This design comes from an exercise in tuning for small area and a short achievable clock period on the open sky130 flow, not from production work. Where RTL was checked, it was by simulation tests only, not by an equivalence proof against the original. Not every run is shown, and edits may drop behaviour that the tests do not exercise. For runs 3 to 5, 10 and 11, only the layout was checked, not whether the RTL still works.

--- flow/config.mk ---
export PLATFORM = sky130hd
export DESIGN_NAME = float_recip
export DESIGN_NICKNAME = float_recip
export VERILOG_FILES = /design/flow/design.v
export SDC_FILE = /design/flow/constraint.sdc
export NUM_CORES = 4
export LEC_CHECK = 0
export CAP_MARGIN = 20
export CORE_MARGIN = 2
export CORE_UTILIZATION = 40
export PLACE_DENSITY = 0.6
export SETUP_SLACK_MARGIN = 5
export SLEW_MARGIN = 20
export SYNTH_HIERARCHICAL = 1
export SYNTH_MINIMUM_KEEP_SIZE = 0
--- flow/design.v ---
module recip_x2_lut(n, y);
input  wire [7:0] n;
output reg [14:0] y;
always @*
begin
case (n)
8'd0: y = 15'h0000;
8'd1: y = 15'h770f;
8'd2: y = 15'h761f;
8'd3: y = 15'h752f;
8'd4: y = 15'h743f;
8'd5: y = 15'h6b9b;
8'd6: y = 15'h6aba;
8'd7: y = 15'h69d9;
8'd8: y = 15'h616e;
8'd9: y = 15'h5a0c;
8'd10: y = 15'h5946;
8'd11: y = 15'h5880;
8'd12: y = 15'h57ba;
8'd13: y = 15'h56f5;
8'd14: y = 15'h4ef0;
8'd15: y = 15'h4e38;
8'd16: y = 15'h4821;
8'd17: y = 15'h4773;
8'd18: y = 15'h46c5;
8'd19: y = 15'h3fef;
8'd20: y = 15'h3f4c;
8'd21: y = 15'h3eaa;
8'd22: y = 15'h3e07;
8'd23: y = 15'h3d65;
8'd24: y = 15'h3280;
8'd25: y = 15'h31f0;
8'd26: y = 15'h3160;
8'd27: y = 15'h30d0;
8'd28: y = 15'h3040;
8'd29: y = 15'h2fb0;
8'd30: y = 15'h2955;
8'd31: y = 15'h28cf;
8'd32: y = 15'h242e;
8'd33: y = 15'h23af;
8'd34: y = 15'h2330;
8'd35: y = 15'h22b2;
8'd36: y = 15'h1d5e;
8'd37: y = 15'h1ce8;
8'd38: y = 15'h1c71;
8'd39: y = 15'h1bfb;
8'd40: y = 15'h1791;
8'd41: y = 15'h1721;
8'd42: y = 15'h16b2;
8'd43: y = 15'h1191;
8'd44: y = 15'h1129;
8'd45: y = 15'h10c1;
8'd46: y = 15'h1059;
8'd47: y = 15'h0ff2;
8'd48: y = 15'h0c7b;
8'd49: y = 15'h0c19;
8'd50: y = 15'h0bb6;
8'd51: y = 15'h06c8;
8'd52: y = 15'h066d;
8'd53: y = 15'h0611;
8'd54: y = 15'h05b6;
8'd55: y = 15'h055a;
8'd56: y = 15'h0207;
8'd57: y = 15'h01b0;
8'd58: y = 15'h015a;
8'd59: y = 15'h792e;
8'd60: y = 15'h788e;
8'd61: y = 15'h77ee;
8'd62: y = 15'h774f;
8'd63: y = 15'h76af;
8'd64: y = 15'h71b8;
8'd65: y = 15'h711e;
8'd66: y = 15'h7085;
8'd67: y = 15'h6fec;
8'd68: y = 15'h682d;
8'd69: y = 15'h679f;
8'd70: y = 15'h6711;
8'd71: y = 15'h6682;
8'd72: y = 15'h604a;
8'd73: y = 15'h5fc4;
8'd74: y = 15'h5f3e;
8'd75: y = 15'h5eb8;
8'd76: y = 15'h5e32;
8'd77: y = 15'h31cb;
8'd78: y = 15'h30d1;
8'd79: y = 15'h2fd7;
8'd80: y = 15'h2c86;
8'd81: y = 15'h2b98;
8'd82: y = 15'h2aaa;
8'd83: y = 15'h29bb;
8'd84: y = 15'h28cd;
8'd85: y = 15'h27df;
8'd86: y = 15'h26f0;
8'd87: y = 15'h2602;
8'd88: y = 15'h1fba;
8'd89: y = 15'h1ee7;
8'd90: y = 15'h1e15;
8'd91: y = 15'h1d43;
8'd92: y = 15'h1c71;
8'd93: y = 15'h1b9e;
8'd94: y = 15'h1acc;
8'd95: y = 15'h19fa;
8'd96: y = 15'h1784;
8'd97: y = 15'h16bb;
8'd98: y = 15'h15f2;
8'd99: y = 15'h1528;
8'd100: y = 15'h1125;
8'd101: y = 15'h106d;
8'd102: y = 15'h0fb5;
8'd103: y = 15'h0efe;
8'd104: y = 15'h0d00;
8'd105: y = 15'h0c4f;
8'd106: y = 15'h0b9e;
8'd107: y = 15'h0aed;
8'd108: y = 15'h0a3b;
8'd109: y = 15'h098a;
8'd110: y = 15'h08d9;
8'd111: y = 15'h0828;
8'd112: y = 15'h0610;
8'd113: y = 15'h0307;
8'd114: y = 15'h026b;
8'd115: y = 15'h01cf;
8'd116: y = 15'h0133;
8'd117: y = 15'h0096;
8'd118: y = 15'h7ff5;
8'd119: y = 15'h7ebc;
8'd120: y = 15'h7b51;
8'd121: y = 15'h7a24;
8'd122: y = 15'h78f8;
8'd123: y = 15'h77cc;
8'd124: y = 15'h76a0;
8'd125: y = 15'h7574;
8'd126: y = 15'h7448;
8'd127: y = 15'h731c;
8'd128: y = 15'h7000;
8'd129: y = 15'h7e02;
8'd130: y = 15'h7c06;
8'd131: y = 15'h7a0a;
8'd132: y = 15'h780e;
8'd133: y = 15'h7612;
8'd134: y = 15'h7416;
8'd135: y = 15'h721a;
8'd136: y = 15'h70f0;
8'd137: y = 15'h6f2e;
8'd138: y = 15'h6d6c;
8'd139: y = 15'h6baa;
8'd140: y = 15'h69e8;
8'd141: y = 15'h6826;
8'd142: y = 15'h6677;
8'd143: y = 15'h64b9;
8'd144: y = 15'h638d;
8'd145: y = 15'h61fb;
8'd146: y = 15'h6068;
8'd147: y = 15'h5ede;
8'd148: y = 15'h5d4f;
8'd149: y = 15'h5bc0;
8'd150: y = 15'h5a31;
8'd151: y = 15'h58a2;
8'd152: y = 15'h5793;
8'd153: y = 15'h562a;
8'd154: y = 15'h54c1;
8'd155: y = 15'h5358;
8'd156: y = 15'h51ef;
8'd157: y = 15'h5086;
8'd158: y = 15'h4f2e;
8'd159: y = 15'h4dc8;
8'd160: y = 15'h4ccc;
8'd161: y = 15'h4b86;
8'd162: y = 15'h4a41;
8'd163: y = 15'h48fc;
8'd164: y = 15'h47b7;
8'd165: y = 15'h4672;
8'd166: y = 15'h452d;
8'd167: y = 15'h43e8;
8'd168: y = 15'h430c;
8'd169: y = 15'h41e3;
8'd170: y = 15'h40ba;
8'd171: y = 15'h3f98;
8'd172: y = 15'h3e72;
8'd173: y = 15'h3d4c;
8'd174: y = 15'h3c26;
8'd175: y = 15'h3b00;
8'd176: y = 15'h3a2e;
8'd177: y = 15'h3920;
8'd178: y = 15'h3811;
8'd179: y = 15'h370a;
8'd180: y = 15'h35ff;
8'd181: y = 15'h34f3;
8'd182: y = 15'h33e8;
8'd183: y = 15'h32dc;
8'd184: y = 15'h3216;
8'd185: y = 15'h311e;
8'd186: y = 15'h3027;
8'd187: y = 15'h2f36;
8'd188: y = 15'h2e41;
8'd189: y = 15'h2d4c;
8'd190: y = 15'h2c58;
8'd191: y = 15'h2b63;
8'd192: y = 15'h2aaa;
8'd193: y = 15'h29c8;
8'd194: y = 15'h28e6;
8'd195: y = 15'h2804;
8'd196: y = 15'h2722;
8'd197: y = 15'h2641;
8'd198: y = 15'h255f;
8'd199: y = 15'h247d;
8'd200: y = 15'h23d5;
8'd201: y = 15'h2306;
8'd202: y = 15'h2236;
8'd203: y = 15'h2167;
8'd204: y = 15'h2097;
8'd205: y = 15'h1fd0;
8'd206: y = 15'h1f03;
8'd207: y = 15'h1e36;
8'd208: y = 15'h1d89;
8'd209: y = 15'h1cc8;
8'd210: y = 15'h1c08;
8'd211: y = 15'h1b47;
8'd212: y = 15'h1a87;
8'd213: y = 15'h19c6;
8'd214: y = 15'h1905;
8'd215: y = 15'h1845;
8'd216: y = 15'h17b3;
8'd217: y = 15'h1701;
8'd218: y = 15'h164f;
8'd219: y = 15'h159c;
8'd220: y = 15'h14ea;
8'd221: y = 15'h1438;
8'd222: y = 15'h1386;
8'd223: y = 15'h12d4;
8'd224: y = 15'h1249;
8'd225: y = 15'h11a2;
8'd226: y = 15'h10fb;
8'd227: y = 15'h1055;
8'd228: y = 15'h0fb5;
8'd229: y = 15'h0f10;
8'd230: y = 15'h0e6c;
8'd231: y = 15'h0dc8;
8'd232: y = 15'h0d3d;
8'd233: y = 15'h0ca2;
8'd234: y = 15'h0c07;
8'd235: y = 15'h0b6b;
8'd236: y = 15'h0ad0;
8'd237: y = 15'h0a35;
8'd238: y = 15'h0999;
8'd239: y = 15'h08fe;
8'd240: y = 15'h0888;
8'd241: y = 15'h07f7;
8'd242: y = 15'h0767;
8'd243: y = 15'h06d6;
8'd244: y = 15'h0646;
8'd245: y = 15'h05b5;
8'd246: y = 15'h0525;
8'd247: y = 15'h0494;
8'd248: y = 15'h0421;
8'd249: y = 15'h0398;
8'd250: y = 15'h0310;
8'd251: y = 15'h0288;
8'd252: y = 15'h0200;
8'd253: y = 15'h0178;
8'd254: y = 15'h00f0;
8'd255: y = 15'h0068;
endcase
end
endmodule
module float_recip(clk,rst,i_cip,i_sj,i_vstart,i_vector_length,i_v0,i_v1,i_v2,i_v3,i_v4,i_v5,i_v6,i_v7,o_result, o_busy);
input  wire clk;         
input  wire rst;
input  wire [15:0] i_cip;     
input  wire i_vstart;
input  wire [6:0] i_vector_length;
input wire [63:0] i_v0;
input wire [63:0] i_v1;
input wire [63:0] i_v2;
input wire [63:0] i_v3;
input wire [63:0] i_v4;
input wire [63:0] i_v5;
input wire [63:0] i_v6;
input wire [63:0] i_v7;
input  wire [63:0] i_sj;
output reg [63:0] o_result;
output wire       o_busy;
reg  [7:0] reservation_time;
reg        busy;         
reg  [7:0] vsel;         
always @(posedge clk)
   if (rst)
      reservation_time <= 8'd0;
   else if (i_vstart)
      reservation_time <= {1'b0, i_vector_length} + 8'd4;    
   else if (reservation_time != 8'd0)
      reservation_time <= reservation_time - 8'd1;
wire busy_next = ~rst & (i_vstart | (reservation_time[7:1] != 7'd0));
always @(posedge clk)
begin
   busy <= busy_next;
   if (i_vstart)
      vsel <= busy_next ? (8'd1 << i_cip[5:3]) : 8'd0;
   else
      vsel <= busy_next ? vsel : 8'd0;
end
assign o_busy = busy;
wire [31:0] src = ({32{~busy}}   & i_sj[63:32]) |
                  ({32{vsel[0]}} & i_v0[63:32]) |
                  ({32{vsel[1]}} & i_v1[63:32]) |
                  ({32{vsel[2]}} & i_v2[63:32]) |
                  ({32{vsel[3]}} & i_v3[63:32]) |
                  ({32{vsel[4]}} & i_v4[63:32]) |
                  ({32{vsel[5]}} & i_v5[63:32]) |
                  ({32{vsel[6]}} & i_v6[63:32]) |
                  ({32{vsel[7]}} & i_v7[63:32]);
reg        s0;
reg [14:0] e0;
reg [15:0] d0;
always @(posedge clk)
begin
   s0 <= src[31];
   e0 <= src[30:16];
   d0 <= src[15:0];
end
wire        half0 = (d0[15:8] == 8'h80);
wire [14:0] exp0  = ~e0 + (half0 ? (e0[14] ? 15'd3 : 15'h7fff) : (e0[14] ? 15'd2 : 15'd0));
reg [15:0] se1, se2, se3, se4, se5, se6, se7, se8, se9, se10, se11, se12;    
reg [15:0] d1, d2, d3, d4, d5, d6, d7, d8, d9;
always @(posedge clk)
begin
   se1  <= {s0, exp0};
   se2  <= se1;
   se3  <= se2;
   se4  <= se3;
   se5  <= se4;
   se6  <= se5;
   se7  <= se6;
   se8  <= se7;
   se9  <= se8;
   se10 <= se9;
   se11 <= se10;
   se12 <= se11;
   d1 <= d0;
   d2 <= d1;
   d3 <= d2;
   d4 <= d3;
   d5 <= d4;
   d6 <= d5;
   d7 <= d6;
   d8 <= d7;
   d9 <= d8;
end
wire [14:0] x2_tab;
recip_x2_lut lut(.n(d8[15:8]), .y(x2_tab));
wire [7:0]  x2_neg, x2_one, x2_two;
booth_enc enc(.yl(x2_tab), .neg(x2_neg), .one(x2_one), .two(x2_two));
reg [6:0]  neg9, neg10, neg11;
reg [7:0]  one9, one10, one11;
reg [7:0]  two9, two10, two11;
reg        half9, half10, half11, half12;
always @(posedge clk)
begin
   neg9   <= x2_neg[6:0];
   one9   <= x2_one;
   two9   <= x2_two;
   neg10  <= neg9;
   one10  <= one9;
   two10  <= two9;
   neg11  <= neg10;
   one11  <= one10;
   two11  <= two10;
   half9  <= (d8[15:8] == 8'h80);
   half10 <= half9;
   half11 <= half10;
   half12 <= half11;
end
wire [32:0] b3_a, b3_b;
mul_a ma(.neg({1'b1, neg9}), .one(one9), .two(two9), .m(d9), .ra(b3_a), .rb(b3_b));
reg  [32:0] b3a_10, b3b_10;
always @(posedge clk)
begin
   b3a_10 <= b3_a;
   b3b_10 <= b3_b;
end
wire [32:0] b3 = b3a_10 + b3b_10;
reg  [32:0] n3_11;
always @(posedge clk)
   n3_11 <= b3[32] ? b3 : b3[31] ? {b3[31:0], 1'b0} : {b3[30:0], 2'b0};
wire [48:0] c3_a, c3_b;
mul_c mc(.neg({1'b1, neg11}), .one(one11), .two(two11), .m(n3_11), .ra(c3_a), .rb(c3_b));
reg  [48:0] c3a_12, c3b_12;
always @(posedge clk)
begin
   c3a_12 <= c3_a;
   c3b_12 <= c3_b;
end
wire [48:0] c3 = c3a_12 + c3b_12;
wire [47:0] x3 = c3[48] ? c3[48:1] : c3[47] ? c3[47:0] : {c3[46:0], 1'b0};
always @(posedge clk)
   o_result <= half12 ? {se12, 1'b1, 47'b0} : {se12, x3};
endmodule
module mul_a(neg, one, two, m, ra, rb);
input  wire [7:0] neg;
input  wire [7:0] one;
input  wire [7:0] two;
input  wire [15:0] m;
output wire [32:0] ra;
output wire [32:0] rb;
wire sg0 = ~neg[0];
wire p0_0 = (one[0] & m[0]) ^ sg0;
wire p0_1;
rbp b0_1 (.one(one[0]), .two(two[0]), .neg(sg0), .a(m[1]), .b(m[0]), .p(p0_1));
wire p0_2;
rbp b0_2 (.one(one[0]), .two(two[0]), .neg(sg0), .a(m[2]), .b(m[1]), .p(p0_2));
wire p0_3;
rbp b0_3 (.one(one[0]), .two(two[0]), .neg(sg0), .a(m[3]), .b(m[2]), .p(p0_3));
wire p0_4;
rbp b0_4 (.one(one[0]), .two(two[0]), .neg(sg0), .a(m[4]), .b(m[3]), .p(p0_4));
wire p0_5;
rbp b0_5 (.one(one[0]), .two(two[0]), .neg(sg0), .a(m[5]), .b(m[4]), .p(p0_5));
wire p0_6;
rbp b0_6 (.one(one[0]), .two(two[0]), .neg(sg0), .a(m[6]), .b(m[5]), .p(p0_6));
wire p0_7;
rbp b0_7 (.one(one[0]), .two(two[0]), .neg(sg0), .a(m[7]), .b(m[6]), .p(p0_7));
wire p0_8;
rbp b0_8 (.one(one[0]), .two(two[0]), .neg(sg0), .a(m[8]), .b(m[7]), .p(p0_8));
wire p0_9;
rbp b0_9 (.one(one[0]), .two(two[0]), .neg(sg0), .a(m[9]), .b(m[8]), .p(p0_9));
wire p0_10;
rbp b0_10 (.one(one[0]), .two(two[0]), .neg(sg0), .a(m[10]), .b(m[9]), .p(p0_10));
wire p0_11;
rbp b0_11 (.one(one[0]), .two(two[0]), .neg(sg0), .a(m[11]), .b(m[10]), .p(p0_11));
wire p0_12;
rbp b0_12 (.one(one[0]), .two(two[0]), .neg(sg0), .a(m[12]), .b(m[11]), .p(p0_12));
wire p0_13;
rbp b0_13 (.one(one[0]), .two(two[0]), .neg(sg0), .a(m[13]), .b(m[12]), .p(p0_13));
wire p0_14;
rbp b0_14 (.one(one[0]), .two(two[0]), .neg(sg0), .a(m[14]), .b(m[13]), .p(p0_14));
wire p0_15;
rbp b0_15 (.one(one[0]), .two(two[0]), .neg(sg0), .a(m[15]), .b(m[14]), .p(p0_15));
wire p0_16 = (two[0] & m[15]) ^ sg0;
wire sg1 = ~neg[1];
wire p1_0 = (one[1] & m[0]) ^ sg1;
wire p1_1;
rbp b1_1 (.one(one[1]), .two(two[1]), .neg(sg1), .a(m[1]), .b(m[0]), .p(p1_1));
wire p1_2;
rbp b1_2 (.one(one[1]), .two(two[1]), .neg(sg1), .a(m[2]), .b(m[1]), .p(p1_2));
wire p1_3;
rbp b1_3 (.one(one[1]), .two(two[1]), .neg(sg1), .a(m[3]), .b(m[2]), .p(p1_3));
wire p1_4;
rbp b1_4 (.one(one[1]), .two(two[1]), .neg(sg1), .a(m[4]), .b(m[3]), .p(p1_4));
wire p1_5;
rbp b1_5 (.one(one[1]), .two(two[1]), .neg(sg1), .a(m[5]), .b(m[4]), .p(p1_5));
wire p1_6;
rbp b1_6 (.one(one[1]), .two(two[1]), .neg(sg1), .a(m[6]), .b(m[5]), .p(p1_6));
wire p1_7;
rbp b1_7 (.one(one[1]), .two(two[1]), .neg(sg1), .a(m[7]), .b(m[6]), .p(p1_7));
wire p1_8;
rbp b1_8 (.one(one[1]), .two(two[1]), .neg(sg1), .a(m[8]), .b(m[7]), .p(p1_8));
wire p1_9;
rbp b1_9 (.one(one[1]), .two(two[1]), .neg(sg1), .a(m[9]), .b(m[8]), .p(p1_9));
wire p1_10;
rbp b1_10 (.one(one[1]), .two(two[1]), .neg(sg1), .a(m[10]), .b(m[9]), .p(p1_10));
wire p1_11;
rbp b1_11 (.one(one[1]), .two(two[1]), .neg(sg1), .a(m[11]), .b(m[10]), .p(p1_11));
wire p1_12;
rbp b1_12 (.one(one[1]), .two(two[1]), .neg(sg1), .a(m[12]), .b(m[11]), .p(p1_12));
wire p1_13;
rbp b1_13 (.one(one[1]), .two(two[1]), .neg(sg1), .a(m[13]), .b(m[12]), .p(p1_13));
wire p1_14;
rbp b1_14 (.one(one[1]), .two(two[1]), .neg(sg1), .a(m[14]), .b(m[13]), .p(p1_14));
wire p1_15;
rbp b1_15 (.one(one[1]), .two(two[1]), .neg(sg1), .a(m[15]), .b(m[14]), .p(p1_15));
wire p1_16 = (two[1] & m[15]) ^ sg1;
wire sg2 = ~neg[2];
wire p2_0 = (one[2] & m[0]) ^ sg2;
wire p2_1;
rbp b2_1 (.one(one[2]), .two(two[2]), .neg(sg2), .a(m[1]), .b(m[0]), .p(p2_1));
wire p2_2;
rbp b2_2 (.one(one[2]), .two(two[2]), .neg(sg2), .a(m[2]), .b(m[1]), .p(p2_2));
wire p2_3;
rbp b2_3 (.one(one[2]), .two(two[2]), .neg(sg2), .a(m[3]), .b(m[2]), .p(p2_3));
wire p2_4;
rbp b2_4 (.one(one[2]), .two(two[2]), .neg(sg2), .a(m[4]), .b(m[3]), .p(p2_4));
wire p2_5;
rbp b2_5 (.one(one[2]), .two(two[2]), .neg(sg2), .a(m[5]), .b(m[4]), .p(p2_5));
wire p2_6;
rbp b2_6 (.one(one[2]), .two(two[2]), .neg(sg2), .a(m[6]), .b(m[5]), .p(p2_6));
wire p2_7;
rbp b2_7 (.one(one[2]), .two(two[2]), .neg(sg2), .a(m[7]), .b(m[6]), .p(p2_7));
wire p2_8;
rbp b2_8 (.one(one[2]), .two(two[2]), .neg(sg2), .a(m[8]), .b(m[7]), .p(p2_8));
wire p2_9;
rbp b2_9 (.one(one[2]), .two(two[2]), .neg(sg2), .a(m[9]), .b(m[8]), .p(p2_9));
wire p2_10;
rbp b2_10 (.one(one[2]), .two(two[2]), .neg(sg2), .a(m[10]), .b(m[9]), .p(p2_10));
wire p2_11;
rbp b2_11 (.one(one[2]), .two(two[2]), .neg(sg2), .a(m[11]), .b(m[10]), .p(p2_11));
wire p2_12;
rbp b2_12 (.one(one[2]), .two(two[2]), .neg(sg2), .a(m[12]), .b(m[11]), .p(p2_12));
wire p2_13;
rbp b2_13 (.one(one[2]), .two(two[2]), .neg(sg2), .a(m[13]), .b(m[12]), .p(p2_13));
wire p2_14;
rbp b2_14 (.one(one[2]), .two(two[2]), .neg(sg2), .a(m[14]), .b(m[13]), .p(p2_14));
wire p2_15;
rbp b2_15 (.one(one[2]), .two(two[2]), .neg(sg2), .a(m[15]), .b(m[14]), .p(p2_15));
wire p2_16 = (two[2] & m[15]) ^ sg2;
wire sg3 = ~neg[3];
wire p3_0 = (one[3] & m[0]) ^ sg3;
wire p3_1;
rbp b3_1 (.one(one[3]), .two(two[3]), .neg(sg3), .a(m[1]), .b(m[0]), .p(p3_1));
wire p3_2;
rbp b3_2 (.one(one[3]), .two(two[3]), .neg(sg3), .a(m[2]), .b(m[1]), .p(p3_2));
wire p3_3;
rbp b3_3 (.one(one[3]), .two(two[3]), .neg(sg3), .a(m[3]), .b(m[2]), .p(p3_3));
wire p3_4;
rbp b3_4 (.one(one[3]), .two(two[3]), .neg(sg3), .a(m[4]), .b(m[3]), .p(p3_4));
wire p3_5;
rbp b3_5 (.one(one[3]), .two(two[3]), .neg(sg3), .a(m[5]), .b(m[4]), .p(p3_5));
wire p3_6;
rbp b3_6 (.one(one[3]), .two(two[3]), .neg(sg3), .a(m[6]), .b(m[5]), .p(p3_6));
wire p3_7;
rbp b3_7 (.one(one[3]), .two(two[3]), .neg(sg3), .a(m[7]), .b(m[6]), .p(p3_7));
wire p3_8;
rbp b3_8 (.one(one[3]), .two(two[3]), .neg(sg3), .a(m[8]), .b(m[7]), .p(p3_8));
wire p3_9;
rbp b3_9 (.one(one[3]), .two(two[3]), .neg(sg3), .a(m[9]), .b(m[8]), .p(p3_9));
wire p3_10;
rbp b3_10 (.one(one[3]), .two(two[3]), .neg(sg3), .a(m[10]), .b(m[9]), .p(p3_10));
wire p3_11;
rbp b3_11 (.one(one[3]), .two(two[3]), .neg(sg3), .a(m[11]), .b(m[10]), .p(p3_11));
wire p3_12;
rbp b3_12 (.one(one[3]), .two(two[3]), .neg(sg3), .a(m[12]), .b(m[11]), .p(p3_12));
wire p3_13;
rbp b3_13 (.one(one[3]), .two(two[3]), .neg(sg3), .a(m[13]), .b(m[12]), .p(p3_13));
wire p3_14;
rbp b3_14 (.one(one[3]), .two(two[3]), .neg(sg3), .a(m[14]), .b(m[13]), .p(p3_14));
wire p3_15;
rbp b3_15 (.one(one[3]), .two(two[3]), .neg(sg3), .a(m[15]), .b(m[14]), .p(p3_15));
wire p3_16 = (two[3] & m[15]) ^ sg3;
wire sg4 = ~neg[4];
wire p4_0 = (one[4] & m[0]) ^ sg4;
wire p4_1;
rbp b4_1 (.one(one[4]), .two(two[4]), .neg(sg4), .a(m[1]), .b(m[0]), .p(p4_1));
wire p4_2;
rbp b4_2 (.one(one[4]), .two(two[4]), .neg(sg4), .a(m[2]), .b(m[1]), .p(p4_2));
wire p4_3;
rbp b4_3 (.one(one[4]), .two(two[4]), .neg(sg4), .a(m[3]), .b(m[2]), .p(p4_3));
wire p4_4;
rbp b4_4 (.one(one[4]), .two(two[4]), .neg(sg4), .a(m[4]), .b(m[3]), .p(p4_4));
wire p4_5;
rbp b4_5 (.one(one[4]), .two(two[4]), .neg(sg4), .a(m[5]), .b(m[4]), .p(p4_5));
wire p4_6;
rbp b4_6 (.one(one[4]), .two(two[4]), .neg(sg4), .a(m[6]), .b(m[5]), .p(p4_6));
wire p4_7;
rbp b4_7 (.one(one[4]), .two(two[4]), .neg(sg4), .a(m[7]), .b(m[6]), .p(p4_7));
wire p4_8;
rbp b4_8 (.one(one[4]), .two(two[4]), .neg(sg4), .a(m[8]), .b(m[7]), .p(p4_8));
wire p4_9;
rbp b4_9 (.one(one[4]), .two(two[4]), .neg(sg4), .a(m[9]), .b(m[8]), .p(p4_9));
wire p4_10;
rbp b4_10 (.one(one[4]), .two(two[4]), .neg(sg4), .a(m[10]), .b(m[9]), .p(p4_10));
wire p4_11;
rbp b4_11 (.one(one[4]), .two(two[4]), .neg(sg4), .a(m[11]), .b(m[10]), .p(p4_11));
wire p4_12;
rbp b4_12 (.one(one[4]), .two(two[4]), .neg(sg4), .a(m[12]), .b(m[11]), .p(p4_12));
wire p4_13;
rbp b4_13 (.one(one[4]), .two(two[4]), .neg(sg4), .a(m[13]), .b(m[12]), .p(p4_13));
wire p4_14;
rbp b4_14 (.one(one[4]), .two(two[4]), .neg(sg4), .a(m[14]), .b(m[13]), .p(p4_14));
wire p4_15;
rbp b4_15 (.one(one[4]), .two(two[4]), .neg(sg4), .a(m[15]), .b(m[14]), .p(p4_15));
wire p4_16 = (two[4] & m[15]) ^ sg4;
wire sg5 = ~neg[5];
wire p5_0 = (one[5] & m[0]) ^ sg5;
wire p5_1;
rbp b5_1 (.one(one[5]), .two(two[5]), .neg(sg5), .a(m[1]), .b(m[0]), .p(p5_1));
wire p5_2;
rbp b5_2 (.one(one[5]), .two(two[5]), .neg(sg5), .a(m[2]), .b(m[1]), .p(p5_2));
wire p5_3;
rbp b5_3 (.one(one[5]), .two(two[5]), .neg(sg5), .a(m[3]), .b(m[2]), .p(p5_3));
wire p5_4;
rbp b5_4 (.one(one[5]), .two(two[5]), .neg(sg5), .a(m[4]), .b(m[3]), .p(p5_4));
wire p5_5;
rbp b5_5 (.one(one[5]), .two(two[5]), .neg(sg5), .a(m[5]), .b(m[4]), .p(p5_5));
wire p5_6;
rbp b5_6 (.one(one[5]), .two(two[5]), .neg(sg5), .a(m[6]), .b(m[5]), .p(p5_6));
wire p5_7;
rbp b5_7 (.one(one[5]), .two(two[5]), .neg(sg5), .a(m[7]), .b(m[6]), .p(p5_7));
wire p5_8;
rbp b5_8 (.one(one[5]), .two(two[5]), .neg(sg5), .a(m[8]), .b(m[7]), .p(p5_8));
wire p5_9;
rbp b5_9 (.one(one[5]), .two(two[5]), .neg(sg5), .a(m[9]), .b(m[8]), .p(p5_9));
wire p5_10;
rbp b5_10 (.one(one[5]), .two(two[5]), .neg(sg5), .a(m[10]), .b(m[9]), .p(p5_10));
wire p5_11;
rbp b5_11 (.one(one[5]), .two(two[5]), .neg(sg5), .a(m[11]), .b(m[10]), .p(p5_11));
wire p5_12;
rbp b5_12 (.one(one[5]), .two(two[5]), .neg(sg5), .a(m[12]), .b(m[11]), .p(p5_12));
wire p5_13;
rbp b5_13 (.one(one[5]), .two(two[5]), .neg(sg5), .a(m[13]), .b(m[12]), .p(p5_13));
wire p5_14;
rbp b5_14 (.one(one[5]), .two(two[5]), .neg(sg5), .a(m[14]), .b(m[13]), .p(p5_14));
wire p5_15;
rbp b5_15 (.one(one[5]), .two(two[5]), .neg(sg5), .a(m[15]), .b(m[14]), .p(p5_15));
wire p5_16 = (two[5] & m[15]) ^ sg5;
wire sg6 = ~neg[6];
wire p6_0 = (one[6] & m[0]) ^ sg6;
wire p6_1;
rbp b6_1 (.one(one[6]), .two(two[6]), .neg(sg6), .a(m[1]), .b(m[0]), .p(p6_1));
wire p6_2;
rbp b6_2 (.one(one[6]), .two(two[6]), .neg(sg6), .a(m[2]), .b(m[1]), .p(p6_2));
wire p6_3;
rbp b6_3 (.one(one[6]), .two(two[6]), .neg(sg6), .a(m[3]), .b(m[2]), .p(p6_3));
wire p6_4;
rbp b6_4 (.one(one[6]), .two(two[6]), .neg(sg6), .a(m[4]), .b(m[3]), .p(p6_4));
wire p6_5;
rbp b6_5 (.one(one[6]), .two(two[6]), .neg(sg6), .a(m[5]), .b(m[4]), .p(p6_5));
wire p6_6;
rbp b6_6 (.one(one[6]), .two(two[6]), .neg(sg6), .a(m[6]), .b(m[5]), .p(p6_6));
wire p6_7;
rbp b6_7 (.one(one[6]), .two(two[6]), .neg(sg6), .a(m[7]), .b(m[6]), .p(p6_7));
wire p6_8;
rbp b6_8 (.one(one[6]), .two(two[6]), .neg(sg6), .a(m[8]), .b(m[7]), .p(p6_8));
wire p6_9;
rbp b6_9 (.one(one[6]), .two(two[6]), .neg(sg6), .a(m[9]), .b(m[8]), .p(p6_9));
wire p6_10;
rbp b6_10 (.one(one[6]), .two(two[6]), .neg(sg6), .a(m[10]), .b(m[9]), .p(p6_10));
wire p6_11;
rbp b6_11 (.one(one[6]), .two(two[6]), .neg(sg6), .a(m[11]), .b(m[10]), .p(p6_11));
wire p6_12;
rbp b6_12 (.one(one[6]), .two(two[6]), .neg(sg6), .a(m[12]), .b(m[11]), .p(p6_12));
wire p6_13;
rbp b6_13 (.one(one[6]), .two(two[6]), .neg(sg6), .a(m[13]), .b(m[12]), .p(p6_13));
wire p6_14;
rbp b6_14 (.one(one[6]), .two(two[6]), .neg(sg6), .a(m[14]), .b(m[13]), .p(p6_14));
wire p6_15;
rbp b6_15 (.one(one[6]), .two(two[6]), .neg(sg6), .a(m[15]), .b(m[14]), .p(p6_15));
wire p6_16 = (two[6] & m[15]) ^ sg6;
wire sg7 = ~neg[7];
wire p7_0 = (one[7] & m[0]) ^ sg7;
wire p7_1;
rbp b7_1 (.one(one[7]), .two(two[7]), .neg(sg7), .a(m[1]), .b(m[0]), .p(p7_1));
wire p7_2;
rbp b7_2 (.one(one[7]), .two(two[7]), .neg(sg7), .a(m[2]), .b(m[1]), .p(p7_2));
wire p7_3;
rbp b7_3 (.one(one[7]), .two(two[7]), .neg(sg7), .a(m[3]), .b(m[2]), .p(p7_3));
wire p7_4;
rbp b7_4 (.one(one[7]), .two(two[7]), .neg(sg7), .a(m[4]), .b(m[3]), .p(p7_4));
wire p7_5;
rbp b7_5 (.one(one[7]), .two(two[7]), .neg(sg7), .a(m[5]), .b(m[4]), .p(p7_5));
wire p7_6;
rbp b7_6 (.one(one[7]), .two(two[7]), .neg(sg7), .a(m[6]), .b(m[5]), .p(p7_6));
wire p7_7;
rbp b7_7 (.one(one[7]), .two(two[7]), .neg(sg7), .a(m[7]), .b(m[6]), .p(p7_7));
wire p7_8;
rbp b7_8 (.one(one[7]), .two(two[7]), .neg(sg7), .a(m[8]), .b(m[7]), .p(p7_8));
wire p7_9;
rbp b7_9 (.one(one[7]), .two(two[7]), .neg(sg7), .a(m[9]), .b(m[8]), .p(p7_9));
wire p7_10;
rbp b7_10 (.one(one[7]), .two(two[7]), .neg(sg7), .a(m[10]), .b(m[9]), .p(p7_10));
wire p7_11;
rbp b7_11 (.one(one[7]), .two(two[7]), .neg(sg7), .a(m[11]), .b(m[10]), .p(p7_11));
wire p7_12;
rbp b7_12 (.one(one[7]), .two(two[7]), .neg(sg7), .a(m[12]), .b(m[11]), .p(p7_12));
wire p7_13;
rbp b7_13 (.one(one[7]), .two(two[7]), .neg(sg7), .a(m[13]), .b(m[12]), .p(p7_13));
wire p7_14;
rbp b7_14 (.one(one[7]), .two(two[7]), .neg(sg7), .a(m[14]), .b(m[13]), .p(p7_14));
wire p7_15;
rbp b7_15 (.one(one[7]), .two(two[7]), .neg(sg7), .a(m[15]), .b(m[14]), .p(p7_15));
wire p7_16 = (two[7] & m[15]) ^ sg7;
wire ts0 = ~(~m[0]);
wire tc0 = ~m[0];
wire ts1 = ~((~sg0) ^ (~m[1]));
wire tc1 = (~sg0) | (~m[1]);
wire ts2 = ~(~m[2]);
wire tc2 = ~m[2];
wire ts3, tc3;
rha uts3 (.a(sg5), .b(p0_10), .s(ts3), .co(tc3));
wire ts4, tc4;
rha uts4 (.a(p0_11), .b(p1_9), .s(ts4), .co(tc4));
wire ts5, tc5;
rfa uts5 (.a(sg6), .b(p0_12), .c(p1_10), .s(ts5), .co(tc5));
wire ts6, tc6;
rha uts6 (.a(p2_8), .b(p3_6), .s(ts6), .co(tc6));
wire ts7, tc7;
rfa uts7 (.a(p0_13), .b(p1_11), .c(p2_9), .s(ts7), .co(tc7));
wire ts8, tc8;
rha uts8 (.a(p3_7), .b(p4_5), .s(ts8), .co(tc8));
wire ts9, tc9;
rfa uts9 (.a(sg7), .b(p0_14), .c(p1_12), .s(ts9), .co(tc9));
wire ts10, tc10;
rfa uts10 (.a(p2_10), .b(p3_8), .c(p4_6), .s(ts10), .co(tc10));
wire ts11, tc11;
rha uts11 (.a(p5_4), .b(p6_2), .s(ts11), .co(tc11));
wire ts12, tc12;
rfa uts12 (.a(p0_15), .b(p1_13), .c(p2_11), .s(ts12), .co(tc12));
wire ts13, tc13;
rfa uts13 (.a(p3_9), .b(p4_7), .c(p5_5), .s(ts13), .co(tc13));
wire ts14, tc14;
rha uts14 (.a(p6_3), .b(p7_1), .s(ts14), .co(tc14));
wire ts15, tc15;
rfa uts15 (.a(ts0), .b(p0_16), .c(p1_14), .s(ts15), .co(tc15));
wire ts16, tc16;
rfa uts16 (.a(p2_12), .b(p3_10), .c(p4_8), .s(ts16), .co(tc16));
wire ts17, tc17;
rfa uts17 (.a(p5_6), .b(p6_4), .c(p7_2), .s(ts17), .co(tc17));
wire ts18, tc18;
rfa uts18 (.a(tc0), .b(ts1), .c(p1_15), .s(ts18), .co(tc18));
wire ts19, tc19;
rfa uts19 (.a(p2_13), .b(p3_11), .c(p4_9), .s(ts19), .co(tc19));
wire ts20, tc20;
rfa uts20 (.a(p5_7), .b(p6_5), .c(p7_3), .s(ts20), .co(tc20));
wire ts21, tc21;
rfa uts21 (.a(ts2), .b(tc1), .c(p1_16), .s(ts21), .co(tc21));
wire ts22, tc22;
rfa uts22 (.a(p2_14), .b(p3_12), .c(p4_10), .s(ts22), .co(tc22));
wire ts23, tc23;
rfa uts23 (.a(p5_8), .b(p6_6), .c(p7_4), .s(ts23), .co(tc23));
wire ts24, tc24;
rfa uts24 (.a(~sg1), .b(tc2), .c(~m[3]), .s(ts24), .co(tc24));
wire ts25, tc25;
rfa uts25 (.a(p2_15), .b(p3_13), .c(p4_11), .s(ts25), .co(tc25));
wire ts26, tc26;
rfa uts26 (.a(p5_9), .b(p6_7), .c(p7_5), .s(ts26), .co(tc26));
wire ts27 = ~((~m[4]) ^ (p2_16));
wire tc27 = (~m[4]) | (p2_16);
wire ts28, tc28;
rfa uts28 (.a(p3_14), .b(p4_12), .c(p5_10), .s(ts28), .co(tc28));
wire ts29, tc29;
rha uts29 (.a(p6_8), .b(p7_6), .s(ts29), .co(tc29));
wire ts30, tc30;
rfa uts30 (.a(~sg2), .b(~m[5]), .c(p3_15), .s(ts30), .co(tc30));
wire ts31, tc31;
rfa uts31 (.a(p4_13), .b(p5_11), .c(p6_9), .s(ts31), .co(tc31));
wire ts32 = ~((~m[6]) ^ (p3_16));
wire tc32 = (~m[6]) | (p3_16);
wire ts33, tc33;
rha uts33 (.a(p4_14), .b(p5_12), .s(ts33), .co(tc33));
wire ts34, tc34;
rfa uts34 (.a(~sg3), .b(~m[7]), .c(p4_15), .s(ts34), .co(tc34));
wire ts35 = ~(~m[8]);
wire tc35 = ~m[8];
wire ts36, tc36;
rha uts36 (.a(sg3), .b(p0_6), .s(ts36), .co(tc36));
wire ts37, tc37;
rha uts37 (.a(p0_7), .b(p1_5), .s(ts37), .co(tc37));
wire ts38, tc38;
rfa uts38 (.a(sg4), .b(p0_8), .c(p1_6), .s(ts38), .co(tc38));
wire ts39, tc39;
rha uts39 (.a(p2_4), .b(p3_2), .s(ts39), .co(tc39));
wire ts40, tc40;
rfa uts40 (.a(p0_9), .b(p1_7), .c(p2_5), .s(ts40), .co(tc40));
wire ts41, tc41;
rha uts41 (.a(p3_3), .b(p4_1), .s(ts41), .co(tc41));
wire ts42, tc42;
rfa uts42 (.a(p1_8), .b(p2_6), .c(p3_4), .s(ts42), .co(tc42));
wire ts43, tc43;
rfa uts43 (.a(p4_2), .b(p5_0), .c(ts3), .s(ts43), .co(tc43));
wire ts44, tc44;
rfa uts44 (.a(p2_7), .b(p3_5), .c(p4_3), .s(ts44), .co(tc44));
wire ts45, tc45;
rfa uts45 (.a(p5_1), .b(tc3), .c(ts4), .s(ts45), .co(tc45));
wire ts46, tc46;
rfa uts46 (.a(p4_4), .b(p5_2), .c(p6_0), .s(ts46), .co(tc46));
wire ts47, tc47;
rfa uts47 (.a(tc4), .b(ts6), .c(ts5), .s(ts47), .co(tc47));
wire ts48, tc48;
rfa uts48 (.a(p5_3), .b(p6_1), .c(tc6), .s(ts48), .co(tc48));
wire ts49, tc49;
rfa uts49 (.a(ts8), .b(tc5), .c(ts7), .s(ts49), .co(tc49));
wire ts50, tc50;
rfa uts50 (.a(p7_0), .b(tc8), .c(ts11), .s(ts50), .co(tc50));
wire ts51, tc51;
rfa uts51 (.a(tc7), .b(ts9), .c(ts10), .s(ts51), .co(tc51));
wire ts52, tc52;
rfa uts52 (.a(tc11), .b(ts14), .c(tc9), .s(ts52), .co(tc52));
wire ts53, tc53;
rfa uts53 (.a(tc10), .b(ts12), .c(ts13), .s(ts53), .co(tc53));
wire ts54, tc54;
rfa uts54 (.a(tc14), .b(tc12), .c(tc13), .s(ts54), .co(tc54));
wire ts55, tc55;
rfa uts55 (.a(ts15), .b(ts16), .c(ts17), .s(ts55), .co(tc55));
wire ts56, tc56;
rfa uts56 (.a(tc15), .b(tc16), .c(tc17), .s(ts56), .co(tc56));
wire ts57, tc57;
rfa uts57 (.a(ts18), .b(ts19), .c(ts20), .s(ts57), .co(tc57));
wire ts58, tc58;
rfa uts58 (.a(tc18), .b(tc19), .c(tc20), .s(ts58), .co(tc58));
wire ts59, tc59;
rfa uts59 (.a(ts21), .b(ts22), .c(ts23), .s(ts59), .co(tc59));
wire ts60, tc60;
rfa uts60 (.a(ts24), .b(tc21), .c(tc22), .s(ts60), .co(tc60));
wire ts61, tc61;
rfa uts61 (.a(tc23), .b(ts25), .c(ts26), .s(ts61), .co(tc61));
wire ts62, tc62;
rfa uts62 (.a(tc24), .b(ts27), .c(ts29), .s(ts62), .co(tc62));
wire ts63, tc63;
rfa uts63 (.a(tc25), .b(tc26), .c(ts28), .s(ts63), .co(tc63));
wire ts64, tc64;
rfa uts64 (.a(p7_7), .b(tc29), .c(tc27), .s(ts64), .co(tc64));
wire ts65, tc65;
rfa uts65 (.a(tc28), .b(ts30), .c(ts31), .s(ts65), .co(tc65));
wire ts66, tc66;
rfa uts66 (.a(p6_10), .b(p7_8), .c(ts32), .s(ts66), .co(tc66));
wire ts67, tc67;
rfa uts67 (.a(ts33), .b(tc30), .c(tc31), .s(ts67), .co(tc67));
wire ts68, tc68;
rfa uts68 (.a(p5_13), .b(p6_11), .c(p7_9), .s(ts68), .co(tc68));
wire ts69, tc69;
rfa uts69 (.a(tc33), .b(tc32), .c(ts34), .s(ts69), .co(tc69));
wire ts70, tc70;
rfa uts70 (.a(ts35), .b(p4_16), .c(p5_14), .s(ts70), .co(tc70));
wire ts71, tc71;
rfa uts71 (.a(p6_12), .b(p7_10), .c(tc34), .s(ts71), .co(tc71));
wire ts72, tc72;
rfa uts72 (.a(~sg4), .b(tc35), .c(~m[9]), .s(ts72), .co(tc72));
wire ts73, tc73;
rfa uts73 (.a(p5_15), .b(p6_13), .c(p7_11), .s(ts73), .co(tc73));
wire ts74 = ~((~m[10]) ^ (p5_16));
wire tc74 = (~m[10]) | (p5_16);
wire ts75, tc75;
rha uts75 (.a(p6_14), .b(p7_12), .s(ts75), .co(tc75));
wire ts76, tc76;
rfa uts76 (.a(~sg5), .b(~m[11]), .c(p6_15), .s(ts76), .co(tc76));
wire ts77 = ~(~m[12]);
wire tc77 = ~m[12];
wire ts78, tc78;
rha uts78 (.a(sg2), .b(p0_4), .s(ts78), .co(tc78));
wire ts79, tc79;
rha uts79 (.a(p0_5), .b(p1_3), .s(ts79), .co(tc79));
wire ts80, tc80;
rfa uts80 (.a(p1_4), .b(p2_2), .c(p3_0), .s(ts80), .co(tc80));
wire ts81, tc81;
rfa uts81 (.a(p2_3), .b(p3_1), .c(tc36), .s(ts81), .co(tc81));
wire ts82, tc82;
rfa uts82 (.a(p4_0), .b(tc37), .c(ts39), .s(ts82), .co(tc82));
wire ts83, tc83;
rfa uts83 (.a(tc39), .b(ts41), .c(tc38), .s(ts83), .co(tc83));
wire ts84, tc84;
rfa uts84 (.a(tc41), .b(tc40), .c(ts42), .s(ts84), .co(tc84));
wire ts85, tc85;
rfa uts85 (.a(tc42), .b(ts44), .c(tc43), .s(ts85), .co(tc85));
wire ts86, tc86;
rfa uts86 (.a(tc44), .b(ts46), .c(tc45), .s(ts86), .co(tc86));
wire ts87, tc87;
rfa uts87 (.a(tc46), .b(ts48), .c(tc47), .s(ts87), .co(tc87));
wire ts88, tc88;
rfa uts88 (.a(tc48), .b(ts50), .c(tc49), .s(ts88), .co(tc88));
wire ts89, tc89;
rfa uts89 (.a(tc50), .b(tc51), .c(ts52), .s(ts89), .co(tc89));
wire ts90, tc90;
rfa uts90 (.a(tc52), .b(tc53), .c(ts54), .s(ts90), .co(tc90));
wire ts91, tc91;
rfa uts91 (.a(tc54), .b(tc55), .c(ts56), .s(ts91), .co(tc91));
wire ts92, tc92;
rfa uts92 (.a(tc56), .b(tc57), .c(ts58), .s(ts92), .co(tc92));
wire ts93, tc93;
rfa uts93 (.a(tc58), .b(tc59), .c(ts60), .s(ts93), .co(tc93));
wire ts94, tc94;
rfa uts94 (.a(ts62), .b(tc60), .c(tc61), .s(ts94), .co(tc94));
wire ts95, tc95;
rfa uts95 (.a(tc62), .b(ts64), .c(tc63), .s(ts95), .co(tc95));
wire ts96, tc96;
rfa uts96 (.a(tc64), .b(ts66), .c(tc65), .s(ts96), .co(tc96));
wire ts97, tc97;
rfa uts97 (.a(ts68), .b(tc66), .c(tc67), .s(ts97), .co(tc97));
wire ts98, tc98;
rfa uts98 (.a(tc68), .b(ts70), .c(tc69), .s(ts98), .co(tc98));
wire ts99, tc99;
rfa uts99 (.a(ts72), .b(tc70), .c(ts73), .s(ts99), .co(tc99));
wire ts100, tc100;
rfa uts100 (.a(tc72), .b(ts74), .c(ts75), .s(ts100), .co(tc100));
wire ts101, tc101;
rfa uts101 (.a(p7_13), .b(tc75), .c(tc74), .s(ts101), .co(tc101));
wire ts102, tc102;
rfa uts102 (.a(ts77), .b(p6_16), .c(p7_14), .s(ts102), .co(tc102));
wire ts103, tc103;
rfa uts103 (.a(~sg6), .b(tc77), .c(~m[13]), .s(ts103), .co(tc103));
wire ts104 = ~(~m[14]);
wire tc104 = ~m[14];
wire ts105, tc105;
rha uts105 (.a(sg1), .b(p0_2), .s(ts105), .co(tc105));
wire ts106, tc106;
rha uts106 (.a(p0_3), .b(p1_1), .s(ts106), .co(tc106));
wire ts107, tc107;
rfa uts107 (.a(p1_2), .b(p2_0), .c(ts78), .s(ts107), .co(tc107));
wire ts108, tc108;
rfa uts108 (.a(p2_1), .b(tc78), .c(ts79), .s(ts108), .co(tc108));
wire ts109, tc109;
rfa uts109 (.a(tc79), .b(ts36), .c(ts80), .s(ts109), .co(tc109));
wire ts110, tc110;
rfa uts110 (.a(ts37), .b(tc80), .c(ts81), .s(ts110), .co(tc110));
wire ts111, tc111;
rfa uts111 (.a(ts38), .b(tc81), .c(ts82), .s(ts111), .co(tc111));
wire ts112, tc112;
rfa uts112 (.a(ts40), .b(tc82), .c(ts83), .s(ts112), .co(tc112));
wire ts113, tc113;
rfa uts113 (.a(ts43), .b(tc83), .c(ts84), .s(ts113), .co(tc113));
wire ts114, tc114;
rfa uts114 (.a(ts45), .b(tc84), .c(ts85), .s(ts114), .co(tc114));
wire ts115, tc115;
rfa uts115 (.a(ts47), .b(tc85), .c(ts86), .s(ts115), .co(tc115));
wire ts116, tc116;
rfa uts116 (.a(ts49), .b(tc86), .c(ts87), .s(ts116), .co(tc116));
wire ts117, tc117;
rfa uts117 (.a(ts51), .b(tc87), .c(ts88), .s(ts117), .co(tc117));
wire ts118, tc118;
rfa uts118 (.a(ts53), .b(tc88), .c(ts89), .s(ts118), .co(tc118));
wire ts119, tc119;
rfa uts119 (.a(ts55), .b(tc89), .c(ts90), .s(ts119), .co(tc119));
wire ts120, tc120;
rfa uts120 (.a(ts57), .b(tc90), .c(ts91), .s(ts120), .co(tc120));
wire ts121, tc121;
rfa uts121 (.a(ts59), .b(tc91), .c(ts92), .s(ts121), .co(tc121));
wire ts122, tc122;
rfa uts122 (.a(ts61), .b(tc92), .c(ts93), .s(ts122), .co(tc122));
wire ts123, tc123;
rfa uts123 (.a(ts63), .b(tc93), .c(ts94), .s(ts123), .co(tc123));
wire ts124, tc124;
rfa uts124 (.a(ts65), .b(tc94), .c(ts95), .s(ts124), .co(tc124));
wire ts125, tc125;
rfa uts125 (.a(ts67), .b(tc95), .c(ts96), .s(ts125), .co(tc125));
wire ts126, tc126;
rfa uts126 (.a(ts69), .b(tc96), .c(ts97), .s(ts126), .co(tc126));
wire ts127, tc127;
rfa uts127 (.a(ts71), .b(tc97), .c(ts98), .s(ts127), .co(tc127));
wire ts128, tc128;
rfa uts128 (.a(tc71), .b(ts99), .c(tc98), .s(ts128), .co(tc128));
wire ts129, tc129;
rfa uts129 (.a(tc73), .b(ts100), .c(tc99), .s(ts129), .co(tc129));
wire ts130, tc130;
rfa uts130 (.a(ts76), .b(tc100), .c(ts101), .s(ts130), .co(tc130));
wire ts131, tc131;
rfa uts131 (.a(tc76), .b(ts102), .c(tc101), .s(ts131), .co(tc131));
wire ts132, tc132;
rfa uts132 (.a(ts103), .b(p7_15), .c(tc102), .s(ts132), .co(tc132));
wire ts133, tc133;
rfa uts133 (.a(ts104), .b(tc103), .c(p7_16), .s(ts133), .co(tc133));
wire ts134, tc134;
rfa uts134 (.a(~sg7), .b(tc104), .c(~m[15]), .s(ts134), .co(tc134));
assign ra = {tc134, tc133, tc132, tc131, tc130, tc129, tc128, tc127, tc126, tc125, tc124, tc123, tc122, tc121, tc120, tc119, tc118, tc117, tc116, tc115, tc114, tc113, tc112, tc111, tc110, tc109, tc108, tc107, tc106, tc105, ts105, p0_1, sg0};
assign rb = {1'b1, ts134, ts133, ts132, ts131, ts130, ts129, ts128, ts127, ts126, ts125, ts124, ts123, ts122, ts121, ts120, ts119, ts118, ts117, ts116, ts115, ts114, ts113, ts112, ts111, ts110, ts109, ts108, ts107, ts106, p1_0, 1'b0, p0_0};
endmodule
module mul_c(neg, one, two, m, ra, rb);
input  wire [7:0] neg;
input  wire [7:0] one;
input  wire [7:0] two;
input  wire [32:0] m;
output wire [48:0] ra;
output wire [48:0] rb;
wire sg0 = neg[0];
wire p0_0 = (one[0] & m[0]) ^ sg0;
wire p0_1;
rbp b0_1 (.one(one[0]), .two(two[0]), .neg(sg0), .a(m[1]), .b(m[0]), .p(p0_1));
wire p0_2;
rbp b0_2 (.one(one[0]), .two(two[0]), .neg(sg0), .a(m[2]), .b(m[1]), .p(p0_2));
wire p0_3;
rbp b0_3 (.one(one[0]), .two(two[0]), .neg(sg0), .a(m[3]), .b(m[2]), .p(p0_3));
wire p0_4;
rbp b0_4 (.one(one[0]), .two(two[0]), .neg(sg0), .a(m[4]), .b(m[3]), .p(p0_4));
wire p0_5;
rbp b0_5 (.one(one[0]), .two(two[0]), .neg(sg0), .a(m[5]), .b(m[4]), .p(p0_5));
wire p0_6;
rbp b0_6 (.one(one[0]), .two(two[0]), .neg(sg0), .a(m[6]), .b(m[5]), .p(p0_6));
wire p0_7;
rbp b0_7 (.one(one[0]), .two(two[0]), .neg(sg0), .a(m[7]), .b(m[6]), .p(p0_7));
wire p0_8;
rbp b0_8 (.one(one[0]), .two(two[0]), .neg(sg0), .a(m[8]), .b(m[7]), .p(p0_8));
wire p0_9;
rbp b0_9 (.one(one[0]), .two(two[0]), .neg(sg0), .a(m[9]), .b(m[8]), .p(p0_9));
wire p0_10;
rbp b0_10 (.one(one[0]), .two(two[0]), .neg(sg0), .a(m[10]), .b(m[9]), .p(p0_10));
wire p0_11;
rbp b0_11 (.one(one[0]), .two(two[0]), .neg(sg0), .a(m[11]), .b(m[10]), .p(p0_11));
wire p0_12;
rbp b0_12 (.one(one[0]), .two(two[0]), .neg(sg0), .a(m[12]), .b(m[11]), .p(p0_12));
wire p0_13;
rbp b0_13 (.one(one[0]), .two(two[0]), .neg(sg0), .a(m[13]), .b(m[12]), .p(p0_13));
wire p0_14;
rbp b0_14 (.one(one[0]), .two(two[0]), .neg(sg0), .a(m[14]), .b(m[13]), .p(p0_14));
wire p0_15;
rbp b0_15 (.one(one[0]), .two(two[0]), .neg(sg0), .a(m[15]), .b(m[14]), .p(p0_15));
wire p0_16;
rbp b0_16 (.one(one[0]), .two(two[0]), .neg(sg0), .a(m[16]), .b(m[15]), .p(p0_16));
wire p0_17;
rbp b0_17 (.one(one[0]), .two(two[0]), .neg(sg0), .a(m[17]), .b(m[16]), .p(p0_17));
wire p0_18;
rbp b0_18 (.one(one[0]), .two(two[0]), .neg(sg0), .a(m[18]), .b(m[17]), .p(p0_18));
wire p0_19;
rbp b0_19 (.one(one[0]), .two(two[0]), .neg(sg0), .a(m[19]), .b(m[18]), .p(p0_19));
wire p0_20;
rbp b0_20 (.one(one[0]), .two(two[0]), .neg(sg0), .a(m[20]), .b(m[19]), .p(p0_20));
wire p0_21;
rbp b0_21 (.one(one[0]), .two(two[0]), .neg(sg0), .a(m[21]), .b(m[20]), .p(p0_21));
wire p0_22;
rbp b0_22 (.one(one[0]), .two(two[0]), .neg(sg0), .a(m[22]), .b(m[21]), .p(p0_22));
wire p0_23;
rbp b0_23 (.one(one[0]), .two(two[0]), .neg(sg0), .a(m[23]), .b(m[22]), .p(p0_23));
wire p0_24;
rbp b0_24 (.one(one[0]), .two(two[0]), .neg(sg0), .a(m[24]), .b(m[23]), .p(p0_24));
wire p0_25;
rbp b0_25 (.one(one[0]), .two(two[0]), .neg(sg0), .a(m[25]), .b(m[24]), .p(p0_25));
wire p0_26;
rbp b0_26 (.one(one[0]), .two(two[0]), .neg(sg0), .a(m[26]), .b(m[25]), .p(p0_26));
wire p0_27;
rbp b0_27 (.one(one[0]), .two(two[0]), .neg(sg0), .a(m[27]), .b(m[26]), .p(p0_27));
wire p0_28;
rbp b0_28 (.one(one[0]), .two(two[0]), .neg(sg0), .a(m[28]), .b(m[27]), .p(p0_28));
wire p0_29;
rbp b0_29 (.one(one[0]), .two(two[0]), .neg(sg0), .a(m[29]), .b(m[28]), .p(p0_29));
wire p0_30;
rbp b0_30 (.one(one[0]), .two(two[0]), .neg(sg0), .a(m[30]), .b(m[29]), .p(p0_30));
wire p0_31;
rbp b0_31 (.one(one[0]), .two(two[0]), .neg(sg0), .a(m[31]), .b(m[30]), .p(p0_31));
wire p0_32;
rbp b0_32 (.one(one[0]), .two(two[0]), .neg(sg0), .a(m[32]), .b(m[31]), .p(p0_32));
wire p0_33 = (two[0] & m[32]) ^ sg0;
wire sg1 = neg[1];
wire p1_0 = (one[1] & m[0]) ^ sg1;
wire p1_1;
rbp b1_1 (.one(one[1]), .two(two[1]), .neg(sg1), .a(m[1]), .b(m[0]), .p(p1_1));
wire p1_2;
rbp b1_2 (.one(one[1]), .two(two[1]), .neg(sg1), .a(m[2]), .b(m[1]), .p(p1_2));
wire p1_3;
rbp b1_3 (.one(one[1]), .two(two[1]), .neg(sg1), .a(m[3]), .b(m[2]), .p(p1_3));
wire p1_4;
rbp b1_4 (.one(one[1]), .two(two[1]), .neg(sg1), .a(m[4]), .b(m[3]), .p(p1_4));
wire p1_5;
rbp b1_5 (.one(one[1]), .two(two[1]), .neg(sg1), .a(m[5]), .b(m[4]), .p(p1_5));
wire p1_6;
rbp b1_6 (.one(one[1]), .two(two[1]), .neg(sg1), .a(m[6]), .b(m[5]), .p(p1_6));
wire p1_7;
rbp b1_7 (.one(one[1]), .two(two[1]), .neg(sg1), .a(m[7]), .b(m[6]), .p(p1_7));
wire p1_8;
rbp b1_8 (.one(one[1]), .two(two[1]), .neg(sg1), .a(m[8]), .b(m[7]), .p(p1_8));
wire p1_9;
rbp b1_9 (.one(one[1]), .two(two[1]), .neg(sg1), .a(m[9]), .b(m[8]), .p(p1_9));
wire p1_10;
rbp b1_10 (.one(one[1]), .two(two[1]), .neg(sg1), .a(m[10]), .b(m[9]), .p(p1_10));
wire p1_11;
rbp b1_11 (.one(one[1]), .two(two[1]), .neg(sg1), .a(m[11]), .b(m[10]), .p(p1_11));
wire p1_12;
rbp b1_12 (.one(one[1]), .two(two[1]), .neg(sg1), .a(m[12]), .b(m[11]), .p(p1_12));
wire p1_13;
rbp b1_13 (.one(one[1]), .two(two[1]), .neg(sg1), .a(m[13]), .b(m[12]), .p(p1_13));
wire p1_14;
rbp b1_14 (.one(one[1]), .two(two[1]), .neg(sg1), .a(m[14]), .b(m[13]), .p(p1_14));
wire p1_15;
rbp b1_15 (.one(one[1]), .two(two[1]), .neg(sg1), .a(m[15]), .b(m[14]), .p(p1_15));
wire p1_16;
rbp b1_16 (.one(one[1]), .two(two[1]), .neg(sg1), .a(m[16]), .b(m[15]), .p(p1_16));
wire p1_17;
rbp b1_17 (.one(one[1]), .two(two[1]), .neg(sg1), .a(m[17]), .b(m[16]), .p(p1_17));
wire p1_18;
rbp b1_18 (.one(one[1]), .two(two[1]), .neg(sg1), .a(m[18]), .b(m[17]), .p(p1_18));
wire p1_19;
rbp b1_19 (.one(one[1]), .two(two[1]), .neg(sg1), .a(m[19]), .b(m[18]), .p(p1_19));
wire p1_20;
rbp b1_20 (.one(one[1]), .two(two[1]), .neg(sg1), .a(m[20]), .b(m[19]), .p(p1_20));
wire p1_21;
rbp b1_21 (.one(one[1]), .two(two[1]), .neg(sg1), .a(m[21]), .b(m[20]), .p(p1_21));
wire p1_22;
rbp b1_22 (.one(one[1]), .two(two[1]), .neg(sg1), .a(m[22]), .b(m[21]), .p(p1_22));
wire p1_23;
rbp b1_23 (.one(one[1]), .two(two[1]), .neg(sg1), .a(m[23]), .b(m[22]), .p(p1_23));
wire p1_24;
rbp b1_24 (.one(one[1]), .two(two[1]), .neg(sg1), .a(m[24]), .b(m[23]), .p(p1_24));
wire p1_25;
rbp b1_25 (.one(one[1]), .two(two[1]), .neg(sg1), .a(m[25]), .b(m[24]), .p(p1_25));
wire p1_26;
rbp b1_26 (.one(one[1]), .two(two[1]), .neg(sg1), .a(m[26]), .b(m[25]), .p(p1_26));
wire p1_27;
rbp b1_27 (.one(one[1]), .two(two[1]), .neg(sg1), .a(m[27]), .b(m[26]), .p(p1_27));
wire p1_28;
rbp b1_28 (.one(one[1]), .two(two[1]), .neg(sg1), .a(m[28]), .b(m[27]), .p(p1_28));
wire p1_29;
rbp b1_29 (.one(one[1]), .two(two[1]), .neg(sg1), .a(m[29]), .b(m[28]), .p(p1_29));
wire p1_30;
rbp b1_30 (.one(one[1]), .two(two[1]), .neg(sg1), .a(m[30]), .b(m[29]), .p(p1_30));
wire p1_31;
rbp b1_31 (.one(one[1]), .two(two[1]), .neg(sg1), .a(m[31]), .b(m[30]), .p(p1_31));
wire p1_32;
rbp b1_32 (.one(one[1]), .two(two[1]), .neg(sg1), .a(m[32]), .b(m[31]), .p(p1_32));
wire p1_33 = (two[1] & m[32]) ^ sg1;
wire sg2 = neg[2];
wire p2_0 = (one[2] & m[0]) ^ sg2;
wire p2_1;
rbp b2_1 (.one(one[2]), .two(two[2]), .neg(sg2), .a(m[1]), .b(m[0]), .p(p2_1));
wire p2_2;
rbp b2_2 (.one(one[2]), .two(two[2]), .neg(sg2), .a(m[2]), .b(m[1]), .p(p2_2));
wire p2_3;
rbp b2_3 (.one(one[2]), .two(two[2]), .neg(sg2), .a(m[3]), .b(m[2]), .p(p2_3));
wire p2_4;
rbp b2_4 (.one(one[2]), .two(two[2]), .neg(sg2), .a(m[4]), .b(m[3]), .p(p2_4));
wire p2_5;
rbp b2_5 (.one(one[2]), .two(two[2]), .neg(sg2), .a(m[5]), .b(m[4]), .p(p2_5));
wire p2_6;
rbp b2_6 (.one(one[2]), .two(two[2]), .neg(sg2), .a(m[6]), .b(m[5]), .p(p2_6));
wire p2_7;
rbp b2_7 (.one(one[2]), .two(two[2]), .neg(sg2), .a(m[7]), .b(m[6]), .p(p2_7));
wire p2_8;
rbp b2_8 (.one(one[2]), .two(two[2]), .neg(sg2), .a(m[8]), .b(m[7]), .p(p2_8));
wire p2_9;
rbp b2_9 (.one(one[2]), .two(two[2]), .neg(sg2), .a(m[9]), .b(m[8]), .p(p2_9));
wire p2_10;
rbp b2_10 (.one(one[2]), .two(two[2]), .neg(sg2), .a(m[10]), .b(m[9]), .p(p2_10));
wire p2_11;
rbp b2_11 (.one(one[2]), .two(two[2]), .neg(sg2), .a(m[11]), .b(m[10]), .p(p2_11));
wire p2_12;
rbp b2_12 (.one(one[2]), .two(two[2]), .neg(sg2), .a(m[12]), .b(m[11]), .p(p2_12));
wire p2_13;
rbp b2_13 (.one(one[2]), .two(two[2]), .neg(sg2), .a(m[13]), .b(m[12]), .p(p2_13));
wire p2_14;
rbp b2_14 (.one(one[2]), .two(two[2]), .neg(sg2), .a(m[14]), .b(m[13]), .p(p2_14));
wire p2_15;
rbp b2_15 (.one(one[2]), .two(two[2]), .neg(sg2), .a(m[15]), .b(m[14]), .p(p2_15));
wire p2_16;
rbp b2_16 (.one(one[2]), .two(two[2]), .neg(sg2), .a(m[16]), .b(m[15]), .p(p2_16));
wire p2_17;
rbp b2_17 (.one(one[2]), .two(two[2]), .neg(sg2), .a(m[17]), .b(m[16]), .p(p2_17));
wire p2_18;
rbp b2_18 (.one(one[2]), .two(two[2]), .neg(sg2), .a(m[18]), .b(m[17]), .p(p2_18));
wire p2_19;
rbp b2_19 (.one(one[2]), .two(two[2]), .neg(sg2), .a(m[19]), .b(m[18]), .p(p2_19));
wire p2_20;
rbp b2_20 (.one(one[2]), .two(two[2]), .neg(sg2), .a(m[20]), .b(m[19]), .p(p2_20));
wire p2_21;
rbp b2_21 (.one(one[2]), .two(two[2]), .neg(sg2), .a(m[21]), .b(m[20]), .p(p2_21));
wire p2_22;
rbp b2_22 (.one(one[2]), .two(two[2]), .neg(sg2), .a(m[22]), .b(m[21]), .p(p2_22));
wire p2_23;
rbp b2_23 (.one(one[2]), .two(two[2]), .neg(sg2), .a(m[23]), .b(m[22]), .p(p2_23));
wire p2_24;
rbp b2_24 (.one(one[2]), .two(two[2]), .neg(sg2), .a(m[24]), .b(m[23]), .p(p2_24));
wire p2_25;
rbp b2_25 (.one(one[2]), .two(two[2]), .neg(sg2), .a(m[25]), .b(m[24]), .p(p2_25));
wire p2_26;
rbp b2_26 (.one(one[2]), .two(two[2]), .neg(sg2), .a(m[26]), .b(m[25]), .p(p2_26));
wire p2_27;
rbp b2_27 (.one(one[2]), .two(two[2]), .neg(sg2), .a(m[27]), .b(m[26]), .p(p2_27));
wire p2_28;
rbp b2_28 (.one(one[2]), .two(two[2]), .neg(sg2), .a(m[28]), .b(m[27]), .p(p2_28));
wire p2_29;
rbp b2_29 (.one(one[2]), .two(two[2]), .neg(sg2), .a(m[29]), .b(m[28]), .p(p2_29));
wire p2_30;
rbp b2_30 (.one(one[2]), .two(two[2]), .neg(sg2), .a(m[30]), .b(m[29]), .p(p2_30));
wire p2_31;
rbp b2_31 (.one(one[2]), .two(two[2]), .neg(sg2), .a(m[31]), .b(m[30]), .p(p2_31));
wire p2_32;
rbp b2_32 (.one(one[2]), .two(two[2]), .neg(sg2), .a(m[32]), .b(m[31]), .p(p2_32));
wire p2_33 = (two[2] & m[32]) ^ sg2;
wire sg3 = neg[3];
wire p3_0 = (one[3] & m[0]) ^ sg3;
wire p3_1;
rbp b3_1 (.one(one[3]), .two(two[3]), .neg(sg3), .a(m[1]), .b(m[0]), .p(p3_1));
wire p3_2;
rbp b3_2 (.one(one[3]), .two(two[3]), .neg(sg3), .a(m[2]), .b(m[1]), .p(p3_2));
wire p3_3;
rbp b3_3 (.one(one[3]), .two(two[3]), .neg(sg3), .a(m[3]), .b(m[2]), .p(p3_3));
wire p3_4;
rbp b3_4 (.one(one[3]), .two(two[3]), .neg(sg3), .a(m[4]), .b(m[3]), .p(p3_4));
wire p3_5;
rbp b3_5 (.one(one[3]), .two(two[3]), .neg(sg3), .a(m[5]), .b(m[4]), .p(p3_5));
wire p3_6;
rbp b3_6 (.one(one[3]), .two(two[3]), .neg(sg3), .a(m[6]), .b(m[5]), .p(p3_6));
wire p3_7;
rbp b3_7 (.one(one[3]), .two(two[3]), .neg(sg3), .a(m[7]), .b(m[6]), .p(p3_7));
wire p3_8;
rbp b3_8 (.one(one[3]), .two(two[3]), .neg(sg3), .a(m[8]), .b(m[7]), .p(p3_8));
wire p3_9;
rbp b3_9 (.one(one[3]), .two(two[3]), .neg(sg3), .a(m[9]), .b(m[8]), .p(p3_9));
wire p3_10;
rbp b3_10 (.one(one[3]), .two(two[3]), .neg(sg3), .a(m[10]), .b(m[9]), .p(p3_10));
wire p3_11;
rbp b3_11 (.one(one[3]), .two(two[3]), .neg(sg3), .a(m[11]), .b(m[10]), .p(p3_11));
wire p3_12;
rbp b3_12 (.one(one[3]), .two(two[3]), .neg(sg3), .a(m[12]), .b(m[11]), .p(p3_12));
wire p3_13;
rbp b3_13 (.one(one[3]), .two(two[3]), .neg(sg3), .a(m[13]), .b(m[12]), .p(p3_13));
wire p3_14;
rbp b3_14 (.one(one[3]), .two(two[3]), .neg(sg3), .a(m[14]), .b(m[13]), .p(p3_14));
wire p3_15;
rbp b3_15 (.one(one[3]), .two(two[3]), .neg(sg3), .a(m[15]), .b(m[14]), .p(p3_15));
wire p3_16;
rbp b3_16 (.one(one[3]), .two(two[3]), .neg(sg3), .a(m[16]), .b(m[15]), .p(p3_16));
wire p3_17;
rbp b3_17 (.one(one[3]), .two(two[3]), .neg(sg3), .a(m[17]), .b(m[16]), .p(p3_17));
wire p3_18;
rbp b3_18 (.one(one[3]), .two(two[3]), .neg(sg3), .a(m[18]), .b(m[17]), .p(p3_18));
wire p3_19;
rbp b3_19 (.one(one[3]), .two(two[3]), .neg(sg3), .a(m[19]), .b(m[18]), .p(p3_19));
wire p3_20;
rbp b3_20 (.one(one[3]), .two(two[3]), .neg(sg3), .a(m[20]), .b(m[19]), .p(p3_20));
wire p3_21;
rbp b3_21 (.one(one[3]), .two(two[3]), .neg(sg3), .a(m[21]), .b(m[20]), .p(p3_21));
wire p3_22;
rbp b3_22 (.one(one[3]), .two(two[3]), .neg(sg3), .a(m[22]), .b(m[21]), .p(p3_22));
wire p3_23;
rbp b3_23 (.one(one[3]), .two(two[3]), .neg(sg3), .a(m[23]), .b(m[22]), .p(p3_23));
wire p3_24;
rbp b3_24 (.one(one[3]), .two(two[3]), .neg(sg3), .a(m[24]), .b(m[23]), .p(p3_24));
wire p3_25;
rbp b3_25 (.one(one[3]), .two(two[3]), .neg(sg3), .a(m[25]), .b(m[24]), .p(p3_25));
wire p3_26;
rbp b3_26 (.one(one[3]), .two(two[3]), .neg(sg3), .a(m[26]), .b(m[25]), .p(p3_26));
wire p3_27;
rbp b3_27 (.one(one[3]), .two(two[3]), .neg(sg3), .a(m[27]), .b(m[26]), .p(p3_27));
wire p3_28;
rbp b3_28 (.one(one[3]), .two(two[3]), .neg(sg3), .a(m[28]), .b(m[27]), .p(p3_28));
wire p3_29;
rbp b3_29 (.one(one[3]), .two(two[3]), .neg(sg3), .a(m[29]), .b(m[28]), .p(p3_29));
wire p3_30;
rbp b3_30 (.one(one[3]), .two(two[3]), .neg(sg3), .a(m[30]), .b(m[29]), .p(p3_30));
wire p3_31;
rbp b3_31 (.one(one[3]), .two(two[3]), .neg(sg3), .a(m[31]), .b(m[30]), .p(p3_31));
wire p3_32;
rbp b3_32 (.one(one[3]), .two(two[3]), .neg(sg3), .a(m[32]), .b(m[31]), .p(p3_32));
wire p3_33 = (two[3] & m[32]) ^ sg3;
wire sg4 = neg[4];
wire p4_0 = (one[4] & m[0]) ^ sg4;
wire p4_1;
rbp b4_1 (.one(one[4]), .two(two[4]), .neg(sg4), .a(m[1]), .b(m[0]), .p(p4_1));
wire p4_2;
rbp b4_2 (.one(one[4]), .two(two[4]), .neg(sg4), .a(m[2]), .b(m[1]), .p(p4_2));
wire p4_3;
rbp b4_3 (.one(one[4]), .two(two[4]), .neg(sg4), .a(m[3]), .b(m[2]), .p(p4_3));
wire p4_4;
rbp b4_4 (.one(one[4]), .two(two[4]), .neg(sg4), .a(m[4]), .b(m[3]), .p(p4_4));
wire p4_5;
rbp b4_5 (.one(one[4]), .two(two[4]), .neg(sg4), .a(m[5]), .b(m[4]), .p(p4_5));
wire p4_6;
rbp b4_6 (.one(one[4]), .two(two[4]), .neg(sg4), .a(m[6]), .b(m[5]), .p(p4_6));
wire p4_7;
rbp b4_7 (.one(one[4]), .two(two[4]), .neg(sg4), .a(m[7]), .b(m[6]), .p(p4_7));
wire p4_8;
rbp b4_8 (.one(one[4]), .two(two[4]), .neg(sg4), .a(m[8]), .b(m[7]), .p(p4_8));
wire p4_9;
rbp b4_9 (.one(one[4]), .two(two[4]), .neg(sg4), .a(m[9]), .b(m[8]), .p(p4_9));
wire p4_10;
rbp b4_10 (.one(one[4]), .two(two[4]), .neg(sg4), .a(m[10]), .b(m[9]), .p(p4_10));
wire p4_11;
rbp b4_11 (.one(one[4]), .two(two[4]), .neg(sg4), .a(m[11]), .b(m[10]), .p(p4_11));
wire p4_12;
rbp b4_12 (.one(one[4]), .two(two[4]), .neg(sg4), .a(m[12]), .b(m[11]), .p(p4_12));
wire p4_13;
rbp b4_13 (.one(one[4]), .two(two[4]), .neg(sg4), .a(m[13]), .b(m[12]), .p(p4_13));
wire p4_14;
rbp b4_14 (.one(one[4]), .two(two[4]), .neg(sg4), .a(m[14]), .b(m[13]), .p(p4_14));
wire p4_15;
rbp b4_15 (.one(one[4]), .two(two[4]), .neg(sg4), .a(m[15]), .b(m[14]), .p(p4_15));
wire p4_16;
rbp b4_16 (.one(one[4]), .two(two[4]), .neg(sg4), .a(m[16]), .b(m[15]), .p(p4_16));
wire p4_17;
rbp b4_17 (.one(one[4]), .two(two[4]), .neg(sg4), .a(m[17]), .b(m[16]), .p(p4_17));
wire p4_18;
rbp b4_18 (.one(one[4]), .two(two[4]), .neg(sg4), .a(m[18]), .b(m[17]), .p(p4_18));
wire p4_19;
rbp b4_19 (.one(one[4]), .two(two[4]), .neg(sg4), .a(m[19]), .b(m[18]), .p(p4_19));
wire p4_20;
rbp b4_20 (.one(one[4]), .two(two[4]), .neg(sg4), .a(m[20]), .b(m[19]), .p(p4_20));
wire p4_21;
rbp b4_21 (.one(one[4]), .two(two[4]), .neg(sg4), .a(m[21]), .b(m[20]), .p(p4_21));
wire p4_22;
rbp b4_22 (.one(one[4]), .two(two[4]), .neg(sg4), .a(m[22]), .b(m[21]), .p(p4_22));
wire p4_23;
rbp b4_23 (.one(one[4]), .two(two[4]), .neg(sg4), .a(m[23]), .b(m[22]), .p(p4_23));
wire p4_24;
rbp b4_24 (.one(one[4]), .two(two[4]), .neg(sg4), .a(m[24]), .b(m[23]), .p(p4_24));
wire p4_25;
rbp b4_25 (.one(one[4]), .two(two[4]), .neg(sg4), .a(m[25]), .b(m[24]), .p(p4_25));
wire p4_26;
rbp b4_26 (.one(one[4]), .two(two[4]), .neg(sg4), .a(m[26]), .b(m[25]), .p(p4_26));
wire p4_27;
rbp b4_27 (.one(one[4]), .two(two[4]), .neg(sg4), .a(m[27]), .b(m[26]), .p(p4_27));
wire p4_28;
rbp b4_28 (.one(one[4]), .two(two[4]), .neg(sg4), .a(m[28]), .b(m[27]), .p(p4_28));
wire p4_29;
rbp b4_29 (.one(one[4]), .two(two[4]), .neg(sg4), .a(m[29]), .b(m[28]), .p(p4_29));
wire p4_30;
rbp b4_30 (.one(one[4]), .two(two[4]), .neg(sg4), .a(m[30]), .b(m[29]), .p(p4_30));
wire p4_31;
rbp b4_31 (.one(one[4]), .two(two[4]), .neg(sg4), .a(m[31]), .b(m[30]), .p(p4_31));
wire p4_32;
rbp b4_32 (.one(one[4]), .two(two[4]), .neg(sg4), .a(m[32]), .b(m[31]), .p(p4_32));
wire p4_33 = (two[4] & m[32]) ^ sg4;
wire sg5 = neg[5];
wire p5_0 = (one[5] & m[0]) ^ sg5;
wire p5_1;
rbp b5_1 (.one(one[5]), .two(two[5]), .neg(sg5), .a(m[1]), .b(m[0]), .p(p5_1));
wire p5_2;
rbp b5_2 (.one(one[5]), .two(two[5]), .neg(sg5), .a(m[2]), .b(m[1]), .p(p5_2));
wire p5_3;
rbp b5_3 (.one(one[5]), .two(two[5]), .neg(sg5), .a(m[3]), .b(m[2]), .p(p5_3));
wire p5_4;
rbp b5_4 (.one(one[5]), .two(two[5]), .neg(sg5), .a(m[4]), .b(m[3]), .p(p5_4));
wire p5_5;
rbp b5_5 (.one(one[5]), .two(two[5]), .neg(sg5), .a(m[5]), .b(m[4]), .p(p5_5));
wire p5_6;
rbp b5_6 (.one(one[5]), .two(two[5]), .neg(sg5), .a(m[6]), .b(m[5]), .p(p5_6));
wire p5_7;
rbp b5_7 (.one(one[5]), .two(two[5]), .neg(sg5), .a(m[7]), .b(m[6]), .p(p5_7));
wire p5_8;
rbp b5_8 (.one(one[5]), .two(two[5]), .neg(sg5), .a(m[8]), .b(m[7]), .p(p5_8));
wire p5_9;
rbp b5_9 (.one(one[5]), .two(two[5]), .neg(sg5), .a(m[9]), .b(m[8]), .p(p5_9));
wire p5_10;
rbp b5_10 (.one(one[5]), .two(two[5]), .neg(sg5), .a(m[10]), .b(m[9]), .p(p5_10));
wire p5_11;
rbp b5_11 (.one(one[5]), .two(two[5]), .neg(sg5), .a(m[11]), .b(m[10]), .p(p5_11));
wire p5_12;
rbp b5_12 (.one(one[5]), .two(two[5]), .neg(sg5), .a(m[12]), .b(m[11]), .p(p5_12));
wire p5_13;
rbp b5_13 (.one(one[5]), .two(two[5]), .neg(sg5), .a(m[13]), .b(m[12]), .p(p5_13));
wire p5_14;
rbp b5_14 (.one(one[5]), .two(two[5]), .neg(sg5), .a(m[14]), .b(m[13]), .p(p5_14));
wire p5_15;
rbp b5_15 (.one(one[5]), .two(two[5]), .neg(sg5), .a(m[15]), .b(m[14]), .p(p5_15));
wire p5_16;
rbp b5_16 (.one(one[5]), .two(two[5]), .neg(sg5), .a(m[16]), .b(m[15]), .p(p5_16));
wire p5_17;
rbp b5_17 (.one(one[5]), .two(two[5]), .neg(sg5), .a(m[17]), .b(m[16]), .p(p5_17));
wire p5_18;
rbp b5_18 (.one(one[5]), .two(two[5]), .neg(sg5), .a(m[18]), .b(m[17]), .p(p5_18));
wire p5_19;
rbp b5_19 (.one(one[5]), .two(two[5]), .neg(sg5), .a(m[19]), .b(m[18]), .p(p5_19));
wire p5_20;
rbp b5_20 (.one(one[5]), .two(two[5]), .neg(sg5), .a(m[20]), .b(m[19]), .p(p5_20));
wire p5_21;
rbp b5_21 (.one(one[5]), .two(two[5]), .neg(sg5), .a(m[21]), .b(m[20]), .p(p5_21));
wire p5_22;
rbp b5_22 (.one(one[5]), .two(two[5]), .neg(sg5), .a(m[22]), .b(m[21]), .p(p5_22));
wire p5_23;
rbp b5_23 (.one(one[5]), .two(two[5]), .neg(sg5), .a(m[23]), .b(m[22]), .p(p5_23));
wire p5_24;
rbp b5_24 (.one(one[5]), .two(two[5]), .neg(sg5), .a(m[24]), .b(m[23]), .p(p5_24));
wire p5_25;
rbp b5_25 (.one(one[5]), .two(two[5]), .neg(sg5), .a(m[25]), .b(m[24]), .p(p5_25));
wire p5_26;
rbp b5_26 (.one(one[5]), .two(two[5]), .neg(sg5), .a(m[26]), .b(m[25]), .p(p5_26));
wire p5_27;
rbp b5_27 (.one(one[5]), .two(two[5]), .neg(sg5), .a(m[27]), .b(m[26]), .p(p5_27));
wire p5_28;
rbp b5_28 (.one(one[5]), .two(two[5]), .neg(sg5), .a(m[28]), .b(m[27]), .p(p5_28));
wire p5_29;
rbp b5_29 (.one(one[5]), .two(two[5]), .neg(sg5), .a(m[29]), .b(m[28]), .p(p5_29));
wire p5_30;
rbp b5_30 (.one(one[5]), .two(two[5]), .neg(sg5), .a(m[30]), .b(m[29]), .p(p5_30));
wire p5_31;
rbp b5_31 (.one(one[5]), .two(two[5]), .neg(sg5), .a(m[31]), .b(m[30]), .p(p5_31));
wire p5_32;
rbp b5_32 (.one(one[5]), .two(two[5]), .neg(sg5), .a(m[32]), .b(m[31]), .p(p5_32));
wire p5_33 = (two[5] & m[32]) ^ sg5;
wire sg6 = neg[6];
wire p6_0 = (one[6] & m[0]) ^ sg6;
wire p6_1;
rbp b6_1 (.one(one[6]), .two(two[6]), .neg(sg6), .a(m[1]), .b(m[0]), .p(p6_1));
wire p6_2;
rbp b6_2 (.one(one[6]), .two(two[6]), .neg(sg6), .a(m[2]), .b(m[1]), .p(p6_2));
wire p6_3;
rbp b6_3 (.one(one[6]), .two(two[6]), .neg(sg6), .a(m[3]), .b(m[2]), .p(p6_3));
wire p6_4;
rbp b6_4 (.one(one[6]), .two(two[6]), .neg(sg6), .a(m[4]), .b(m[3]), .p(p6_4));
wire p6_5;
rbp b6_5 (.one(one[6]), .two(two[6]), .neg(sg6), .a(m[5]), .b(m[4]), .p(p6_5));
wire p6_6;
rbp b6_6 (.one(one[6]), .two(two[6]), .neg(sg6), .a(m[6]), .b(m[5]), .p(p6_6));
wire p6_7;
rbp b6_7 (.one(one[6]), .two(two[6]), .neg(sg6), .a(m[7]), .b(m[6]), .p(p6_7));
wire p6_8;
rbp b6_8 (.one(one[6]), .two(two[6]), .neg(sg6), .a(m[8]), .b(m[7]), .p(p6_8));
wire p6_9;
rbp b6_9 (.one(one[6]), .two(two[6]), .neg(sg6), .a(m[9]), .b(m[8]), .p(p6_9));
wire p6_10;
rbp b6_10 (.one(one[6]), .two(two[6]), .neg(sg6), .a(m[10]), .b(m[9]), .p(p6_10));
wire p6_11;
rbp b6_11 (.one(one[6]), .two(two[6]), .neg(sg6), .a(m[11]), .b(m[10]), .p(p6_11));
wire p6_12;
rbp b6_12 (.one(one[6]), .two(two[6]), .neg(sg6), .a(m[12]), .b(m[11]), .p(p6_12));
wire p6_13;
rbp b6_13 (.one(one[6]), .two(two[6]), .neg(sg6), .a(m[13]), .b(m[12]), .p(p6_13));
wire p6_14;
rbp b6_14 (.one(one[6]), .two(two[6]), .neg(sg6), .a(m[14]), .b(m[13]), .p(p6_14));
wire p6_15;
rbp b6_15 (.one(one[6]), .two(two[6]), .neg(sg6), .a(m[15]), .b(m[14]), .p(p6_15));
wire p6_16;
rbp b6_16 (.one(one[6]), .two(two[6]), .neg(sg6), .a(m[16]), .b(m[15]), .p(p6_16));
wire p6_17;
rbp b6_17 (.one(one[6]), .two(two[6]), .neg(sg6), .a(m[17]), .b(m[16]), .p(p6_17));
wire p6_18;
rbp b6_18 (.one(one[6]), .two(two[6]), .neg(sg6), .a(m[18]), .b(m[17]), .p(p6_18));
wire p6_19;
rbp b6_19 (.one(one[6]), .two(two[6]), .neg(sg6), .a(m[19]), .b(m[18]), .p(p6_19));
wire p6_20;
rbp b6_20 (.one(one[6]), .two(two[6]), .neg(sg6), .a(m[20]), .b(m[19]), .p(p6_20));
wire p6_21;
rbp b6_21 (.one(one[6]), .two(two[6]), .neg(sg6), .a(m[21]), .b(m[20]), .p(p6_21));
wire p6_22;
rbp b6_22 (.one(one[6]), .two(two[6]), .neg(sg6), .a(m[22]), .b(m[21]), .p(p6_22));
wire p6_23;
rbp b6_23 (.one(one[6]), .two(two[6]), .neg(sg6), .a(m[23]), .b(m[22]), .p(p6_23));
wire p6_24;
rbp b6_24 (.one(one[6]), .two(two[6]), .neg(sg6), .a(m[24]), .b(m[23]), .p(p6_24));
wire p6_25;
rbp b6_25 (.one(one[6]), .two(two[6]), .neg(sg6), .a(m[25]), .b(m[24]), .p(p6_25));
wire p6_26;
rbp b6_26 (.one(one[6]), .two(two[6]), .neg(sg6), .a(m[26]), .b(m[25]), .p(p6_26));
wire p6_27;
rbp b6_27 (.one(one[6]), .two(two[6]), .neg(sg6), .a(m[27]), .b(m[26]), .p(p6_27));
wire p6_28;
rbp b6_28 (.one(one[6]), .two(two[6]), .neg(sg6), .a(m[28]), .b(m[27]), .p(p6_28));
wire p6_29;
rbp b6_29 (.one(one[6]), .two(two[6]), .neg(sg6), .a(m[29]), .b(m[28]), .p(p6_29));
wire p6_30;
rbp b6_30 (.one(one[6]), .two(two[6]), .neg(sg6), .a(m[30]), .b(m[29]), .p(p6_30));
wire p6_31;
rbp b6_31 (.one(one[6]), .two(two[6]), .neg(sg6), .a(m[31]), .b(m[30]), .p(p6_31));
wire p6_32;
rbp b6_32 (.one(one[6]), .two(two[6]), .neg(sg6), .a(m[32]), .b(m[31]), .p(p6_32));
wire p6_33 = (two[6] & m[32]) ^ sg6;
wire sg7 = neg[7];
wire p7_0 = (one[7] & m[0]) ^ sg7;
wire p7_1;
rbp b7_1 (.one(one[7]), .two(two[7]), .neg(sg7), .a(m[1]), .b(m[0]), .p(p7_1));
wire p7_2;
rbp b7_2 (.one(one[7]), .two(two[7]), .neg(sg7), .a(m[2]), .b(m[1]), .p(p7_2));
wire p7_3;
rbp b7_3 (.one(one[7]), .two(two[7]), .neg(sg7), .a(m[3]), .b(m[2]), .p(p7_3));
wire p7_4;
rbp b7_4 (.one(one[7]), .two(two[7]), .neg(sg7), .a(m[4]), .b(m[3]), .p(p7_4));
wire p7_5;
rbp b7_5 (.one(one[7]), .two(two[7]), .neg(sg7), .a(m[5]), .b(m[4]), .p(p7_5));
wire p7_6;
rbp b7_6 (.one(one[7]), .two(two[7]), .neg(sg7), .a(m[6]), .b(m[5]), .p(p7_6));
wire p7_7;
rbp b7_7 (.one(one[7]), .two(two[7]), .neg(sg7), .a(m[7]), .b(m[6]), .p(p7_7));
wire p7_8;
rbp b7_8 (.one(one[7]), .two(two[7]), .neg(sg7), .a(m[8]), .b(m[7]), .p(p7_8));
wire p7_9;
rbp b7_9 (.one(one[7]), .two(two[7]), .neg(sg7), .a(m[9]), .b(m[8]), .p(p7_9));
wire p7_10;
rbp b7_10 (.one(one[7]), .two(two[7]), .neg(sg7), .a(m[10]), .b(m[9]), .p(p7_10));
wire p7_11;
rbp b7_11 (.one(one[7]), .two(two[7]), .neg(sg7), .a(m[11]), .b(m[10]), .p(p7_11));
wire p7_12;
rbp b7_12 (.one(one[7]), .two(two[7]), .neg(sg7), .a(m[12]), .b(m[11]), .p(p7_12));
wire p7_13;
rbp b7_13 (.one(one[7]), .two(two[7]), .neg(sg7), .a(m[13]), .b(m[12]), .p(p7_13));
wire p7_14;
rbp b7_14 (.one(one[7]), .two(two[7]), .neg(sg7), .a(m[14]), .b(m[13]), .p(p7_14));
wire p7_15;
rbp b7_15 (.one(one[7]), .two(two[7]), .neg(sg7), .a(m[15]), .b(m[14]), .p(p7_15));
wire p7_16;
rbp b7_16 (.one(one[7]), .two(two[7]), .neg(sg7), .a(m[16]), .b(m[15]), .p(p7_16));
wire p7_17;
rbp b7_17 (.one(one[7]), .two(two[7]), .neg(sg7), .a(m[17]), .b(m[16]), .p(p7_17));
wire p7_18;
rbp b7_18 (.one(one[7]), .two(two[7]), .neg(sg7), .a(m[18]), .b(m[17]), .p(p7_18));
wire p7_19;
rbp b7_19 (.one(one[7]), .two(two[7]), .neg(sg7), .a(m[19]), .b(m[18]), .p(p7_19));
wire p7_20;
rbp b7_20 (.one(one[7]), .two(two[7]), .neg(sg7), .a(m[20]), .b(m[19]), .p(p7_20));
wire p7_21;
rbp b7_21 (.one(one[7]), .two(two[7]), .neg(sg7), .a(m[21]), .b(m[20]), .p(p7_21));
wire p7_22;
rbp b7_22 (.one(one[7]), .two(two[7]), .neg(sg7), .a(m[22]), .b(m[21]), .p(p7_22));
wire p7_23;
rbp b7_23 (.one(one[7]), .two(two[7]), .neg(sg7), .a(m[23]), .b(m[22]), .p(p7_23));
wire p7_24;
rbp b7_24 (.one(one[7]), .two(two[7]), .neg(sg7), .a(m[24]), .b(m[23]), .p(p7_24));
wire p7_25;
rbp b7_25 (.one(one[7]), .two(two[7]), .neg(sg7), .a(m[25]), .b(m[24]), .p(p7_25));
wire p7_26;
rbp b7_26 (.one(one[7]), .two(two[7]), .neg(sg7), .a(m[26]), .b(m[25]), .p(p7_26));
wire p7_27;
rbp b7_27 (.one(one[7]), .two(two[7]), .neg(sg7), .a(m[27]), .b(m[26]), .p(p7_27));
wire p7_28;
rbp b7_28 (.one(one[7]), .two(two[7]), .neg(sg7), .a(m[28]), .b(m[27]), .p(p7_28));
wire p7_29;
rbp b7_29 (.one(one[7]), .two(two[7]), .neg(sg7), .a(m[29]), .b(m[28]), .p(p7_29));
wire p7_30;
rbp b7_30 (.one(one[7]), .two(two[7]), .neg(sg7), .a(m[30]), .b(m[29]), .p(p7_30));
wire p7_31;
rbp b7_31 (.one(one[7]), .two(two[7]), .neg(sg7), .a(m[31]), .b(m[30]), .p(p7_31));
wire p7_32;
rbp b7_32 (.one(one[7]), .two(two[7]), .neg(sg7), .a(m[32]), .b(m[31]), .p(p7_32));
wire p7_33 = (two[7] & m[32]) ^ sg7;
wire ts0 = ~(~sg0);
wire tc0 = ~sg0;
wire ts1 = ~(m[19]);
wire tc1 = m[19];
wire ts2, tc2;
rha uts2 (.a(sg5), .b(p0_10), .s(ts2), .co(tc2));
wire ts3, tc3;
rha uts3 (.a(p0_11), .b(p1_9), .s(ts3), .co(tc3));
wire ts4, tc4;
rfa uts4 (.a(sg6), .b(p0_12), .c(p1_10), .s(ts4), .co(tc4));
wire ts5, tc5;
rha uts5 (.a(p2_8), .b(p3_6), .s(ts5), .co(tc5));
wire ts6, tc6;
rfa uts6 (.a(p0_13), .b(p1_11), .c(p2_9), .s(ts6), .co(tc6));
wire ts7, tc7;
rha uts7 (.a(p3_7), .b(p4_5), .s(ts7), .co(tc7));
wire ts8, tc8;
rfa uts8 (.a(sg7), .b(p0_14), .c(p1_12), .s(ts8), .co(tc8));
wire ts9, tc9;
rfa uts9 (.a(p2_10), .b(p3_8), .c(p4_6), .s(ts9), .co(tc9));
wire ts10, tc10;
rha uts10 (.a(p5_4), .b(p6_2), .s(ts10), .co(tc10));
wire ts11, tc11;
rfa uts11 (.a(p0_15), .b(p1_13), .c(p2_11), .s(ts11), .co(tc11));
wire ts12, tc12;
rfa uts12 (.a(p3_9), .b(p4_7), .c(p5_5), .s(ts12), .co(tc12));
wire ts13, tc13;
rha uts13 (.a(p6_3), .b(p7_1), .s(ts13), .co(tc13));
wire ts14, tc14;
rfa uts14 (.a(m[0]), .b(p0_16), .c(p1_14), .s(ts14), .co(tc14));
wire ts15, tc15;
rfa uts15 (.a(p2_12), .b(p3_10), .c(p4_8), .s(ts15), .co(tc15));
wire ts16, tc16;
rfa uts16 (.a(p5_6), .b(p6_4), .c(p7_2), .s(ts16), .co(tc16));
wire ts17, tc17;
rfa uts17 (.a(m[1]), .b(p0_17), .c(p1_15), .s(ts17), .co(tc17));
wire ts18, tc18;
rfa uts18 (.a(p2_13), .b(p3_11), .c(p4_9), .s(ts18), .co(tc18));
wire ts19, tc19;
rfa uts19 (.a(p5_7), .b(p6_5), .c(p7_3), .s(ts19), .co(tc19));
wire ts20, tc20;
rfa uts20 (.a(m[2]), .b(p0_18), .c(p1_16), .s(ts20), .co(tc20));
wire ts21, tc21;
rfa uts21 (.a(p2_14), .b(p3_12), .c(p4_10), .s(ts21), .co(tc21));
wire ts22, tc22;
rfa uts22 (.a(p5_8), .b(p6_6), .c(p7_4), .s(ts22), .co(tc22));
wire ts23, tc23;
rfa uts23 (.a(m[3]), .b(p0_19), .c(p1_17), .s(ts23), .co(tc23));
wire ts24, tc24;
rfa uts24 (.a(p2_15), .b(p3_13), .c(p4_11), .s(ts24), .co(tc24));
wire ts25, tc25;
rfa uts25 (.a(p5_9), .b(p6_7), .c(p7_5), .s(ts25), .co(tc25));
wire ts26, tc26;
rfa uts26 (.a(m[4]), .b(p0_20), .c(p1_18), .s(ts26), .co(tc26));
wire ts27, tc27;
rfa uts27 (.a(p2_16), .b(p3_14), .c(p4_12), .s(ts27), .co(tc27));
wire ts28, tc28;
rfa uts28 (.a(p5_10), .b(p6_8), .c(p7_6), .s(ts28), .co(tc28));
wire ts29, tc29;
rfa uts29 (.a(m[5]), .b(p0_21), .c(p1_19), .s(ts29), .co(tc29));
wire ts30, tc30;
rfa uts30 (.a(p2_17), .b(p3_15), .c(p4_13), .s(ts30), .co(tc30));
wire ts31, tc31;
rfa uts31 (.a(p5_11), .b(p6_9), .c(p7_7), .s(ts31), .co(tc31));
wire ts32, tc32;
rfa uts32 (.a(m[6]), .b(p0_22), .c(p1_20), .s(ts32), .co(tc32));
wire ts33, tc33;
rfa uts33 (.a(p2_18), .b(p3_16), .c(p4_14), .s(ts33), .co(tc33));
wire ts34, tc34;
rfa uts34 (.a(p5_12), .b(p6_10), .c(p7_8), .s(ts34), .co(tc34));
wire ts35, tc35;
rfa uts35 (.a(m[7]), .b(p0_23), .c(p1_21), .s(ts35), .co(tc35));
wire ts36, tc36;
rfa uts36 (.a(p2_19), .b(p3_17), .c(p4_15), .s(ts36), .co(tc36));
wire ts37, tc37;
rfa uts37 (.a(p5_13), .b(p6_11), .c(p7_9), .s(ts37), .co(tc37));
wire ts38, tc38;
rfa uts38 (.a(m[8]), .b(p0_24), .c(p1_22), .s(ts38), .co(tc38));
wire ts39, tc39;
rfa uts39 (.a(p2_20), .b(p3_18), .c(p4_16), .s(ts39), .co(tc39));
wire ts40, tc40;
rfa uts40 (.a(p5_14), .b(p6_12), .c(p7_10), .s(ts40), .co(tc40));
wire ts41, tc41;
rfa uts41 (.a(m[9]), .b(p0_25), .c(p1_23), .s(ts41), .co(tc41));
wire ts42, tc42;
rfa uts42 (.a(p2_21), .b(p3_19), .c(p4_17), .s(ts42), .co(tc42));
wire ts43, tc43;
rfa uts43 (.a(p5_15), .b(p6_13), .c(p7_11), .s(ts43), .co(tc43));
wire ts44, tc44;
rfa uts44 (.a(m[10]), .b(p0_26), .c(p1_24), .s(ts44), .co(tc44));
wire ts45, tc45;
rfa uts45 (.a(p2_22), .b(p3_20), .c(p4_18), .s(ts45), .co(tc45));
wire ts46, tc46;
rfa uts46 (.a(p5_16), .b(p6_14), .c(p7_12), .s(ts46), .co(tc46));
wire ts47, tc47;
rfa uts47 (.a(m[11]), .b(p0_27), .c(p1_25), .s(ts47), .co(tc47));
wire ts48, tc48;
rfa uts48 (.a(p2_23), .b(p3_21), .c(p4_19), .s(ts48), .co(tc48));
wire ts49, tc49;
rfa uts49 (.a(p5_17), .b(p6_15), .c(p7_13), .s(ts49), .co(tc49));
wire ts50, tc50;
rfa uts50 (.a(m[12]), .b(p0_28), .c(p1_26), .s(ts50), .co(tc50));
wire ts51, tc51;
rfa uts51 (.a(p2_24), .b(p3_22), .c(p4_20), .s(ts51), .co(tc51));
wire ts52, tc52;
rfa uts52 (.a(p5_18), .b(p6_16), .c(p7_14), .s(ts52), .co(tc52));
wire ts53, tc53;
rfa uts53 (.a(m[13]), .b(p0_29), .c(p1_27), .s(ts53), .co(tc53));
wire ts54, tc54;
rfa uts54 (.a(p2_25), .b(p3_23), .c(p4_21), .s(ts54), .co(tc54));
wire ts55, tc55;
rfa uts55 (.a(p5_19), .b(p6_17), .c(p7_15), .s(ts55), .co(tc55));
wire ts56, tc56;
rfa uts56 (.a(m[14]), .b(p0_30), .c(p1_28), .s(ts56), .co(tc56));
wire ts57, tc57;
rfa uts57 (.a(p2_26), .b(p3_24), .c(p4_22), .s(ts57), .co(tc57));
wire ts58, tc58;
rfa uts58 (.a(p5_20), .b(p6_18), .c(p7_16), .s(ts58), .co(tc58));
wire ts59, tc59;
rfa uts59 (.a(m[15]), .b(p0_31), .c(p1_29), .s(ts59), .co(tc59));
wire ts60, tc60;
rfa uts60 (.a(p2_27), .b(p3_25), .c(p4_23), .s(ts60), .co(tc60));
wire ts61, tc61;
rfa uts61 (.a(p5_21), .b(p6_19), .c(p7_17), .s(ts61), .co(tc61));
wire ts62, tc62;
rfa uts62 (.a(m[16]), .b(p0_32), .c(p1_30), .s(ts62), .co(tc62));
wire ts63, tc63;
rfa uts63 (.a(p2_28), .b(p3_26), .c(p4_24), .s(ts63), .co(tc63));
wire ts64, tc64;
rfa uts64 (.a(p5_22), .b(p6_20), .c(p7_18), .s(ts64), .co(tc64));
wire ts65, tc65;
rfa uts65 (.a(m[17]), .b(p0_33), .c(p1_31), .s(ts65), .co(tc65));
wire ts66, tc66;
rfa uts66 (.a(p2_29), .b(p3_27), .c(p4_25), .s(ts66), .co(tc66));
wire ts67, tc67;
rfa uts67 (.a(p5_23), .b(p6_21), .c(p7_19), .s(ts67), .co(tc67));
wire ts68, tc68;
rfa uts68 (.a(m[18]), .b(ts0), .c(p1_32), .s(ts68), .co(tc68));
wire ts69, tc69;
rfa uts69 (.a(p2_30), .b(p3_28), .c(p4_26), .s(ts69), .co(tc69));
wire ts70, tc70;
rfa uts70 (.a(p5_24), .b(p6_22), .c(p7_20), .s(ts70), .co(tc70));
wire ts71, tc71;
rfa uts71 (.a(tc0), .b(ts1), .c(p1_33), .s(ts71), .co(tc71));
wire ts72, tc72;
rfa uts72 (.a(p2_31), .b(p3_29), .c(p4_27), .s(ts72), .co(tc72));
wire ts73, tc73;
rfa uts73 (.a(p5_25), .b(p6_23), .c(p7_21), .s(ts73), .co(tc73));
wire ts74, tc74;
rfa uts74 (.a(~sg1), .b(tc1), .c(m[20]), .s(ts74), .co(tc74));
wire ts75, tc75;
rfa uts75 (.a(p2_32), .b(p3_30), .c(p4_28), .s(ts75), .co(tc75));
wire ts76, tc76;
rfa uts76 (.a(p5_26), .b(p6_24), .c(p7_22), .s(ts76), .co(tc76));
wire ts77 = ~((m[21]) ^ (p2_33));
wire tc77 = (m[21]) | (p2_33);
wire ts78, tc78;
rfa uts78 (.a(p3_31), .b(p4_29), .c(p5_27), .s(ts78), .co(tc78));
wire ts79, tc79;
rha uts79 (.a(p6_25), .b(p7_23), .s(ts79), .co(tc79));
wire ts80, tc80;
rfa uts80 (.a(~sg2), .b(m[22]), .c(p3_32), .s(ts80), .co(tc80));
wire ts81, tc81;
rfa uts81 (.a(p4_30), .b(p5_28), .c(p6_26), .s(ts81), .co(tc81));
wire ts82 = ~((m[23]) ^ (p3_33));
wire tc82 = (m[23]) | (p3_33);
wire ts83, tc83;
rha uts83 (.a(p4_31), .b(p5_29), .s(ts83), .co(tc83));
wire ts84, tc84;
rfa uts84 (.a(~sg3), .b(m[24]), .c(p4_32), .s(ts84), .co(tc84));
wire ts85 = ~(m[25]);
wire tc85 = m[25];
wire ts86, tc86;
rha uts86 (.a(sg3), .b(p0_6), .s(ts86), .co(tc86));
wire ts87, tc87;
rha uts87 (.a(p0_7), .b(p1_5), .s(ts87), .co(tc87));
wire ts88, tc88;
rfa uts88 (.a(sg4), .b(p0_8), .c(p1_6), .s(ts88), .co(tc88));
wire ts89, tc89;
rha uts89 (.a(p2_4), .b(p3_2), .s(ts89), .co(tc89));
wire ts90, tc90;
rfa uts90 (.a(p0_9), .b(p1_7), .c(p2_5), .s(ts90), .co(tc90));
wire ts91, tc91;
rha uts91 (.a(p3_3), .b(p4_1), .s(ts91), .co(tc91));
wire ts92, tc92;
rfa uts92 (.a(p1_8), .b(p2_6), .c(p3_4), .s(ts92), .co(tc92));
wire ts93, tc93;
rfa uts93 (.a(p4_2), .b(p5_0), .c(ts2), .s(ts93), .co(tc93));
wire ts94, tc94;
rfa uts94 (.a(p2_7), .b(p3_5), .c(p4_3), .s(ts94), .co(tc94));
wire ts95, tc95;
rfa uts95 (.a(p5_1), .b(tc2), .c(ts3), .s(ts95), .co(tc95));
wire ts96, tc96;
rfa uts96 (.a(p4_4), .b(p5_2), .c(p6_0), .s(ts96), .co(tc96));
wire ts97, tc97;
rfa uts97 (.a(tc3), .b(ts5), .c(ts4), .s(ts97), .co(tc97));
wire ts98, tc98;
rfa uts98 (.a(p5_3), .b(p6_1), .c(tc5), .s(ts98), .co(tc98));
wire ts99, tc99;
rfa uts99 (.a(ts7), .b(tc4), .c(ts6), .s(ts99), .co(tc99));
wire ts100, tc100;
rfa uts100 (.a(p7_0), .b(tc7), .c(ts10), .s(ts100), .co(tc100));
wire ts101, tc101;
rfa uts101 (.a(tc6), .b(ts8), .c(ts9), .s(ts101), .co(tc101));
wire ts102, tc102;
rfa uts102 (.a(tc10), .b(ts13), .c(tc8), .s(ts102), .co(tc102));
wire ts103, tc103;
rfa uts103 (.a(tc9), .b(ts11), .c(ts12), .s(ts103), .co(tc103));
wire ts104, tc104;
rfa uts104 (.a(tc13), .b(tc11), .c(tc12), .s(ts104), .co(tc104));
wire ts105, tc105;
rfa uts105 (.a(ts14), .b(ts15), .c(ts16), .s(ts105), .co(tc105));
wire ts106, tc106;
rfa uts106 (.a(tc14), .b(tc15), .c(tc16), .s(ts106), .co(tc106));
wire ts107, tc107;
rfa uts107 (.a(ts17), .b(ts18), .c(ts19), .s(ts107), .co(tc107));
wire ts108, tc108;
rfa uts108 (.a(tc17), .b(tc18), .c(tc19), .s(ts108), .co(tc108));
wire ts109, tc109;
rfa uts109 (.a(ts20), .b(ts21), .c(ts22), .s(ts109), .co(tc109));
wire ts110, tc110;
rfa uts110 (.a(tc20), .b(tc21), .c(tc22), .s(ts110), .co(tc110));
wire ts111, tc111;
rfa uts111 (.a(ts23), .b(ts24), .c(ts25), .s(ts111), .co(tc111));
wire ts112, tc112;
rfa uts112 (.a(tc23), .b(tc24), .c(tc25), .s(ts112), .co(tc112));
wire ts113, tc113;
rfa uts113 (.a(ts26), .b(ts27), .c(ts28), .s(ts113), .co(tc113));
wire ts114, tc114;
rfa uts114 (.a(tc26), .b(tc27), .c(tc28), .s(ts114), .co(tc114));
wire ts115, tc115;
rfa uts115 (.a(ts29), .b(ts30), .c(ts31), .s(ts115), .co(tc115));
wire ts116, tc116;
rfa uts116 (.a(tc29), .b(tc30), .c(tc31), .s(ts116), .co(tc116));
wire ts117, tc117;
rfa uts117 (.a(ts32), .b(ts33), .c(ts34), .s(ts117), .co(tc117));
wire ts118, tc118;
rfa uts118 (.a(tc32), .b(tc33), .c(tc34), .s(ts118), .co(tc118));
wire ts119, tc119;
rfa uts119 (.a(ts35), .b(ts36), .c(ts37), .s(ts119), .co(tc119));
wire ts120, tc120;
rfa uts120 (.a(tc35), .b(tc36), .c(tc37), .s(ts120), .co(tc120));
wire ts121, tc121;
rfa uts121 (.a(ts38), .b(ts39), .c(ts40), .s(ts121), .co(tc121));
wire ts122, tc122;
rfa uts122 (.a(tc38), .b(tc39), .c(tc40), .s(ts122), .co(tc122));
wire ts123, tc123;
rfa uts123 (.a(ts41), .b(ts42), .c(ts43), .s(ts123), .co(tc123));
wire ts124, tc124;
rfa uts124 (.a(tc41), .b(tc42), .c(tc43), .s(ts124), .co(tc124));
wire ts125, tc125;
rfa uts125 (.a(ts44), .b(ts45), .c(ts46), .s(ts125), .co(tc125));
wire ts126, tc126;
rfa uts126 (.a(tc44), .b(tc45), .c(tc46), .s(ts126), .co(tc126));
wire ts127, tc127;
rfa uts127 (.a(ts47), .b(ts48), .c(ts49), .s(ts127), .co(tc127));
wire ts128, tc128;
rfa uts128 (.a(tc47), .b(tc48), .c(tc49), .s(ts128), .co(tc128));
wire ts129, tc129;
rfa uts129 (.a(ts50), .b(ts51), .c(ts52), .s(ts129), .co(tc129));
wire ts130, tc130;
rfa uts130 (.a(tc50), .b(tc51), .c(tc52), .s(ts130), .co(tc130));
wire ts131, tc131;
rfa uts131 (.a(ts53), .b(ts54), .c(ts55), .s(ts131), .co(tc131));
wire ts132, tc132;
rfa uts132 (.a(tc53), .b(tc54), .c(tc55), .s(ts132), .co(tc132));
wire ts133, tc133;
rfa uts133 (.a(ts56), .b(ts57), .c(ts58), .s(ts133), .co(tc133));
wire ts134, tc134;
rfa uts134 (.a(tc56), .b(tc57), .c(tc58), .s(ts134), .co(tc134));
wire ts135, tc135;
rfa uts135 (.a(ts59), .b(ts60), .c(ts61), .s(ts135), .co(tc135));
wire ts136, tc136;
rfa uts136 (.a(tc59), .b(tc60), .c(tc61), .s(ts136), .co(tc136));
wire ts137, tc137;
rfa uts137 (.a(ts62), .b(ts63), .c(ts64), .s(ts137), .co(tc137));
wire ts138, tc138;
rfa uts138 (.a(tc62), .b(tc63), .c(tc64), .s(ts138), .co(tc138));
wire ts139, tc139;
rfa uts139 (.a(ts65), .b(ts66), .c(ts67), .s(ts139), .co(tc139));
wire ts140, tc140;
rfa uts140 (.a(tc65), .b(tc66), .c(tc67), .s(ts140), .co(tc140));
wire ts141, tc141;
rfa uts141 (.a(ts68), .b(ts69), .c(ts70), .s(ts141), .co(tc141));
wire ts142, tc142;
rfa uts142 (.a(tc68), .b(tc69), .c(tc70), .s(ts142), .co(tc142));
wire ts143, tc143;
rfa uts143 (.a(ts71), .b(ts72), .c(ts73), .s(ts143), .co(tc143));
wire ts144, tc144;
rfa uts144 (.a(ts74), .b(tc71), .c(tc72), .s(ts144), .co(tc144));
wire ts145, tc145;
rfa uts145 (.a(tc73), .b(ts75), .c(ts76), .s(ts145), .co(tc145));
wire ts146, tc146;
rfa uts146 (.a(tc74), .b(ts77), .c(ts79), .s(ts146), .co(tc146));
wire ts147, tc147;
rfa uts147 (.a(tc75), .b(tc76), .c(ts78), .s(ts147), .co(tc147));
wire ts148, tc148;
rfa uts148 (.a(p7_24), .b(tc79), .c(tc77), .s(ts148), .co(tc148));
wire ts149, tc149;
rfa uts149 (.a(tc78), .b(ts80), .c(ts81), .s(ts149), .co(tc149));
wire ts150, tc150;
rfa uts150 (.a(p6_27), .b(p7_25), .c(ts82), .s(ts150), .co(tc150));
wire ts151, tc151;
rfa uts151 (.a(ts83), .b(tc80), .c(tc81), .s(ts151), .co(tc151));
wire ts152, tc152;
rfa uts152 (.a(p5_30), .b(p6_28), .c(p7_26), .s(ts152), .co(tc152));
wire ts153, tc153;
rfa uts153 (.a(tc83), .b(tc82), .c(ts84), .s(ts153), .co(tc153));
wire ts154, tc154;
rfa uts154 (.a(ts85), .b(p4_33), .c(p5_31), .s(ts154), .co(tc154));
wire ts155, tc155;
rfa uts155 (.a(p6_29), .b(p7_27), .c(tc84), .s(ts155), .co(tc155));
wire ts156, tc156;
rfa uts156 (.a(~sg4), .b(tc85), .c(m[26]), .s(ts156), .co(tc156));
wire ts157, tc157;
rfa uts157 (.a(p5_32), .b(p6_30), .c(p7_28), .s(ts157), .co(tc157));
wire ts158 = ~((m[27]) ^ (p5_33));
wire tc158 = (m[27]) | (p5_33);
wire ts159, tc159;
rha uts159 (.a(p6_31), .b(p7_29), .s(ts159), .co(tc159));
wire ts160, tc160;
rfa uts160 (.a(~sg5), .b(m[28]), .c(p6_32), .s(ts160), .co(tc160));
wire ts161 = ~(m[29]);
wire tc161 = m[29];
wire ts162, tc162;
rha uts162 (.a(sg2), .b(p0_4), .s(ts162), .co(tc162));
wire ts163, tc163;
rha uts163 (.a(p0_5), .b(p1_3), .s(ts163), .co(tc163));
wire ts164, tc164;
rfa uts164 (.a(p1_4), .b(p2_2), .c(p3_0), .s(ts164), .co(tc164));
wire ts165, tc165;
rfa uts165 (.a(p2_3), .b(p3_1), .c(tc86), .s(ts165), .co(tc165));
wire ts166, tc166;
rfa uts166 (.a(p4_0), .b(tc87), .c(ts89), .s(ts166), .co(tc166));
wire ts167, tc167;
rfa uts167 (.a(tc89), .b(ts91), .c(tc88), .s(ts167), .co(tc167));
wire ts168, tc168;
rfa uts168 (.a(tc91), .b(tc90), .c(ts92), .s(ts168), .co(tc168));
wire ts169, tc169;
rfa uts169 (.a(tc92), .b(ts94), .c(tc93), .s(ts169), .co(tc169));
wire ts170, tc170;
rfa uts170 (.a(tc94), .b(ts96), .c(tc95), .s(ts170), .co(tc170));
wire ts171, tc171;
rfa uts171 (.a(tc96), .b(ts98), .c(tc97), .s(ts171), .co(tc171));
wire ts172, tc172;
rfa uts172 (.a(tc98), .b(ts100), .c(tc99), .s(ts172), .co(tc172));
wire ts173, tc173;
rfa uts173 (.a(tc100), .b(tc101), .c(ts102), .s(ts173), .co(tc173));
wire ts174, tc174;
rfa uts174 (.a(tc102), .b(tc103), .c(ts104), .s(ts174), .co(tc174));
wire ts175, tc175;
rfa uts175 (.a(tc104), .b(tc105), .c(ts106), .s(ts175), .co(tc175));
wire ts176, tc176;
rfa uts176 (.a(tc106), .b(tc107), .c(ts108), .s(ts176), .co(tc176));
wire ts177, tc177;
rfa uts177 (.a(tc108), .b(tc109), .c(ts110), .s(ts177), .co(tc177));
wire ts178, tc178;
rfa uts178 (.a(tc110), .b(tc111), .c(ts112), .s(ts178), .co(tc178));
wire ts179, tc179;
rfa uts179 (.a(tc112), .b(tc113), .c(ts114), .s(ts179), .co(tc179));
wire ts180, tc180;
rfa uts180 (.a(tc114), .b(tc115), .c(ts116), .s(ts180), .co(tc180));
wire ts181, tc181;
rfa uts181 (.a(tc116), .b(tc117), .c(ts118), .s(ts181), .co(tc181));
wire ts182, tc182;
rfa uts182 (.a(tc118), .b(tc119), .c(ts120), .s(ts182), .co(tc182));
wire ts183, tc183;
rfa uts183 (.a(tc120), .b(tc121), .c(ts122), .s(ts183), .co(tc183));
wire ts184, tc184;
rfa uts184 (.a(tc122), .b(tc123), .c(ts124), .s(ts184), .co(tc184));
wire ts185, tc185;
rfa uts185 (.a(tc124), .b(tc125), .c(ts126), .s(ts185), .co(tc185));
wire ts186, tc186;
rfa uts186 (.a(tc126), .b(tc127), .c(ts128), .s(ts186), .co(tc186));
wire ts187, tc187;
rfa uts187 (.a(tc128), .b(tc129), .c(ts130), .s(ts187), .co(tc187));
wire ts188, tc188;
rfa uts188 (.a(tc130), .b(tc131), .c(ts132), .s(ts188), .co(tc188));
wire ts189, tc189;
rfa uts189 (.a(tc132), .b(tc133), .c(ts134), .s(ts189), .co(tc189));
wire ts190, tc190;
rfa uts190 (.a(tc134), .b(tc135), .c(ts136), .s(ts190), .co(tc190));
wire ts191, tc191;
rfa uts191 (.a(tc136), .b(tc137), .c(ts138), .s(ts191), .co(tc191));
wire ts192, tc192;
rfa uts192 (.a(tc138), .b(tc139), .c(ts140), .s(ts192), .co(tc192));
wire ts193, tc193;
rfa uts193 (.a(tc140), .b(tc141), .c(ts142), .s(ts193), .co(tc193));
wire ts194, tc194;
rfa uts194 (.a(tc142), .b(tc143), .c(ts144), .s(ts194), .co(tc194));
wire ts195, tc195;
rfa uts195 (.a(ts146), .b(tc144), .c(tc145), .s(ts195), .co(tc195));
wire ts196, tc196;
rfa uts196 (.a(tc146), .b(ts148), .c(tc147), .s(ts196), .co(tc196));
wire ts197, tc197;
rfa uts197 (.a(tc148), .b(ts150), .c(tc149), .s(ts197), .co(tc197));
wire ts198, tc198;
rfa uts198 (.a(ts152), .b(tc150), .c(tc151), .s(ts198), .co(tc198));
wire ts199, tc199;
rfa uts199 (.a(tc152), .b(ts154), .c(tc153), .s(ts199), .co(tc199));
wire ts200, tc200;
rfa uts200 (.a(ts156), .b(tc154), .c(ts157), .s(ts200), .co(tc200));
wire ts201, tc201;
rfa uts201 (.a(tc156), .b(ts158), .c(ts159), .s(ts201), .co(tc201));
wire ts202, tc202;
rfa uts202 (.a(p7_30), .b(tc159), .c(tc158), .s(ts202), .co(tc202));
wire ts203, tc203;
rfa uts203 (.a(ts161), .b(p6_33), .c(p7_31), .s(ts203), .co(tc203));
wire ts204, tc204;
rfa uts204 (.a(~sg6), .b(tc161), .c(m[30]), .s(ts204), .co(tc204));
wire ts205 = ~(m[31]);
wire tc205 = m[31];
wire ts206, tc206;
rha uts206 (.a(sg1), .b(p0_2), .s(ts206), .co(tc206));
wire ts207, tc207;
rha uts207 (.a(p0_3), .b(p1_1), .s(ts207), .co(tc207));
wire ts208, tc208;
rfa uts208 (.a(p1_2), .b(p2_0), .c(ts162), .s(ts208), .co(tc208));
wire ts209, tc209;
rfa uts209 (.a(p2_1), .b(tc162), .c(ts163), .s(ts209), .co(tc209));
wire ts210, tc210;
rfa uts210 (.a(tc163), .b(ts86), .c(ts164), .s(ts210), .co(tc210));
wire ts211, tc211;
rfa uts211 (.a(ts87), .b(tc164), .c(ts165), .s(ts211), .co(tc211));
wire ts212, tc212;
rfa uts212 (.a(ts88), .b(tc165), .c(ts166), .s(ts212), .co(tc212));
wire ts213, tc213;
rfa uts213 (.a(ts90), .b(tc166), .c(ts167), .s(ts213), .co(tc213));
wire ts214, tc214;
rfa uts214 (.a(ts93), .b(tc167), .c(ts168), .s(ts214), .co(tc214));
wire ts215, tc215;
rfa uts215 (.a(ts95), .b(tc168), .c(ts169), .s(ts215), .co(tc215));
wire ts216, tc216;
rfa uts216 (.a(ts97), .b(tc169), .c(ts170), .s(ts216), .co(tc216));
wire ts217, tc217;
rfa uts217 (.a(ts99), .b(tc170), .c(ts171), .s(ts217), .co(tc217));
wire ts218, tc218;
rfa uts218 (.a(ts101), .b(tc171), .c(ts172), .s(ts218), .co(tc218));
wire ts219, tc219;
rfa uts219 (.a(ts103), .b(tc172), .c(ts173), .s(ts219), .co(tc219));
wire ts220, tc220;
rfa uts220 (.a(ts105), .b(tc173), .c(ts174), .s(ts220), .co(tc220));
wire ts221, tc221;
rfa uts221 (.a(ts107), .b(tc174), .c(ts175), .s(ts221), .co(tc221));
wire ts222, tc222;
rfa uts222 (.a(ts109), .b(tc175), .c(ts176), .s(ts222), .co(tc222));
wire ts223, tc223;
rfa uts223 (.a(ts111), .b(tc176), .c(ts177), .s(ts223), .co(tc223));
wire ts224, tc224;
rfa uts224 (.a(ts113), .b(tc177), .c(ts178), .s(ts224), .co(tc224));
wire ts225, tc225;
rfa uts225 (.a(ts115), .b(tc178), .c(ts179), .s(ts225), .co(tc225));
wire ts226, tc226;
rfa uts226 (.a(ts117), .b(tc179), .c(ts180), .s(ts226), .co(tc226));
wire ts227, tc227;
rfa uts227 (.a(ts119), .b(tc180), .c(ts181), .s(ts227), .co(tc227));
wire ts228, tc228;
rfa uts228 (.a(ts121), .b(tc181), .c(ts182), .s(ts228), .co(tc228));
wire ts229, tc229;
rfa uts229 (.a(ts123), .b(tc182), .c(ts183), .s(ts229), .co(tc229));
wire ts230, tc230;
rfa uts230 (.a(ts125), .b(tc183), .c(ts184), .s(ts230), .co(tc230));
wire ts231, tc231;
rfa uts231 (.a(ts127), .b(tc184), .c(ts185), .s(ts231), .co(tc231));
wire ts232, tc232;
rfa uts232 (.a(ts129), .b(tc185), .c(ts186), .s(ts232), .co(tc232));
wire ts233, tc233;
rfa uts233 (.a(ts131), .b(tc186), .c(ts187), .s(ts233), .co(tc233));
wire ts234, tc234;
rfa uts234 (.a(ts133), .b(tc187), .c(ts188), .s(ts234), .co(tc234));
wire ts235, tc235;
rfa uts235 (.a(ts135), .b(tc188), .c(ts189), .s(ts235), .co(tc235));
wire ts236, tc236;
rfa uts236 (.a(ts137), .b(tc189), .c(ts190), .s(ts236), .co(tc236));
wire ts237, tc237;
rfa uts237 (.a(ts139), .b(tc190), .c(ts191), .s(ts237), .co(tc237));
wire ts238, tc238;
rfa uts238 (.a(ts141), .b(tc191), .c(ts192), .s(ts238), .co(tc238));
wire ts239, tc239;
rfa uts239 (.a(ts143), .b(tc192), .c(ts193), .s(ts239), .co(tc239));
wire ts240, tc240;
rfa uts240 (.a(ts145), .b(tc193), .c(ts194), .s(ts240), .co(tc240));
wire ts241, tc241;
rfa uts241 (.a(ts147), .b(tc194), .c(ts195), .s(ts241), .co(tc241));
wire ts242, tc242;
rfa uts242 (.a(ts149), .b(tc195), .c(ts196), .s(ts242), .co(tc242));
wire ts243, tc243;
rfa uts243 (.a(ts151), .b(tc196), .c(ts197), .s(ts243), .co(tc243));
wire ts244, tc244;
rfa uts244 (.a(ts153), .b(tc197), .c(ts198), .s(ts244), .co(tc244));
wire ts245, tc245;
rfa uts245 (.a(ts155), .b(tc198), .c(ts199), .s(ts245), .co(tc245));
wire ts246, tc246;
rfa uts246 (.a(tc155), .b(ts200), .c(tc199), .s(ts246), .co(tc246));
wire ts247, tc247;
rfa uts247 (.a(tc157), .b(ts201), .c(tc200), .s(ts247), .co(tc247));
wire ts248, tc248;
rfa uts248 (.a(ts160), .b(tc201), .c(ts202), .s(ts248), .co(tc248));
wire ts249, tc249;
rfa uts249 (.a(tc160), .b(ts203), .c(tc202), .s(ts249), .co(tc249));
wire ts250, tc250;
rfa uts250 (.a(ts204), .b(p7_32), .c(tc203), .s(ts250), .co(tc250));
wire ts251, tc251;
rfa uts251 (.a(ts205), .b(tc204), .c(p7_33), .s(ts251), .co(tc251));
wire ts252, tc252;
rfa uts252 (.a(~sg7), .b(tc205), .c(m[32]), .s(ts252), .co(tc252));
assign ra = {tc251, tc250, tc249, tc248, tc247, tc246, tc245, tc244, tc243, tc242, tc241, tc240, tc239, tc238, tc237, tc236, tc235, tc234, tc233, tc232, tc231, tc230, tc229, tc228, tc227, tc226, tc225, tc224, tc223, tc222, tc221, tc220, tc219, tc218, tc217, tc216, tc215, tc214, tc213, tc212, tc211, tc210, tc209, tc208, tc207, tc206, ts206, p0_1, sg0};
assign rb = {ts252, ts251, ts250, ts249, ts248, ts247, ts246, ts245, ts244, ts243, ts242, ts241, ts240, ts239, ts238, ts237, ts236, ts235, ts234, ts233, ts232, ts231, ts230, ts229, ts228, ts227, ts226, ts225, ts224, ts223, ts222, ts221, ts220, ts219, ts218, ts217, ts216, ts215, ts214, ts213, ts212, ts211, ts210, ts209, ts208, ts207, p1_0, 1'b0, p0_0};
endmodule
module booth_enc(yl, neg, one, two);
input  wire [14:0] yl;
output wire [7:0] neg;
output wire [7:0] one;
output wire [7:0] two;
wire [16:0] yy = {1'b1, yl, 1'b0};
genvar i;
generate for (i = 0; i < 8; i = i + 1) begin : dig
   assign neg[i] = yy[2*i+2];
   assign one[i] = yy[2*i+1] ^ yy[2*i];
   assign two[i] = (yy[2*i+2] & ~yy[2*i+1] & ~yy[2*i]) | (~yy[2*i+2] & yy[2*i+1] & yy[2*i]);
end endgenerate
endmodule
module rfa(a, b, c, s, co);
input wire a, b, c;
output wire s, co;
assign s = a ^ b ^ c;
assign co = (a & b) | (a & c) | (b & c);
endmodule
module rha(a, b, s, co);
input wire a, b;
output wire s, co;
assign s = a ^ b;
assign co = a & b;
endmodule
module rbp(one, two, neg, a, b, p);
input wire one, two, neg, a, b;
output wire p;
assign p = ((one & a) | (two & b)) ^ neg;
endmodule
--- flow/constraint.sdc ---
create_clock -name core_clock -period 10.0 [get_ports {clk}]
set_input_delay 2.0000 -clock core_clock [delete_from_list [all_inputs] [get_ports {clk}]]
set_output_delay 2.0000 -clock core_clock [all_outputs]
set_load 0.01 [all_outputs]
--- flow/run.sh ---
#!/bin/bash
# synth_recipe.tcl (not shown) runs the flow's synth.tcl, then flattens the netlist and writes it again
# the make line also repeats each setting of config.mk as NAME=value (left out here)
make -C /OpenROAD-flow-scripts/flow DESIGN_CONFIG=/design/flow/config.mk WORK_HOME=/design/flow/orfs CLKGATE_MAP_FILE= SYNTH_SCRIPT=/design/flow/synth_recipe.tcl finish
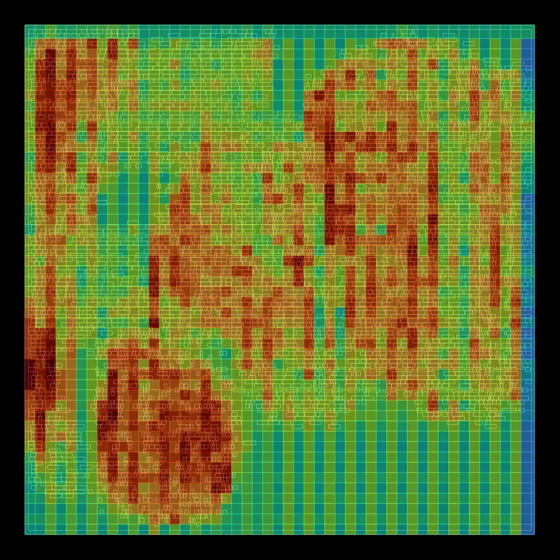
**Above:** run 1 (track usage over the die).
grt peak-use layer: met2
grt met1 use: 0.283
routed len/inst: 22.8 µm
end-of-flow core utilization: 0.463
GR Util All Layers: 0.232

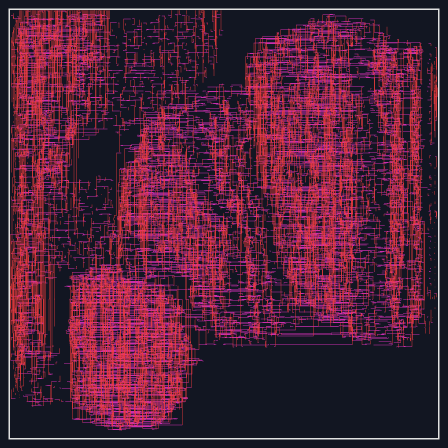
**Above:** run 1 (signal wires by layer).
Only two layers are drawn.
[red] met2 | wire length: 65.6 mm
[magenta] met1 | wire length: 54.6 mm
vias: 33,700
Detailed Route WL: 136,000 µm

==> out/metrics.csv, run 1 <==
stage,metric,value,unit
cts,clk_path_buf_depth,3,
timing,setup_viol,0,
cts,cts.repair.resized,0,
cts,root_buffer,clkbuf_16,
timing,worst_pin_slew,1180,ps
worst_setup_path,required,10580,ps
cts,numCtsBuffers,77,
route,drtAntennaViolNets,0,
timing,slew_headroom,0.193,
min_path,hp-start,se10[1],
worst_setup_path,cp.depth,14,
cts,clk_pin_slew,60,ps
synthesis,synth_warnings,8,
placed_design,hpwl,96200,µm
final_layout,num-fill-cells,10500,
timing,finalCritPeriodShare,0.429,
cts,hold_buffers,0,
global_route,met2_usage,0.394,
timing,slew_violations,0,
worst_setup_path,endpoint_kind,register,
floorplan,fp.dieH,340,µm
worst_setup_path,start_kind,register,
timing,fin_crit,4290,ps
cts,cts_setup_buffers,0,
route,wl_met1,54600,µm
worst_setup_path,critPathMostFrequentCell,a21oi_1,
worst_setup_path,endpoint,se1[14],
worst_setup_path,worst_r2r_endpoint,se1[14],
outcome,status,finished clean,
cts,cts_sinks,719,
worst_setup_path,path_class,register to register,
run,maxCapViolations,0,
worst_setup_path,path_max_fanout,12,
final_layout,area_growth_syn_to_layout,15.1,%
worst_setup_path,cp.arrival,4870,ps
synthesis,synthCells,4184,
final_layout,final_nets,5502,
global_route,grt_pass1_wl,209000,µm
worst_setup_path,reg2reg_slack,5710,ps
cts,cts_tree,done,
route,via_per_inst,5.63,
worst_setup_path,cp_top_family,simple AND/OR/NAND/NOR gates,
placed_design,place_congestion,0.956,
final_layout,design_area,52100,µm²
timing,finClkSkew,34.4,ps
global_route,grt_max_degree,60,
timing,fmaxAchievable,233,MHz
final_layout,drive_gt1_frac,0.160,
floorplan,rows,123,
final_layout,top_regs,"o_result: 64 flops, c3a_12: 49 flops, c3b_12: 49 flops",
route,first_pass_iters,9,
route,wl_met2,65600,µm
min_path,worst_hold_path.num_cells,0,
cts,clkLatencyLatePin,660,ps
min_path,min_to,se11[1],
global_route,grt_pass1_vias,34400,
global_route,antenna_found_initial,12,
worst_setup_path,path_cells,nor4_1 > nand2_1 > nor2_1 > ha_1 > a21o_1 > a21oi_1 > o21bai_1 > a21oi_1 > o21bai_1 > a21oi_1 > o211ai_1 > a31o_2 > a21oi_1 > xor2_1,
timing,hold_violations,0,
route,drc,0,
floorplan,dieWidth,340,µm
global_route,grt_use_met3,0.0410,
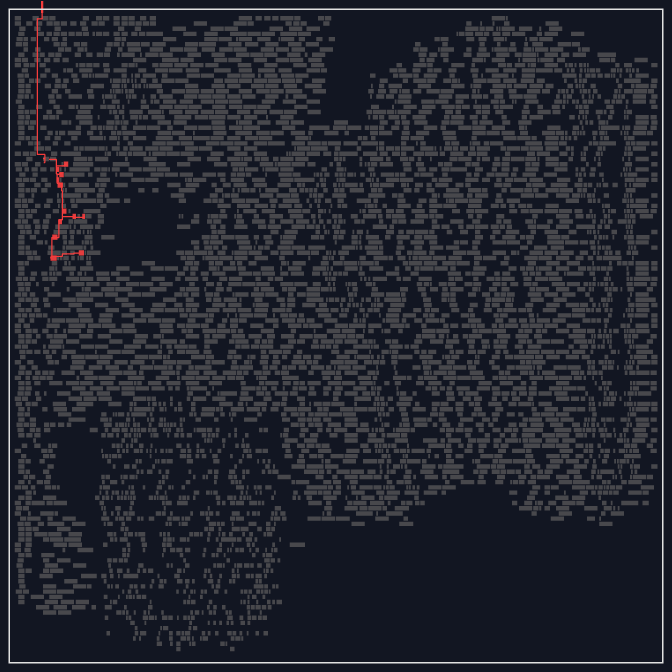
**Above:** run 1 (wires at chosen ports, followed through buffers).
[red] rst | direction: input | edge: north | end cells: 12 | buffers: 1 | wire: 190 µm
Port Buffers: 365
num ports: 667

run 1: metrics by stage:
stage	util	cells	hold WS, ps	setup WS, ps
2_1_floorplan	-	4221	310	6200
3_3_place_gp	0.440	5829	310	5590
3_5_place_dp	0.440	5829	312	5600
4_1_cts	0.463	5972	322	5580
5_1_grt	0.463	5983	325	5420
6_report	0.463	5985	321	5710
run 1: cell type report:
class	count	area (µm²)	share of cell area
Multi-Input combinational cell	3044	28300	0.543
Sequential cell	719	14500	0.279
Timing Repair Buffer	457	4360	0.0838
Clock buffer	104	2100	0.0403
Tap cell	1500	1880	0.0361
Clock inverter	39	490	0.00942
Inverter	110	413	0.00793
Antenna cell	12	30.0	0.000577
run 1: cell usage in the layout, fill, tap and decap left out, drive strengths merged, types with 104 or more instances in the layout:
| master | instances |
|---|---|
| xnor2 | 456 |
| fa | 340 |
| ha | 151 |
| dfxtp | 711 |
| clkdlybuf4s50 | 365 |
| a21oi | 205 |
| nand2 | 201 |
| a22oi | 412 |
| clkbuf | 104 |
| inv | 122 |
| o21ai | 149 |
| nor2 | 189 |
## Run 2: what changed since run 1
--- a/flow/config.mk
+++ b/flow/config.mk
@@ -9,7 +9,6 @@
 export CORE_MARGIN = 2
 export CORE_UTILIZATION = 40
 export PLACE_DENSITY = 0.6
-export SETUP_SLACK_MARGIN = 5
 export SLEW_MARGIN = 20
 export SYNTH_HIERARCHICAL = 1
 export SYNTH_MINIMUM_KEEP_SIZE = 0
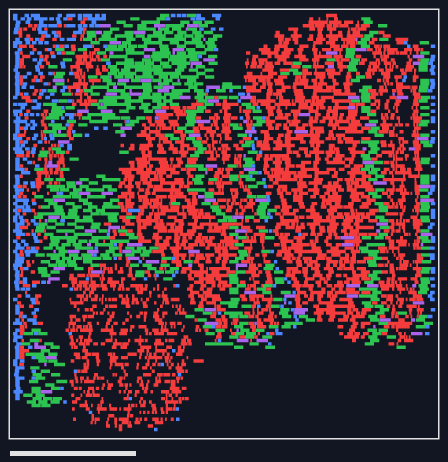
**Above:** run 2 (cell classes on the final placement).
The bar under the picture is 100 µm long.
[purple] clock drivers and dummy loads | cells: 143
[red] all other logic | cells: 3,154
[blue] other buffers and delay cells | cells: 457
[green] flip-flops | cells: 719
Std-Cell Rows: 123
final instance area: 52,100 µm²
sequential share of cell area: 0.279
area of the core: 112,000 µm²

==> run 2 against run 1 <==
  * Global-route usage unchanged
  * Synthesized cell count is the same
  * Die area unchanged
  * Final area unchanged
  * Via count unchanged
  * Hold slack is the same
  * Clock skew unchanged
  * Non-clock buffer count is the same
  * Critical path depth is the same
==> out/metrics.csv, run 2 <==
stage,metric,value,unit,change
run,maxCapViolations,0,,unchanged
global_route,gr-total-overflow,0,,
final_layout,final_nets,5502,,unchanged
timing,hold_violations,0,,unchanged
min_path,hold_path_class,register to register,,
placed_design,dp_cells,5829,,unchanged
route,dr_total_vias,33700,,unchanged
cts,clk_path_buf_depth,3,,unchanged
route,drt_wl_total,136000,µm,unchanged
route,drtAntennaViolNets,0,,unchanged
final_layout,layout.cells.non_filler,5985,,unchanged
route,drtIter0Drc,2537,,
outcome,status,finished clean,,
placed_design,hpwl,96200,µm,unchanged
placed_design,place_congestion,0.956,,unchanged
global_route,grt.busiest_layer,met2,,
cts,clk_pin_slew,60,ps,about the same
synthesis,synth_warnings,8,,unchanged
global_route,grt_use_met3,0.0410,,unchanged
min_path,hp-start,se10[1],,
final_layout,drive_gt1_frac,0.160,,unchanged
final_layout,final_cell_mix,"dfxtp_1, xnor2_1, a22oi_2",,
cts,root_buffer,clkbuf_16,,
min_path,min_to,se11[1],,
route,wl_met1,54600,µm,unchanged
worst_setup_path,cp.arrival,4870,ps,about the same
cts,cts_tree,done,,
timing,slew_violations,0,,unchanged
min_path,worst_hold_path.num_cells,0,,unchanged
global_route,met2_usage,0.394,,unchanged
route,top_layer,met5,,
worst_setup_path,reg2reg_slack,5710,ps,about the same
final_layout,num-fill-cells,10500,,unchanged
timing,fin_crit,4290,ps,unchanged
timing,finClkSkew,34.4,ps,unchanged
global_route,gr-usage-met1,0.283,,unchanged
route,via_per_inst,5.63,,unchanged
timing,finalCritPeriodShare,0.429,,unchanged
route,wire_per_inst,22.8,µm,unchanged
worst_setup_path,path_class,register to register,,
timing,fmaxAchievable,233,MHz,unchanged
final_layout,final_common_cell,dfxtp_1,,
floorplan,pin_count,667,,unchanged
worst_setup_path,setup.worst_path.start,d0[9],,
cts,clkLatencyLatePin,660,ps,about the same
timing,worst_pin_slew,1180,ps,unchanged
worst_setup_path,start_kind,register,,
global_route,antenna_found_initial,12,,unchanged
timing,slew_headroom,0.193,,unchanged
global_route,grt_usage,0.232,,unchanged
route,first_pass_iters,9,,unchanged
worst_setup_path,rr_startpoint,d0[9],,
synthesis,synthCells,4184,,unchanged
timing,setup_viol,0,,unchanged
cts,cts_sinks,719,,unchanged
global_route,grt_pass1_wl,209000,µm,unchanged
global_route,grt_pass1_vias,34400,,unchanged
worst_setup_path,endpoint_kind,register,,
cts,cts_setup_buffers,0,,unchanged
cts,cts.repair.resized,0,,unchanged
final_layout,area_growth_syn_to_layout,15.1,%,unchanged
placed_design,io_buffers,365,,unchanged
cts,hold_buffers,0,,unchanged
worst_setup_path,required,10580,ps,about the same
cts,numCtsBuffers,77,,unchanged
final_layout,top_regs,"o_result: 64 flops, c3a_12: 49 flops, c3b_12: 49 flops",,
worst_setup_path,path_max_fanout,12,,unchanged
global_route,grt_max_degree,60,,unchanged
worst_setup_path,endpoint,se1[14],,
route,wl_met2,65600,µm,unchanged
worst_setup_path,worst_r2r_endpoint,se1[14],,
route,drc,0,,unchanged
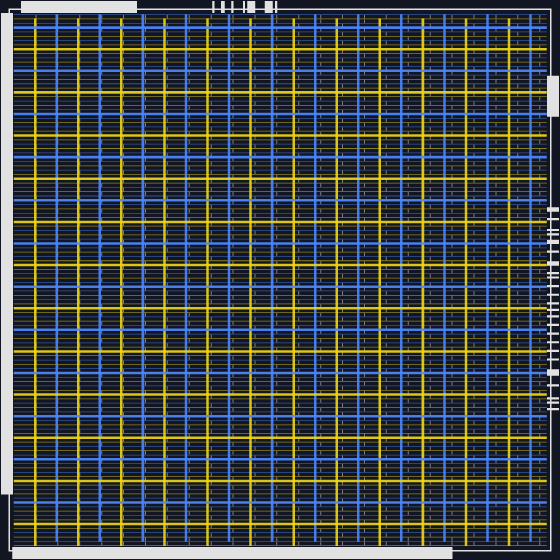
**Above:** run 2 (PDN straps and rails).
Pins as bars on the die edge. Tap cells in gray.
[blue] VDD
[yellow] VSS
met1 rails: 124
rows: 123
tap cells: 1,500
signal pins: 667
Die Width: 340 µm

==> run 2: cell counts in the layout (fill, tap and decap cells not counted) <==
No cell type changed its count.
==> run 2: metrics by stage <==
step                      utilization  hold WS [ps]  area, µm²  setup slack [ps]
after floorplan                     -           310      45400              6200
after global placement          0.440           310      49400              5590
after detailed placement        0.440           312      49400              5600
after CTS                       0.463           322      52000              5580
after global routing            0.463           325      52100              5420
final                           0.463           321      52100              5710
==> run 2: worst max-delay path, stage by stage (launching register included) <==
cell and delay, ps:
dfxtp_1 320, nor4_1 620, nand2_1 320, nor2_1 730
ha_1 410, a21o_1 190, a21oi_1 230, o21bai_1 90
a21oi_1 220, o21bai_1 100, a21oi_1 260, o211ai_1 160
a31o_2 250, a21oi_1 160, xor2_1 150
==> run 2: layout make-up <==
cell class              count  area (µm²)  share of cell area
diodes                     12        30.0            0.000577
inverters                 110         413             0.00793
clock inverters            39         490             0.00942
multi-input cells        3044       28300               0.543
clock buffers             104        2100              0.0403
flip-flops and latches    719       14500               0.279
repair buffers            457        4360              0.0838
well taps                1500        1880              0.0361
## Run 3: what changed since run 2
--- a/flow/design.v
+++ b/flow/design.v
@@ -318,14 +318,21 @@
    e0 <= src[30:16];
    d0 <= src[15:0];
 end
-wire        half0 = (d0[15:8] == 8'h80);
-wire [14:0] exp0  = ~e0 + (half0 ? (e0[14] ? 15'd3 : 15'h7fff) : (e0[14] ? 15'd2 : 15'd0));
-reg [15:0] se1, se2, se3, se4, se5, se6, se7, se8, se9, se10, se11, se12;    
-reg [15:0] d1, d2, d3, d4, d5, d6, d7, d8, d9;
+reg        s1;
+reg [14:0] e1;
+reg        h1;
 always @(posedge clk)
 begin
-   se1  <= {s0, exp0};
-   se2  <= se1;
+   s1 <= s0;
+   e1 <= e0;
+   h1 <= (d0[15:8] == 8'h80);
+end
+wire [14:0] exp1 = ~e1 + (h1 ? (e1[14] ? 15'd3 : 15'h7fff) : (e1[14] ? 15'd2 : 15'd0));
+reg [15:0] se2, se3, se4, se5, se6, se7, se8, se9, se10, se11, se12;    
+reg [15:0] d1, d2, d3, d4, d5, d6, d7, d8;
+always @(posedge clk)
+begin
+   se2  <= {s1, exp1};
    se3  <= se2;
    se4  <= se3;
    se5  <= se4;
@@ -344,53 +351,64 @@
    d6 <= d5;
    d7 <= d6;
    d8 <= d7;
-   d9 <= d8;
 end
 wire [14:0] x2_tab;
-recip_x2_lut lut(.n(d8[15:8]), .y(x2_tab));
-wire [7:0]  x2_neg, x2_one, x2_two;
-booth_enc enc(.yl(x2_tab), .neg(x2_neg), .one(x2_one), .two(x2_two));
-reg [6:0]  neg9, neg10, neg11;
-reg [7:0]  one9, one10, one11;
-reg [7:0]  two9, two10, two11;
-reg        half9, half10, half11, half12;
-always @(posedge clk)
-begin
-   neg9   <= x2_neg[6:0];
-   one9   <= x2_one;
-   two9   <= x2_two;
-   neg10  <= neg9;
-   one10  <= one9;
-   two10  <= two9;
-   neg11  <= neg10;
-   one11  <= one10;
-   two11  <= two10;
-   half9  <= (d8[15:8] == 8'h80);
+recip_x2_lut lut(.n(d6[15:8]), .y(x2_tab));
+reg  [14:0] x2_7;
+reg         half7, half8, half9, half10, half11, half12;
+always @(posedge clk)
+begin
+   x2_7   <= x2_tab;
+   half7  <= (d6[15:8] == 8'h80);
+   half8  <= half7;
+   half9  <= half8;
    half10 <= half9;
    half11 <= half10;
    half12 <= half11;
 end
+wire [7:0]  x2_neg, x2_one, x2_two;
+booth_enc enc(.yl(x2_7), .neg(x2_neg), .one(x2_one), .two(x2_two));
+reg [6:0]  neg8, neg9, neg10;
+reg [7:0]  one8, one9, one10;
+reg [7:0]  two8, two9, two10;
+always @(posedge clk)
+begin
+   neg8  <= x2_neg[6:0];
+   one8  <= x2_one;
+   two8  <= x2_two;
+   neg9  <= neg8;
+   one9  <= one8;
+   two9  <= two8;
+   neg10 <= neg9;
+   one10 <= one9;
+   two10 <= two9;
+end
 wire [32:0] b3_a, b3_b;
-mul_a ma(.neg({1'b1, neg9}), .one(one9), .two(two9), .m(d9), .ra(b3_a), .rb(b3_b));
-reg  [32:0] b3a_10, b3b_10;
+mul_a ma(.neg({1'b1, neg8}), .one(one8), .two(two8), .m(d8), .ra(b3_a), .rb(b3_b));
+reg  [32:0] b3a_9, b3b_9;
 always @(posedge clk)
 begin
-   b3a_10 <= b3_a;
-   b3b_10 <= b3_b;
+   b3a_9 <= b3_a;
+   b3b_9 <= b3_b;
 end
-wire [32:0] b3 = b3a_10 + b3b_10;
-reg  [32:0] n3_11;
+reg  [32:0] b3_10;
 always @(posedge clk)
-   n3_11 <= b3[32] ? b3 : b3[31] ? {b3[31:0], 1'b0} : {b3[30:0], 2'b0};
-wire [48:0] c3_a, c3_b;
-mul_c mc(.neg({1'b1, neg11}), .one(one11), .two(two11), .m(n3_11), .ra(c3_a), .rb(c3_b));
-reg  [48:0] c3a_12, c3b_12;
+   b3_10 <= b3a_9 + b3b_9;
+wire [48:0] p_a, p_b;
+mul_c mc(.neg({1'b1, neg10}), .one(one10), .two(two10), .m(b3_10), .ra(p_a), .rb(p_b));
+reg  [48:0] pa_11, pb_11;
+reg  [1:0]  s11, s12;
 always @(posedge clk)
 begin
-   c3a_12 <= c3_a;
-   c3b_12 <= c3_b;
+   pa_11 <= p_a;
+   pb_11 <= p_b;
+   s11   <= b3_10[32] ? 2'd0 : b3_10[31] ? 2'd1 : 2'd2;
+   s12   <= s11;
 end
-wire [48:0] c3 = c3a_12 + c3b_12;
+reg  [48:0] p_12;
+always @(posedge clk)
+   p_12 <= pa_11 + pb_11;
+wire [48:0] c3 = p_12 << s12;
 wire [47:0] x3 = c3[48] ? c3[48:1] : c3[47] ? c3[47:0] : {c3[46:0], 1'b0};
 always @(posedge clk)
    o_result <= half12 ? {se12, 1'b1, 47'b0} : {se12, x3};
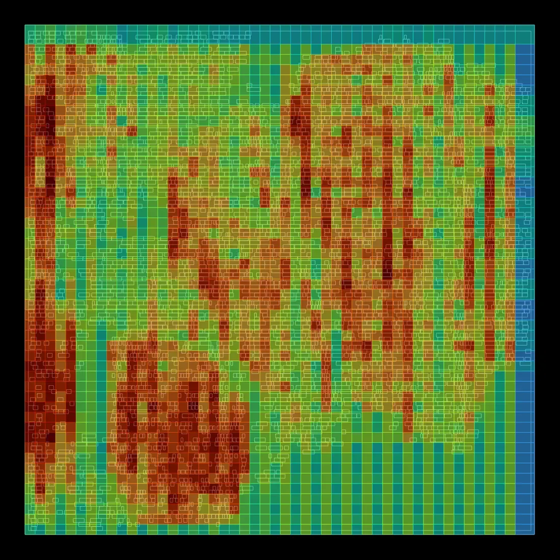
**Above:** run 3 (track usage over the die).
grt met1 use: 0.272
end-of-flow core utilization: 0.469

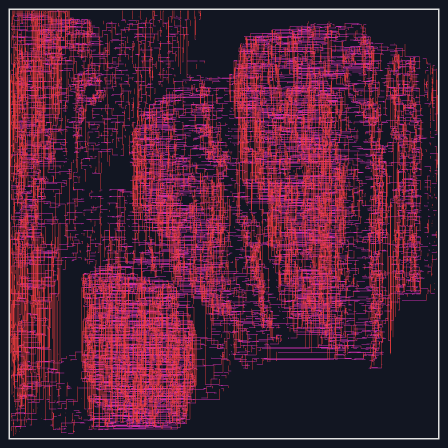
**Above:** run 3 (signal wires by layer).
Only two layers are drawn.
[magenta] met1 | wire length: 53.8 mm
[red] met2 | wire length: 66.1 mm
GR Util All Layers: 0.231
routed len/inst: 23.3 µm
Detailed Route WL: 139,000 µm
vias: 33,800

==> run 3 against run 2 <==
  * Critical path depth fell by 4
  * First-iteration DRC count down 0.83%
  * Maximum frequency rose by 4.0%
  * Wire length grew 1.8%
  * Critical endpoint is now x2_7[5]
==> out/metrics.csv, run 3 <==
stage,metric,value,unit,change
route,top_layer,met5,,
global_route,grt_pass1_vias,34500,,+0.22%
floorplan,pin_count,667,,unchanged
worst_setup_path,path_max_fanout,25,,+13
worst_setup_path,worst_r2r_endpoint,x2_7[5],,
min_path,worst_hold_path.num_cells,0,,unchanged
outcome,status,finished clean,,
global_route,grt_use_met3,0.0441,,+0.00310
final_layout,seq_area_frac,0.291,,+0.0122
final_layout,multi_input_area,28300,µm²,+0.13%
timing,fmaxAchievable,243,MHz,+4.0%
worst_setup_path,cp.depth,10,,-4
global_route,met2_usage,0.388,,-0.00591
final_layout,multi_input_cells,2951,,-3.1%
cts,numCtsBuffers,81,,+5.2%
global_route,grt_pass1_wl,209000,µm,+0.39%
final_layout,final_nets,5473,,-0.53%
min_path,hold_path_class,register to register,,
route,drtAntennaViolNets,0,,unchanged
final_layout,inverters,101,,-8.2%
final_layout,nonClkBufAreaFrac,0.0830,,-0.000787
worst_setup_path,slowest_stage,nor4_1,,
cts,cts_tree,done,,
timing,worst_pin_slew,1160,ps,-20.6 ps
worst_setup_path,cp_num_buf_inv,3,,+3
route,drtIter0Drc,2516,,-0.83%
final_layout,n_clock_buffer,112,,+7.7%
worst_setup_path,rr_startpoint,d6[8],,
timing,finalCritPeriodShare,0.412,,-0.0164
global_route,gr-total-overflow,0,,unchanged
worst_setup_path,required,10430,ps,-150 ps
timing,slew_headroom,0.226,,+0.0330
timing,slew_violations,0,,unchanged
cts,clk_path_buf_depth,3,,unchanged
route,wl_met2,66100,µm,+0.82%
route,wl_met1,53800,µm,-1.5%
min_path,min_to,d6[15],,
cts,root_buffer,clkbuf_16,,
synthesis,synthCells,4144,,-0.96%
timing,setup_viol,0,,unchanged
global_route,antenna_found_initial,18,,+6
worst_setup_path,endpoint,x2_7[5],,
worst_setup_path,path_class,register to register,,
worst_setup_path,start_kind,register,,
final_layout,nNonClkBuffers,471,,+3.1%
timing,finClkSkew,56.3,ps,+21.9 ps
synthesis,synth_warnings,8,,unchanged
worst_setup_path,endpoint_kind,register,,
global_route,grt_max_degree,89,,+48%
floorplan,rows,124,,+0.81%
timing,hold_violations,0,,unchanged
floorplan,core,115000,µm²,+1.9%
worst_setup_path,path_cells,buf_4 > inv_1 > ha_1 > buf_4 > nor2_2 > a21oi_1 > a211oi_1 > or3_1 > a21oi_1 > nor4_1,,
cts,clkLatencyLatePin,680,ps,+20 ps
timing,fin_crit,4120,ps,-164 ps
final_layout,final_cell_mix,"dfxtp_1, xnor2_1, a22oi_2",,
cts,clk_pin_slew,60,ps,about the same
final_layout,drive_gt1_frac,0.169,,+0.00907
final_layout,largest_reg_flops,64,,
final_layout,num-fill-cells,10600,,+0.74%
cts,cts.repair.resized,0,,unchanged
final_layout,clkCellAreaFrac,0.0556,,+0.00590
route,first_pass_iters,8,,-1
final_layout,register_area,15600,µm²,+7.6%
final_layout,design.seq.count,774,,+7.6%
cts,cts_sinks,774,,+7.6%
worst_setup_path,critPathMaxStageDelay,830,ps,+100 ps
route,met3WireLength,10000,µm,
route,via_per_inst,5.66,,+0.53%
global_route,grt.busiest_layer,met2,,
worst_setup_path,reg2reg_slack,5880,ps,+160 ps
cts,cts_setup_buffers,0,,unchanged
placed_design,io_buffers,365,,unchanged
floorplan,tap_cells,1512,,+0.80%
final_layout,final_common_cell,dfxtp_1,,
final_layout,diodes,12,,unchanged
final_layout,top_area_cell_class,multi-input gates,,
route,drc,0,,unchanged
worst_setup_path,cp.arrival,4560,ps,-310 ps
worst_setup_path,setup.worst_path.start,d6[8],,
cts,hold_buffers,0,,unchanged
run,maxCapViolations,0,,unchanged
min_path,hp-start,d5[15],,
final_layout,multi_input_area_share,0.527,,-0.0156
final_layout,area_growth_syn_to_layout,16.0,%,
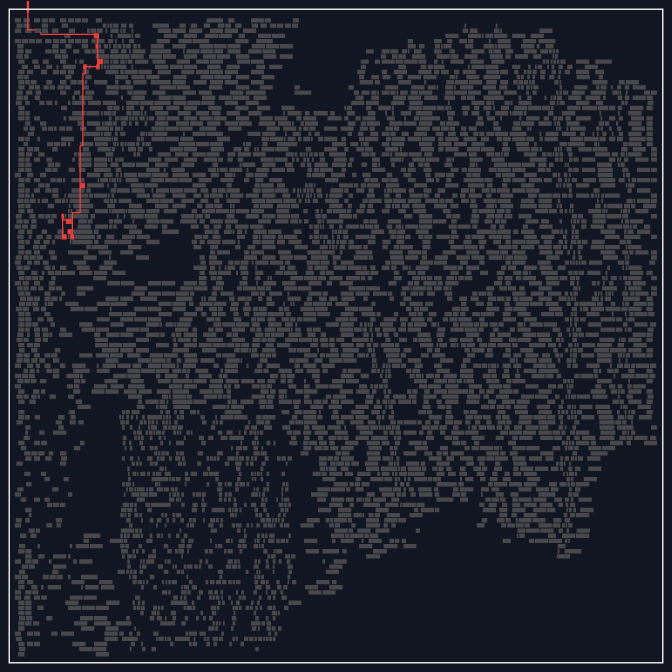
**Above:** run 3 (wires at chosen ports, followed through buffers).
[red] rst | direction: input | edge: north | end cells: 11 | buffers: 1 | wire: 186 µm

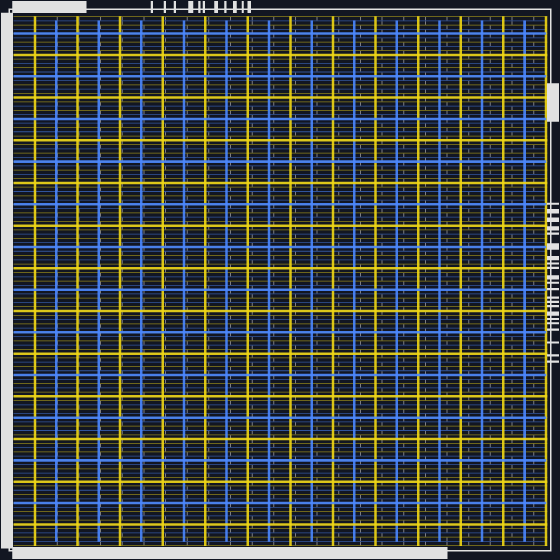
**Above:** run 3 (PDN straps and rails).
Pins as bars on the die edge. Tap cells in gray.
[yellow] VSS
[blue] VDD
rows: 124
signal pins: 667
met4 straps: 25
tap cells: 1,512
Die Y: 344 µm

[run 3: cell types whose count changed in the layout (fill, tap and decap cells not counted), sizes merged, moves of 9 or more]
| cell | change |
|---|---|
| mux2 | -10 |
| dfxtp | +55 |
| a211oi | +38 |
| o21ai | -16 |
| buf | +14 |
| inv | -15 |
| nand2b | -9 |
| mux4 | +40 |
| xor2 | -9 |
| nand2 | -58 |
| xnor2 | +10 |
| a21oi | -33 |
[run 3: through the flow]
step | instances | instance area (µm²) | hold slack, ps | setup slack [ps]
after global routing | 5968 | 53700 | 284 | 5900
after detailed placement | 5808 | 50600 | 312 | 6050
final | 5970 | 53700 | 286 | 5880
after CTS | 5957 | 53600 | 285 | 6020
after global placement | 5808 | 50600 | 310 | 5950
after floorplan | 4181 | 46400 | 310 | 6200
## Run 4: what changed since run 3
--- a/flow/design.v
+++ b/flow/design.v
@@ -1,267 +1,22 @@
-module recip_x2_lut(n, y);
-input  wire [7:0] n;
-output reg [14:0] y;
-always @*
-begin
-case (n)
-8'd0: y = 15'h0000;
-8'd1: y = 15'h770f;
-8'd2: y = 15'h761f;
-8'd3: y = 15'h752f;
-8'd4: y = 15'h743f;
-8'd5: y = 15'h6b9b;
-8'd6: y = 15'h6aba;
-8'd7: y = 15'h69d9;
-8'd8: y = 15'h616e;
-8'd9: y = 15'h5a0c;
-8'd10: y = 15'h5946;
-8'd11: y = 15'h5880;
-8'd12: y = 15'h57ba;
-8'd13: y = 15'h56f5;
-8'd14: y = 15'h4ef0;
-8'd15: y = 15'h4e38;
-8'd16: y = 15'h4821;
-8'd17: y = 15'h4773;
-8'd18: y = 15'h46c5;
-8'd19: y = 15'h3fef;
-8'd20: y = 15'h3f4c;
-8'd21: y = 15'h3eaa;
-8'd22: y = 15'h3e07;
-8'd23: y = 15'h3d65;
-8'd24: y = 15'h3280;
-8'd25: y = 15'h31f0;
-8'd26: y = 15'h3160;
-8'd27: y = 15'h30d0;
-8'd28: y = 15'h3040;
-8'd29: y = 15'h2fb0;
-8'd30: y = 15'h2955;
-8'd31: y = 15'h28cf;
-8'd32: y = 15'h242e;
-8'd33: y = 15'h23af;
-8'd34: y = 15'h2330;
-8'd35: y = 15'h22b2;
-8'd36: y = 15'h1d5e;
-8'd37: y = 15'h1ce8;
-8'd38: y = 15'h1c71;
-8'd39: y = 15'h1bfb;
-8'd40: y = 15'h1791;
-8'd41: y = 15'h1721;
-8'd42: y = 15'h16b2;
-8'd43: y = 15'h1191;
-8'd44: y = 15'h1129;
-8'd45: y = 15'h10c1;
-8'd46: y = 15'h1059;
-8'd47: y = 15'h0ff2;
-8'd48: y = 15'h0c7b;
-8'd49: y = 15'h0c19;
-8'd50: y = 15'h0bb6;
-8'd51: y = 15'h06c8;
-8'd52: y = 15'h066d;
-8'd53: y = 15'h0611;
-8'd54: y = 15'h05b6;
-8'd55: y = 15'h055a;
-8'd56: y = 15'h0207;
-8'd57: y = 15'h01b0;
-8'd58: y = 15'h015a;
-8'd59: y = 15'h792e;
-8'd60: y = 15'h788e;
-8'd61: y = 15'h77ee;
-8'd62: y = 15'h774f;
-8'd63: y = 15'h76af;
-8'd64: y = 15'h71b8;
-8'd65: y = 15'h711e;
-8'd66: y = 15'h7085;
-8'd67: y = 15'h6fec;
-8'd68: y = 15'h682d;
-8'd69: y = 15'h679f;
-8'd70: y = 15'h6711;
-8'd71: y = 15'h6682;
-8'd72: y = 15'h604a;
-8'd73: y = 15'h5fc4;
-8'd74: y = 15'h5f3e;
-8'd75: y = 15'h5eb8;
-8'd76: y = 15'h5e32;
-8'd77: y = 15'h31cb;
-8'd78: y = 15'h30d1;
-8'd79: y = 15'h2fd7;
-8'd80: y = 15'h2c86;
-8'd81: y = 15'h2b98;
-8'd82: y = 15'h2aaa;
-8'd83: y = 15'h29bb;
-8'd84: y = 15'h28cd;
-8'd85: y = 15'h27df;
-8'd86: y = 15'h26f0;
-8'd87: y = 15'h2602;
-8'd88: y = 15'h1fba;
-8'd89: y = 15'h1ee7;
-8'd90: y = 15'h1e15;
-8'd91: y = 15'h1d43;
-8'd92: y = 15'h1c71;
-8'd93: y = 15'h1b9e;
-8'd94: y = 15'h1acc;
-8'd95: y = 15'h19fa;
-8'd96: y = 15'h1784;
-8'd97: y = 15'h16bb;
-8'd98: y = 15'h15f2;
-8'd99: y = 15'h1528;
-8'd100: y = 15'h1125;
-8'd101: y = 15'h106d;
-8'd102: y = 15'h0fb5;
-8'd103: y = 15'h0efe;
-8'd104: y = 15'h0d00;
-8'd105: y = 15'h0c4f;
-8'd106: y = 15'h0b9e;
-8'd107: y = 15'h0aed;
-8'd108: y = 15'h0a3b;
-8'd109: y = 15'h098a;
-8'd110: y = 15'h08d9;
-8'd111: y = 15'h0828;
-8'd112: y = 15'h0610;
-8'd113: y = 15'h0307;
-8'd114: y = 15'h026b;
-8'd115: y = 15'h01cf;
-8'd116: y = 15'h0133;
-8'd117: y = 15'h0096;
-8'd118: y = 15'h7ff5;
-8'd119: y = 15'h7ebc;
-8'd120: y = 15'h7b51;
-8'd121: y = 15'h7a24;
-8'd122: y = 15'h78f8;
-8'd123: y = 15'h77cc;
-8'd124: y = 15'h76a0;
-8'd125: y = 15'h7574;
-8'd126: y = 15'h7448;
-8'd127: y = 15'h731c;
-8'd128: y = 15'h7000;
-8'd129: y = 15'h7e02;
-8'd130: y = 15'h7c06;
-8'd131: y = 15'h7a0a;
-8'd132: y = 15'h780e;
-8'd133: y = 15'h7612;
-8'd134: y = 15'h7416;
-8'd135: y = 15'h721a;
-8'd136: y = 15'h70f0;
-8'd137: y = 15'h6f2e;
-8'd138: y = 15'h6d6c;
-8'd139: y = 15'h6baa;
-8'd140: y = 15'h69e8;
-8'd141: y = 15'h6826;
-8'd142: y = 15'h6677;
-8'd143: y = 15'h64b9;
-8'd144: y = 15'h638d;
-8'd145: y = 15'h61fb;
-8'd146: y = 15'h6068;
-8'd147: y = 15'h5ede;
-8'd148: y = 15'h5d4f;
-8'd149: y = 15'h5bc0;
-8'd150: y = 15'h5a31;
-8'd151: y = 15'h58a2;
-8'd152: y = 15'h5793;
-8'd153: y = 15'h562a;
-8'd154: y = 15'h54c1;
-8'd155: y = 15'h5358;
-8'd156: y = 15'h51ef;
-8'd157: y = 15'h5086;
-8'd158: y = 15'h4f2e;
-8'd159: y = 15'h4dc8;
-8'd160: y = 15'h4ccc;
-8'd161: y = 15'h4b86;
-8'd162: y = 15'h4a41;
-8'd163: y = 15'h48fc;
-8'd164: y = 15'h47b7;
-8'd165: y = 15'h4672;
-8'd166: y = 15'h452d;
-8'd167: y = 15'h43e8;
-8'd168: y = 15'h430c;
-8'd169: y = 15'h41e3;
-8'd170: y = 15'h40ba;
-8'd171: y = 15'h3f98;
-8'd172: y = 15'h3e72;
-8'd173: y = 15'h3d4c;
-8'd174: y = 15'h3c26;
-8'd175: y = 15'h3b00;
-8'd176: y = 15'h3a2e;
-8'd177: y = 15'h3920;
-8'd178: y = 15'h3811;
-8'd179: y = 15'h370a;
-8'd180: y = 15'h35ff;
-8'd181: y = 15'h34f3;
-8'd182: y = 15'h33e8;
-8'd183: y = 15'h32dc;
-8'd184: y = 15'h3216;
-8'd185: y = 15'h311e;
-8'd186: y = 15'h3027;
-8'd187: y = 15'h2f36;
-8'd188: y = 15'h2e41;
-8'd189: y = 15'h2d4c;
-8'd190: y = 15'h2c58;
-8'd191: y = 15'h2b63;
-8'd192: y = 15'h2aaa;
-8'd193: y = 15'h29c8;
-8'd194: y = 15'h28e6;
-8'd195: y = 15'h2804;
-8'd196: y = 15'h2722;
-8'd197: y = 15'h2641;
-8'd198: y = 15'h255f;
-8'd199: y = 15'h247d;
-8'd200: y = 15'h23d5;
-8'd201: y = 15'h2306;
-8'd202: y = 15'h2236;
-8'd203: y = 15'h2167;
-8'd204: y = 15'h2097;
-8'd205: y = 15'h1fd0;
-8'd206: y = 15'h1f03;
-8'd207: y = 15'h1e36;
-8'd208: y = 15'h1d89;
-8'd209: y = 15'h1cc8;
-8'd210: y = 15'h1c08;
-8'd211: y = 15'h1b47;
-8'd212: y = 15'h1a87;
-8'd213: y = 15'h19c6;
-8'd214: y = 15'h1905;
-8'd215: y = 15'h1845;
-8'd216: y = 15'h17b3;
-8'd217: y = 15'h1701;
-8'd218: y = 15'h164f;
-8'd219: y = 15'h159c;
-8'd220: y = 15'h14ea;
-8'd221: y = 15'h1438;
-8'd222: y = 15'h1386;
-8'd223: y = 15'h12d4;
-8'd224: y = 15'h1249;
-8'd225: y = 15'h11a2;
-8'd226: y = 15'h10fb;
-8'd227: y = 15'h1055;
-8'd228: y = 15'h0fb5;
-8'd229: y = 15'h0f10;
-8'd230: y = 15'h0e6c;
-8'd231: y = 15'h0dc8;
-8'd232: y = 15'h0d3d;
-8'd233: y = 15'h0ca2;
-8'd234: y = 15'h0c07;
-8'd235: y = 15'h0b6b;
-8'd236: y = 15'h0ad0;
-8'd237: y = 15'h0a35;
-8'd238: y = 15'h0999;
-8'd239: y = 15'h08fe;
-8'd240: y = 15'h0888;
-8'd241: y = 15'h07f7;
-8'd242: y = 15'h0767;
-8'd243: y = 15'h06d6;
-8'd244: y = 15'h0646;
-8'd245: y = 15'h05b5;
-8'd246: y = 15'h0525;
-8'd247: y = 15'h0494;
-8'd248: y = 15'h0421;
-8'd249: y = 15'h0398;
-8'd250: y = 15'h0310;
-8'd251: y = 15'h0288;
-8'd252: y = 15'h0200;
-8'd253: y = 15'h0178;
-8'd254: y = 15'h00f0;
-8'd255: y = 15'h0068;
-endcase
-end
+module recip_x2_lut(h, l, y);
+input  wire [15:0] h;
+input  wire [15:0] l;
+output wire [14:0] y;
+assign y[0] = (h[0] & (l[1] | l[2] | l[3] | l[4] | l[5] | l[7] | l[13])) | (h[1] & (l[0] | l[1] | l[2] | l[3] | l[6] | l[7] | l[14] | l[15])) | (h[2] & (l[1] | l[6] | l[7] | l[8] | l[9] | l[11] | l[12] | l[13] | l[14])) | (h[3] & (l[0] | l[1] | l[4] | l[5] | l[8] | l[14] | l[15])) | (h[4] & (l[2] | l[4] | l[5] | l[6] | l[13] | l[14] | l[15])) | (h[5] & (l[3] | l[4] | l[5] | l[9] | l[10] | l[11] | l[12])) | (h[6] & (l[1] | l[4] | l[5] | l[6] | l[9] | l[11] | l[12] | l[14])) | (h[7] & (l[1] | l[2] | l[3] | l[4] | l[6] | l[8])) | (h[8] & (l[14] | l[15])) | (h[9] & (l[0] | l[1] | l[4] | l[6] | l[8] | l[10] | l[12])) | (h[10] & (l[2] | l[4] | l[6] | l[9])) | (h[11] & (l[2] | l[4] | l[5] | l[10] | l[12] | l[15])) | (h[12] & (l[5] | l[6] | l[7] | l[8] | l[11] | l[12] | l[14])) | (h[13] & (l[0] | l[3] | l[4] | l[6] | l[7] | l[8] | l[9] | l[10])) | (h[14] & (l[0] | l[2] | l[3] | l[4] | l[8] | l[10] | l[11] | l[13] | l[14])) | (h[15] & (l[1] | l[2] | l[5] | l[6] | l[8]));
+assign y[1] = (h[0] & (l[1] | l[2] | l[3] | l[4] | l[5] | l[6] | l[8] | l[10] | l[12])) | (h[1] & (l[1] | l[3] | l[5] | l[6] | l[15])) | (h[2] & (l[0] | l[1] | l[3] | l[4] | l[7] | l[10] | l[15])) | (h[3] & (l[0] | l[2] | l[6] | l[7] | l[8] | l[10] | l[11] | l[12] | l[13] | l[14] | l[15])) | (h[4] & (l[1] | l[5] | l[7] | l[8] | l[10] | l[12] | l[13] | l[15])) | (h[5] & (l[0] | l[2] | l[3] | l[5] | l[7] | l[8] | l[9] | l[11] | l[13] | l[15])) | (h[6] & (l[1] | l[2] | l[7] | l[9] | l[10] | l[12] | l[13])) | (h[7] & (l[1] | l[2] | l[3] | l[4] | l[5])) | (h[8] & (l[1] | l[2] | l[3] | l[4] | l[5] | l[6] | l[7] | l[9] | l[11] | l[13] | l[14])) | (h[9] & (l[1] | l[3] | l[4] | l[7] | l[8] | l[9] | l[12] | l[13] | l[14])) | (h[10] & (l[1] | l[4] | l[5] | l[9] | l[10] | l[12] | l[14])) | (h[11] & (l[0] | l[3] | l[4] | l[5] | l[8] | l[9] | l[10] | l[11] | l[15])) | (h[12] & (l[0] | l[2] | l[4] | l[6] | l[9] | l[10] | l[11] | l[12] | l[14] | l[15])) | (h[13] & (l[3] | l[4] | l[5] | l[8] | l[10] | l[12] | l[14])) | (h[14] & (l[1] | l[2] | l[9] | l[10] | l[11] | l[15])) | (h[15] & (l[1] | l[2] | l[3] | l[4]));
+assign y[2] = (h[0] & (l[1] | l[2] | l[3] | l[4] | l[8] | l[9] | l[10] | l[13])) | (h[1] & (l[2] | l[3] | l[4] | l[6] | l[7] | l[14] | l[15])) | (h[2] & (l[0] | l[1] | l[4])) | (h[3] & (l[2] | l[4] | l[6] | l[8] | l[11] | l[12] | l[13] | l[14] | l[15])) | (h[4] & (l[1] | l[2] | l[3] | l[4] | l[5] | l[9] | l[10] | l[15])) | (h[5] & (l[0] | l[4] | l[5] | l[9] | l[10] | l[13] | l[14])) | (h[6] & (l[0] | l[4] | l[5] | l[6] | l[7] | l[9] | l[10] | l[11])) | (h[7] & (l[1] | l[3] | l[5] | l[6] | l[7] | l[9] | l[11] | l[13] | l[15])) | (h[8] & (l[2] | l[4] | l[6] | l[9] | l[10] | l[13] | l[14])) | (h[9] & (l[0] | l[3] | l[4] | l[12] | l[13] | l[14])) | (h[10] & (l[0] | l[1] | l[3] | l[4] | l[6] | l[8] | l[13] | l[14])) | (h[11] & (l[0] | l[4] | l[7] | l[8] | l[9] | l[10] | l[11] | l[13])) | (h[12] & (l[2] | l[3] | l[6] | l[7] | l[8] | l[9] | l[10] | l[11] | l[12] | l[15])) | (h[13] & (l[3] | l[4] | l[5] | l[6] | l[7] | l[10] | l[11] | l[14] | l[15])) | (h[14] & (l[3] | l[4] | l[6] | l[8] | l[10] | l[13] | l[15])) | (h[15] & (l[1] | l[2] | l[3] | l[4] | l[5] | l[6] | l[7]));
+assign y[3] = (h[0] & (l[1] | l[2] | l[3] | l[4] | l[5] | l[6] | l[7] | l[8] | l[9] | l[12] | l[15])) | (h[1] & (l[3] | l[4] | l[5] | l[15])) | (h[2] & (l[0] | l[1] | l[4] | l[5] | l[7] | l[12] | l[14])) | (h[3] & (l[0] | l[1] | l[3] | l[4] | l[7] | l[10] | l[11] | l[12] | l[13] | l[14] | l[15])) | (h[4] & (l[0] | l[1] | l[3] | l[4] | l[5] | l[8] | l[10] | l[11] | l[13])) | (h[5] & (l[1] | l[2] | l[3] | l[4] | l[5] | l[8] | l[13] | l[14] | l[15])) | (h[6] & (l[1] | l[3] | l[5] | l[7] | l[9] | l[10] | l[11] | l[12] | l[13] | l[14] | l[15])) | (h[7] & (l[2] | l[3] | l[7] | l[10] | l[11] | l[14] | l[15])) | (h[8] & (l[3] | l[4] | l[7] | l[9] | l[10] | l[11] | l[12] | l[15])) | (h[9] & (l[0] | l[1] | l[2] | l[3] | l[4] | l[9] | l[11] | l[12] | l[14] | l[15])) | (h[10] & (l[0] | l[3] | l[6] | l[7] | l[8] | l[10] | l[11] | l[13])) | (h[11] & (l[0] | l[3] | l[4] | l[6] | l[7] | l[9] | l[13] | l[14])) | (h[12] & (l[0] | l[1] | l[6] | l[7])) | (h[13] & (l[0] | l[1] | l[2] | l[10] | l[11] | l[12] | l[13])) | (h[14] & (l[0] | l[2] | l[6] | l[7] | l[8] | l[11] | l[14] | l[15])) | (h[15] & (l[0] | l[9] | l[11] | l[13] | l[15]));
+assign y[4] = (h[0] & (l[2] | l[4] | l[5] | l[6] | l[7] | l[12] | l[13] | l[14] | l[15])) | (h[1] & (l[1] | l[9] | l[11] | l[13] | l[14])) | (h[2] & (l[2] | l[3] | l[4] | l[6] | l[7] | l[8] | l[10] | l[11] | l[14] | l[15])) | (h[3] & (l[0] | l[1] | l[2] | l[5] | l[6] | l[7] | l[9] | l[10])) | (h[4] & (l[0] | l[1] | l[5] | l[6] | l[10] | l[11] | l[12] | l[14] | l[15])) | (h[5] & (l[1] | l[3] | l[5] | l[6] | l[8] | l[10] | l[12] | l[13] | l[15])) | (h[6] & (l[1] | l[2] | l[6] | l[7] | l[10] | l[12] | l[14])) | (h[7] & (l[0] | l[4] | l[5] | l[6] | l[7] | l[8] | l[10] | l[13] | l[15])) | (h[8] & (l[5] | l[6] | l[7] | l[8] | l[14] | l[15])) | (h[9] & (l[1] | l[3] | l[6] | l[8] | l[11])) | (h[10] & (l[3] | l[4] | l[5] | l[10] | l[11] | l[12])) | (h[11] & (l[2] | l[4] | l[5] | l[7] | l[8] | l[9] | l[11] | l[14])) | (h[12] & (l[6] | l[7] | l[8] | l[10] | l[12] | l[13] | l[15])) | (h[13] & (l[8] | l[11] | l[13] | l[15])) | (h[14] & (l[2] | l[3] | l[4] | l[5] | l[8] | l[12] | l[13] | l[14] | l[15])) | (h[15] & (l[1] | l[3] | l[5] | l[7] | l[9] | l[10] | l[13] | l[14]));
+assign y[5] = (h[0] & (l[3] | l[4] | l[6] | l[8] | l[12] | l[13] | l[14] | l[15])) | (h[1] & (l[0] | l[1] | l[3] | l[5] | l[7] | l[9] | l[10] | l[13])) | (h[2] & (l[0] | l[1] | l[2] | l[3] | l[5] | l[6] | l[7] | l[9] | l[10] | l[12] | l[15])) | (h[3] & (l[0] | l[2] | l[4] | l[6] | l[9] | l[11] | l[13] | l[15])) | (h[4] & (l[0] | l[3] | l[4] | l[10] | l[11] | l[12])) | (h[5] & (l[2] | l[3] | l[6] | l[8] | l[9] | l[12] | l[15])) | (h[6] & (l[1] | l[2] | l[3] | l[4] | l[5] | l[6] | l[7] | l[11] | l[12] | l[15])) | (h[7] & (l[2] | l[4] | l[6] | l[7] | l[9] | l[10] | l[12] | l[13])) | (h[8] & (l[8] | l[9] | l[10] | l[11] | l[12] | l[13] | l[14] | l[15])) | (h[9] & (l[1] | l[2] | l[6] | l[7] | l[9] | l[12] | l[14])) | (h[10] & (l[3] | l[4] | l[5] | l[6] | l[7] | l[9] | l[10] | l[12] | l[14])) | (h[11] & (l[0] | l[1] | l[4] | l[5] | l[6] | l[10] | l[11] | l[15])) | (h[12] & (l[0] | l[2] | l[4] | l[7] | l[10] | l[11] | l[15])) | (h[13] & (l[8] | l[12] | l[13])) | (h[14] & (l[1] | l[2] | l[4] | l[6] | l[8] | l[9] | l[11] | l[13] | l[15])) | (h[15] & (l[1] | l[2] | l[5] | l[6] | l[8] | l[13] | l[14] | l[15]));
+assign y[6] = (h[0] & (l[7] | l[8] | l[10] | l[13] | l[14])) | (h[1] & (l[1] | l[2] | l[3] | l[4] | l[7] | l[9] | l[10] | l[11] | l[12] | l[14] | l[15])) | (h[2] & (l[4] | l[5] | l[6] | l[7] | l[13] | l[14] | l[15])) | (h[3] & (l[0] | l[3] | l[4] | l[7] | l[10] | l[13] | l[14])) | (h[4] & (l[3] | l[8] | l[9] | l[13] | l[14] | l[15])) | (h[5] & (l[4] | l[5] | l[6] | l[9] | l[11] | l[12] | l[14] | l[15])) | (h[6] & (l[2] | l[5] | l[7] | l[9] | l[11] | l[14])) | (h[7] & (l[2] | l[3] | l[6] | l[8] | l[10] | l[11] | l[13] | l[14])) | (h[8] & (l[8] | l[10] | l[12] | l[14])) | (h[9] & (l[1] | l[2] | l[3] | l[4] | l[5] | l[10] | l[11] | l[12] | l[15])) | (h[10] & (l[0] | l[2] | l[3] | l[5] | l[7] | l[9] | l[12] | l[13])) | (h[11] & (l[4] | l[5] | l[6] | l[7] | l[12] | l[13] | l[14] | l[15])) | (h[12] & (l[1] | l[2] | l[5] | l[6] | l[7] | l[8] | l[11] | l[13])) | (h[13] & (l[1] | l[3] | l[5] | l[7] | l[10] | l[12] | l[15])) | (h[14] & (l[0] | l[2] | l[3] | l[6] | l[7] | l[11] | l[12] | l[15])) | (h[15] & (l[1] | l[2] | l[3] | l[4] | l[13] | l[14] | l[15]));
+assign y[7] = (h[0] & (l[5] | l[6] | l[7] | l[11] | l[12] | l[13] | l[14])) | (h[1] & (l[2] | l[3] | l[5] | l[8] | l[9] | l[11] | l[13] | l[15])) | (h[2] & (l[1] | l[3] | l[5] | l[7] | l[8] | l[10] | l[11] | l[13] | l[15])) | (h[3] & (l[2] | l[3] | l[6] | l[9] | l[12] | l[13] | l[15])) | (h[4] & (l[0] | l[2] | l[3] | l[5] | l[7] | l[9] | l[11] | l[13] | l[14] | l[15])) | (h[5] & (l[0] | l[1] | l[2] | l[3] | l[4] | l[5] | l[6] | l[8] | l[9] | l[13] | l[14] | l[15])) | (h[6] & (l[0] | l[1] | l[2] | l[6] | l[7] | l[10] | l[11] | l[13] | l[14])) | (h[7] & (l[3] | l[5] | l[6] | l[7] | l[10] | l[11] | l[12])) | (h[8] & (l[8] | l[11] | l[12] | l[15])) | (h[9] & (l[0] | l[1] | l[3] | l[5] | l[7] | l[8] | l[10] | l[12] | l[13] | l[15])) | (h[10] & (l[0] | l[1] | l[3] | l[4] | l[7] | l[9] | l[10] | l[11])) | (h[11] & (l[4] | l[5] | l[6] | l[7])) | (h[12] & (l[0] | l[1] | l[2] | l[8] | l[12] | l[13])) | (h[13] & (l[0] | l[1] | l[4] | l[5] | l[8] | l[11] | l[12] | l[14] | l[15])) | (h[14] & (l[1] | l[2] | l[4] | l[7] | l[9] | l[12] | l[14] | l[15])) | (h[15] & (l[0] | l[1] | l[3] | l[5] | l[7] | l[9] | l[11] | l[14]));
+assign y[8] = (h[0] & (l[1] | l[3] | l[5] | l[7] | l[8] | l[10] | l[12])) | (h[1] & (l[1] | l[3] | l[4] | l[7] | l[9] | l[10] | l[13] | l[14])) | (h[2] & (l[1] | l[2] | l[4] | l[7] | l[8] | l[9] | l[11] | l[12] | l[15])) | (h[3] & (l[2] | l[6] | l[7] | l[9] | l[10] | l[11] | l[13] | l[14])) | (h[4] & (l[0] | l[1] | l[3] | l[5] | l[6] | l[9] | l[10] | l[13] | l[15])) | (h[5] & (l[1] | l[3] | l[5] | l[8] | l[11] | l[13] | l[15])) | (h[6] & (l[0] | l[2] | l[3] | l[4] | l[6] | l[8] | l[10] | l[13])) | (h[7] & (l[1] | l[3] | l[4] | l[6] | l[8] | l[11] | l[13] | l[15])) | (h[8] & (l[9] | l[10] | l[11] | l[12])) | (h[9] & (l[0] | l[1] | l[4] | l[5] | l[8] | l[11] | l[12] | l[14] | l[15])) | (h[10] & (l[1] | l[4] | l[6] | l[7] | l[8] | l[9] | l[11] | l[13] | l[15])) | (h[11] & (l[1] | l[3] | l[4] | l[6] | l[9] | l[11] | l[13] | l[15])) | (h[12] & (l[1] | l[4] | l[6] | l[8] | l[9] | l[11] | l[13] | l[14])) | (h[13] & (l[0] | l[3] | l[5] | l[6] | l[8] | l[9] | l[11] | l[14])) | (h[14] & (l[1] | l[4] | l[5] | l[7] | l[8] | l[11] | l[14])) | (h[15] & (l[1] | l[2] | l[5] | l[6] | l[9] | l[10] | l[13]));
+assign y[9] = (h[0] & (l[1] | l[2] | l[5] | l[6] | l[9] | l[12] | l[13] | l[14] | l[15])) | (h[1] & (l[1] | l[2] | l[3] | l[4] | l[5] | l[6] | l[8] | l[13])) | (h[2] & (l[1] | l[2] | l[3] | l[7] | l[8] | l[9] | l[10] | l[15])) | (h[3] & (l[2] | l[3] | l[4] | l[5] | l[8] | l[13] | l[14] | l[15])) | (h[4] & (l[3] | l[5] | l[6] | l[7] | l[9] | l[10] | l[11] | l[12] | l[15])) | (h[5] & (l[1] | l[2] | l[5] | l[6] | l[7] | l[8] | l[9] | l[10] | l[13] | l[14])) | (h[6] & (l[0] | l[1] | l[6] | l[7] | l[10] | l[11] | l[12])) | (h[7] & (l[0] | l[1] | l[2] | l[6] | l[7] | l[8] | l[9] | l[11] | l[12] | l[15])) | (h[8] & (l[1] | l[3] | l[5] | l[7] | l[9] | l[11] | l[14])) | (h[9] & (l[0] | l[3] | l[5] | l[6] | l[8] | l[9] | l[11] | l[14])) | (h[10] & (l[1] | l[2] | l[4] | l[5] | l[7] | l[8] | l[11] | l[12] | l[15])) | (h[11] & (l[0] | l[3] | l[6] | l[7] | l[8] | l[11] | l[12] | l[15])) | (h[12] & (l[0] | l[4] | l[5] | l[8] | l[9] | l[10] | l[13] | l[14] | l[15])) | (h[13] & (l[3] | l[4] | l[8] | l[9] | l[10] | l[14] | l[15])) | (h[14] & (l[0] | l[4] | l[5] | l[6] | l[11] | l[12] | l[13])) | (h[15] & (l[1] | l[2] | l[3] | l[4] | l[9] | l[10] | l[11] | l[12]));
+assign y[10] = (h[0] & (l[1] | l[2] | l[3] | l[4] | l[12] | l[13] | l[14] | l[15])) | (h[1] & (l[1] | l[2] | l[3] | l[4] | l[5] | l[6] | l[7] | l[13])) | (h[2] & (l[0] | l[4] | l[5] | l[6] | l[8] | l[9] | l[10] | l[15])) | (h[3] & (l[0] | l[1] | l[3] | l[4] | l[5] | l[6] | l[7] | l[13] | l[14] | l[15])) | (h[4] & (l[3] | l[5] | l[6] | l[7] | l[9] | l[10] | l[11] | l[12] | l[15])) | (h[5] & (l[0] | l[5] | l[6] | l[7] | l[8] | l[9] | l[10] | l[11] | l[12])) | (h[6] & (l[0] | l[1] | l[2] | l[3] | l[6] | l[7] | l[8] | l[9])) | (h[7] & (l[0] | l[6] | l[7] | l[11] | l[12] | l[13] | l[14])) | (h[8] & (l[1] | l[2] | l[5] | l[6] | l[9] | l[10] | l[14] | l[15])) | (h[9] & (l[3] | l[4] | l[8] | l[9] | l[10] | l[14] | l[15])) | (h[10] & (l[0] | l[4] | l[5] | l[6] | l[11] | l[12] | l[13] | l[14])) | (h[11] & (l[3] | l[4] | l[5] | l[11] | l[12] | l[13] | l[14])) | (h[12] & (l[4] | l[5] | l[6] | l[7] | l[13] | l[14] | l[15])) | (h[13] & (l[0] | l[1] | l[2] | l[8] | l[9] | l[10] | l[11] | l[12] | l[13])) | (h[14] & (l[4] | l[5] | l[6] | l[7] | l[8] | l[9] | l[10])) | (h[15] & (l[1] | l[2] | l[3] | l[4] | l[5] | l[6] | l[7] | l[8]));
+assign y[11] = (h[0] & (l[5] | l[6] | l[7] | l[9] | l[10] | l[11] | l[14] | l[15])) | (h[1] & (l[0] | l[3] | l[4] | l[5] | l[6] | l[7] | l[13] | l[14] | l[15])) | (h[2] & (l[4] | l[5] | l[6] | l[7] | l[15])) | (h[3] & (l[0] | l[1] | l[2] | l[11] | l[12])) | (h[4] & (l[3] | l[4] | l[9] | l[10] | l[11] | l[12] | l[15])) | (h[5] & (l[0] | l[1] | l[2] | l[3] | l[4] | l[8] | l[9] | l[10] | l[11] | l[12] | l[13] | l[14] | l[15])) | (h[6] & (l[6] | l[7] | l[8] | l[9] | l[10] | l[11] | l[12] | l[13] | l[14] | l[15])) | (h[7] & (l[6] | l[7] | l[8] | l[9] | l[10])) | (h[8] & (l[1] | l[2] | l[3] | l[4] | l[9] | l[10] | l[11] | l[12] | l[13])) | (h[9] & (l[3] | l[4] | l[5] | l[6] | l[7] | l[14] | l[15])) | (h[10] & (l[0] | l[1] | l[2] | l[3] | l[11] | l[12] | l[13] | l[14] | l[15])) | (h[11] & (l[0] | l[1] | l[2] | l[11] | l[12] | l[13] | l[14] | l[15])) | (h[12] & (l[0] | l[1] | l[2] | l[3] | l[13] | l[14] | l[15])) | (h[13] & (l[0] | l[1] | l[2] | l[3] | l[4] | l[5] | l[6] | l[7])) | (h[14] & (l[4] | l[5] | l[6] | l[7] | l[8] | l[9] | l[10] | l[11] | l[12] | l[13] | l[14] | l[15])) | (h[15] & (l[0]));
+assign y[12] = (h[0] & (l[1] | l[2] | l[3] | l[4] | l[9] | l[10] | l[11] | l[12] | l[13])) | (h[1] & (l[3] | l[4] | l[5] | l[6] | l[7] | l[8] | l[9] | l[10] | l[11] | l[12])) | (h[2] & (l[4] | l[5] | l[6] | l[7] | l[8] | l[9] | l[10] | l[11] | l[12] | l[13] | l[14])) | (h[3] & (l[11] | l[12] | l[13] | l[14] | l[15])) | (h[4] & (l[0] | l[1] | l[2] | l[9] | l[10] | l[11] | l[12] | l[13] | l[14])) | (h[5] & (l[8] | l[9] | l[10] | l[11] | l[12] | l[13] | l[14] | l[15])) | (h[6] & (l[0] | l[1] | l[2] | l[3] | l[4] | l[5])) | (h[7] & (l[6] | l[7] | l[8] | l[9] | l[10] | l[11] | l[12] | l[13] | l[14] | l[15])) | (h[8] & (l[0] | l[1] | l[2] | l[3] | l[4] | l[5] | l[6] | l[7] | l[8])) | (h[9] & (l[3] | l[4] | l[5] | l[6] | l[7] | l[8] | l[9] | l[10] | l[11] | l[12] | l[13])) | (h[10] & (l[11] | l[12] | l[13] | l[14] | l[15])) | (h[11] & (l[0] | l[1] | l[2] | l[3] | l[4] | l[5] | l[6] | l[7] | l[8] | l[9] | l[10])) | (h[12] & (l[13] | l[14] | l[15])) | h[13] | (h[14] & (l[0] | l[1] | l[2] | l[3]));
+assign y[13] = (h[0] & (l[1] | l[2] | l[3] | l[4] | l[5] | l[6] | l[7] | l[8])) | (h[1] & (l[3] | l[4] | l[5] | l[6] | l[7] | l[8] | l[9] | l[10] | l[11] | l[12] | l[13] | l[14] | l[15])) | (h[2] & (l[0] | l[1] | l[2] | l[3])) | (h[3] & (l[11] | l[12] | l[13] | l[14] | l[15])) | (h[4] & (l[0] | l[1] | l[2] | l[3] | l[4] | l[5] | l[6] | l[7] | l[8] | l[13] | l[14] | l[15])) | (h[5] & (l[0] | l[1] | l[2] | l[3] | l[4] | l[5] | l[6] | l[7])) | (h[7] & (l[6] | l[7] | l[8] | l[9] | l[10] | l[11] | l[12] | l[13] | l[14] | l[15])) | h[8] | (h[9] & (l[0] | l[1] | l[2])) | (h[10] & (l[11] | l[12] | l[13] | l[14] | l[15])) | h[11] | (h[12] & (l[0] | l[1] | l[2] | l[3] | l[4] | l[5] | l[6] | l[7] | l[8] | l[9] | l[10] | l[11] | l[12]));
+assign y[14] = (h[0] & (l[1] | l[2] | l[3] | l[4] | l[5] | l[6] | l[7] | l[8] | l[9] | l[10] | l[11] | l[12] | l[13] | l[14] | l[15])) | (h[1] & (l[0] | l[1] | l[2])) | (h[3] & (l[11] | l[12] | l[13] | l[14] | l[15])) | (h[4] & (l[0] | l[1] | l[2] | l[3] | l[4] | l[5] | l[6] | l[7] | l[8] | l[9] | l[10] | l[11] | l[12])) | (h[7] & (l[6] | l[7] | l[8] | l[9] | l[10] | l[11] | l[12] | l[13] | l[14] | l[15])) | h[8] | h[9] | (h[10] & (l[0] | l[1] | l[2] | l[3] | l[4] | l[5] | l[6] | l[7] | l[8] | l[9] | l[10]));
 endmodule
 module float_recip(clk,rst,i_cip,i_sj,i_vstart,i_vector_length,i_v0,i_v1,i_v2,i_v3,i_v4,i_v5,i_v6,i_v7,o_result, o_busy);
 input  wire clk;         
@@ -327,13 +82,29 @@
    e1 <= e0;
    h1 <= (d0[15:8] == 8'h80);
 end
-wire [14:0] exp1 = ~e1 + (h1 ? (e1[14] ? 15'd3 : 15'h7fff) : (e1[14] ? 15'd2 : 15'd0));
-reg [15:0] se2, se3, se4, se5, se6, se7, se8, se9, se10, se11, se12;    
-reg [15:0] d1, d2, d3, d4, d5, d6, d7, d8;
+wire [14:0] ek1 = h1 ? (e1[14] ? 15'd3 : 15'h7fff) : (e1[14] ? 15'd2 : 15'd0);
+wire [8:0]  elo1 = {1'b0, ~e1[7:0]} + {1'b0, ek1[7:0]};
+reg        s2;
+reg [7:0]  elo2;
+reg        ec2;          
+reg [6:0]  ehi2;         
+reg        em2;          
+always @(posedge clk)
+begin
+   s2   <= s1;
+   elo2 <= elo1[7:0];
+   ec2  <= elo1[8];
+   ehi2 <= ~e1[14:8];
+   em2  <= ek1[14];
+end
+wire [6:0] ehi = ehi2 + {7{em2}} + {6'd0, ec2};
+reg [15:0] se3, se4, se5, se6, se7, se8, se9, se10, se11, se12;    
+reg [15:0] d1, d2, d3, d4, d5, d6;
+reg [7:0]  d7lo;
+reg [15:0] d8;
 always @(posedge clk)
 begin
-   se2  <= {s1, exp1};
-   se3  <= se2;
+   se3  <= {s2, ehi, elo2};
    se4  <= se3;
    se5  <= se4;
    se6  <= se5;
@@ -349,30 +120,30 @@
    d4 <= d3;
    d5 <= d4;
    d6 <= d5;
-   d7 <= d6;
-   d8 <= d7;
+   d7lo <= d6[7:0];
 end
-wire [14:0] x2_tab;
-recip_x2_lut lut(.n(d6[15:8]), .y(x2_tab));
-reg  [14:0] x2_7;
-reg         half7, half8, half9, half10, half11, half12;
+reg [15:0] dh7;          
+reg [15:0] dl7;          
 always @(posedge clk)
 begin
-   x2_7   <= x2_tab;
-   half7  <= (d6[15:8] == 8'h80);
-   half8  <= half7;
-   half9  <= half8;
-   half10 <= half9;
-   half11 <= half10;
-   half12 <= half11;
+   dh7 <= 16'd1 << d6[15:12];
+   dl7 <= 16'd1 << d6[11:8];
 end
+wire [3:0] dh7_bin = {|dh7[15:8], |{dh7[15:12], dh7[7:4]}, |{dh7[15:14], dh7[11:10], dh7[7:6], dh7[3:2]},
+                      |{dh7[15], dh7[13], dh7[11], dh7[9], dh7[7], dh7[5], dh7[3], dh7[1]}};
+wire [3:0] dl7_bin = {|dl7[15:8], |{dl7[15:12], dl7[7:4]}, |{dl7[15:14], dl7[11:10], dl7[7:6], dl7[3:2]},
+                      |{dl7[15], dl7[13], dl7[11], dl7[9], dl7[7], dl7[5], dl7[3], dl7[1]}};
+wire [14:0] x2_tab;
+recip_x2_lut lut(.h(dh7), .l(dl7), .y(x2_tab));
 wire [7:0]  x2_neg, x2_one, x2_two;
-booth_enc enc(.yl(x2_7), .neg(x2_neg), .one(x2_one), .two(x2_two));
+booth_enc enc(.yl(x2_tab), .neg(x2_neg), .one(x2_one), .two(x2_two));
 reg [6:0]  neg8, neg9, neg10;
 reg [7:0]  one8, one9, one10;
 reg [7:0]  two8, two9, two10;
+reg        half8, half9, half10, half11, half12;
 always @(posedge clk)
 begin
+   d8    <= {dh7_bin, dl7_bin, d7lo};
    neg8  <= x2_neg[6:0];
    one8  <= x2_one;
    two8  <= x2_two;
@@ -382,6 +153,11 @@
    neg10 <= neg9;
    one10 <= one9;
    two10 <= two9;
+   half8  <= dh7[8] & dl7[0];
+   half9  <= half8;
+   half10 <= half9;
+   half11 <= half10;
+   half12 <= half11;
 end
 wire [32:0] b3_a, b3_b;
 mul_a ma(.neg({1'b1, neg8}), .one(one8), .two(two8), .m(d8), .ra(b3_a), .rb(b3_b));
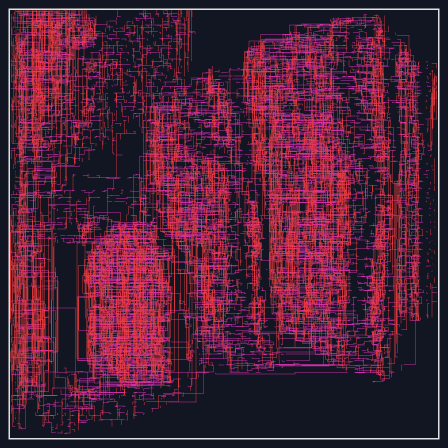
**Above:** run 4 (signal wires by layer).
Only two layers are drawn.
[red] met2 | wire length: 66.0 mm
[magenta] met1 | wire length: 51.1 mm
Detailed Route WL: 134,000 µm
GR Util All Layers: 0.226
vias: 33,100
routed len/inst: 22.8 µm

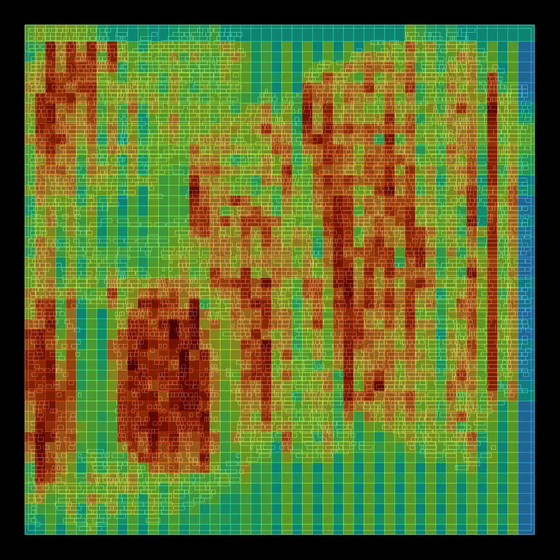
**Above:** run 4 (track usage over the die).
met3 Usage GRT: 0.0437
grt met1 use: 0.259
grt met2 use: 0.394

==> run 4 against run 3 <==
  * Still clean on timing, DRC and antenna
  * Clock skew down 6.3 ps
  * Wire length is 3.7% lower
  * Die area fell by 1.1%
  * Final area shrank 0.78%
==> out/metrics.csv, run 4 <==
stage,metric,value,unit,change
timing,whs,291,ps,+5.06 ps
placed_design,io_buffers,365,,unchanged
timing,setup_viol,0,,unchanged
placed_design,dp_slack,6220,ps,+169 ps
final_layout,multi_input_area,27700,µm²,-1.9%
final_layout,final_nets,5359,,-2.1%
final_layout,drive_gt1_frac,0.174,,+0.00536
route,drc,0,,unchanged
timing,finClkSkew,50.0,ps,-6.28 ps
worst_setup_path,cp_num_buf_inv,1,,-2
final_layout,area_growth_syn_to_layout,16.3,%,
worst_setup_path,required,8000,ps,-2430 ps
worst_setup_path,path_max_fanout,1,,-96%
synthesis,synth_warnings,7,,-1
worst_setup_path,start_kind,register,,
cts,hold_buffers,0,,unchanged
floorplan,pin_count,667,,unchanged
timing,worst_pin_slew,1160,ps,+5.24 ps
worst_setup_path,critPathMaxStageDelay,550,ps,-280 ps
min_path,hold_path_class,register to register,,
route,wl_met2,66000,µm,-0.17%
route,met3WireLength,9280,µm,-7.2%
global_route,grt_pass1_wl,205000,µm,-2.0%
timing,fin_crit,3600,ps,-523 ps
worst_setup_path,slowest_stage,clkdlybuf4s50_1,,
cts,clkLatencyLatePin,680,ps,about the same
final_layout,largest_reg_flops,64,,unchanged
route,first_pass_iters,9,,+1
worst_setup_path,path_cells,clkdlybuf4s50_1,,
timing,finalCritPeriodShare,0.360,,-0.0523
timing,fin_ws,6400,ps,+523 ps
final_layout,final_common_cell,dfxtp_1,,
cts,clk_pin_slew,60,ps,about the same
worst_setup_path,setup.worst_path.start,o_result[48],,
outcome,status,finished clean,,
cts,cts_tree,done,,
timing,slew_violations,0,,unchanged
cts,cts_setup_buffers,0,,unchanged
cts,cts.repair.resized,0,,unchanged
timing,hold_violations,0,,unchanged
global_route,grt_max_degree,89,,unchanged
floorplan,rows,124,,unchanged
final_layout,num-fill-cells,10500,,-0.50%
worst_setup_path,endpoint,o_result[48],,
global_route,grt_pass1_vias,34000,,-1.5%
placed_design,dp_cells,5703,,-1.8%
timing,slew_headroom,0.223,,-0.00350
cts,numCtsBuffers,83,,+2.5%
route,drtIter0Drc,2480,,-1.4%
cts,cts_sinks,784,,+1.3%
worst_setup_path,cp.depth,1,,-9
final_layout,register_area,15800,µm²,+1.2%
synthesis,synthCells,4029,,-2.8%
route,drtAntennaViolNets,0,,unchanged
worst_setup_path,path_class,register to output pin,,
worst_setup_path,cp.arrival,1600,ps,-2960 ps
placed_design,postPlaceCellArea,50300,µm²,-0.73%
route,top_layer,met4,,
worst_setup_path,endpoint_kind,output pin,,
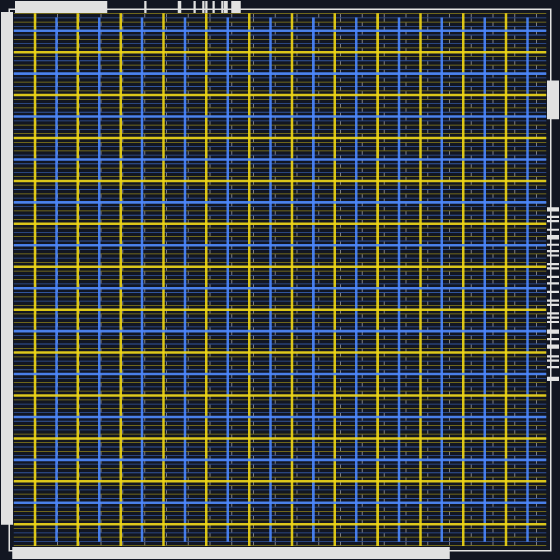
**Above:** run 4 (PDN straps and rails).
Pins as bars on the die edge. Tap cells in gray.
[yellow] VSS
[blue] VDD
rows: 124
met5 straps: 24
signal pins: 667
Die Width: 342 µm
area of the core: 114,000 µm²

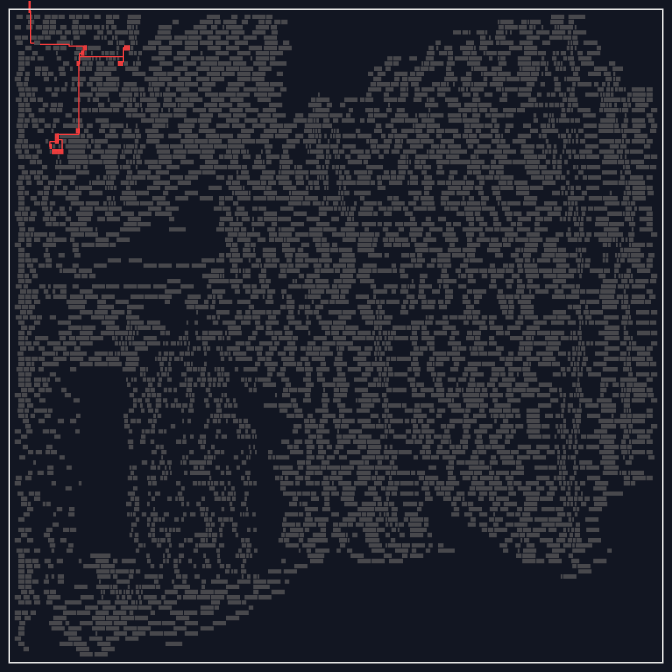
**Above:** run 4 (wires at chosen ports, followed through buffers).
[red] rst | direction: input | edge: north | end cells: 11 | buffers: 1 | wire: 163 µm

run 4: worst register-to-register path, stage by stage, from the launching register on:
cell and delay (ps):
dfxtp_1 1080, a22oi_2 200, xnor2_1 300, fa_1 490
fa_1 450, fa_1 530, fa_1 420
run 4: worst min-delay path by stage:
| stage | start | to | slack, ps | depth (start not counted) |
|---|---|---|---|---|
| 3_5_place_dp | one9[5] | one10[5] | 310 | 0 |
| 3_3_place_gp | d3[11] | d4[11] | 310 | 0 |
| 4_1_cts | d5[13] | d6[13] | 280 | 0 |
| 5_1_grt | d5[13] | d6[13] | 300 | 0 |
| 6_report | d5[13] | d6[13] | 290 | 0 |
| 2_1_floorplan | d0[0] | d1[0] | 310 | 0 |
run 4: layout make-up:
cell class | count | area share
Antenna cell | 11 | 0.000517
Timing Repair Buffer | 466 | 0.0831
Multi-Input combinational cell | 2833 | 0.521
Clock buffer | 105 | 0.0428
Clock inverter | 40 | 0.0121
Inverter | 110 | 0.00775
Sequential cell | 784 | 0.297
Tap cell | 1512 | 0.0355
## Run 5: what changed since run 4
==> flow/flow/run.sh (new file) <==
#!/bin/bash
set -euo pipefail
bash standard.sh SETUP_SLACK_MARGIN=6.3 "BUFFER_PORTS_ARGS=-buffer_cell sky130_fd_sc_hd__buf_2" finish > standard_flow.log 2>&1
==> flow/standard.sh (new file) <==
#!/bin/bash
# synth_recipe.tcl (not shown) runs the flow's synth.tcl, then flattens the netlist and writes it again
# the make line also repeats each setting of config.mk as NAME=value (left out here)
make -C /OpenROAD-flow-scripts/flow DESIGN_CONFIG=/design/flow/config.mk WORK_HOME=/design/flow/orfs CLKGATE_MAP_FILE= SYNTH_SCRIPT=/design/flow/synth_recipe.tcl "${@:-finish}"
removed: flow/run.sh
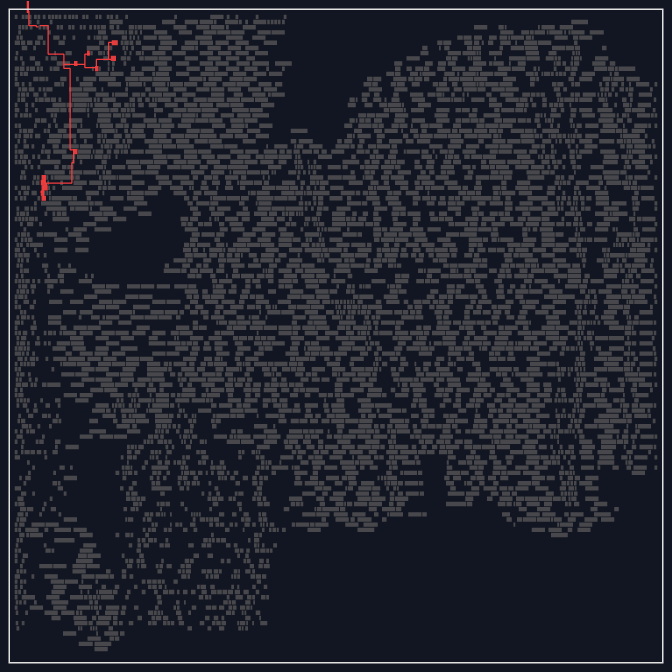
**Above:** run 5 (wires at chosen ports, followed through buffers).
[red] rst | direction: input | edge: north | end cells: 11 | buffers: 1 | wire: 197 µm

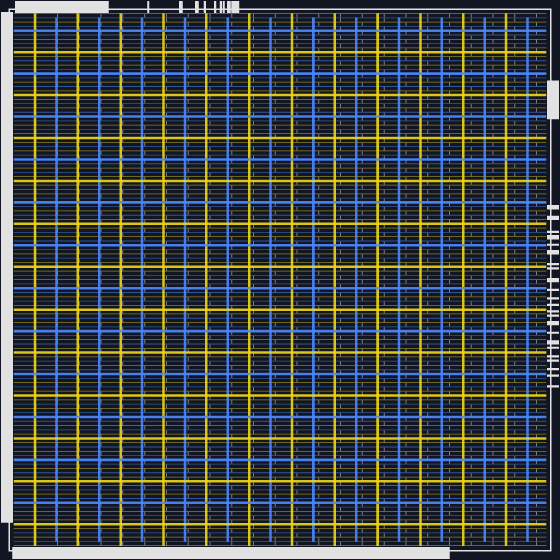
**Above:** run 5 (PDN straps and rails).
Pins as bars on the die edge. Tap cells in gray.
[yellow] VSS
[blue] VDD
met4 straps: 24
signal pins: 667
met1 rails: 125
tap cells: 1,512
met5 straps: 24
Die Y: 342 µm

==> run 5 against run 4 <==
  * Final area shrank 3.4%
  * Maximum frequency down 1.5%
  * Cell count is 0.12% higher
  * Synthesized cell count unchanged
  * Wire length decreased by 0.75%
  * Die area unchanged
  * First-iteration DRC count up 7.7%
  * Critical endpoint is now b3b_9[17]
==> out/metrics.csv, run 5 <==
stage,metric,value,unit,change
outcome,status,finished clean,,
cts,root_buffer,clkbuf_16,,
timing,finClkSkew,62.8,ps,+12.7 ps
timing,finalCritPeriodShare,0.366,,+0.00559
worst_setup_path,setup.worst_path.start,neg8[6],,
worst_setup_path,endpoint,b3b_9[17],,
min_path,hold_path_class,register to register,,
global_route,gr-total-overflow,0,,
placed_design,hpwl,91000,µm,
run,maxCapViolations,0,,
cts,numCtsBuffers,85,,+2.4%
final_layout,drive_gt1_frac,0.260,,+0.0853
timing,hold_violations,0,,unchanged
synthesis,syn_area,45800,µm²,
worst_setup_path,path_cells,inv_1 > xnor2_1 > fa_1 > fa_1 > fa_1 > fa_1,,
worst_setup_path,rr_startpoint,neg8[6],,
route,drtAntennaViolNets,0,,unchanged
global_route,grt_max_degree,89,,unchanged
worst_setup_path,worst_r2r_endpoint,b3b_9[17],,
cts,clk_path_buf_depth,3,,
placed_design,io_buffers,365,,unchanged
cts,htree_levels,3,,
timing,slew_violations,0,,unchanged
timing,tns,0,ps,
worst_setup_path,slowest_stage,inv_1,,
worst_setup_path,cp_top_family,adder cells,,
worst_setup_path,critPathMostFrequentCell,fa_1,,
min_path,min_to,d1[6],,
synthesis,synth_warnings,7,,unchanged
worst_setup_path,r2r_cells,6,,
floorplan,start_util,0.402,,
timing,fmaxAchievable,274,MHz,
cts,cts_sinks,784,,unchanged
global_route,antenna_found_initial,23,,
timing,slew_headroom,0.244,,+0.0208
timing,worst_pin_slew,1130,ps,-31.2 ps
worst_setup_path,reg2reg_slack,6340,ps,
cts,cts_tree,done,,
worst_setup_path,critPathMaxStageDelay,830,ps,+280 ps
cts,cts_setup_buffers,0,,unchanged
cts,clkLatencyLatePin,700,ps,+20 ps
route,drt_wl_total,133000,µm,-0.75%
final_layout,area_growth_syn_to_layout,12.4,%,
floorplan,dieWidth,342,µm,unchanged
worst_setup_path,required,10530,ps,+2530 ps
worst_setup_path,path_max_fanout,18,,+17
timing,whs,283,ps,-8.43 ps
final_layout,regMostFlops,o_result,,
timing,rsz0062_at_grt,true,,
synthesis,synthCells,4029,,unchanged
floorplan,rows,124,,unchanged
min_path,worst_hold_path.num_cells,0,,unchanged
floorplan,dieArea,117000,µm²,
final_layout,final_common_cell,dfxtp_1,,
route,drc,0,,unchanged
final_layout,largest_reg_flops,64,,unchanged
worst_setup_path,cp.arrival,4180,ps,+2580 ps
worst_setup_path,endpoint_kind,register,,
synthesis,syn_avg_cell_area,11.4,µm²,
route,first_pass_iters,9,,unchanged
cts,clk_pin_slew,60,ps,about the same
placed_design,place_congestion,0.991,,
worst_setup_path,cp_num_buf_inv,1,,unchanged
timing,setup_viol,0,,unchanged
worst_setup_path,path_class,register to register,,
worst_setup_path,cp.depth,6,,+5
global_route,grt_pass1_vias,33900,,-0.11%
global_route,grt_pass1_wl,204000,µm,-0.41%
floorplan,pin_count,667,,unchanged
final_layout,final_cell_mix,"dfxtp_1, xnor2_1, a22oi_2",,
route,via_per_inst,5.68,,
floorplan,core,114000,µm²,unchanged
min_path,hp-start,d0[6],,
route,dr_total_vias,33300,,+0.51%
timing,fin_crit,3660,ps,+55.9 ps
worst_setup_path,start_kind,register,,
final_layout,final_nets,5353,,-0.11%
route,drtIter0Drc,2672,,+7.7%
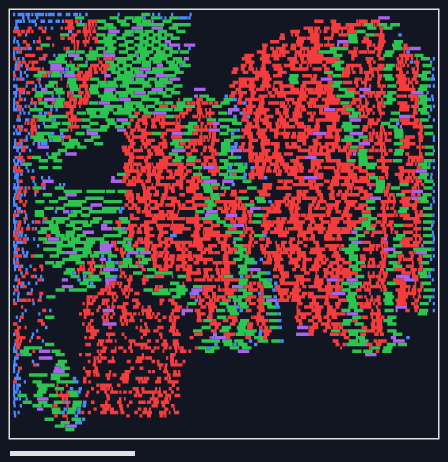
**Above:** run 5 (cell classes on the final placement).
The bar under the picture is 100 µm long.
[blue] other buffers and delay cells | cells: 458
[red] all other logic | cells: 2,943
[purple] clock drivers and dummy loads | cells: 153
[green] flip-flops | cells: 784
end-of-flow core utilization: 0.452
final instance area: 51,400 µm²

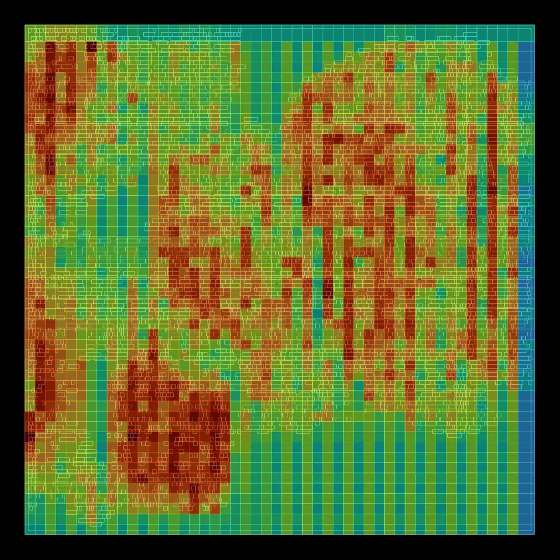
**Above:** run 5 (track usage over the die).
met3 Usage GRT: 0.0470
grt met1 use: 0.274
routed len/inst: 22.6 µm
GR Util All Layers: 0.224

## run 5: area by class of cell
cell class	count	area, µm²
tap	1512	1890
antenna	18	45.0
inverter	110	413
fill	10800	62400
sequential	784	15800
multi-input combinational	2833	27700
timing repair buffer	458	2530
clock inverter	45	624
clock buffer	108	2360
## run 5: metal layers
layer / wire, µm / GRT usage
met3: 10100 / 0.0470
met4: 6730 / 0.114
met2: 63200 / 0.372
met1: 52700 / 0.274
met5: 13 / 0
## run 5: metrics by stage
| step | util | cell area [µm²] | cells | worst slack (ps) |
|---|---|---|---|---|
| 2_1_floorplan | - | 45900 | 4066 | 6300 |
| 3_3_place_gp | 0.425 | 48400 | 5696 | 6360 |
| 3_5_place_dp | 0.425 | 48400 | 5696 | 6350 |
| 4_1_cts | 0.451 | 51400 | 5849 | 6330 |
| 5_1_grt | 0.452 | 51400 | 5865 | 6260 |
| 6_report | 0.452 | 51400 | 5868 | 6340 |
## run 5: timing repair
item	in CTS	in global routing
endpoints found under the setup margin	0	10
hold buffers	0	0
hold endpoints to repair	0	0
resized for setup	0	5
## Run 6: large edit since run 5, in outline
flow/design.v: 1817 -> 1788 lines; modules unchanged: 6
  float_recip: edited, 171 -> 172 lines
  mul_c: edited, 1052 -> 1022 lines
==> module float_recip as of run 6 <==
module float_recip(clk,rst,i_cip,i_sj,i_vstart,i_vector_length,i_v0,i_v1,i_v2,i_v3,i_v4,i_v5,i_v6,i_v7,o_result, o_busy);
input  wire clk;         
input  wire rst;
input  wire [15:0] i_cip;     
input  wire i_vstart;
input  wire [6:0] i_vector_length;
input wire [63:0] i_v0;
input wire [63:0] i_v1;
input wire [63:0] i_v2;
input wire [63:0] i_v3;
input wire [63:0] i_v4;
input wire [63:0] i_v5;
input wire [63:0] i_v6;
input wire [63:0] i_v7;
input  wire [63:0] i_sj;
output reg [63:0] o_result;
output wire       o_busy;
reg  [7:0] reservation_time;
reg        busy;         
reg  [7:0] vsel;         
always @(posedge clk)
   if (rst)
      reservation_time <= 8'd0;
   else if (i_vstart)
      reservation_time <= {1'b0, i_vector_length} + 8'd4;    
   else if (reservation_time != 8'd0)
      reservation_time <= reservation_time - 8'd1;
wire busy_next = ~rst & (i_vstart | (reservation_time[7:1] != 7'd0));
always @(posedge clk)
begin
   busy <= busy_next;
   if (i_vstart)
      vsel <= busy_next ? (8'd1 << i_cip[5:3]) : 8'd0;
   else
      vsel <= busy_next ? vsel : 8'd0;
end
assign o_busy = busy;
wire [31:0] src = ({32{~busy}}   & i_sj[63:32]) |
                  ({32{vsel[0]}} & i_v0[63:32]) |
                  ({32{vsel[1]}} & i_v1[63:32]) |
                  ({32{vsel[2]}} & i_v2[63:32]) |
                  ({32{vsel[3]}} & i_v3[63:32]) |
                  ({32{vsel[4]}} & i_v4[63:32]) |
                  ({32{vsel[5]}} & i_v5[63:32]) |
                  ({32{vsel[6]}} & i_v6[63:32]) |
                  ({32{vsel[7]}} & i_v7[63:32]);
reg        s0;
reg [14:0] e0;
reg [15:0] d0;
always @(posedge clk)
begin
   s0 <= src[31];
   e0 <= src[30:16];
   d0 <= src[15:0];
end
reg        s1;
reg [14:0] e1;
reg        h1;
always @(posedge clk)
begin
   s1 <= s0;
   e1 <= e0;
   h1 <= (d0[15:8] == 8'h80);
end
wire [14:0] ek1 = h1 ? (e1[14] ? 15'd3 : 15'h7fff) : (e1[14] ? 15'd2 : 15'd0);
wire [8:0]  elo1 = {1'b0, ~e1[7:0]} + {1'b0, ek1[7:0]};
reg        s2;
reg [7:0]  elo2;
reg        ec2;          
reg [6:0]  ehi2;         
reg        em2;          
always @(posedge clk)
begin
   s2   <= s1;
   elo2 <= elo1[7:0];
   ec2  <= elo1[8];
   ehi2 <= ~e1[14:8];
   em2  <= ek1[14];
end
wire [6:0] ehi = ehi2 + {7{em2}} + {6'd0, ec2};
reg [15:0] se3, se4, se5, se6, se7, se8, se9, se10, se11, se12;    
reg [15:0] d1, d2, d3, d4, d5, d6;
reg [7:0]  d7lo;
reg [15:0] d8;
always @(posedge clk)
begin
   se3  <= {s2, ehi, elo2};
   se4  <= se3;
   se5  <= se4;
   se6  <= se5;
   se7  <= se6;
   se8  <= se7;
   se9  <= se8;
   se10 <= se9;
   se11 <= se10;
   se12 <= se11;
   d1 <= d0;
   d2 <= d1;
   d3 <= d2;
   d4 <= d3;
   d5 <= d4;
   d6 <= d5;
   d7lo <= d6[7:0];
end
reg [15:0] dh7;          
reg [15:0] dl7;          
always @(posedge clk)
begin
   dh7 <= 16'd1 << d6[15:12];
   dl7 <= 16'd1 << d6[11:8];
end
wire [3:0] dh7_bin = {|dh7[15:8], |{dh7[15:12], dh7[7:4]}, |{dh7[15:14], dh7[11:10], dh7[7:6], dh7[3:2]},
                      |{dh7[15], dh7[13], dh7[11], dh7[9], dh7[7], dh7[5], dh7[3], dh7[1]}};
wire [3:0] dl7_bin = {|dl7[15:8], |{dl7[15:12], dl7[7:4]}, |{dl7[15:14], dl7[11:10], dl7[7:6], dl7[3:2]},
                      |{dl7[15], dl7[13], dl7[11], dl7[9], dl7[7], dl7[5], dl7[3], dl7[1]}};
wire [14:0] x2_tab;
recip_x2_lut lut(.h(dh7), .l(dl7), .y(x2_tab));
wire [7:0]  x2_neg, x2_one, x2_two;
booth_enc enc(.yl(x2_tab), .neg(x2_neg), .one(x2_one), .two(x2_two));
reg [6:0]  neg8, neg9, neg10;
reg [7:0]  one8, one9, one10;
reg [7:0]  two8, two9, two10;
reg        half8, half9, half10, half11, half12;
always @(posedge clk)
begin
   d8    <= {dh7_bin, dl7_bin, d7lo};
   neg8  <= x2_neg[6:0];
   one8  <= x2_one;
   two8  <= x2_two;
   neg9  <= neg8;
   one9  <= one8;
   two9  <= two8;
   neg10 <= neg9;
   one10 <= one9;
   two10 <= two9;
   half8  <= dh7[8] & dl7[0];
   half9  <= half8;
   half10 <= half9;
   half11 <= half10;
   half12 <= half11;
end
wire [32:0] b3_a, b3_b;
mul_a ma(.neg({1'b1, neg8}), .one(one8), .two(two8), .m(d8), .ra(b3_a), .rb(b3_b));
reg  [32:0] b3a_9, b3b_9;
always @(posedge clk)
begin
   b3a_9 <= b3_a;
   b3b_9 <= b3_b;
end
reg  [32:0] b3_10;
always @(posedge clk)
   b3_10 <= b3a_9 + b3b_9;
wire [48:0] p_a, p_b;
mul_c mc(.neg({1'b1, neg10}), .one(one10), .two(two10), .m(b3_10[31:0]), .ra(p_a), .rb(p_b));
reg  [48:0] pa_11, pb_11;
reg  [1:0]  s11, s12;
always @(posedge clk)
begin
   pa_11 <= p_a;
   pb_11 <= p_b;
   s11   <= b3_10[32] ? 2'd0 : b3_10[31] ? 2'd1 : 2'd2;
   s12   <= s11;
end
reg  [48:0] p_12;
always @(posedge clk)
   p_12 <= pa_11 + pb_11;
wire [48:0] c3 = p_12 << s12;
wire [47:0] x3 = (s12 == 2'd0) ? {1'b1, 47'b0} :
                 c3[48] ? c3[48:1] : c3[47] ? c3[47:0] : {c3[46:0], 1'b0};
always @(posedge clk)
   o_result <= half12 ? {se12, 1'b1, 47'b0} : {se12, x3};
endmodule
==> flow/run.sh (new file) <==
#!/bin/bash
# synth_recipe.tcl (not shown) runs the flow's synth.tcl, then flattens the netlist and writes it again
# the make line also repeats each setting of config.mk as NAME=value (left out here)
make -C /OpenROAD-flow-scripts/flow DESIGN_CONFIG=/design/flow/config.mk WORK_HOME=/design/flow/orfs CLKGATE_MAP_FILE= SYNTH_SCRIPT=/design/flow/synth_recipe.tcl finish
--- a/flow/config.mk
+++ b/flow/config.mk
@@ -9,4 +9,5 @@
 export CORE_MARGIN = 2
 export CORE_UTILIZATION = 40
+export CTS_BUF_LIST = sky130_fd_sc_hd__clkbuf_4 sky130_fd_sc_hd__clkbuf_8
 export PLACE_DENSITY = 0.6
 export SLEW_MARGIN = 20
removed: flow/flow/run.sh
removed: flow/standard.sh
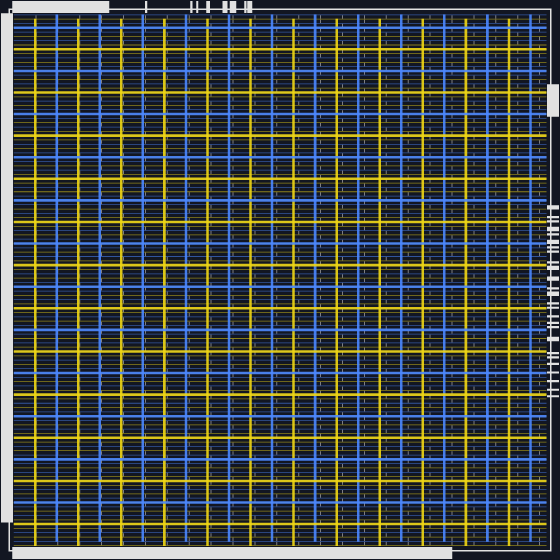
**Above:** run 6 (PDN straps and rails).
Pins as bars on the die edge. Tap cells in gray.
[blue] VDD
[yellow] VSS
met4 straps: 24
signal pins: 667
met5 straps: 24
met1 rails: 124
tap cells: 1,500
Die Width: 340 µm

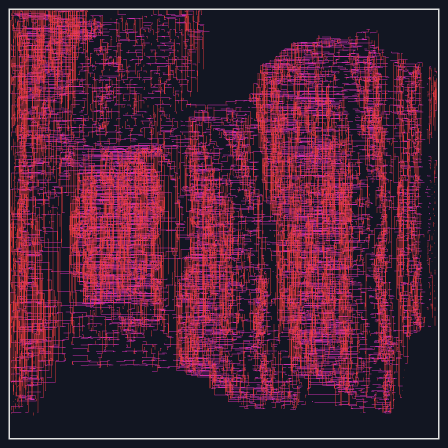
**Above:** run 6 (signal wires by layer).
Only two layers are drawn.
[red] met2 | wire length: 65.8 mm
[magenta] met1 | wire length: 50.2 mm
GR Util All Layers: 0.227
routed len/inst: 22.5 µm
Detailed Route WL: 133,000 µm
vias: 33,200

==> run 6 against run 5 <==
  * Still clean
  * Via count shrank 0.46%
  * Cell count grew 0.72%
  * Global-route usage grew 0.30 points
  * Wire length grew 0.16%
  * Maximum frequency shrank 2.1%
  * Non-clock buffer count grew 6
  * Register-to-register slack is essentially flat
  * Highest routed layer is now met4
==> out/metrics.csv, run 6 <==
stage,metric,value,unit,change
cts,hold_buffers,0,,unchanged
cts,cts.repair.resized,0,,unchanged
timing,fin_crit,3730,ps,+77.9 ps
placed_design,place_congestion,0.948,,-4.4%
timing,fmaxAchievable,268,MHz,-2.1%
placed_design,dp_cells,5653,,-0.75%
synthesis,synthCells,3990,,-0.97%
cts,clk_path_buf_depth,3,,unchanged
timing,whs,307,ps,+24.2 ps
worst_setup_path,cp_num_buf_inv,1,,unchanged
route,drtAntennaViolNets,0,,unchanged
worst_setup_path,critPathMaxStageDelay,560,ps,-270 ps
synthesis,syn_avg_cell_area,11.3,µm²,-0.18%
worst_setup_path,path_class,register to output pin,,
timing,finClkSkew,46.1,ps,-16.7 ps
global_route,grt_pass1_wl,204000,µm,about the same
worst_setup_path,path_cells,clkdlybuf4s50_1,,
min_path,hold_path_class,register to register,,
timing,slew_violations,0,,unchanged
final_layout,multi_input_cells,2801,,-1.1%
worst_setup_path,required,8000,ps,-2530 ps
cts,cts_sinks,784,,unchanged
final_layout,diodes,17,,-1
synthesis,synth_warnings,7,,unchanged
final_layout,n_clock_buffer,202,,+87%
timing,finalCritPeriodShare,0.373,,+0.00779
final_layout,design.seq.count,784,,unchanged
timing,tns,0,ps,unchanged
global_route,grt_max_degree,92,,+3.4%
final_layout,drive_gt1_frac,0.191,,-0.0688
timing,slew_headroom,0.230,,-0.0140
worst_setup_path,path_max_fanout,1,,-17
outcome,status,finished clean,,
timing,hold_violations,0,,unchanged
final_layout,final_common_cell,dfxtp_1,,
floorplan,tap_cells,1500,,-0.79%
global_route,gr-total-overflow,0,,unchanged
worst_setup_path,cp.arrival,1730,ps,-2450 ps
placed_design,hpwl,92100,µm,+1.2%
route,via_per_inst,5.61,,-1.2%
worst_setup_path,slowest_stage,clkdlybuf4s50_1,,
synthesis,syn_area,45200,µm²,-1.1%
final_layout,multi_input_area,27300,µm²,-1.7%
placed_design,io_buffers,365,,unchanged
worst_setup_path,cp_top_family,buffers and inverters,,
final_layout,area_growth_syn_to_layout,16.8,%,
cts,root_buffer,clkbuf_8,,
final_layout,clkCellAreaFrac,0.0570,,-0.00107
timing,worst_pin_slew,1150,ps,+21.0 ps
cts,numCtsBuffers,132,,+55%
floorplan,rows,123,,-0.81%
global_route,antenna_found_initial,15,,-35%
final_layout,regMostFlops,o_result,,
floorplan,dieArea,116000,µm²,-1.1%
global_route,grt_pass1_vias,34700,,+2.4%
final_layout,largest_reg_flops,64,,unchanged
cts,cts_setup_buffers,0,,unchanged
final_layout,layout.cells.non_filler,5910,,+0.72%
cts,htree_levels,4,,+1
run,maxCapViolations,0,,unchanged
final_layout,final_nets,5362,,+0.17%
final_layout,inverters,105,,-4.5%
final_layout,final_cell_mix,"dfxtp_1, xnor2_1, a22oi_2",,
cts,cts_tree,done,,
timing,rsz0062_at_grt,false,,
floorplan,core,112000,µm²,-1.3%
final_layout,nNonClkBuffers,464,,+1.3%
timing,setup_viol,0,,unchanged
final_layout,top_area_cell_class,multi-input gates,,
final_layout,num-fill-cells,10400,,-3.2%
route,drtIter0Drc,2538,,-5.0%
cts,clkLatencyLatePin,840,ps,+140 ps
final_layout,register_area,15800,µm²,about the same
cts,clk_pin_slew,70,ps,about the same
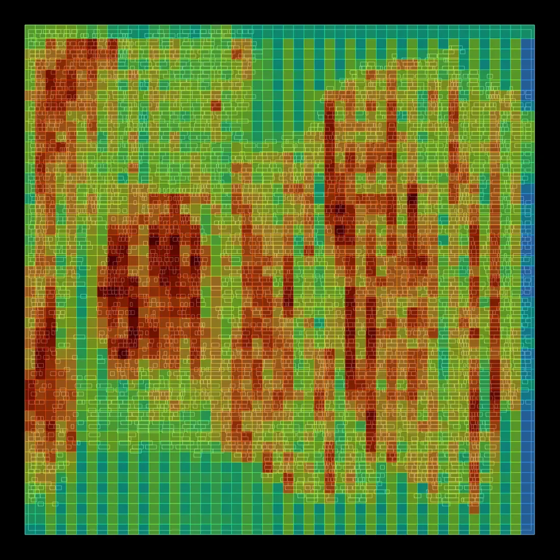
**Above:** run 6 (track usage over the die).
grt met1 use: 0.255
met3 Usage GRT: 0.0498

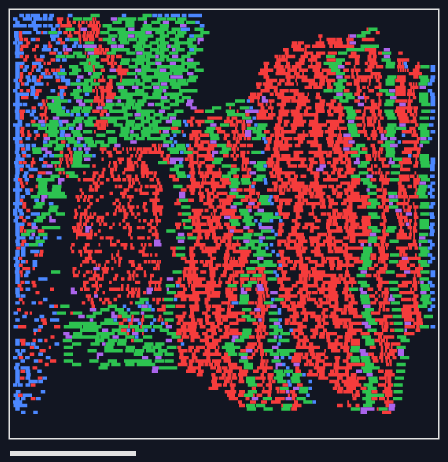
**Above:** run 6 (cell classes on the final placement).
The bar under the picture is 100 µm long.
[blue] other buffers and delay cells | cells: 464
[red] all other logic | cells: 2,906
[green] flip-flops | cells: 784
[purple] clock drivers and dummy loads | cells: 239
sequential share of cell area: 0.299
end-of-flow core utilization: 0.470

## run 6: through the flow
stage	utilization	setup slack, ps	instance area (µm²)
2_1_floorplan	-	6240	45400
3_3_place_gp	0.443	6200	49700
3_5_place_dp	0.443	6190	49800
4_1_cts	0.470	6140	52800
5_1_grt	0.470	6150	52800
6_report	0.470	6270	52800
## run 6: worst paths after layout
path / endpoint / slack [ps] / startpoint / cells past startpoint
worst max-delay path: o_result[48] / 6270 / o_result[48] / 1
worst min-delay path: d8[7] / 310 / d7lo[7] / 0
worst max register to register: pb_11[30] / 6330 / b3_10[29] / 6
worst min register to register: d8[7] / 310 / d7lo[7] / 0
## run 6: routing by layer
metal	global-route usage	wire length, µm	vias up
met3	0.0498	10100	417
li1	-	-	15000
met5	0	0	-
met4	0.127	6780	0
met1	0.255	50200	16100
met2	0.397	65800	1601
## Run 7: what changed since run 6
==> flow/flow/run.sh (new file) <==
#!/bin/bash
set -euo pipefail
bash standard.sh SETUP_SLACK_MARGIN=7.0 "BUFFER_PORTS_ARGS=-buffer_cell sky130_fd_sc_hd__buf_2" finish > standard_flow.log 2>&1
==> flow/standard.sh (new file) <==
#!/bin/bash
# synth_recipe.tcl (not shown) runs the flow's synth.tcl, then flattens the netlist and writes it again
# the make line also repeats each setting of config.mk as NAME=value (left out here)
make -C /OpenROAD-flow-scripts/flow DESIGN_CONFIG=/design/flow/config.mk WORK_HOME=/design/flow/orfs CLKGATE_MAP_FILE= SYNTH_SCRIPT=/design/flow/synth_recipe.tcl "${@:-finish}"
--- a/flow/config.mk
+++ b/flow/config.mk
@@ -8,7 +8,6 @@
 export CAP_MARGIN = 20
 export CORE_MARGIN = 2
 export CORE_UTILIZATION = 40
-export CTS_BUF_LIST = sky130_fd_sc_hd__clkbuf_4 sky130_fd_sc_hd__clkbuf_8
 export PLACE_DENSITY = 0.6
 export SLEW_MARGIN = 20
 export SYNTH_HIERARCHICAL = 1
removed: flow/run.sh
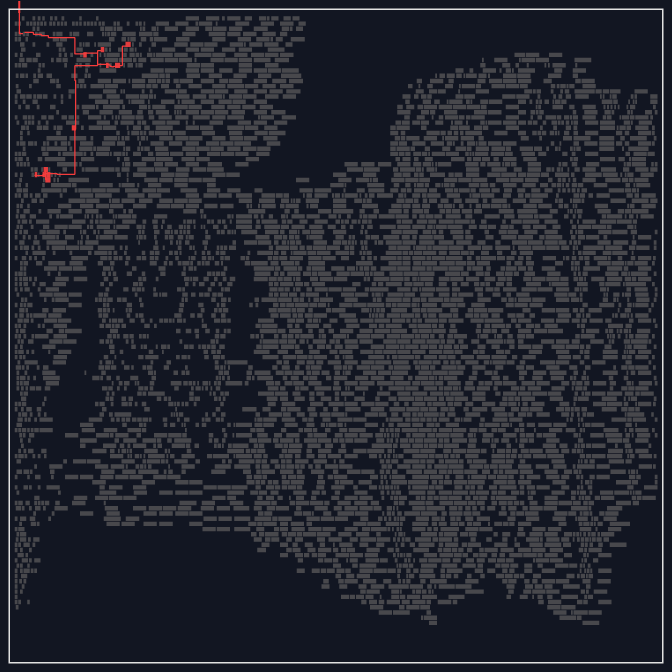
**Above:** run 7 (wires at chosen ports, followed through buffers).
[red] rst | direction: input | edge: north | end cells: 11 | buffers: 1 | wire: 198 µm

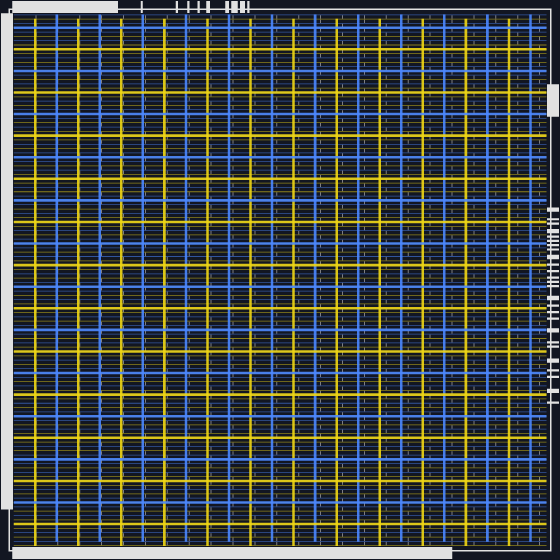
**Above:** run 7 (PDN straps and rails).
Pins as bars on the die edge. Tap cells in gray.
[blue] VDD
[yellow] VSS
signal pins: 667
rows: 123
met4 straps: 24
met5 straps: 24
met1 rails: 124
Die Y: 340 µm
area of the core: 112,000 µm²

==> run 7 against run 6 <==
  * Still clean
  * Count of clock-buffer cells in the layout is 89 lower
  * Critical path depth stayed put
  * Final area is 4.7% higher
  * Die area stayed put
  * Global-route usage is 0.67 points higher
==> out/metrics.csv, run 7 <==
stage,metric,value,unit,change
floorplan,dieArea,116000,µm²,unchanged
global_route,met2_usage,0.403,,+0.00644
route,top_layer,met4,,
global_route,grt_pass1_wl,210000,µm,+3.0%
route,wl_met1,52300,µm,+4.3%
cts,root_buffer,clkbuf_16,,
cts,clk_path_buf_depth,3,,unchanged
global_route,grt.busiest_layer,met2,,
final_layout,area_growth_syn_to_layout,22.2,%,
cts,clkLatencyLatePin,700,ps,-140 ps
final_layout,multi_input_area,28100,µm²,+3.0%
worst_setup_path,required,8000,ps,about the same
timing,whs,303,ps,-3.95 ps
worst_setup_path,slowest_stage,dfxtp_2,,
global_route,grt_use_met3,0.0445,,-0.00531
placed_design,dp_cells,5590,,-1.1%
final_layout,regMostFlops,o_result,,
worst_setup_path,setup.worst_path.start,busy,,
timing,setup_viol,0,,unchanged
placed_design,io_buffers,365,,unchanged
synthesis,synth_warnings,7,,unchanged
route,drtIter0Drc,2887,,+14%
placed_design,place_congestion,0.954,,+0.64%
global_route,antenna_found_initial,17,,+2
final_layout,final_common_cell,dfxtp_1,,
timing,slew_headroom,0.304,,+0.0742
synthesis,synthCells,3990,,unchanged
worst_setup_path,r2r_cells,7,,+1
outcome,status,finished clean,,
cts,cts_sinks,784,,unchanged
placed_design,dp_slack,6530,ps,+347 ps
worst_setup_path,worst_r2r_endpoint,pb_11[29],,
final_layout,drive_gt1_frac,0.349,,+0.158
synthesis,syn_area,45200,µm²,unchanged
final_layout,largest_reg_flops,64,,unchanged
route,via_per_inst,5.70,,+1.7%
floorplan,dieWidth,340,µm,unchanged
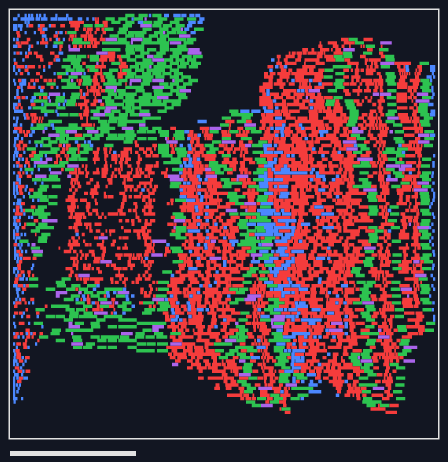
**Above:** run 7 (cell classes on the final placement).
The bar under the picture is 100 µm long.
[red] all other logic | cells: 2,906
[blue] other buffers and delay cells | cells: 703
[purple] clock drivers and dummy loads | cells: 155
[green] flip-flops | cells: 784
sequential share of cell area: 0.292
final instance area: 55,300 µm²
end-of-flow core utilization: 0.492

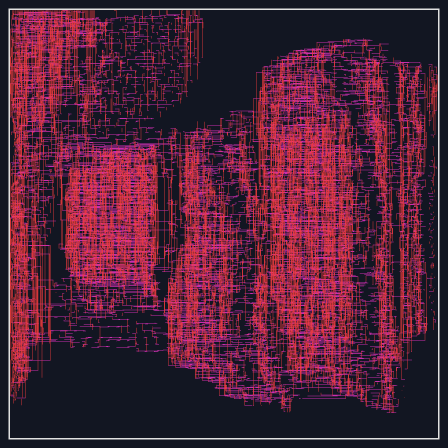
**Above:** run 7 (signal wires by layer).
Only two layers are drawn.
[magenta] met1 | wire length: 52.3 mm
[red] met2 | wire length: 67.8 mm
GR Util All Layers: 0.234
routed len/inst: 23.1 µm
vias: 34,600
Detailed Route WL: 140,000 µm

[run 7: cell count changes in the layout (fill, tap and decap cells not counted), sizes merged]
cell	before	now
clkbuf	202	116
clkdlybuf4s50	365	0
buf	99	700
inv	114	103
diode	17	10
clkinvlp	3	12
bufinv	5	11
clkinv	20	21
[run 7: area by class of cell]
cell class	count	share of cell area
sequential	784	0.292
inverter	105	0.00760
antenna	10	0.000452
clock inverter	42	0.0121
multi-input combinational	2801	0.508
timing repair buffer	703	0.103
clock buffer	113	0.0427
tap	1500	0.0339
[run 7: repair_timing]
action | in CTS | in global routing
setup endpoints to repair | 173 | 140
pin swaps | 23 | 70
resized for setup | 117 | 123
gates cloned | 1 | 3
setup buffers | 150 | 149
[run 7: how the worst min path moves through the flow]
stage            start       end  slack [ps]  cells after the start
2_1_floorplan  neg9[0]  neg10[0]         310                      0
3_5_place_dp   one9[0]  one10[0]         310                      0
3_3_place_gp   two9[0]  two10[0]         310                      0
6_report       neg9[3]  neg10[3]         300                      0
4_1_cts        neg9[3]  neg10[3]         300                      0
5_1_grt        neg9[2]  neg10[2]         310                      0
## Run 8: what changed since run 7
==> flow/flow/run.sh (replaced) <==
#!/bin/bash
set -euo pipefail
bash standard.sh SETUP_SLACK_MARGIN=7.0 TNS_END_PERCENT=0 "BUFFER_PORTS_ARGS=-buffer_cell sky130_fd_sc_hd__buf_2" finish > standard_flow.log 2>&1
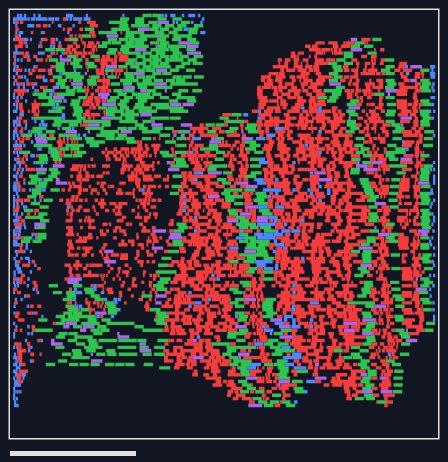
**Above:** run 8 (cell classes on the final placement).
The bar under the picture is 100 µm long.
[purple] clock drivers and dummy loads | cells: 149
[green] flip-flops | cells: 784
[blue] other buffers and delay cells | cells: 503
[red] all other logic | cells: 2,906
end-of-flow core utilization: 0.465
sequential share of cell area: 0.308
final instance area: 52,200 µm²

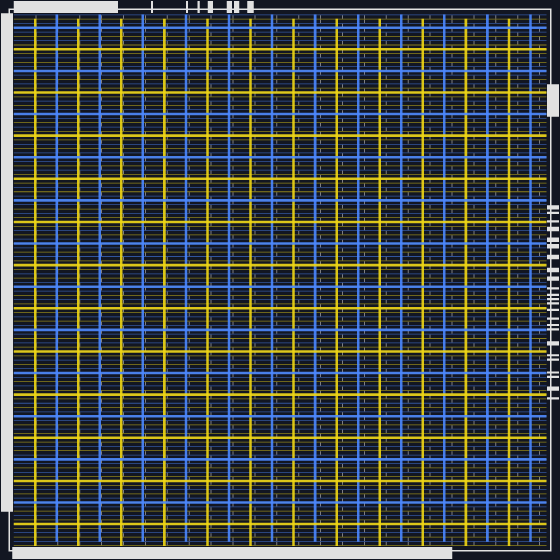
**Above:** run 8 (PDN straps and rails).
Pins as bars on the die edge. Tap cells in gray.
[blue] VDD
[yellow] VSS
rows: 123
met1 rails: 124
signal pins: 667
met4 straps: 24
tap cells: 1,500

==> run 8 against run 7 <==
  * Sequential cell count is the same
  * Sequential share of layout area grew 1.6 points
  * Maximum frequency shrank 0.61%
  * Via count shrank 3.0%
  * Area after synthesis is the same
  * Clock skew shrank 13 ps
  * First-iteration DRC count grew 1.8%
==> out/metrics.csv, run 8 <==
stage,metric,value,unit,change
worst_setup_path,required,8000,ps,about the same
timing,setup_viol,0,,unchanged
synthesis,syn_area,45200,µm²,unchanged
final_layout,num-fill-cells,10400,,
cts,clkLatencyLatePin,680,ps,-20 ps
outcome,status,finished clean,,
floorplan,core,112000,µm²,unchanged
worst_setup_path,path_max_fanout,2,,
final_layout,final_nets,5351,,
timing,whs,313,ps,+9.79 ps
final_layout,area_growth_syn_to_layout,15.4,%,
synthesis,synthCells,3990,,unchanged
timing,slew_headroom,0.328,,+0.0242
final_layout,multi_input_area,27400,µm²,-2.4%
final_layout,drive_gt1_frac,0.284,,-0.0645
route,first_pass_iters,7,,
floorplan,fp.dieH,340,µm,unchanged
final_layout,final_common_cell,dfxtp_1,,
global_route,gr-total-overflow,0,,
final_layout,final_cell_mix,"dfxtp_1, xnor2_1, a22oi_2",,
synthesis,synth_warnings,7,,unchanged
floorplan,dieArea,116000,µm²,unchanged
placed_design,io_buffers,365,,unchanged
timing,worst_pin_slew,1010,ps,
worst_setup_path,setup.worst_path.start,busy,,
global_route,grt_pass1_wl,207000,µm,-1.5%
final_layout,register_area,16100,µm²,
timing,tns,0,ps,
min_path,hp-start,one9[0],,
timing,fmaxAchievable,318,MHz,
floorplan,start_util,0.403,,
worst_setup_path,r2r_cells,6,,-1
global_route,grt_max_degree,92,,
cts,root_buffer,clkbuf_16,,
final_layout,regMostFlops,o_result,,
cts,cts_sinks,784,,unchanged
worst_setup_path,slowest_stage,dfxtp_2,,
placed_design,place_congestion,0.956,,+0.29%
placed_design,dp_cells,5590,,unchanged
final_layout,largest_reg_flops,64,,unchanged
min_path,worst_hold_path.num_cells,0,,unchanged
cts,cts_tree,done,,
placed_design,dp_slack,6510,ps,-19.8 ps
global_route,antenna_found_initial,23,,+6
floorplan,dieWidth,340,µm,unchanged
cts,clk_path_buf_depth,3,,unchanged
route,drtIter0Drc,2940,,+1.8%
route,via_per_inst,5.72,,+0.30%
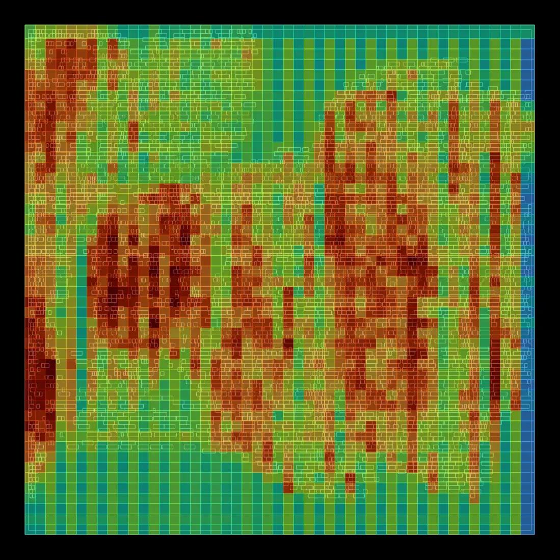
**Above:** run 8 (track usage over the die).
grt met2 use: 0.396
met3 Usage GRT: 0.0432

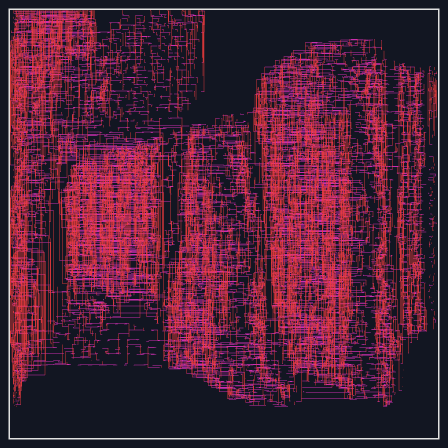
**Above:** run 8 (signal wires by layer).
Only two layers are drawn.
[magenta] met1 | wire length: 51.3 mm
[red] met2 | wire length: 66.5 mm
routed len/inst: 23.2 µm
GR Util All Layers: 0.230
Detailed Route WL: 136,000 µm
vias: 33,500

==> run 8: timing repair <==
action / 4_1_cts / 5_1_grt
setup buffers: 39 / 64
pin swaps: 1 / 5
setup endpoints to repair: 179 / 190
resized for setup: 53 / 44
hold buffers: 0 / 0
==> run 8: routing by layer <==
| metal | vias up | global-route usage | part of all wire |
|---|---|---|---|
| li1 | 14900 | - | - |
| met1 | 16400 | 0.266 | 0.38 |
| met2 | 1689 | 0.396 | 0.49 |
| met3 | 491 | 0.0432 | 0.073 |
| met4 | 0 | 0.136 | 0.061 |
| met5 | - | 0 | 0 |
==> run 8: area by class of cell <==
| type | count | area share |
|---|---|---|
| inverters | 105 | 0.00805 |
| well taps | 1500 | 0.0360 |
| clock buffers | 113 | 0.0449 |
| clock inverters | 36 | 0.0107 |
| diodes | 15 | 0.000719 |
| flip-flops and latches | 784 | 0.308 |
| repair buffers | 503 | 0.0663 |
| multi-input cells | 2801 | 0.525 |
==> run 8: path summary, 6_finish.rpt <==
kind | endpoint | slack (ps)
worst max-delay path | o_busy | 6850
worst max register to register | pb_11[16] | 6880
worst min-delay path | one10[0] | 310
worst min register to register | one10[0] | 310
## Run 9: what changed since run 8
==> flow/flow/run.sh (replaced) <==
#!/bin/bash
set -euo pipefail
bash standard.sh SETUP_SLACK_MARGIN=6.85 "BUFFER_PORTS_ARGS=-buffer_cell sky130_fd_sc_hd__buf_2" finish > standard_flow.log 2>&1
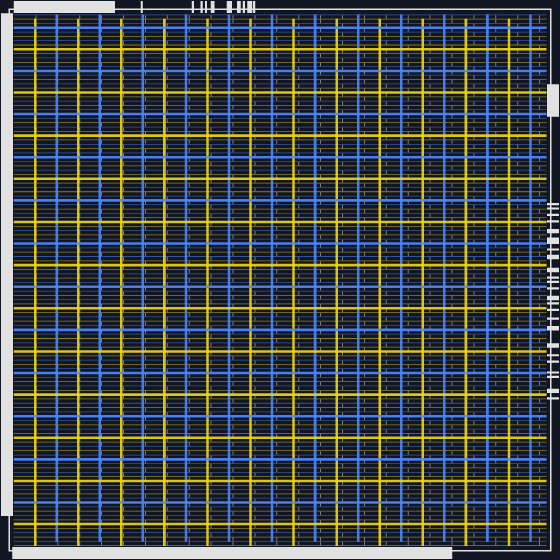
**Above:** run 9 (PDN straps and rails).
Pins as bars on the die edge. Tap cells in gray.
[blue] VDD
[yellow] VSS
met1 rails: 124
rows: 123

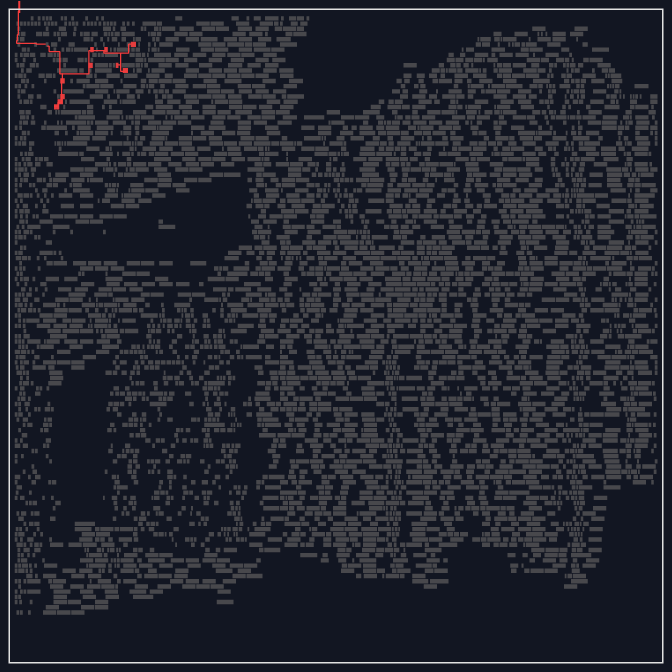
**Above:** run 9 (wires at chosen ports, followed through buffers).
[red] rst | direction: input | edge: north | end cells: 11 | buffers: 1 | wire: 148 µm

==> run 9 against run 8 <==
  * Still clean on timing, DRC and antenna
  * Final area is 0.25% higher
  * First-iteration DRC count is 11% lower
  * Non-clock buffer count is 10 higher
  * Critical path type unchanged
==> out/metrics.csv, run 9 <==
stage,metric,value,unit,change
outcome,status,finished clean,,
cts,cts_setup_buffers,50,,+28%
worst_setup_path,cp.depth,1,,
timing,slew_headroom,0.327,,-0.00119
final_layout,final_nets,5362,,+0.21%
timing,setup_viol,0,,unchanged
timing,rsz0062_at_grt,true,,
worst_setup_path,cp.arrival,1120,ps,
cts,clk_path_buf_depth,3,,unchanged
worst_setup_path,setup.worst_path.start,o_result[48],,
route,via_per_inst,5.68,,-0.65%
timing,finalCritPeriodShare,0.312,,
final_layout,final_cell_mix,"dfxtp_1, xnor2_1, a22oi_2",,
global_route,gr-total-overflow,0,,unchanged
final_layout,num-fill-cells,10400,,+0.28%
cts,hold_buffers,0,,unchanged
timing,tns,0,ps,unchanged
global_route,met2_usage,0.396,,-0.000423
final_layout,area_growth_syn_to_layout,15.7,%,
global_route,grt_pass1_vias,34100,,
placed_design,place_congestion,1.00,,+5.1%
floorplan,dieArea,116000,µm²,unchanged
final_layout,largest_reg_flops,64,,unchanged
route,drt_wl_total,136000,µm,-0.25%
cts,numCtsBuffers,83,,
min_path,worst_hold_path.num_cells,0,,unchanged
global_route,grt_usage,0.229,,-0.00127
cts,cts.repair.resized,89,,+68%
cts,clkLatencyLatePin,680,ps,about the same
final_layout,drive_gt1_frac,0.287,,+0.00217
worst_setup_path,endpoint,o_result[48],,
floorplan,start_util,0.403,,unchanged
worst_setup_path,reg2reg_slack,6890,ps,about the same
worst_setup_path,path_class,register to output pin,,
global_route,grt_max_degree,92,,unchanged
route,dr_total_vias,33300,,-0.52%
route,drc,0,,
timing,fin_crit,3120,ps,
timing,fin_ws,6880,ps,
floorplan,core,112000,µm²,unchanged
timing,slew_violations,0,,
placed_design,io_buffers,365,,unchanged
cts,cts_sinks,784,,unchanged
route,wire_per_inst,23.2,µm,-0.39%
min_path,hold_path_class,register to register,,
timing,worst_pin_slew,1010,ps,+0.471 ps
worst_setup_path,path_max_fanout,1,,-1
cts,htree_levels,3,,
min_path,min_to,d8[4],,
worst_setup_path,critPathMaxStageDelay,350,ps,
worst_setup_path,cp_num_buf_inv,1,,
timing,hold_violations,0,,
route,drtAntennaViolNets,0,,
timing,whs,309,ps,-3.96 ps
synthesis,syn_area,45200,µm²,unchanged
synthesis,syn_avg_cell_area,11.3,µm²,
worst_setup_path,required,8000,ps,about the same
global_route,grt_pass1_wl,205000,µm,-0.89%
floorplan,fp.dieH,340,µm,unchanged
worst_setup_path,path_cells,buf_6,,
run,maxCapViolations,0,,
route,drtIter0Drc,2611,,-11%
global_route,grt_use_met3,0.0412,,-0.00207
floorplan,dieWidth,340,µm,unchanged
final_layout,final_common_cell,dfxtp_1,,
worst_setup_path,slowest_stage,dfxtp_2,,
worst_setup_path,worst_r2r_endpoint,pb_11[21],,
min_path,hp-start,d7lo[4],,
final_layout,regMostFlops,o_result,,
cts,cts_tree,done,,
cts,root_buffer,clkbuf_16,,
global_route,antenna_found_initial,23,,unchanged
worst_setup_path,rr_startpoint,neg10[3],,
worst_setup_path,start_kind,register,,
worst_setup_path,cp_top_family,flip-flops,,
placed_design,hpwl,90200,µm,
synthesis,synth_warnings,7,,unchanged
floorplan,rows,123,,
timing,finClkSkew,41.6,ps,
route,first_pass_iters,9,,+2
floorplan,pin_count,667,,
synthesis,synthCells,3990,,unchanged
global_route,grt.busiest_layer,met2,,
worst_setup_path,r2r_cells,6,,unchanged
timing,fmaxAchievable,320,MHz,+0.80%
placed_design,dp_slack,6420,ps,-98.3 ps
cts,clk_pin_slew,60,ps,
worst_setup_path,endpoint_kind,output pin,,
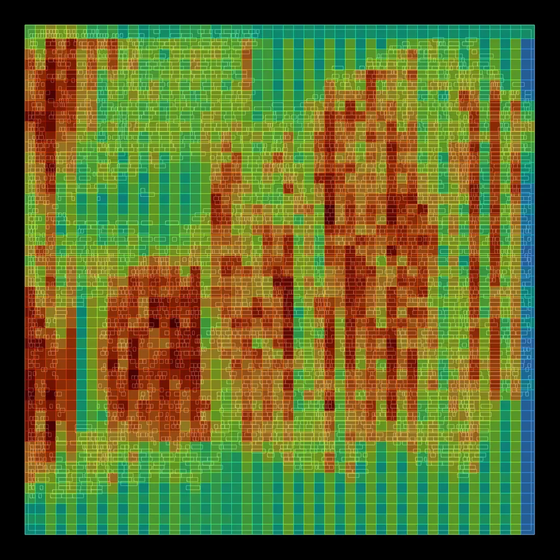
**Above:** run 9 (track usage over the die).
grt met1 use: 0.263
end-of-flow core utilization: 0.466

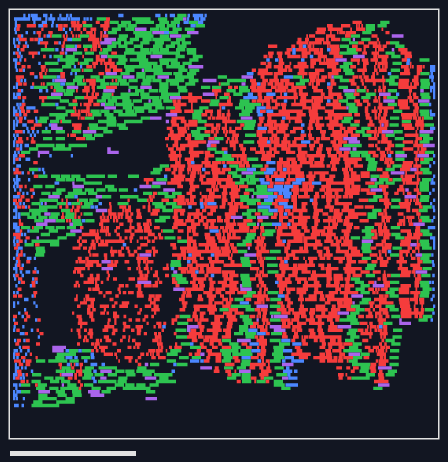
**Above:** run 9 (cell classes on the final placement).
The bar under the picture is 100 µm long.
[green] flip-flops | cells: 784
[purple] clock drivers and dummy loads | cells: 148
[red] all other logic | cells: 2,906
[blue] other buffers and delay cells | cells: 513
final instance area: 52,300 µm²
sequential share of cell area: 0.307

-- run 9: metal layers --
layer,up-vias,routed length [µm]
li1,15000,-
met5,-,13
met4,2,8450
met2,1617,66500
met3,485,9590
met1,16300,51300
-- run 9: metrics by stage --
stage	instance area, µm²	cells
floorplan	45500	4026
global placement	47700	5605
detailed placement	47700	5605
CTS	51500	5803
global route	52300	5863
finish	52300	5865
-- run 9: area by class of cell --
class / count / area, µm² / share of cell area
Tap cell: 1500 / 1880 / 0.0359
Inverter: 105 / 417 / 0.00796
Timing Repair Buffer: 513 / 3650 / 0.0698
Sequential cell: 784 / 16100 / 0.307
Clock buffer: 107 / 2310 / 0.0441
Multi-Input combinational cell: 2801 / 27400 / 0.524
Antenna cell: 14 / 35.0 / 0.000669
Clock inverter: 41 / 538 / 0.0103
## Run 10: what changed since run 9
--- a/flow/design.v
+++ b/flow/design.v
@@ -137,17 +137,17 @@
 recip_x2_lut lut(.h(dh7), .l(dl7), .y(x2_tab));
 wire [7:0]  x2_neg, x2_one, x2_two;
 booth_enc enc(.yl(x2_tab), .neg(x2_neg), .one(x2_one), .two(x2_two));
-reg [6:0]  neg8, neg9, neg10;
+reg [6:0]  sg8, neg9, neg10;
 reg [7:0]  one8, one9, one10;
 reg [7:0]  two8, two9, two10;
 reg        half8, half9, half10, half11, half12;
 always @(posedge clk)
 begin
    d8    <= {dh7_bin, dl7_bin, d7lo};
-   neg8  <= x2_neg[6:0];
+   sg8   <= ~x2_neg[6:0];
    one8  <= x2_one;
    two8  <= x2_two;
-   neg9  <= neg8;
+   neg9  <= ~sg8;
    one9  <= one8;
    two9  <= two8;
    neg10 <= neg9;
@@ -160,7 +160,7 @@
    half12 <= half11;
 end
 wire [32:0] b3_a, b3_b;
-mul_a ma(.neg({1'b1, neg8}), .one(one8), .two(two8), .m(d8), .ra(b3_a), .rb(b3_b));
+mul_a ma(.sg({1'b0, sg8}), .one(one8), .two(two8), .m(d8), .ra(b3_a), .rb(b3_b));
 reg  [32:0] b3a_9, b3b_9;
 always @(posedge clk)
 begin
@@ -190,14 +190,14 @@
 always @(posedge clk)
    o_result <= half12 ? {se12, 1'b1, 47'b0} : {se12, x3};
 endmodule
-module mul_a(neg, one, two, m, ra, rb);
-input  wire [7:0] neg;
+module mul_a(sg, one, two, m, ra, rb);
+input  wire [7:0] sg;
 input  wire [7:0] one;
 input  wire [7:0] two;
 input  wire [15:0] m;
 output wire [32:0] ra;
 output wire [32:0] rb;
-wire sg0 = ~neg[0];
+wire sg0 = sg[0];
 wire p0_0 = (one[0] & m[0]) ^ sg0;
 wire p0_1;
 rbp b0_1 (.one(one[0]), .two(two[0]), .neg(sg0), .a(m[1]), .b(m[0]), .p(p0_1));
@@ -230,7 +230,7 @@
 wire p0_15;
 rbp b0_15 (.one(one[0]), .two(two[0]), .neg(sg0), .a(m[15]), .b(m[14]), .p(p0_15));
 wire p0_16 = (two[0] & m[15]) ^ sg0;
-wire sg1 = ~neg[1];
+wire sg1 = sg[1];
 wire p1_0 = (one[1] & m[0]) ^ sg1;
 wire p1_1;
 rbp b1_1 (.one(one[1]), .two(two[1]), .neg(sg1), .a(m[1]), .b(m[0]), .p(p1_1));
@@ -263,7 +263,7 @@
 wire p1_15;
 rbp b1_15 (.one(one[1]), .two(two[1]), .neg(sg1), .a(m[15]), .b(m[14]), .p(p1_15));
 wire p1_16 = (two[1] & m[15]) ^ sg1;
-wire sg2 = ~neg[2];
+wire sg2 = sg[2];
 wire p2_0 = (one[2] & m[0]) ^ sg2;
 wire p2_1;
 rbp b2_1 (.one(one[2]), .two(two[2]), .neg(sg2), .a(m[1]), .b(m[0]), .p(p2_1));
@@ -296,7 +296,7 @@
 wire p2_15;
 rbp b2_15 (.one(one[2]), .two(two[2]), .neg(sg2), .a(m[15]), .b(m[14]), .p(p2_15));
 wire p2_16 = (two[2] & m[15]) ^ sg2;
-wire sg3 = ~neg[3];
+wire sg3 = sg[3];
 wire p3_0 = (one[3] & m[0]) ^ sg3;
 wire p3_1;
 rbp b3_1 (.one(one[3]), .two(two[3]), .neg(sg3), .a(m[1]), .b(m[0]), .p(p3_1));
@@ -329,7 +329,7 @@
 wire p3_15;
 rbp b3_15 (.one(one[3]), .two(two[3]), .neg(sg3), .a(m[15]), .b(m[14]), .p(p3_15));
 wire p3_16 = (two[3] & m[15]) ^ sg3;
-wire sg4 = ~neg[4];
+wire sg4 = sg[4];
 wire p4_0 = (one[4] & m[0]) ^ sg4;
 wire p4_1;
 rbp b4_1 (.one(one[4]), .two(two[4]), .neg(sg4), .a(m[1]), .b(m[0]), .p(p4_1));
@@ -362,7 +362,7 @@
 wire p4_15;
 rbp b4_15 (.one(one[4]), .two(two[4]), .neg(sg4), .a(m[15]), .b(m[14]), .p(p4_15));
 wire p4_16 = (two[4] & m[15]) ^ sg4;
-wire sg5 = ~neg[5];
+wire sg5 = sg[5];
 wire p5_0 = (one[5] & m[0]) ^ sg5;
 wire p5_1;
 rbp b5_1 (.one(one[5]), .two(two[5]), .neg(sg5), .a(m[1]), .b(m[0]), .p(p5_1));
@@ -395,7 +395,7 @@
 wire p5_15;
 rbp b5_15 (.one(one[5]), .two(two[5]), .neg(sg5), .a(m[15]), .b(m[14]), .p(p5_15));
 wire p5_16 = (two[5] & m[15]) ^ sg5;
-wire sg6 = ~neg[6];
+wire sg6 = sg[6];
 wire p6_0 = (one[6] & m[0]) ^ sg6;
 wire p6_1;
 rbp b6_1 (.one(one[6]), .two(two[6]), .neg(sg6), .a(m[1]), .b(m[0]), .p(p6_1));
@@ -428,7 +428,7 @@
 wire p6_15;
 rbp b6_15 (.one(one[6]), .two(two[6]), .neg(sg6), .a(m[15]), .b(m[14]), .p(p6_15));
 wire p6_16 = (two[6] & m[15]) ^ sg6;
-wire sg7 = ~neg[7];
+wire sg7 = sg[7];
 wire p7_0 = (one[7] & m[0]) ^ sg7;
 wire p7_1;
 rbp b7_1 (.one(one[7]), .two(two[7]), .neg(sg7), .a(m[1]), .b(m[0]), .p(p7_1));
--- a/flow/config.mk
+++ b/flow/config.mk
@@ -8,6 +8,8 @@
 export CAP_MARGIN = 20
 export CORE_MARGIN = 2
 export CORE_UTILIZATION = 40
+export CTS_CLUSTER_DIAMETER = 150
+export CTS_CLUSTER_SIZE = 30
 export PLACE_DENSITY = 0.6
 export SLEW_MARGIN = 20
 export SYNTH_HIERARCHICAL = 1
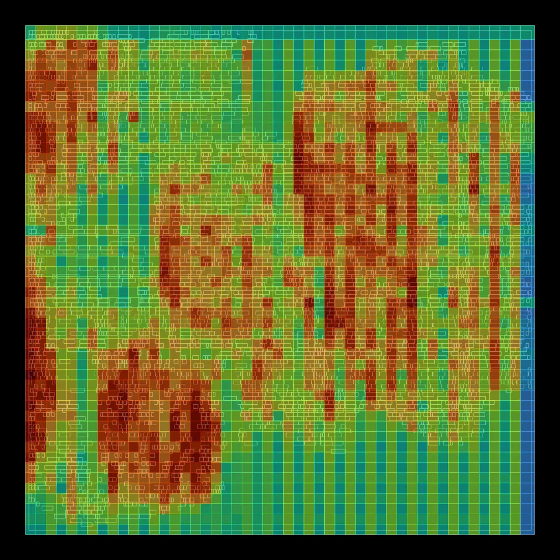
**Above:** run 10 (track usage over the die).
end-of-flow core utilization: 0.446
met3 Usage GRT: 0.0349
GR Util All Layers: 0.223

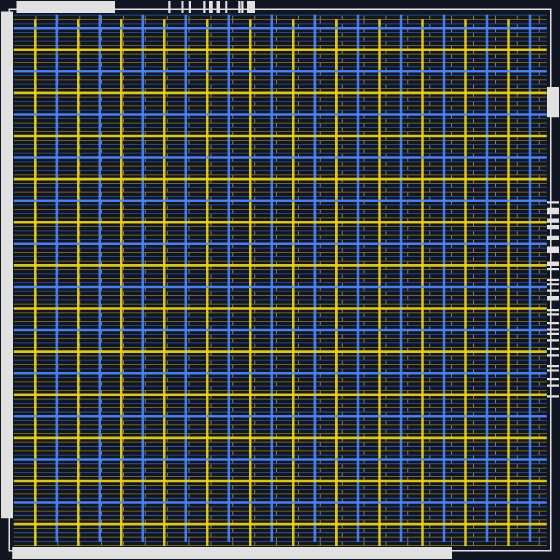
**Above:** run 10 (PDN straps and rails).
Pins as bars on the die edge. Tap cells in gray.
[yellow] VSS
[blue] VDD
signal pins: 667
met4 straps: 24
tap cells: 1,500
Die Width: 341 µm
Die Y: 341 µm

==> run 10 against run 9 <==
  * Still clean on timing, DRC and antenna
  * Count of clock-buffer cells in the layout shrank 67
  * Via count shrank 2.2%
  * Maximum frequency is 0.75% higher
  * Sequential share of layout area grew 1.3 points
  * First-iteration DRC count increased by 1.1%
  * Hold slack worse by 0.93 ps
  * Cell count down 1.8%
  * Critical path type unchanged
  * Critical endpoint is now o_result[53]
==> out/metrics.csv, run 10 <==
stage,metric,value,unit,change
min_path,min_to,se11[5],,
timing,fmaxAchievable,323,MHz,+0.75%
worst_setup_path,setup.worst_path.start,o_result[53],,
min_path,hold_path_class,register to register,,
timing,worst_pin_slew,1070,ps,+58.7 ps
route,drc,0,,unchanged
timing,setup_viol,0,,unchanged
worst_setup_path,worst_r2r_endpoint,b3_10[32],,
route,via_per_inst,5.66,,-0.40%
global_route,gr-total-overflow,0,,unchanged
outcome,status,finished clean,,
floorplan,rows,123,,unchanged
synthesis,syn_avg_cell_area,11.3,µm²,-0.33%
final_layout,final_cell_mix,"dfxtp_1, xnor2_1, a22oi_2",,
final_layout,multi_input_area,27500,µm²,+0.23%
final_layout,layout.cells.non_filler,5760,,-1.8%
worst_setup_path,r2r_cells,11,,+5
timing,slew_violations,0,,unchanged
global_route,grt_pass1_vias,33100,,-2.9%
global_route,grt_pass1_wl,202000,µm,-1.7%
synthesis,synth_warnings,7,,unchanged
final_layout,regMostFlops,o_result,,
cts,clk_pin_slew,100,ps,+40 ps
timing,finalCritPeriodShare,0.310,,-0.00233
cts,numCtsBuffers,34,,-59%
floorplan,pin_count,667,,unchanged
cts,root_buffer,clkbuf_16,,
worst_setup_path,rr_startpoint,b3b_9[0],,
timing,hold_violations,0,,unchanged
worst_setup_path,cp_num_buf_inv,1,,unchanged
run,maxCapViolations,0,,unchanged
timing,whs,308,ps,-0.934 ps
cts,cts_tree,done,,
placed_design,dp_cells,5643,,+0.68%
floorplan,dieArea,116000,µm²,+0.17%
worst_setup_path,required,8000,ps,about the same
final_layout,register_area,16100,µm²,about the same
route,top_layer,met4,,
worst_setup_path,slowest_stage,dfxtp_2,,
final_layout,largest_reg_flops,64,,unchanged
global_route,grt.busiest_layer,met2,,
floorplan,start_util,0.403,,about the same
route,first_pass_iters,8,,-1
worst_setup_path,cp.arrival,1100,ps,-20 ps
final_layout,num-fill-cells,10600,,+1.3%
worst_setup_path,start_kind,register,,
min_path,worst_hold_path.num_cells,0,,unchanged
timing,fin_crit,3100,ps,-23.3 ps
worst_setup_path,endpoint_kind,output pin,,
worst_setup_path,path_max_fanout,1,,unchanged
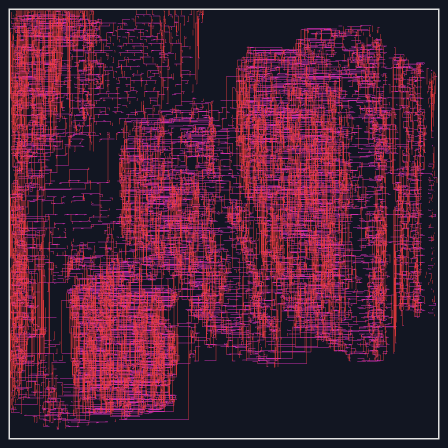
**Above:** run 10 (signal wires by layer).
Only two layers are drawn.
[red] met2 | wire length: 63.2 mm
[magenta] met1 | wire length: 52.6 mm
vias: 32,600
Detailed Route WL: 132,000 µm
routed len/inst: 22.8 µm

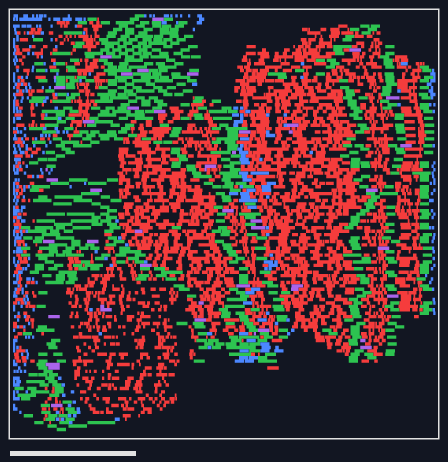
**Above:** run 10 (cell classes on the final placement).
The bar under the picture is 100 µm long.
[blue] other buffers and delay cells | cells: 474
[purple] clock drivers and dummy loads | cells: 49
[red] all other logic | cells: 2,944
[green] flip-flops | cells: 784
area of the core: 112,000 µm²
final instance area: 50,100 µm²

run 10: worst reg2reg max path, cell delays in order (launching register included):
cell and delay (ps):
dfxtp_2 350, ha_4 170, fa_2 370, a211oi_2 260, o21ai_2 100, a311o_1 410
and2_4 170, a221o_2 450, a211o_4 380, a21oi_4 160, o21ai_2 80, xnor2_1 120
run 10: worst max path at each step:
| stage | cells past startpoint | endpoint | slack (ps) |
|---|---|---|---|
| 3_3_place_gp | 8 | two8[1] | 6360 |
| 6_report | 1 | o_result[53] | 6900 |
| 3_5_place_dp | 6 | b3b_9[17] | 6500 |
| 2_1_floorplan | 7 | b3b_9[17] | 6850 |
| 5_1_grt | 11 | b3_10[26] | 6800 |
| 4_1_cts | 6 | pb_11[30] | 6780 |
run 10: timing repair:
action | in CTS | in global routing
setup buffers | 33 | 26
resized for setup | 74 | 52
endpoints found under the setup margin | 100 | 76
pin swaps | 2 | 11
run 10: area by class of cell:
class                   instances  area share
diodes                          9    0.000449
repair buffers                474      0.0638
clock buffers                  40      0.0174
clock inverters                 9     0.00282
multi-input cells            2825       0.548
well taps                    1500      0.0374
inverters                     119     0.00891
flip-flops and latches        784       0.321
## Run 11: what changed since run 10
--- a/flow/design.v
+++ b/flow/design.v
@@ -1784,5 +1784,17 @@
 module rbp(one, two, neg, a, b, p);
 input wire one, two, neg, a, b;
 output wire p;
-assign p = ((one & a) | (two & b)) ^ neg;
+wire t;
+rbp_sel sel (.one(one), .two(two), .a(a), .b(b), .t(t));
+rbp_inv inv (.t(t), .neg(neg), .p(p));
+endmodule
+module rbp_sel(one, two, a, b, t);
+input wire one, two, a, b;
+output wire t;
+assign t = (one & a) | (two & b);
+endmodule
+module rbp_inv(t, neg, p);
+input wire t, neg;
+output wire p;
+assign p = t ^ neg;
 endmodule
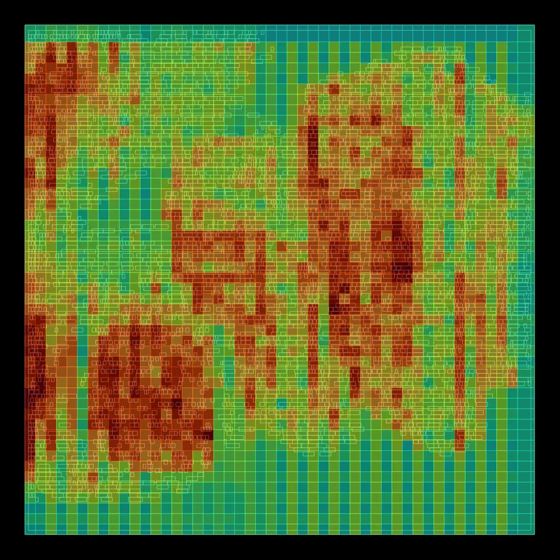
**Above:** run 11 (track usage over the die).
routed len/inst: 22.9 µm
met3 Usage GRT: 0.0379
GR Util All Layers: 0.224
grt met2 use: 0.387
grt met1 use: 0.273

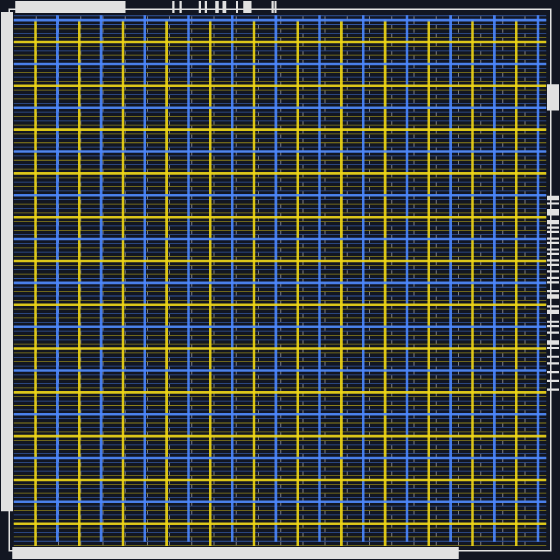
**Above:** run 11 (PDN straps and rails).
Pins as bars on the die edge. Tap cells in gray.
[yellow] VSS
[blue] VDD
met5 straps: 24
signal pins: 667
tap cells: 1,414
met1 rails: 122
Die Y: 335 µm
area of the core: 109,000 µm²
Die Width: 335 µm

==> run 11 against run 10 <==
  * Sequential share of layout area up 1.0 points
  * Synthesized cell count did not move
  * Critical endpoint is now b3_10[32]
  * Hold slack better by 0.58 ps
  * Wire length is 1.5% lower
  * Worst setup slack worse by 86 ps
  * Maximum frequency decreased by 2.7%
  * Cell count shrank 1.7%
  * Die area is 3.0% lower
  * Utilization about the same
==> out/metrics.csv, run 11 <==
stage,metric,value,unit,change
synthesis,syn_area,43900,µm²,
route,drtAntennaViolNets,0,,
cts,cts_setup_buffers,23,,-30%
final_layout,num-fill-cells,10200,,-3.6%
worst_setup_path,path_max_fanout,5,,+4
worst_setup_path,cp.arrival,3720,ps,+2620 ps
worst_setup_path,rr_startpoint,b3b_9[0],,
route,wl_met1,50500,µm,
final_layout,area_growth_syn_to_layout,10.5,%,
synthesis,synth_warnings,7,,unchanged
worst_setup_path,setup.worst_path.start,b3b_9[0],,
timing,fin_ws,6820,ps,
cts,root_buffer,clkbuf_16,,
worst_setup_path,critPathMaxStageDelay,450,ps,
synthesis,synthCells,4010,,
floorplan,dieArea,113000,µm²,-3.0%
timing,tns,0,ps,
timing,rsz0062_at_grt,true,,
timing,fmaxAchievable,314,MHz,-2.7%
worst_setup_path,start_kind,register,,
placed_design,io_buffers,365,,
final_layout,largest_reg_flops,64,,unchanged
cts,clk_path_buf_depth,3,,
timing,setup_viol,0,,unchanged
worst_setup_path,required,10540,ps,+2540 ps
placed_design,postPlaceCellArea,46200,µm²,
final_layout,layout.cells.non_filler,5660,,-1.7%
final_layout,final_cell_mix,"dfxtp_1, a22o_1, xor2_1",,
global_route,grt_pass1_vias,32800,,-1.0%
route,via_per_inst,5.74,,+1.3%
worst_setup_path,slowest_stage,a221o_2,,
cts,cts_tree,done,,
route,dr_total_vias,32500,,-0.42%
floorplan,pin_count,667,,unchanged
final_layout,final_nets,5302,,
route,top_layer,met5,,
global_route,gr-total-overflow,0,,unchanged
timing,fin_crit,3180,ps,+86.3 ps
timing,slew_headroom,0.335,,
cts,clkLatencyLatePin,690,ps,
timing,worst_pin_slew,996,ps,-69.8 ps
placed_design,place_congestion,0.981,,
floorplan,rows,121,,-1.6%
placed_design,dp_cells,5556,,-1.5%
placed_design,dp_slack,6370,ps,
timing,whs,309,ps,+0.579 ps
min_path,hp-start,d5[10],,
synthesis,syn_avg_cell_area,11.0,µm²,-3.0%
min_path,hold_path_class,register to register,,
route,met3WireLength,10200,µm,
final_layout,final_common_cell,dfxtp_1,,
global_route,antenna_found_initial,25,,
worst_setup_path,cp_num_buf_inv,0,,-1
route,drt_wl_total,130000,µm,-1.5%
timing,finalCritPeriodShare,0.318,,+0.00863
placed_design,hpwl,85800,µm,
route,drc,0,,unchanged
final_layout,regMostFlops,o_result,,
global_route,grt_max_degree,92,,
cts,htree_levels,1,,
final_layout,drive_gt1_frac,0.171,,
cts,cts.repair.resized,104,,+41%
outcome,status,finished clean,,
global_route,grt_pass1_wl,197000,µm,-2.4%
route,wl_met2,62100,µm,
cts,cts_sinks,784,,
worst_setup_path,critPathMostFrequentCell,o21ai_2,,
worst_setup_path,path_class,register to register,,
worst_setup_path,endpoint_kind,register,,
cts,hold_buffers,0,,
global_route,grt.busiest_layer,met2,,
cts,numCtsBuffers,30,,-12%
worst_setup_path,path_cells,ha_4 > fa_2 > a211oi_2 > o21ai_2 > a311o_1 > and2_4 > a221o_2 > a211o_4 > a21oi_4 > o21ai_2 > xnor2_1,,
timing,slew_violations,0,,unchanged
cts,clk_pin_slew,120,ps,+20 ps
worst_setup_path,cp_top_family,compound AO/OA/AOI/OAI gates,,
final_layout,multi_input_area,26100,µm²,-5.0%
timing,finClkSkew,57.5,ps,
route,first_pass_iters,8,,unchanged
route,drtIter0Drc,3148,,
final_layout,register_area,16100,µm²,about the same
timing,hold_violations,0,,unchanged
run,maxCapViolations,0,,unchanged
floorplan,start_util,0.404,,+0.000802
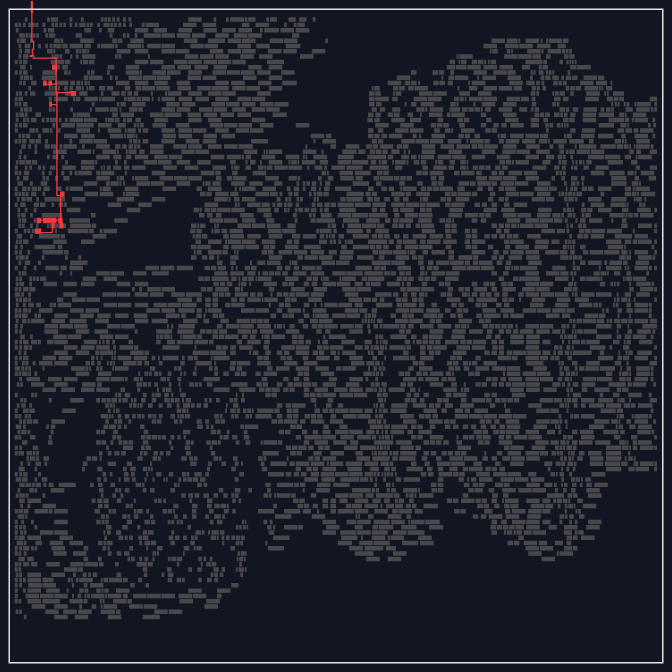
**Above:** run 11 (wires at chosen ports, followed through buffers).
[red] rst | direction: input | edge: north | end cells: 13 | buffers: 1 | wire: 173 µm

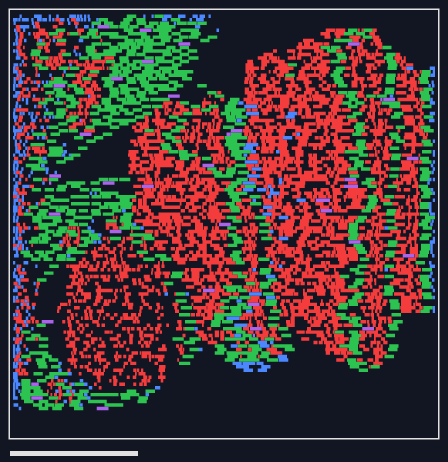
**Above:** run 11 (cell classes on the final placement).
The bar under the picture is 100 µm long.
[red] all other logic | cells: 2,944
[purple] clock drivers and dummy loads | cells: 38
[blue] other buffers and delay cells | cells: 468
[green] flip-flops | cells: 784
end-of-flow core utilization: 0.446
sequential share of cell area: 0.331
final instance area: 48,500 µm²

## run 11: cell types whose count changed in the layout (fill, tap and decap cells not counted), sizes merged
| cell | change |
|---|---|
| a22o | +368 |
| a22oi | -368 |
| buf | -7 |
| bufinv | +1 |
| clkbuf | -5 |
| clkinv | -2 |
| diode | +3 |
| inv | -4 |
| xnor2 | -368 |
| xor2 | +368 |
## run 11: worst paths after layout
path                             endpoint  slack, ps  depth (start not counted)
worst min register to register     d6[10]        310                          0
worst max register to register  b3_10[32]       6820                         11
worst min-delay path               d6[10]        310                          0
worst max-delay path            b3_10[32]       6820                         11
## run 11: cell type report
class	count	share of cell area
Antenna cell	12	0.000619
Timing Repair Buffer	468	0.0668
Multi-Input combinational cell	2825	0.538
Clock inverter	4	0.00175
Tap cell	1414	0.0364
Clock buffer	34	0.0158
Sequential cell	784	0.331
Inverter	119	0.00920

-- what the ideal ports hide --
In the flow no input, the clock included, has a driving cell. The finished layouts below were timed again as built, in two steps.
Step 1 sets driving cells, clkbuf_16 on the clock port and buf_2 on the other inputs (assumed; they add their load-dependent delay and slew).
Step 2 also shifts input and output timing later by t, the mid clock arrival at the registers, as if the neighbouring blocks saw the same clock.
Three values: ideal ports, drivers, drivers and shift; two values: the first two.
run	shift t [ns]	slack for setup (ns)	worst setup path at the end	latest minus earliest clock arrival (ns)	cell pins on the clock port's net
run 1	0.706	5.713 / 5.713 / 5.713	register to register	0.036 / 0.035	1
run 2	0.706	5.713 / 5.713 / 5.713	register to register	0.036 / 0.035	1
run 3	0.728	5.877 / 5.877 / 5.877	register to register	0.058 / 0.057	1
run 4	0.731	6.400 / 6.328 / 6.134	input to register	0.057 / 0.058	1
run 5	0.738	6.344 / 6.344 / 6.344	register to register	0.066 / 0.066	1
run 6	0.879	6.266 / 6.198 / 6.160	input to register	0.049 / 0.049	1
run 7	0.732	6.873 / 6.808 / 6.842	input to register	0.072 / 0.072	1
run 8	0.730	6.853 / 6.786 / 6.838	input to register	0.050 / 0.050	1
run 9	0.736	6.878 / 6.805 / 6.660	input to register	0.056 / 0.055	1
run 10	0.692	6.902 / 6.834 / 6.775	input to register	0.054 / 0.053	1
run 11	0.739	6.815 / 6.762 / 6.815	register to register	0.064 / 0.064	1
After both steps every run listed still meets setup and hold. For run 4, which loses most, drivers alone change the setup slack by -0.072 ns; drivers and shift together by -0.266 ns.
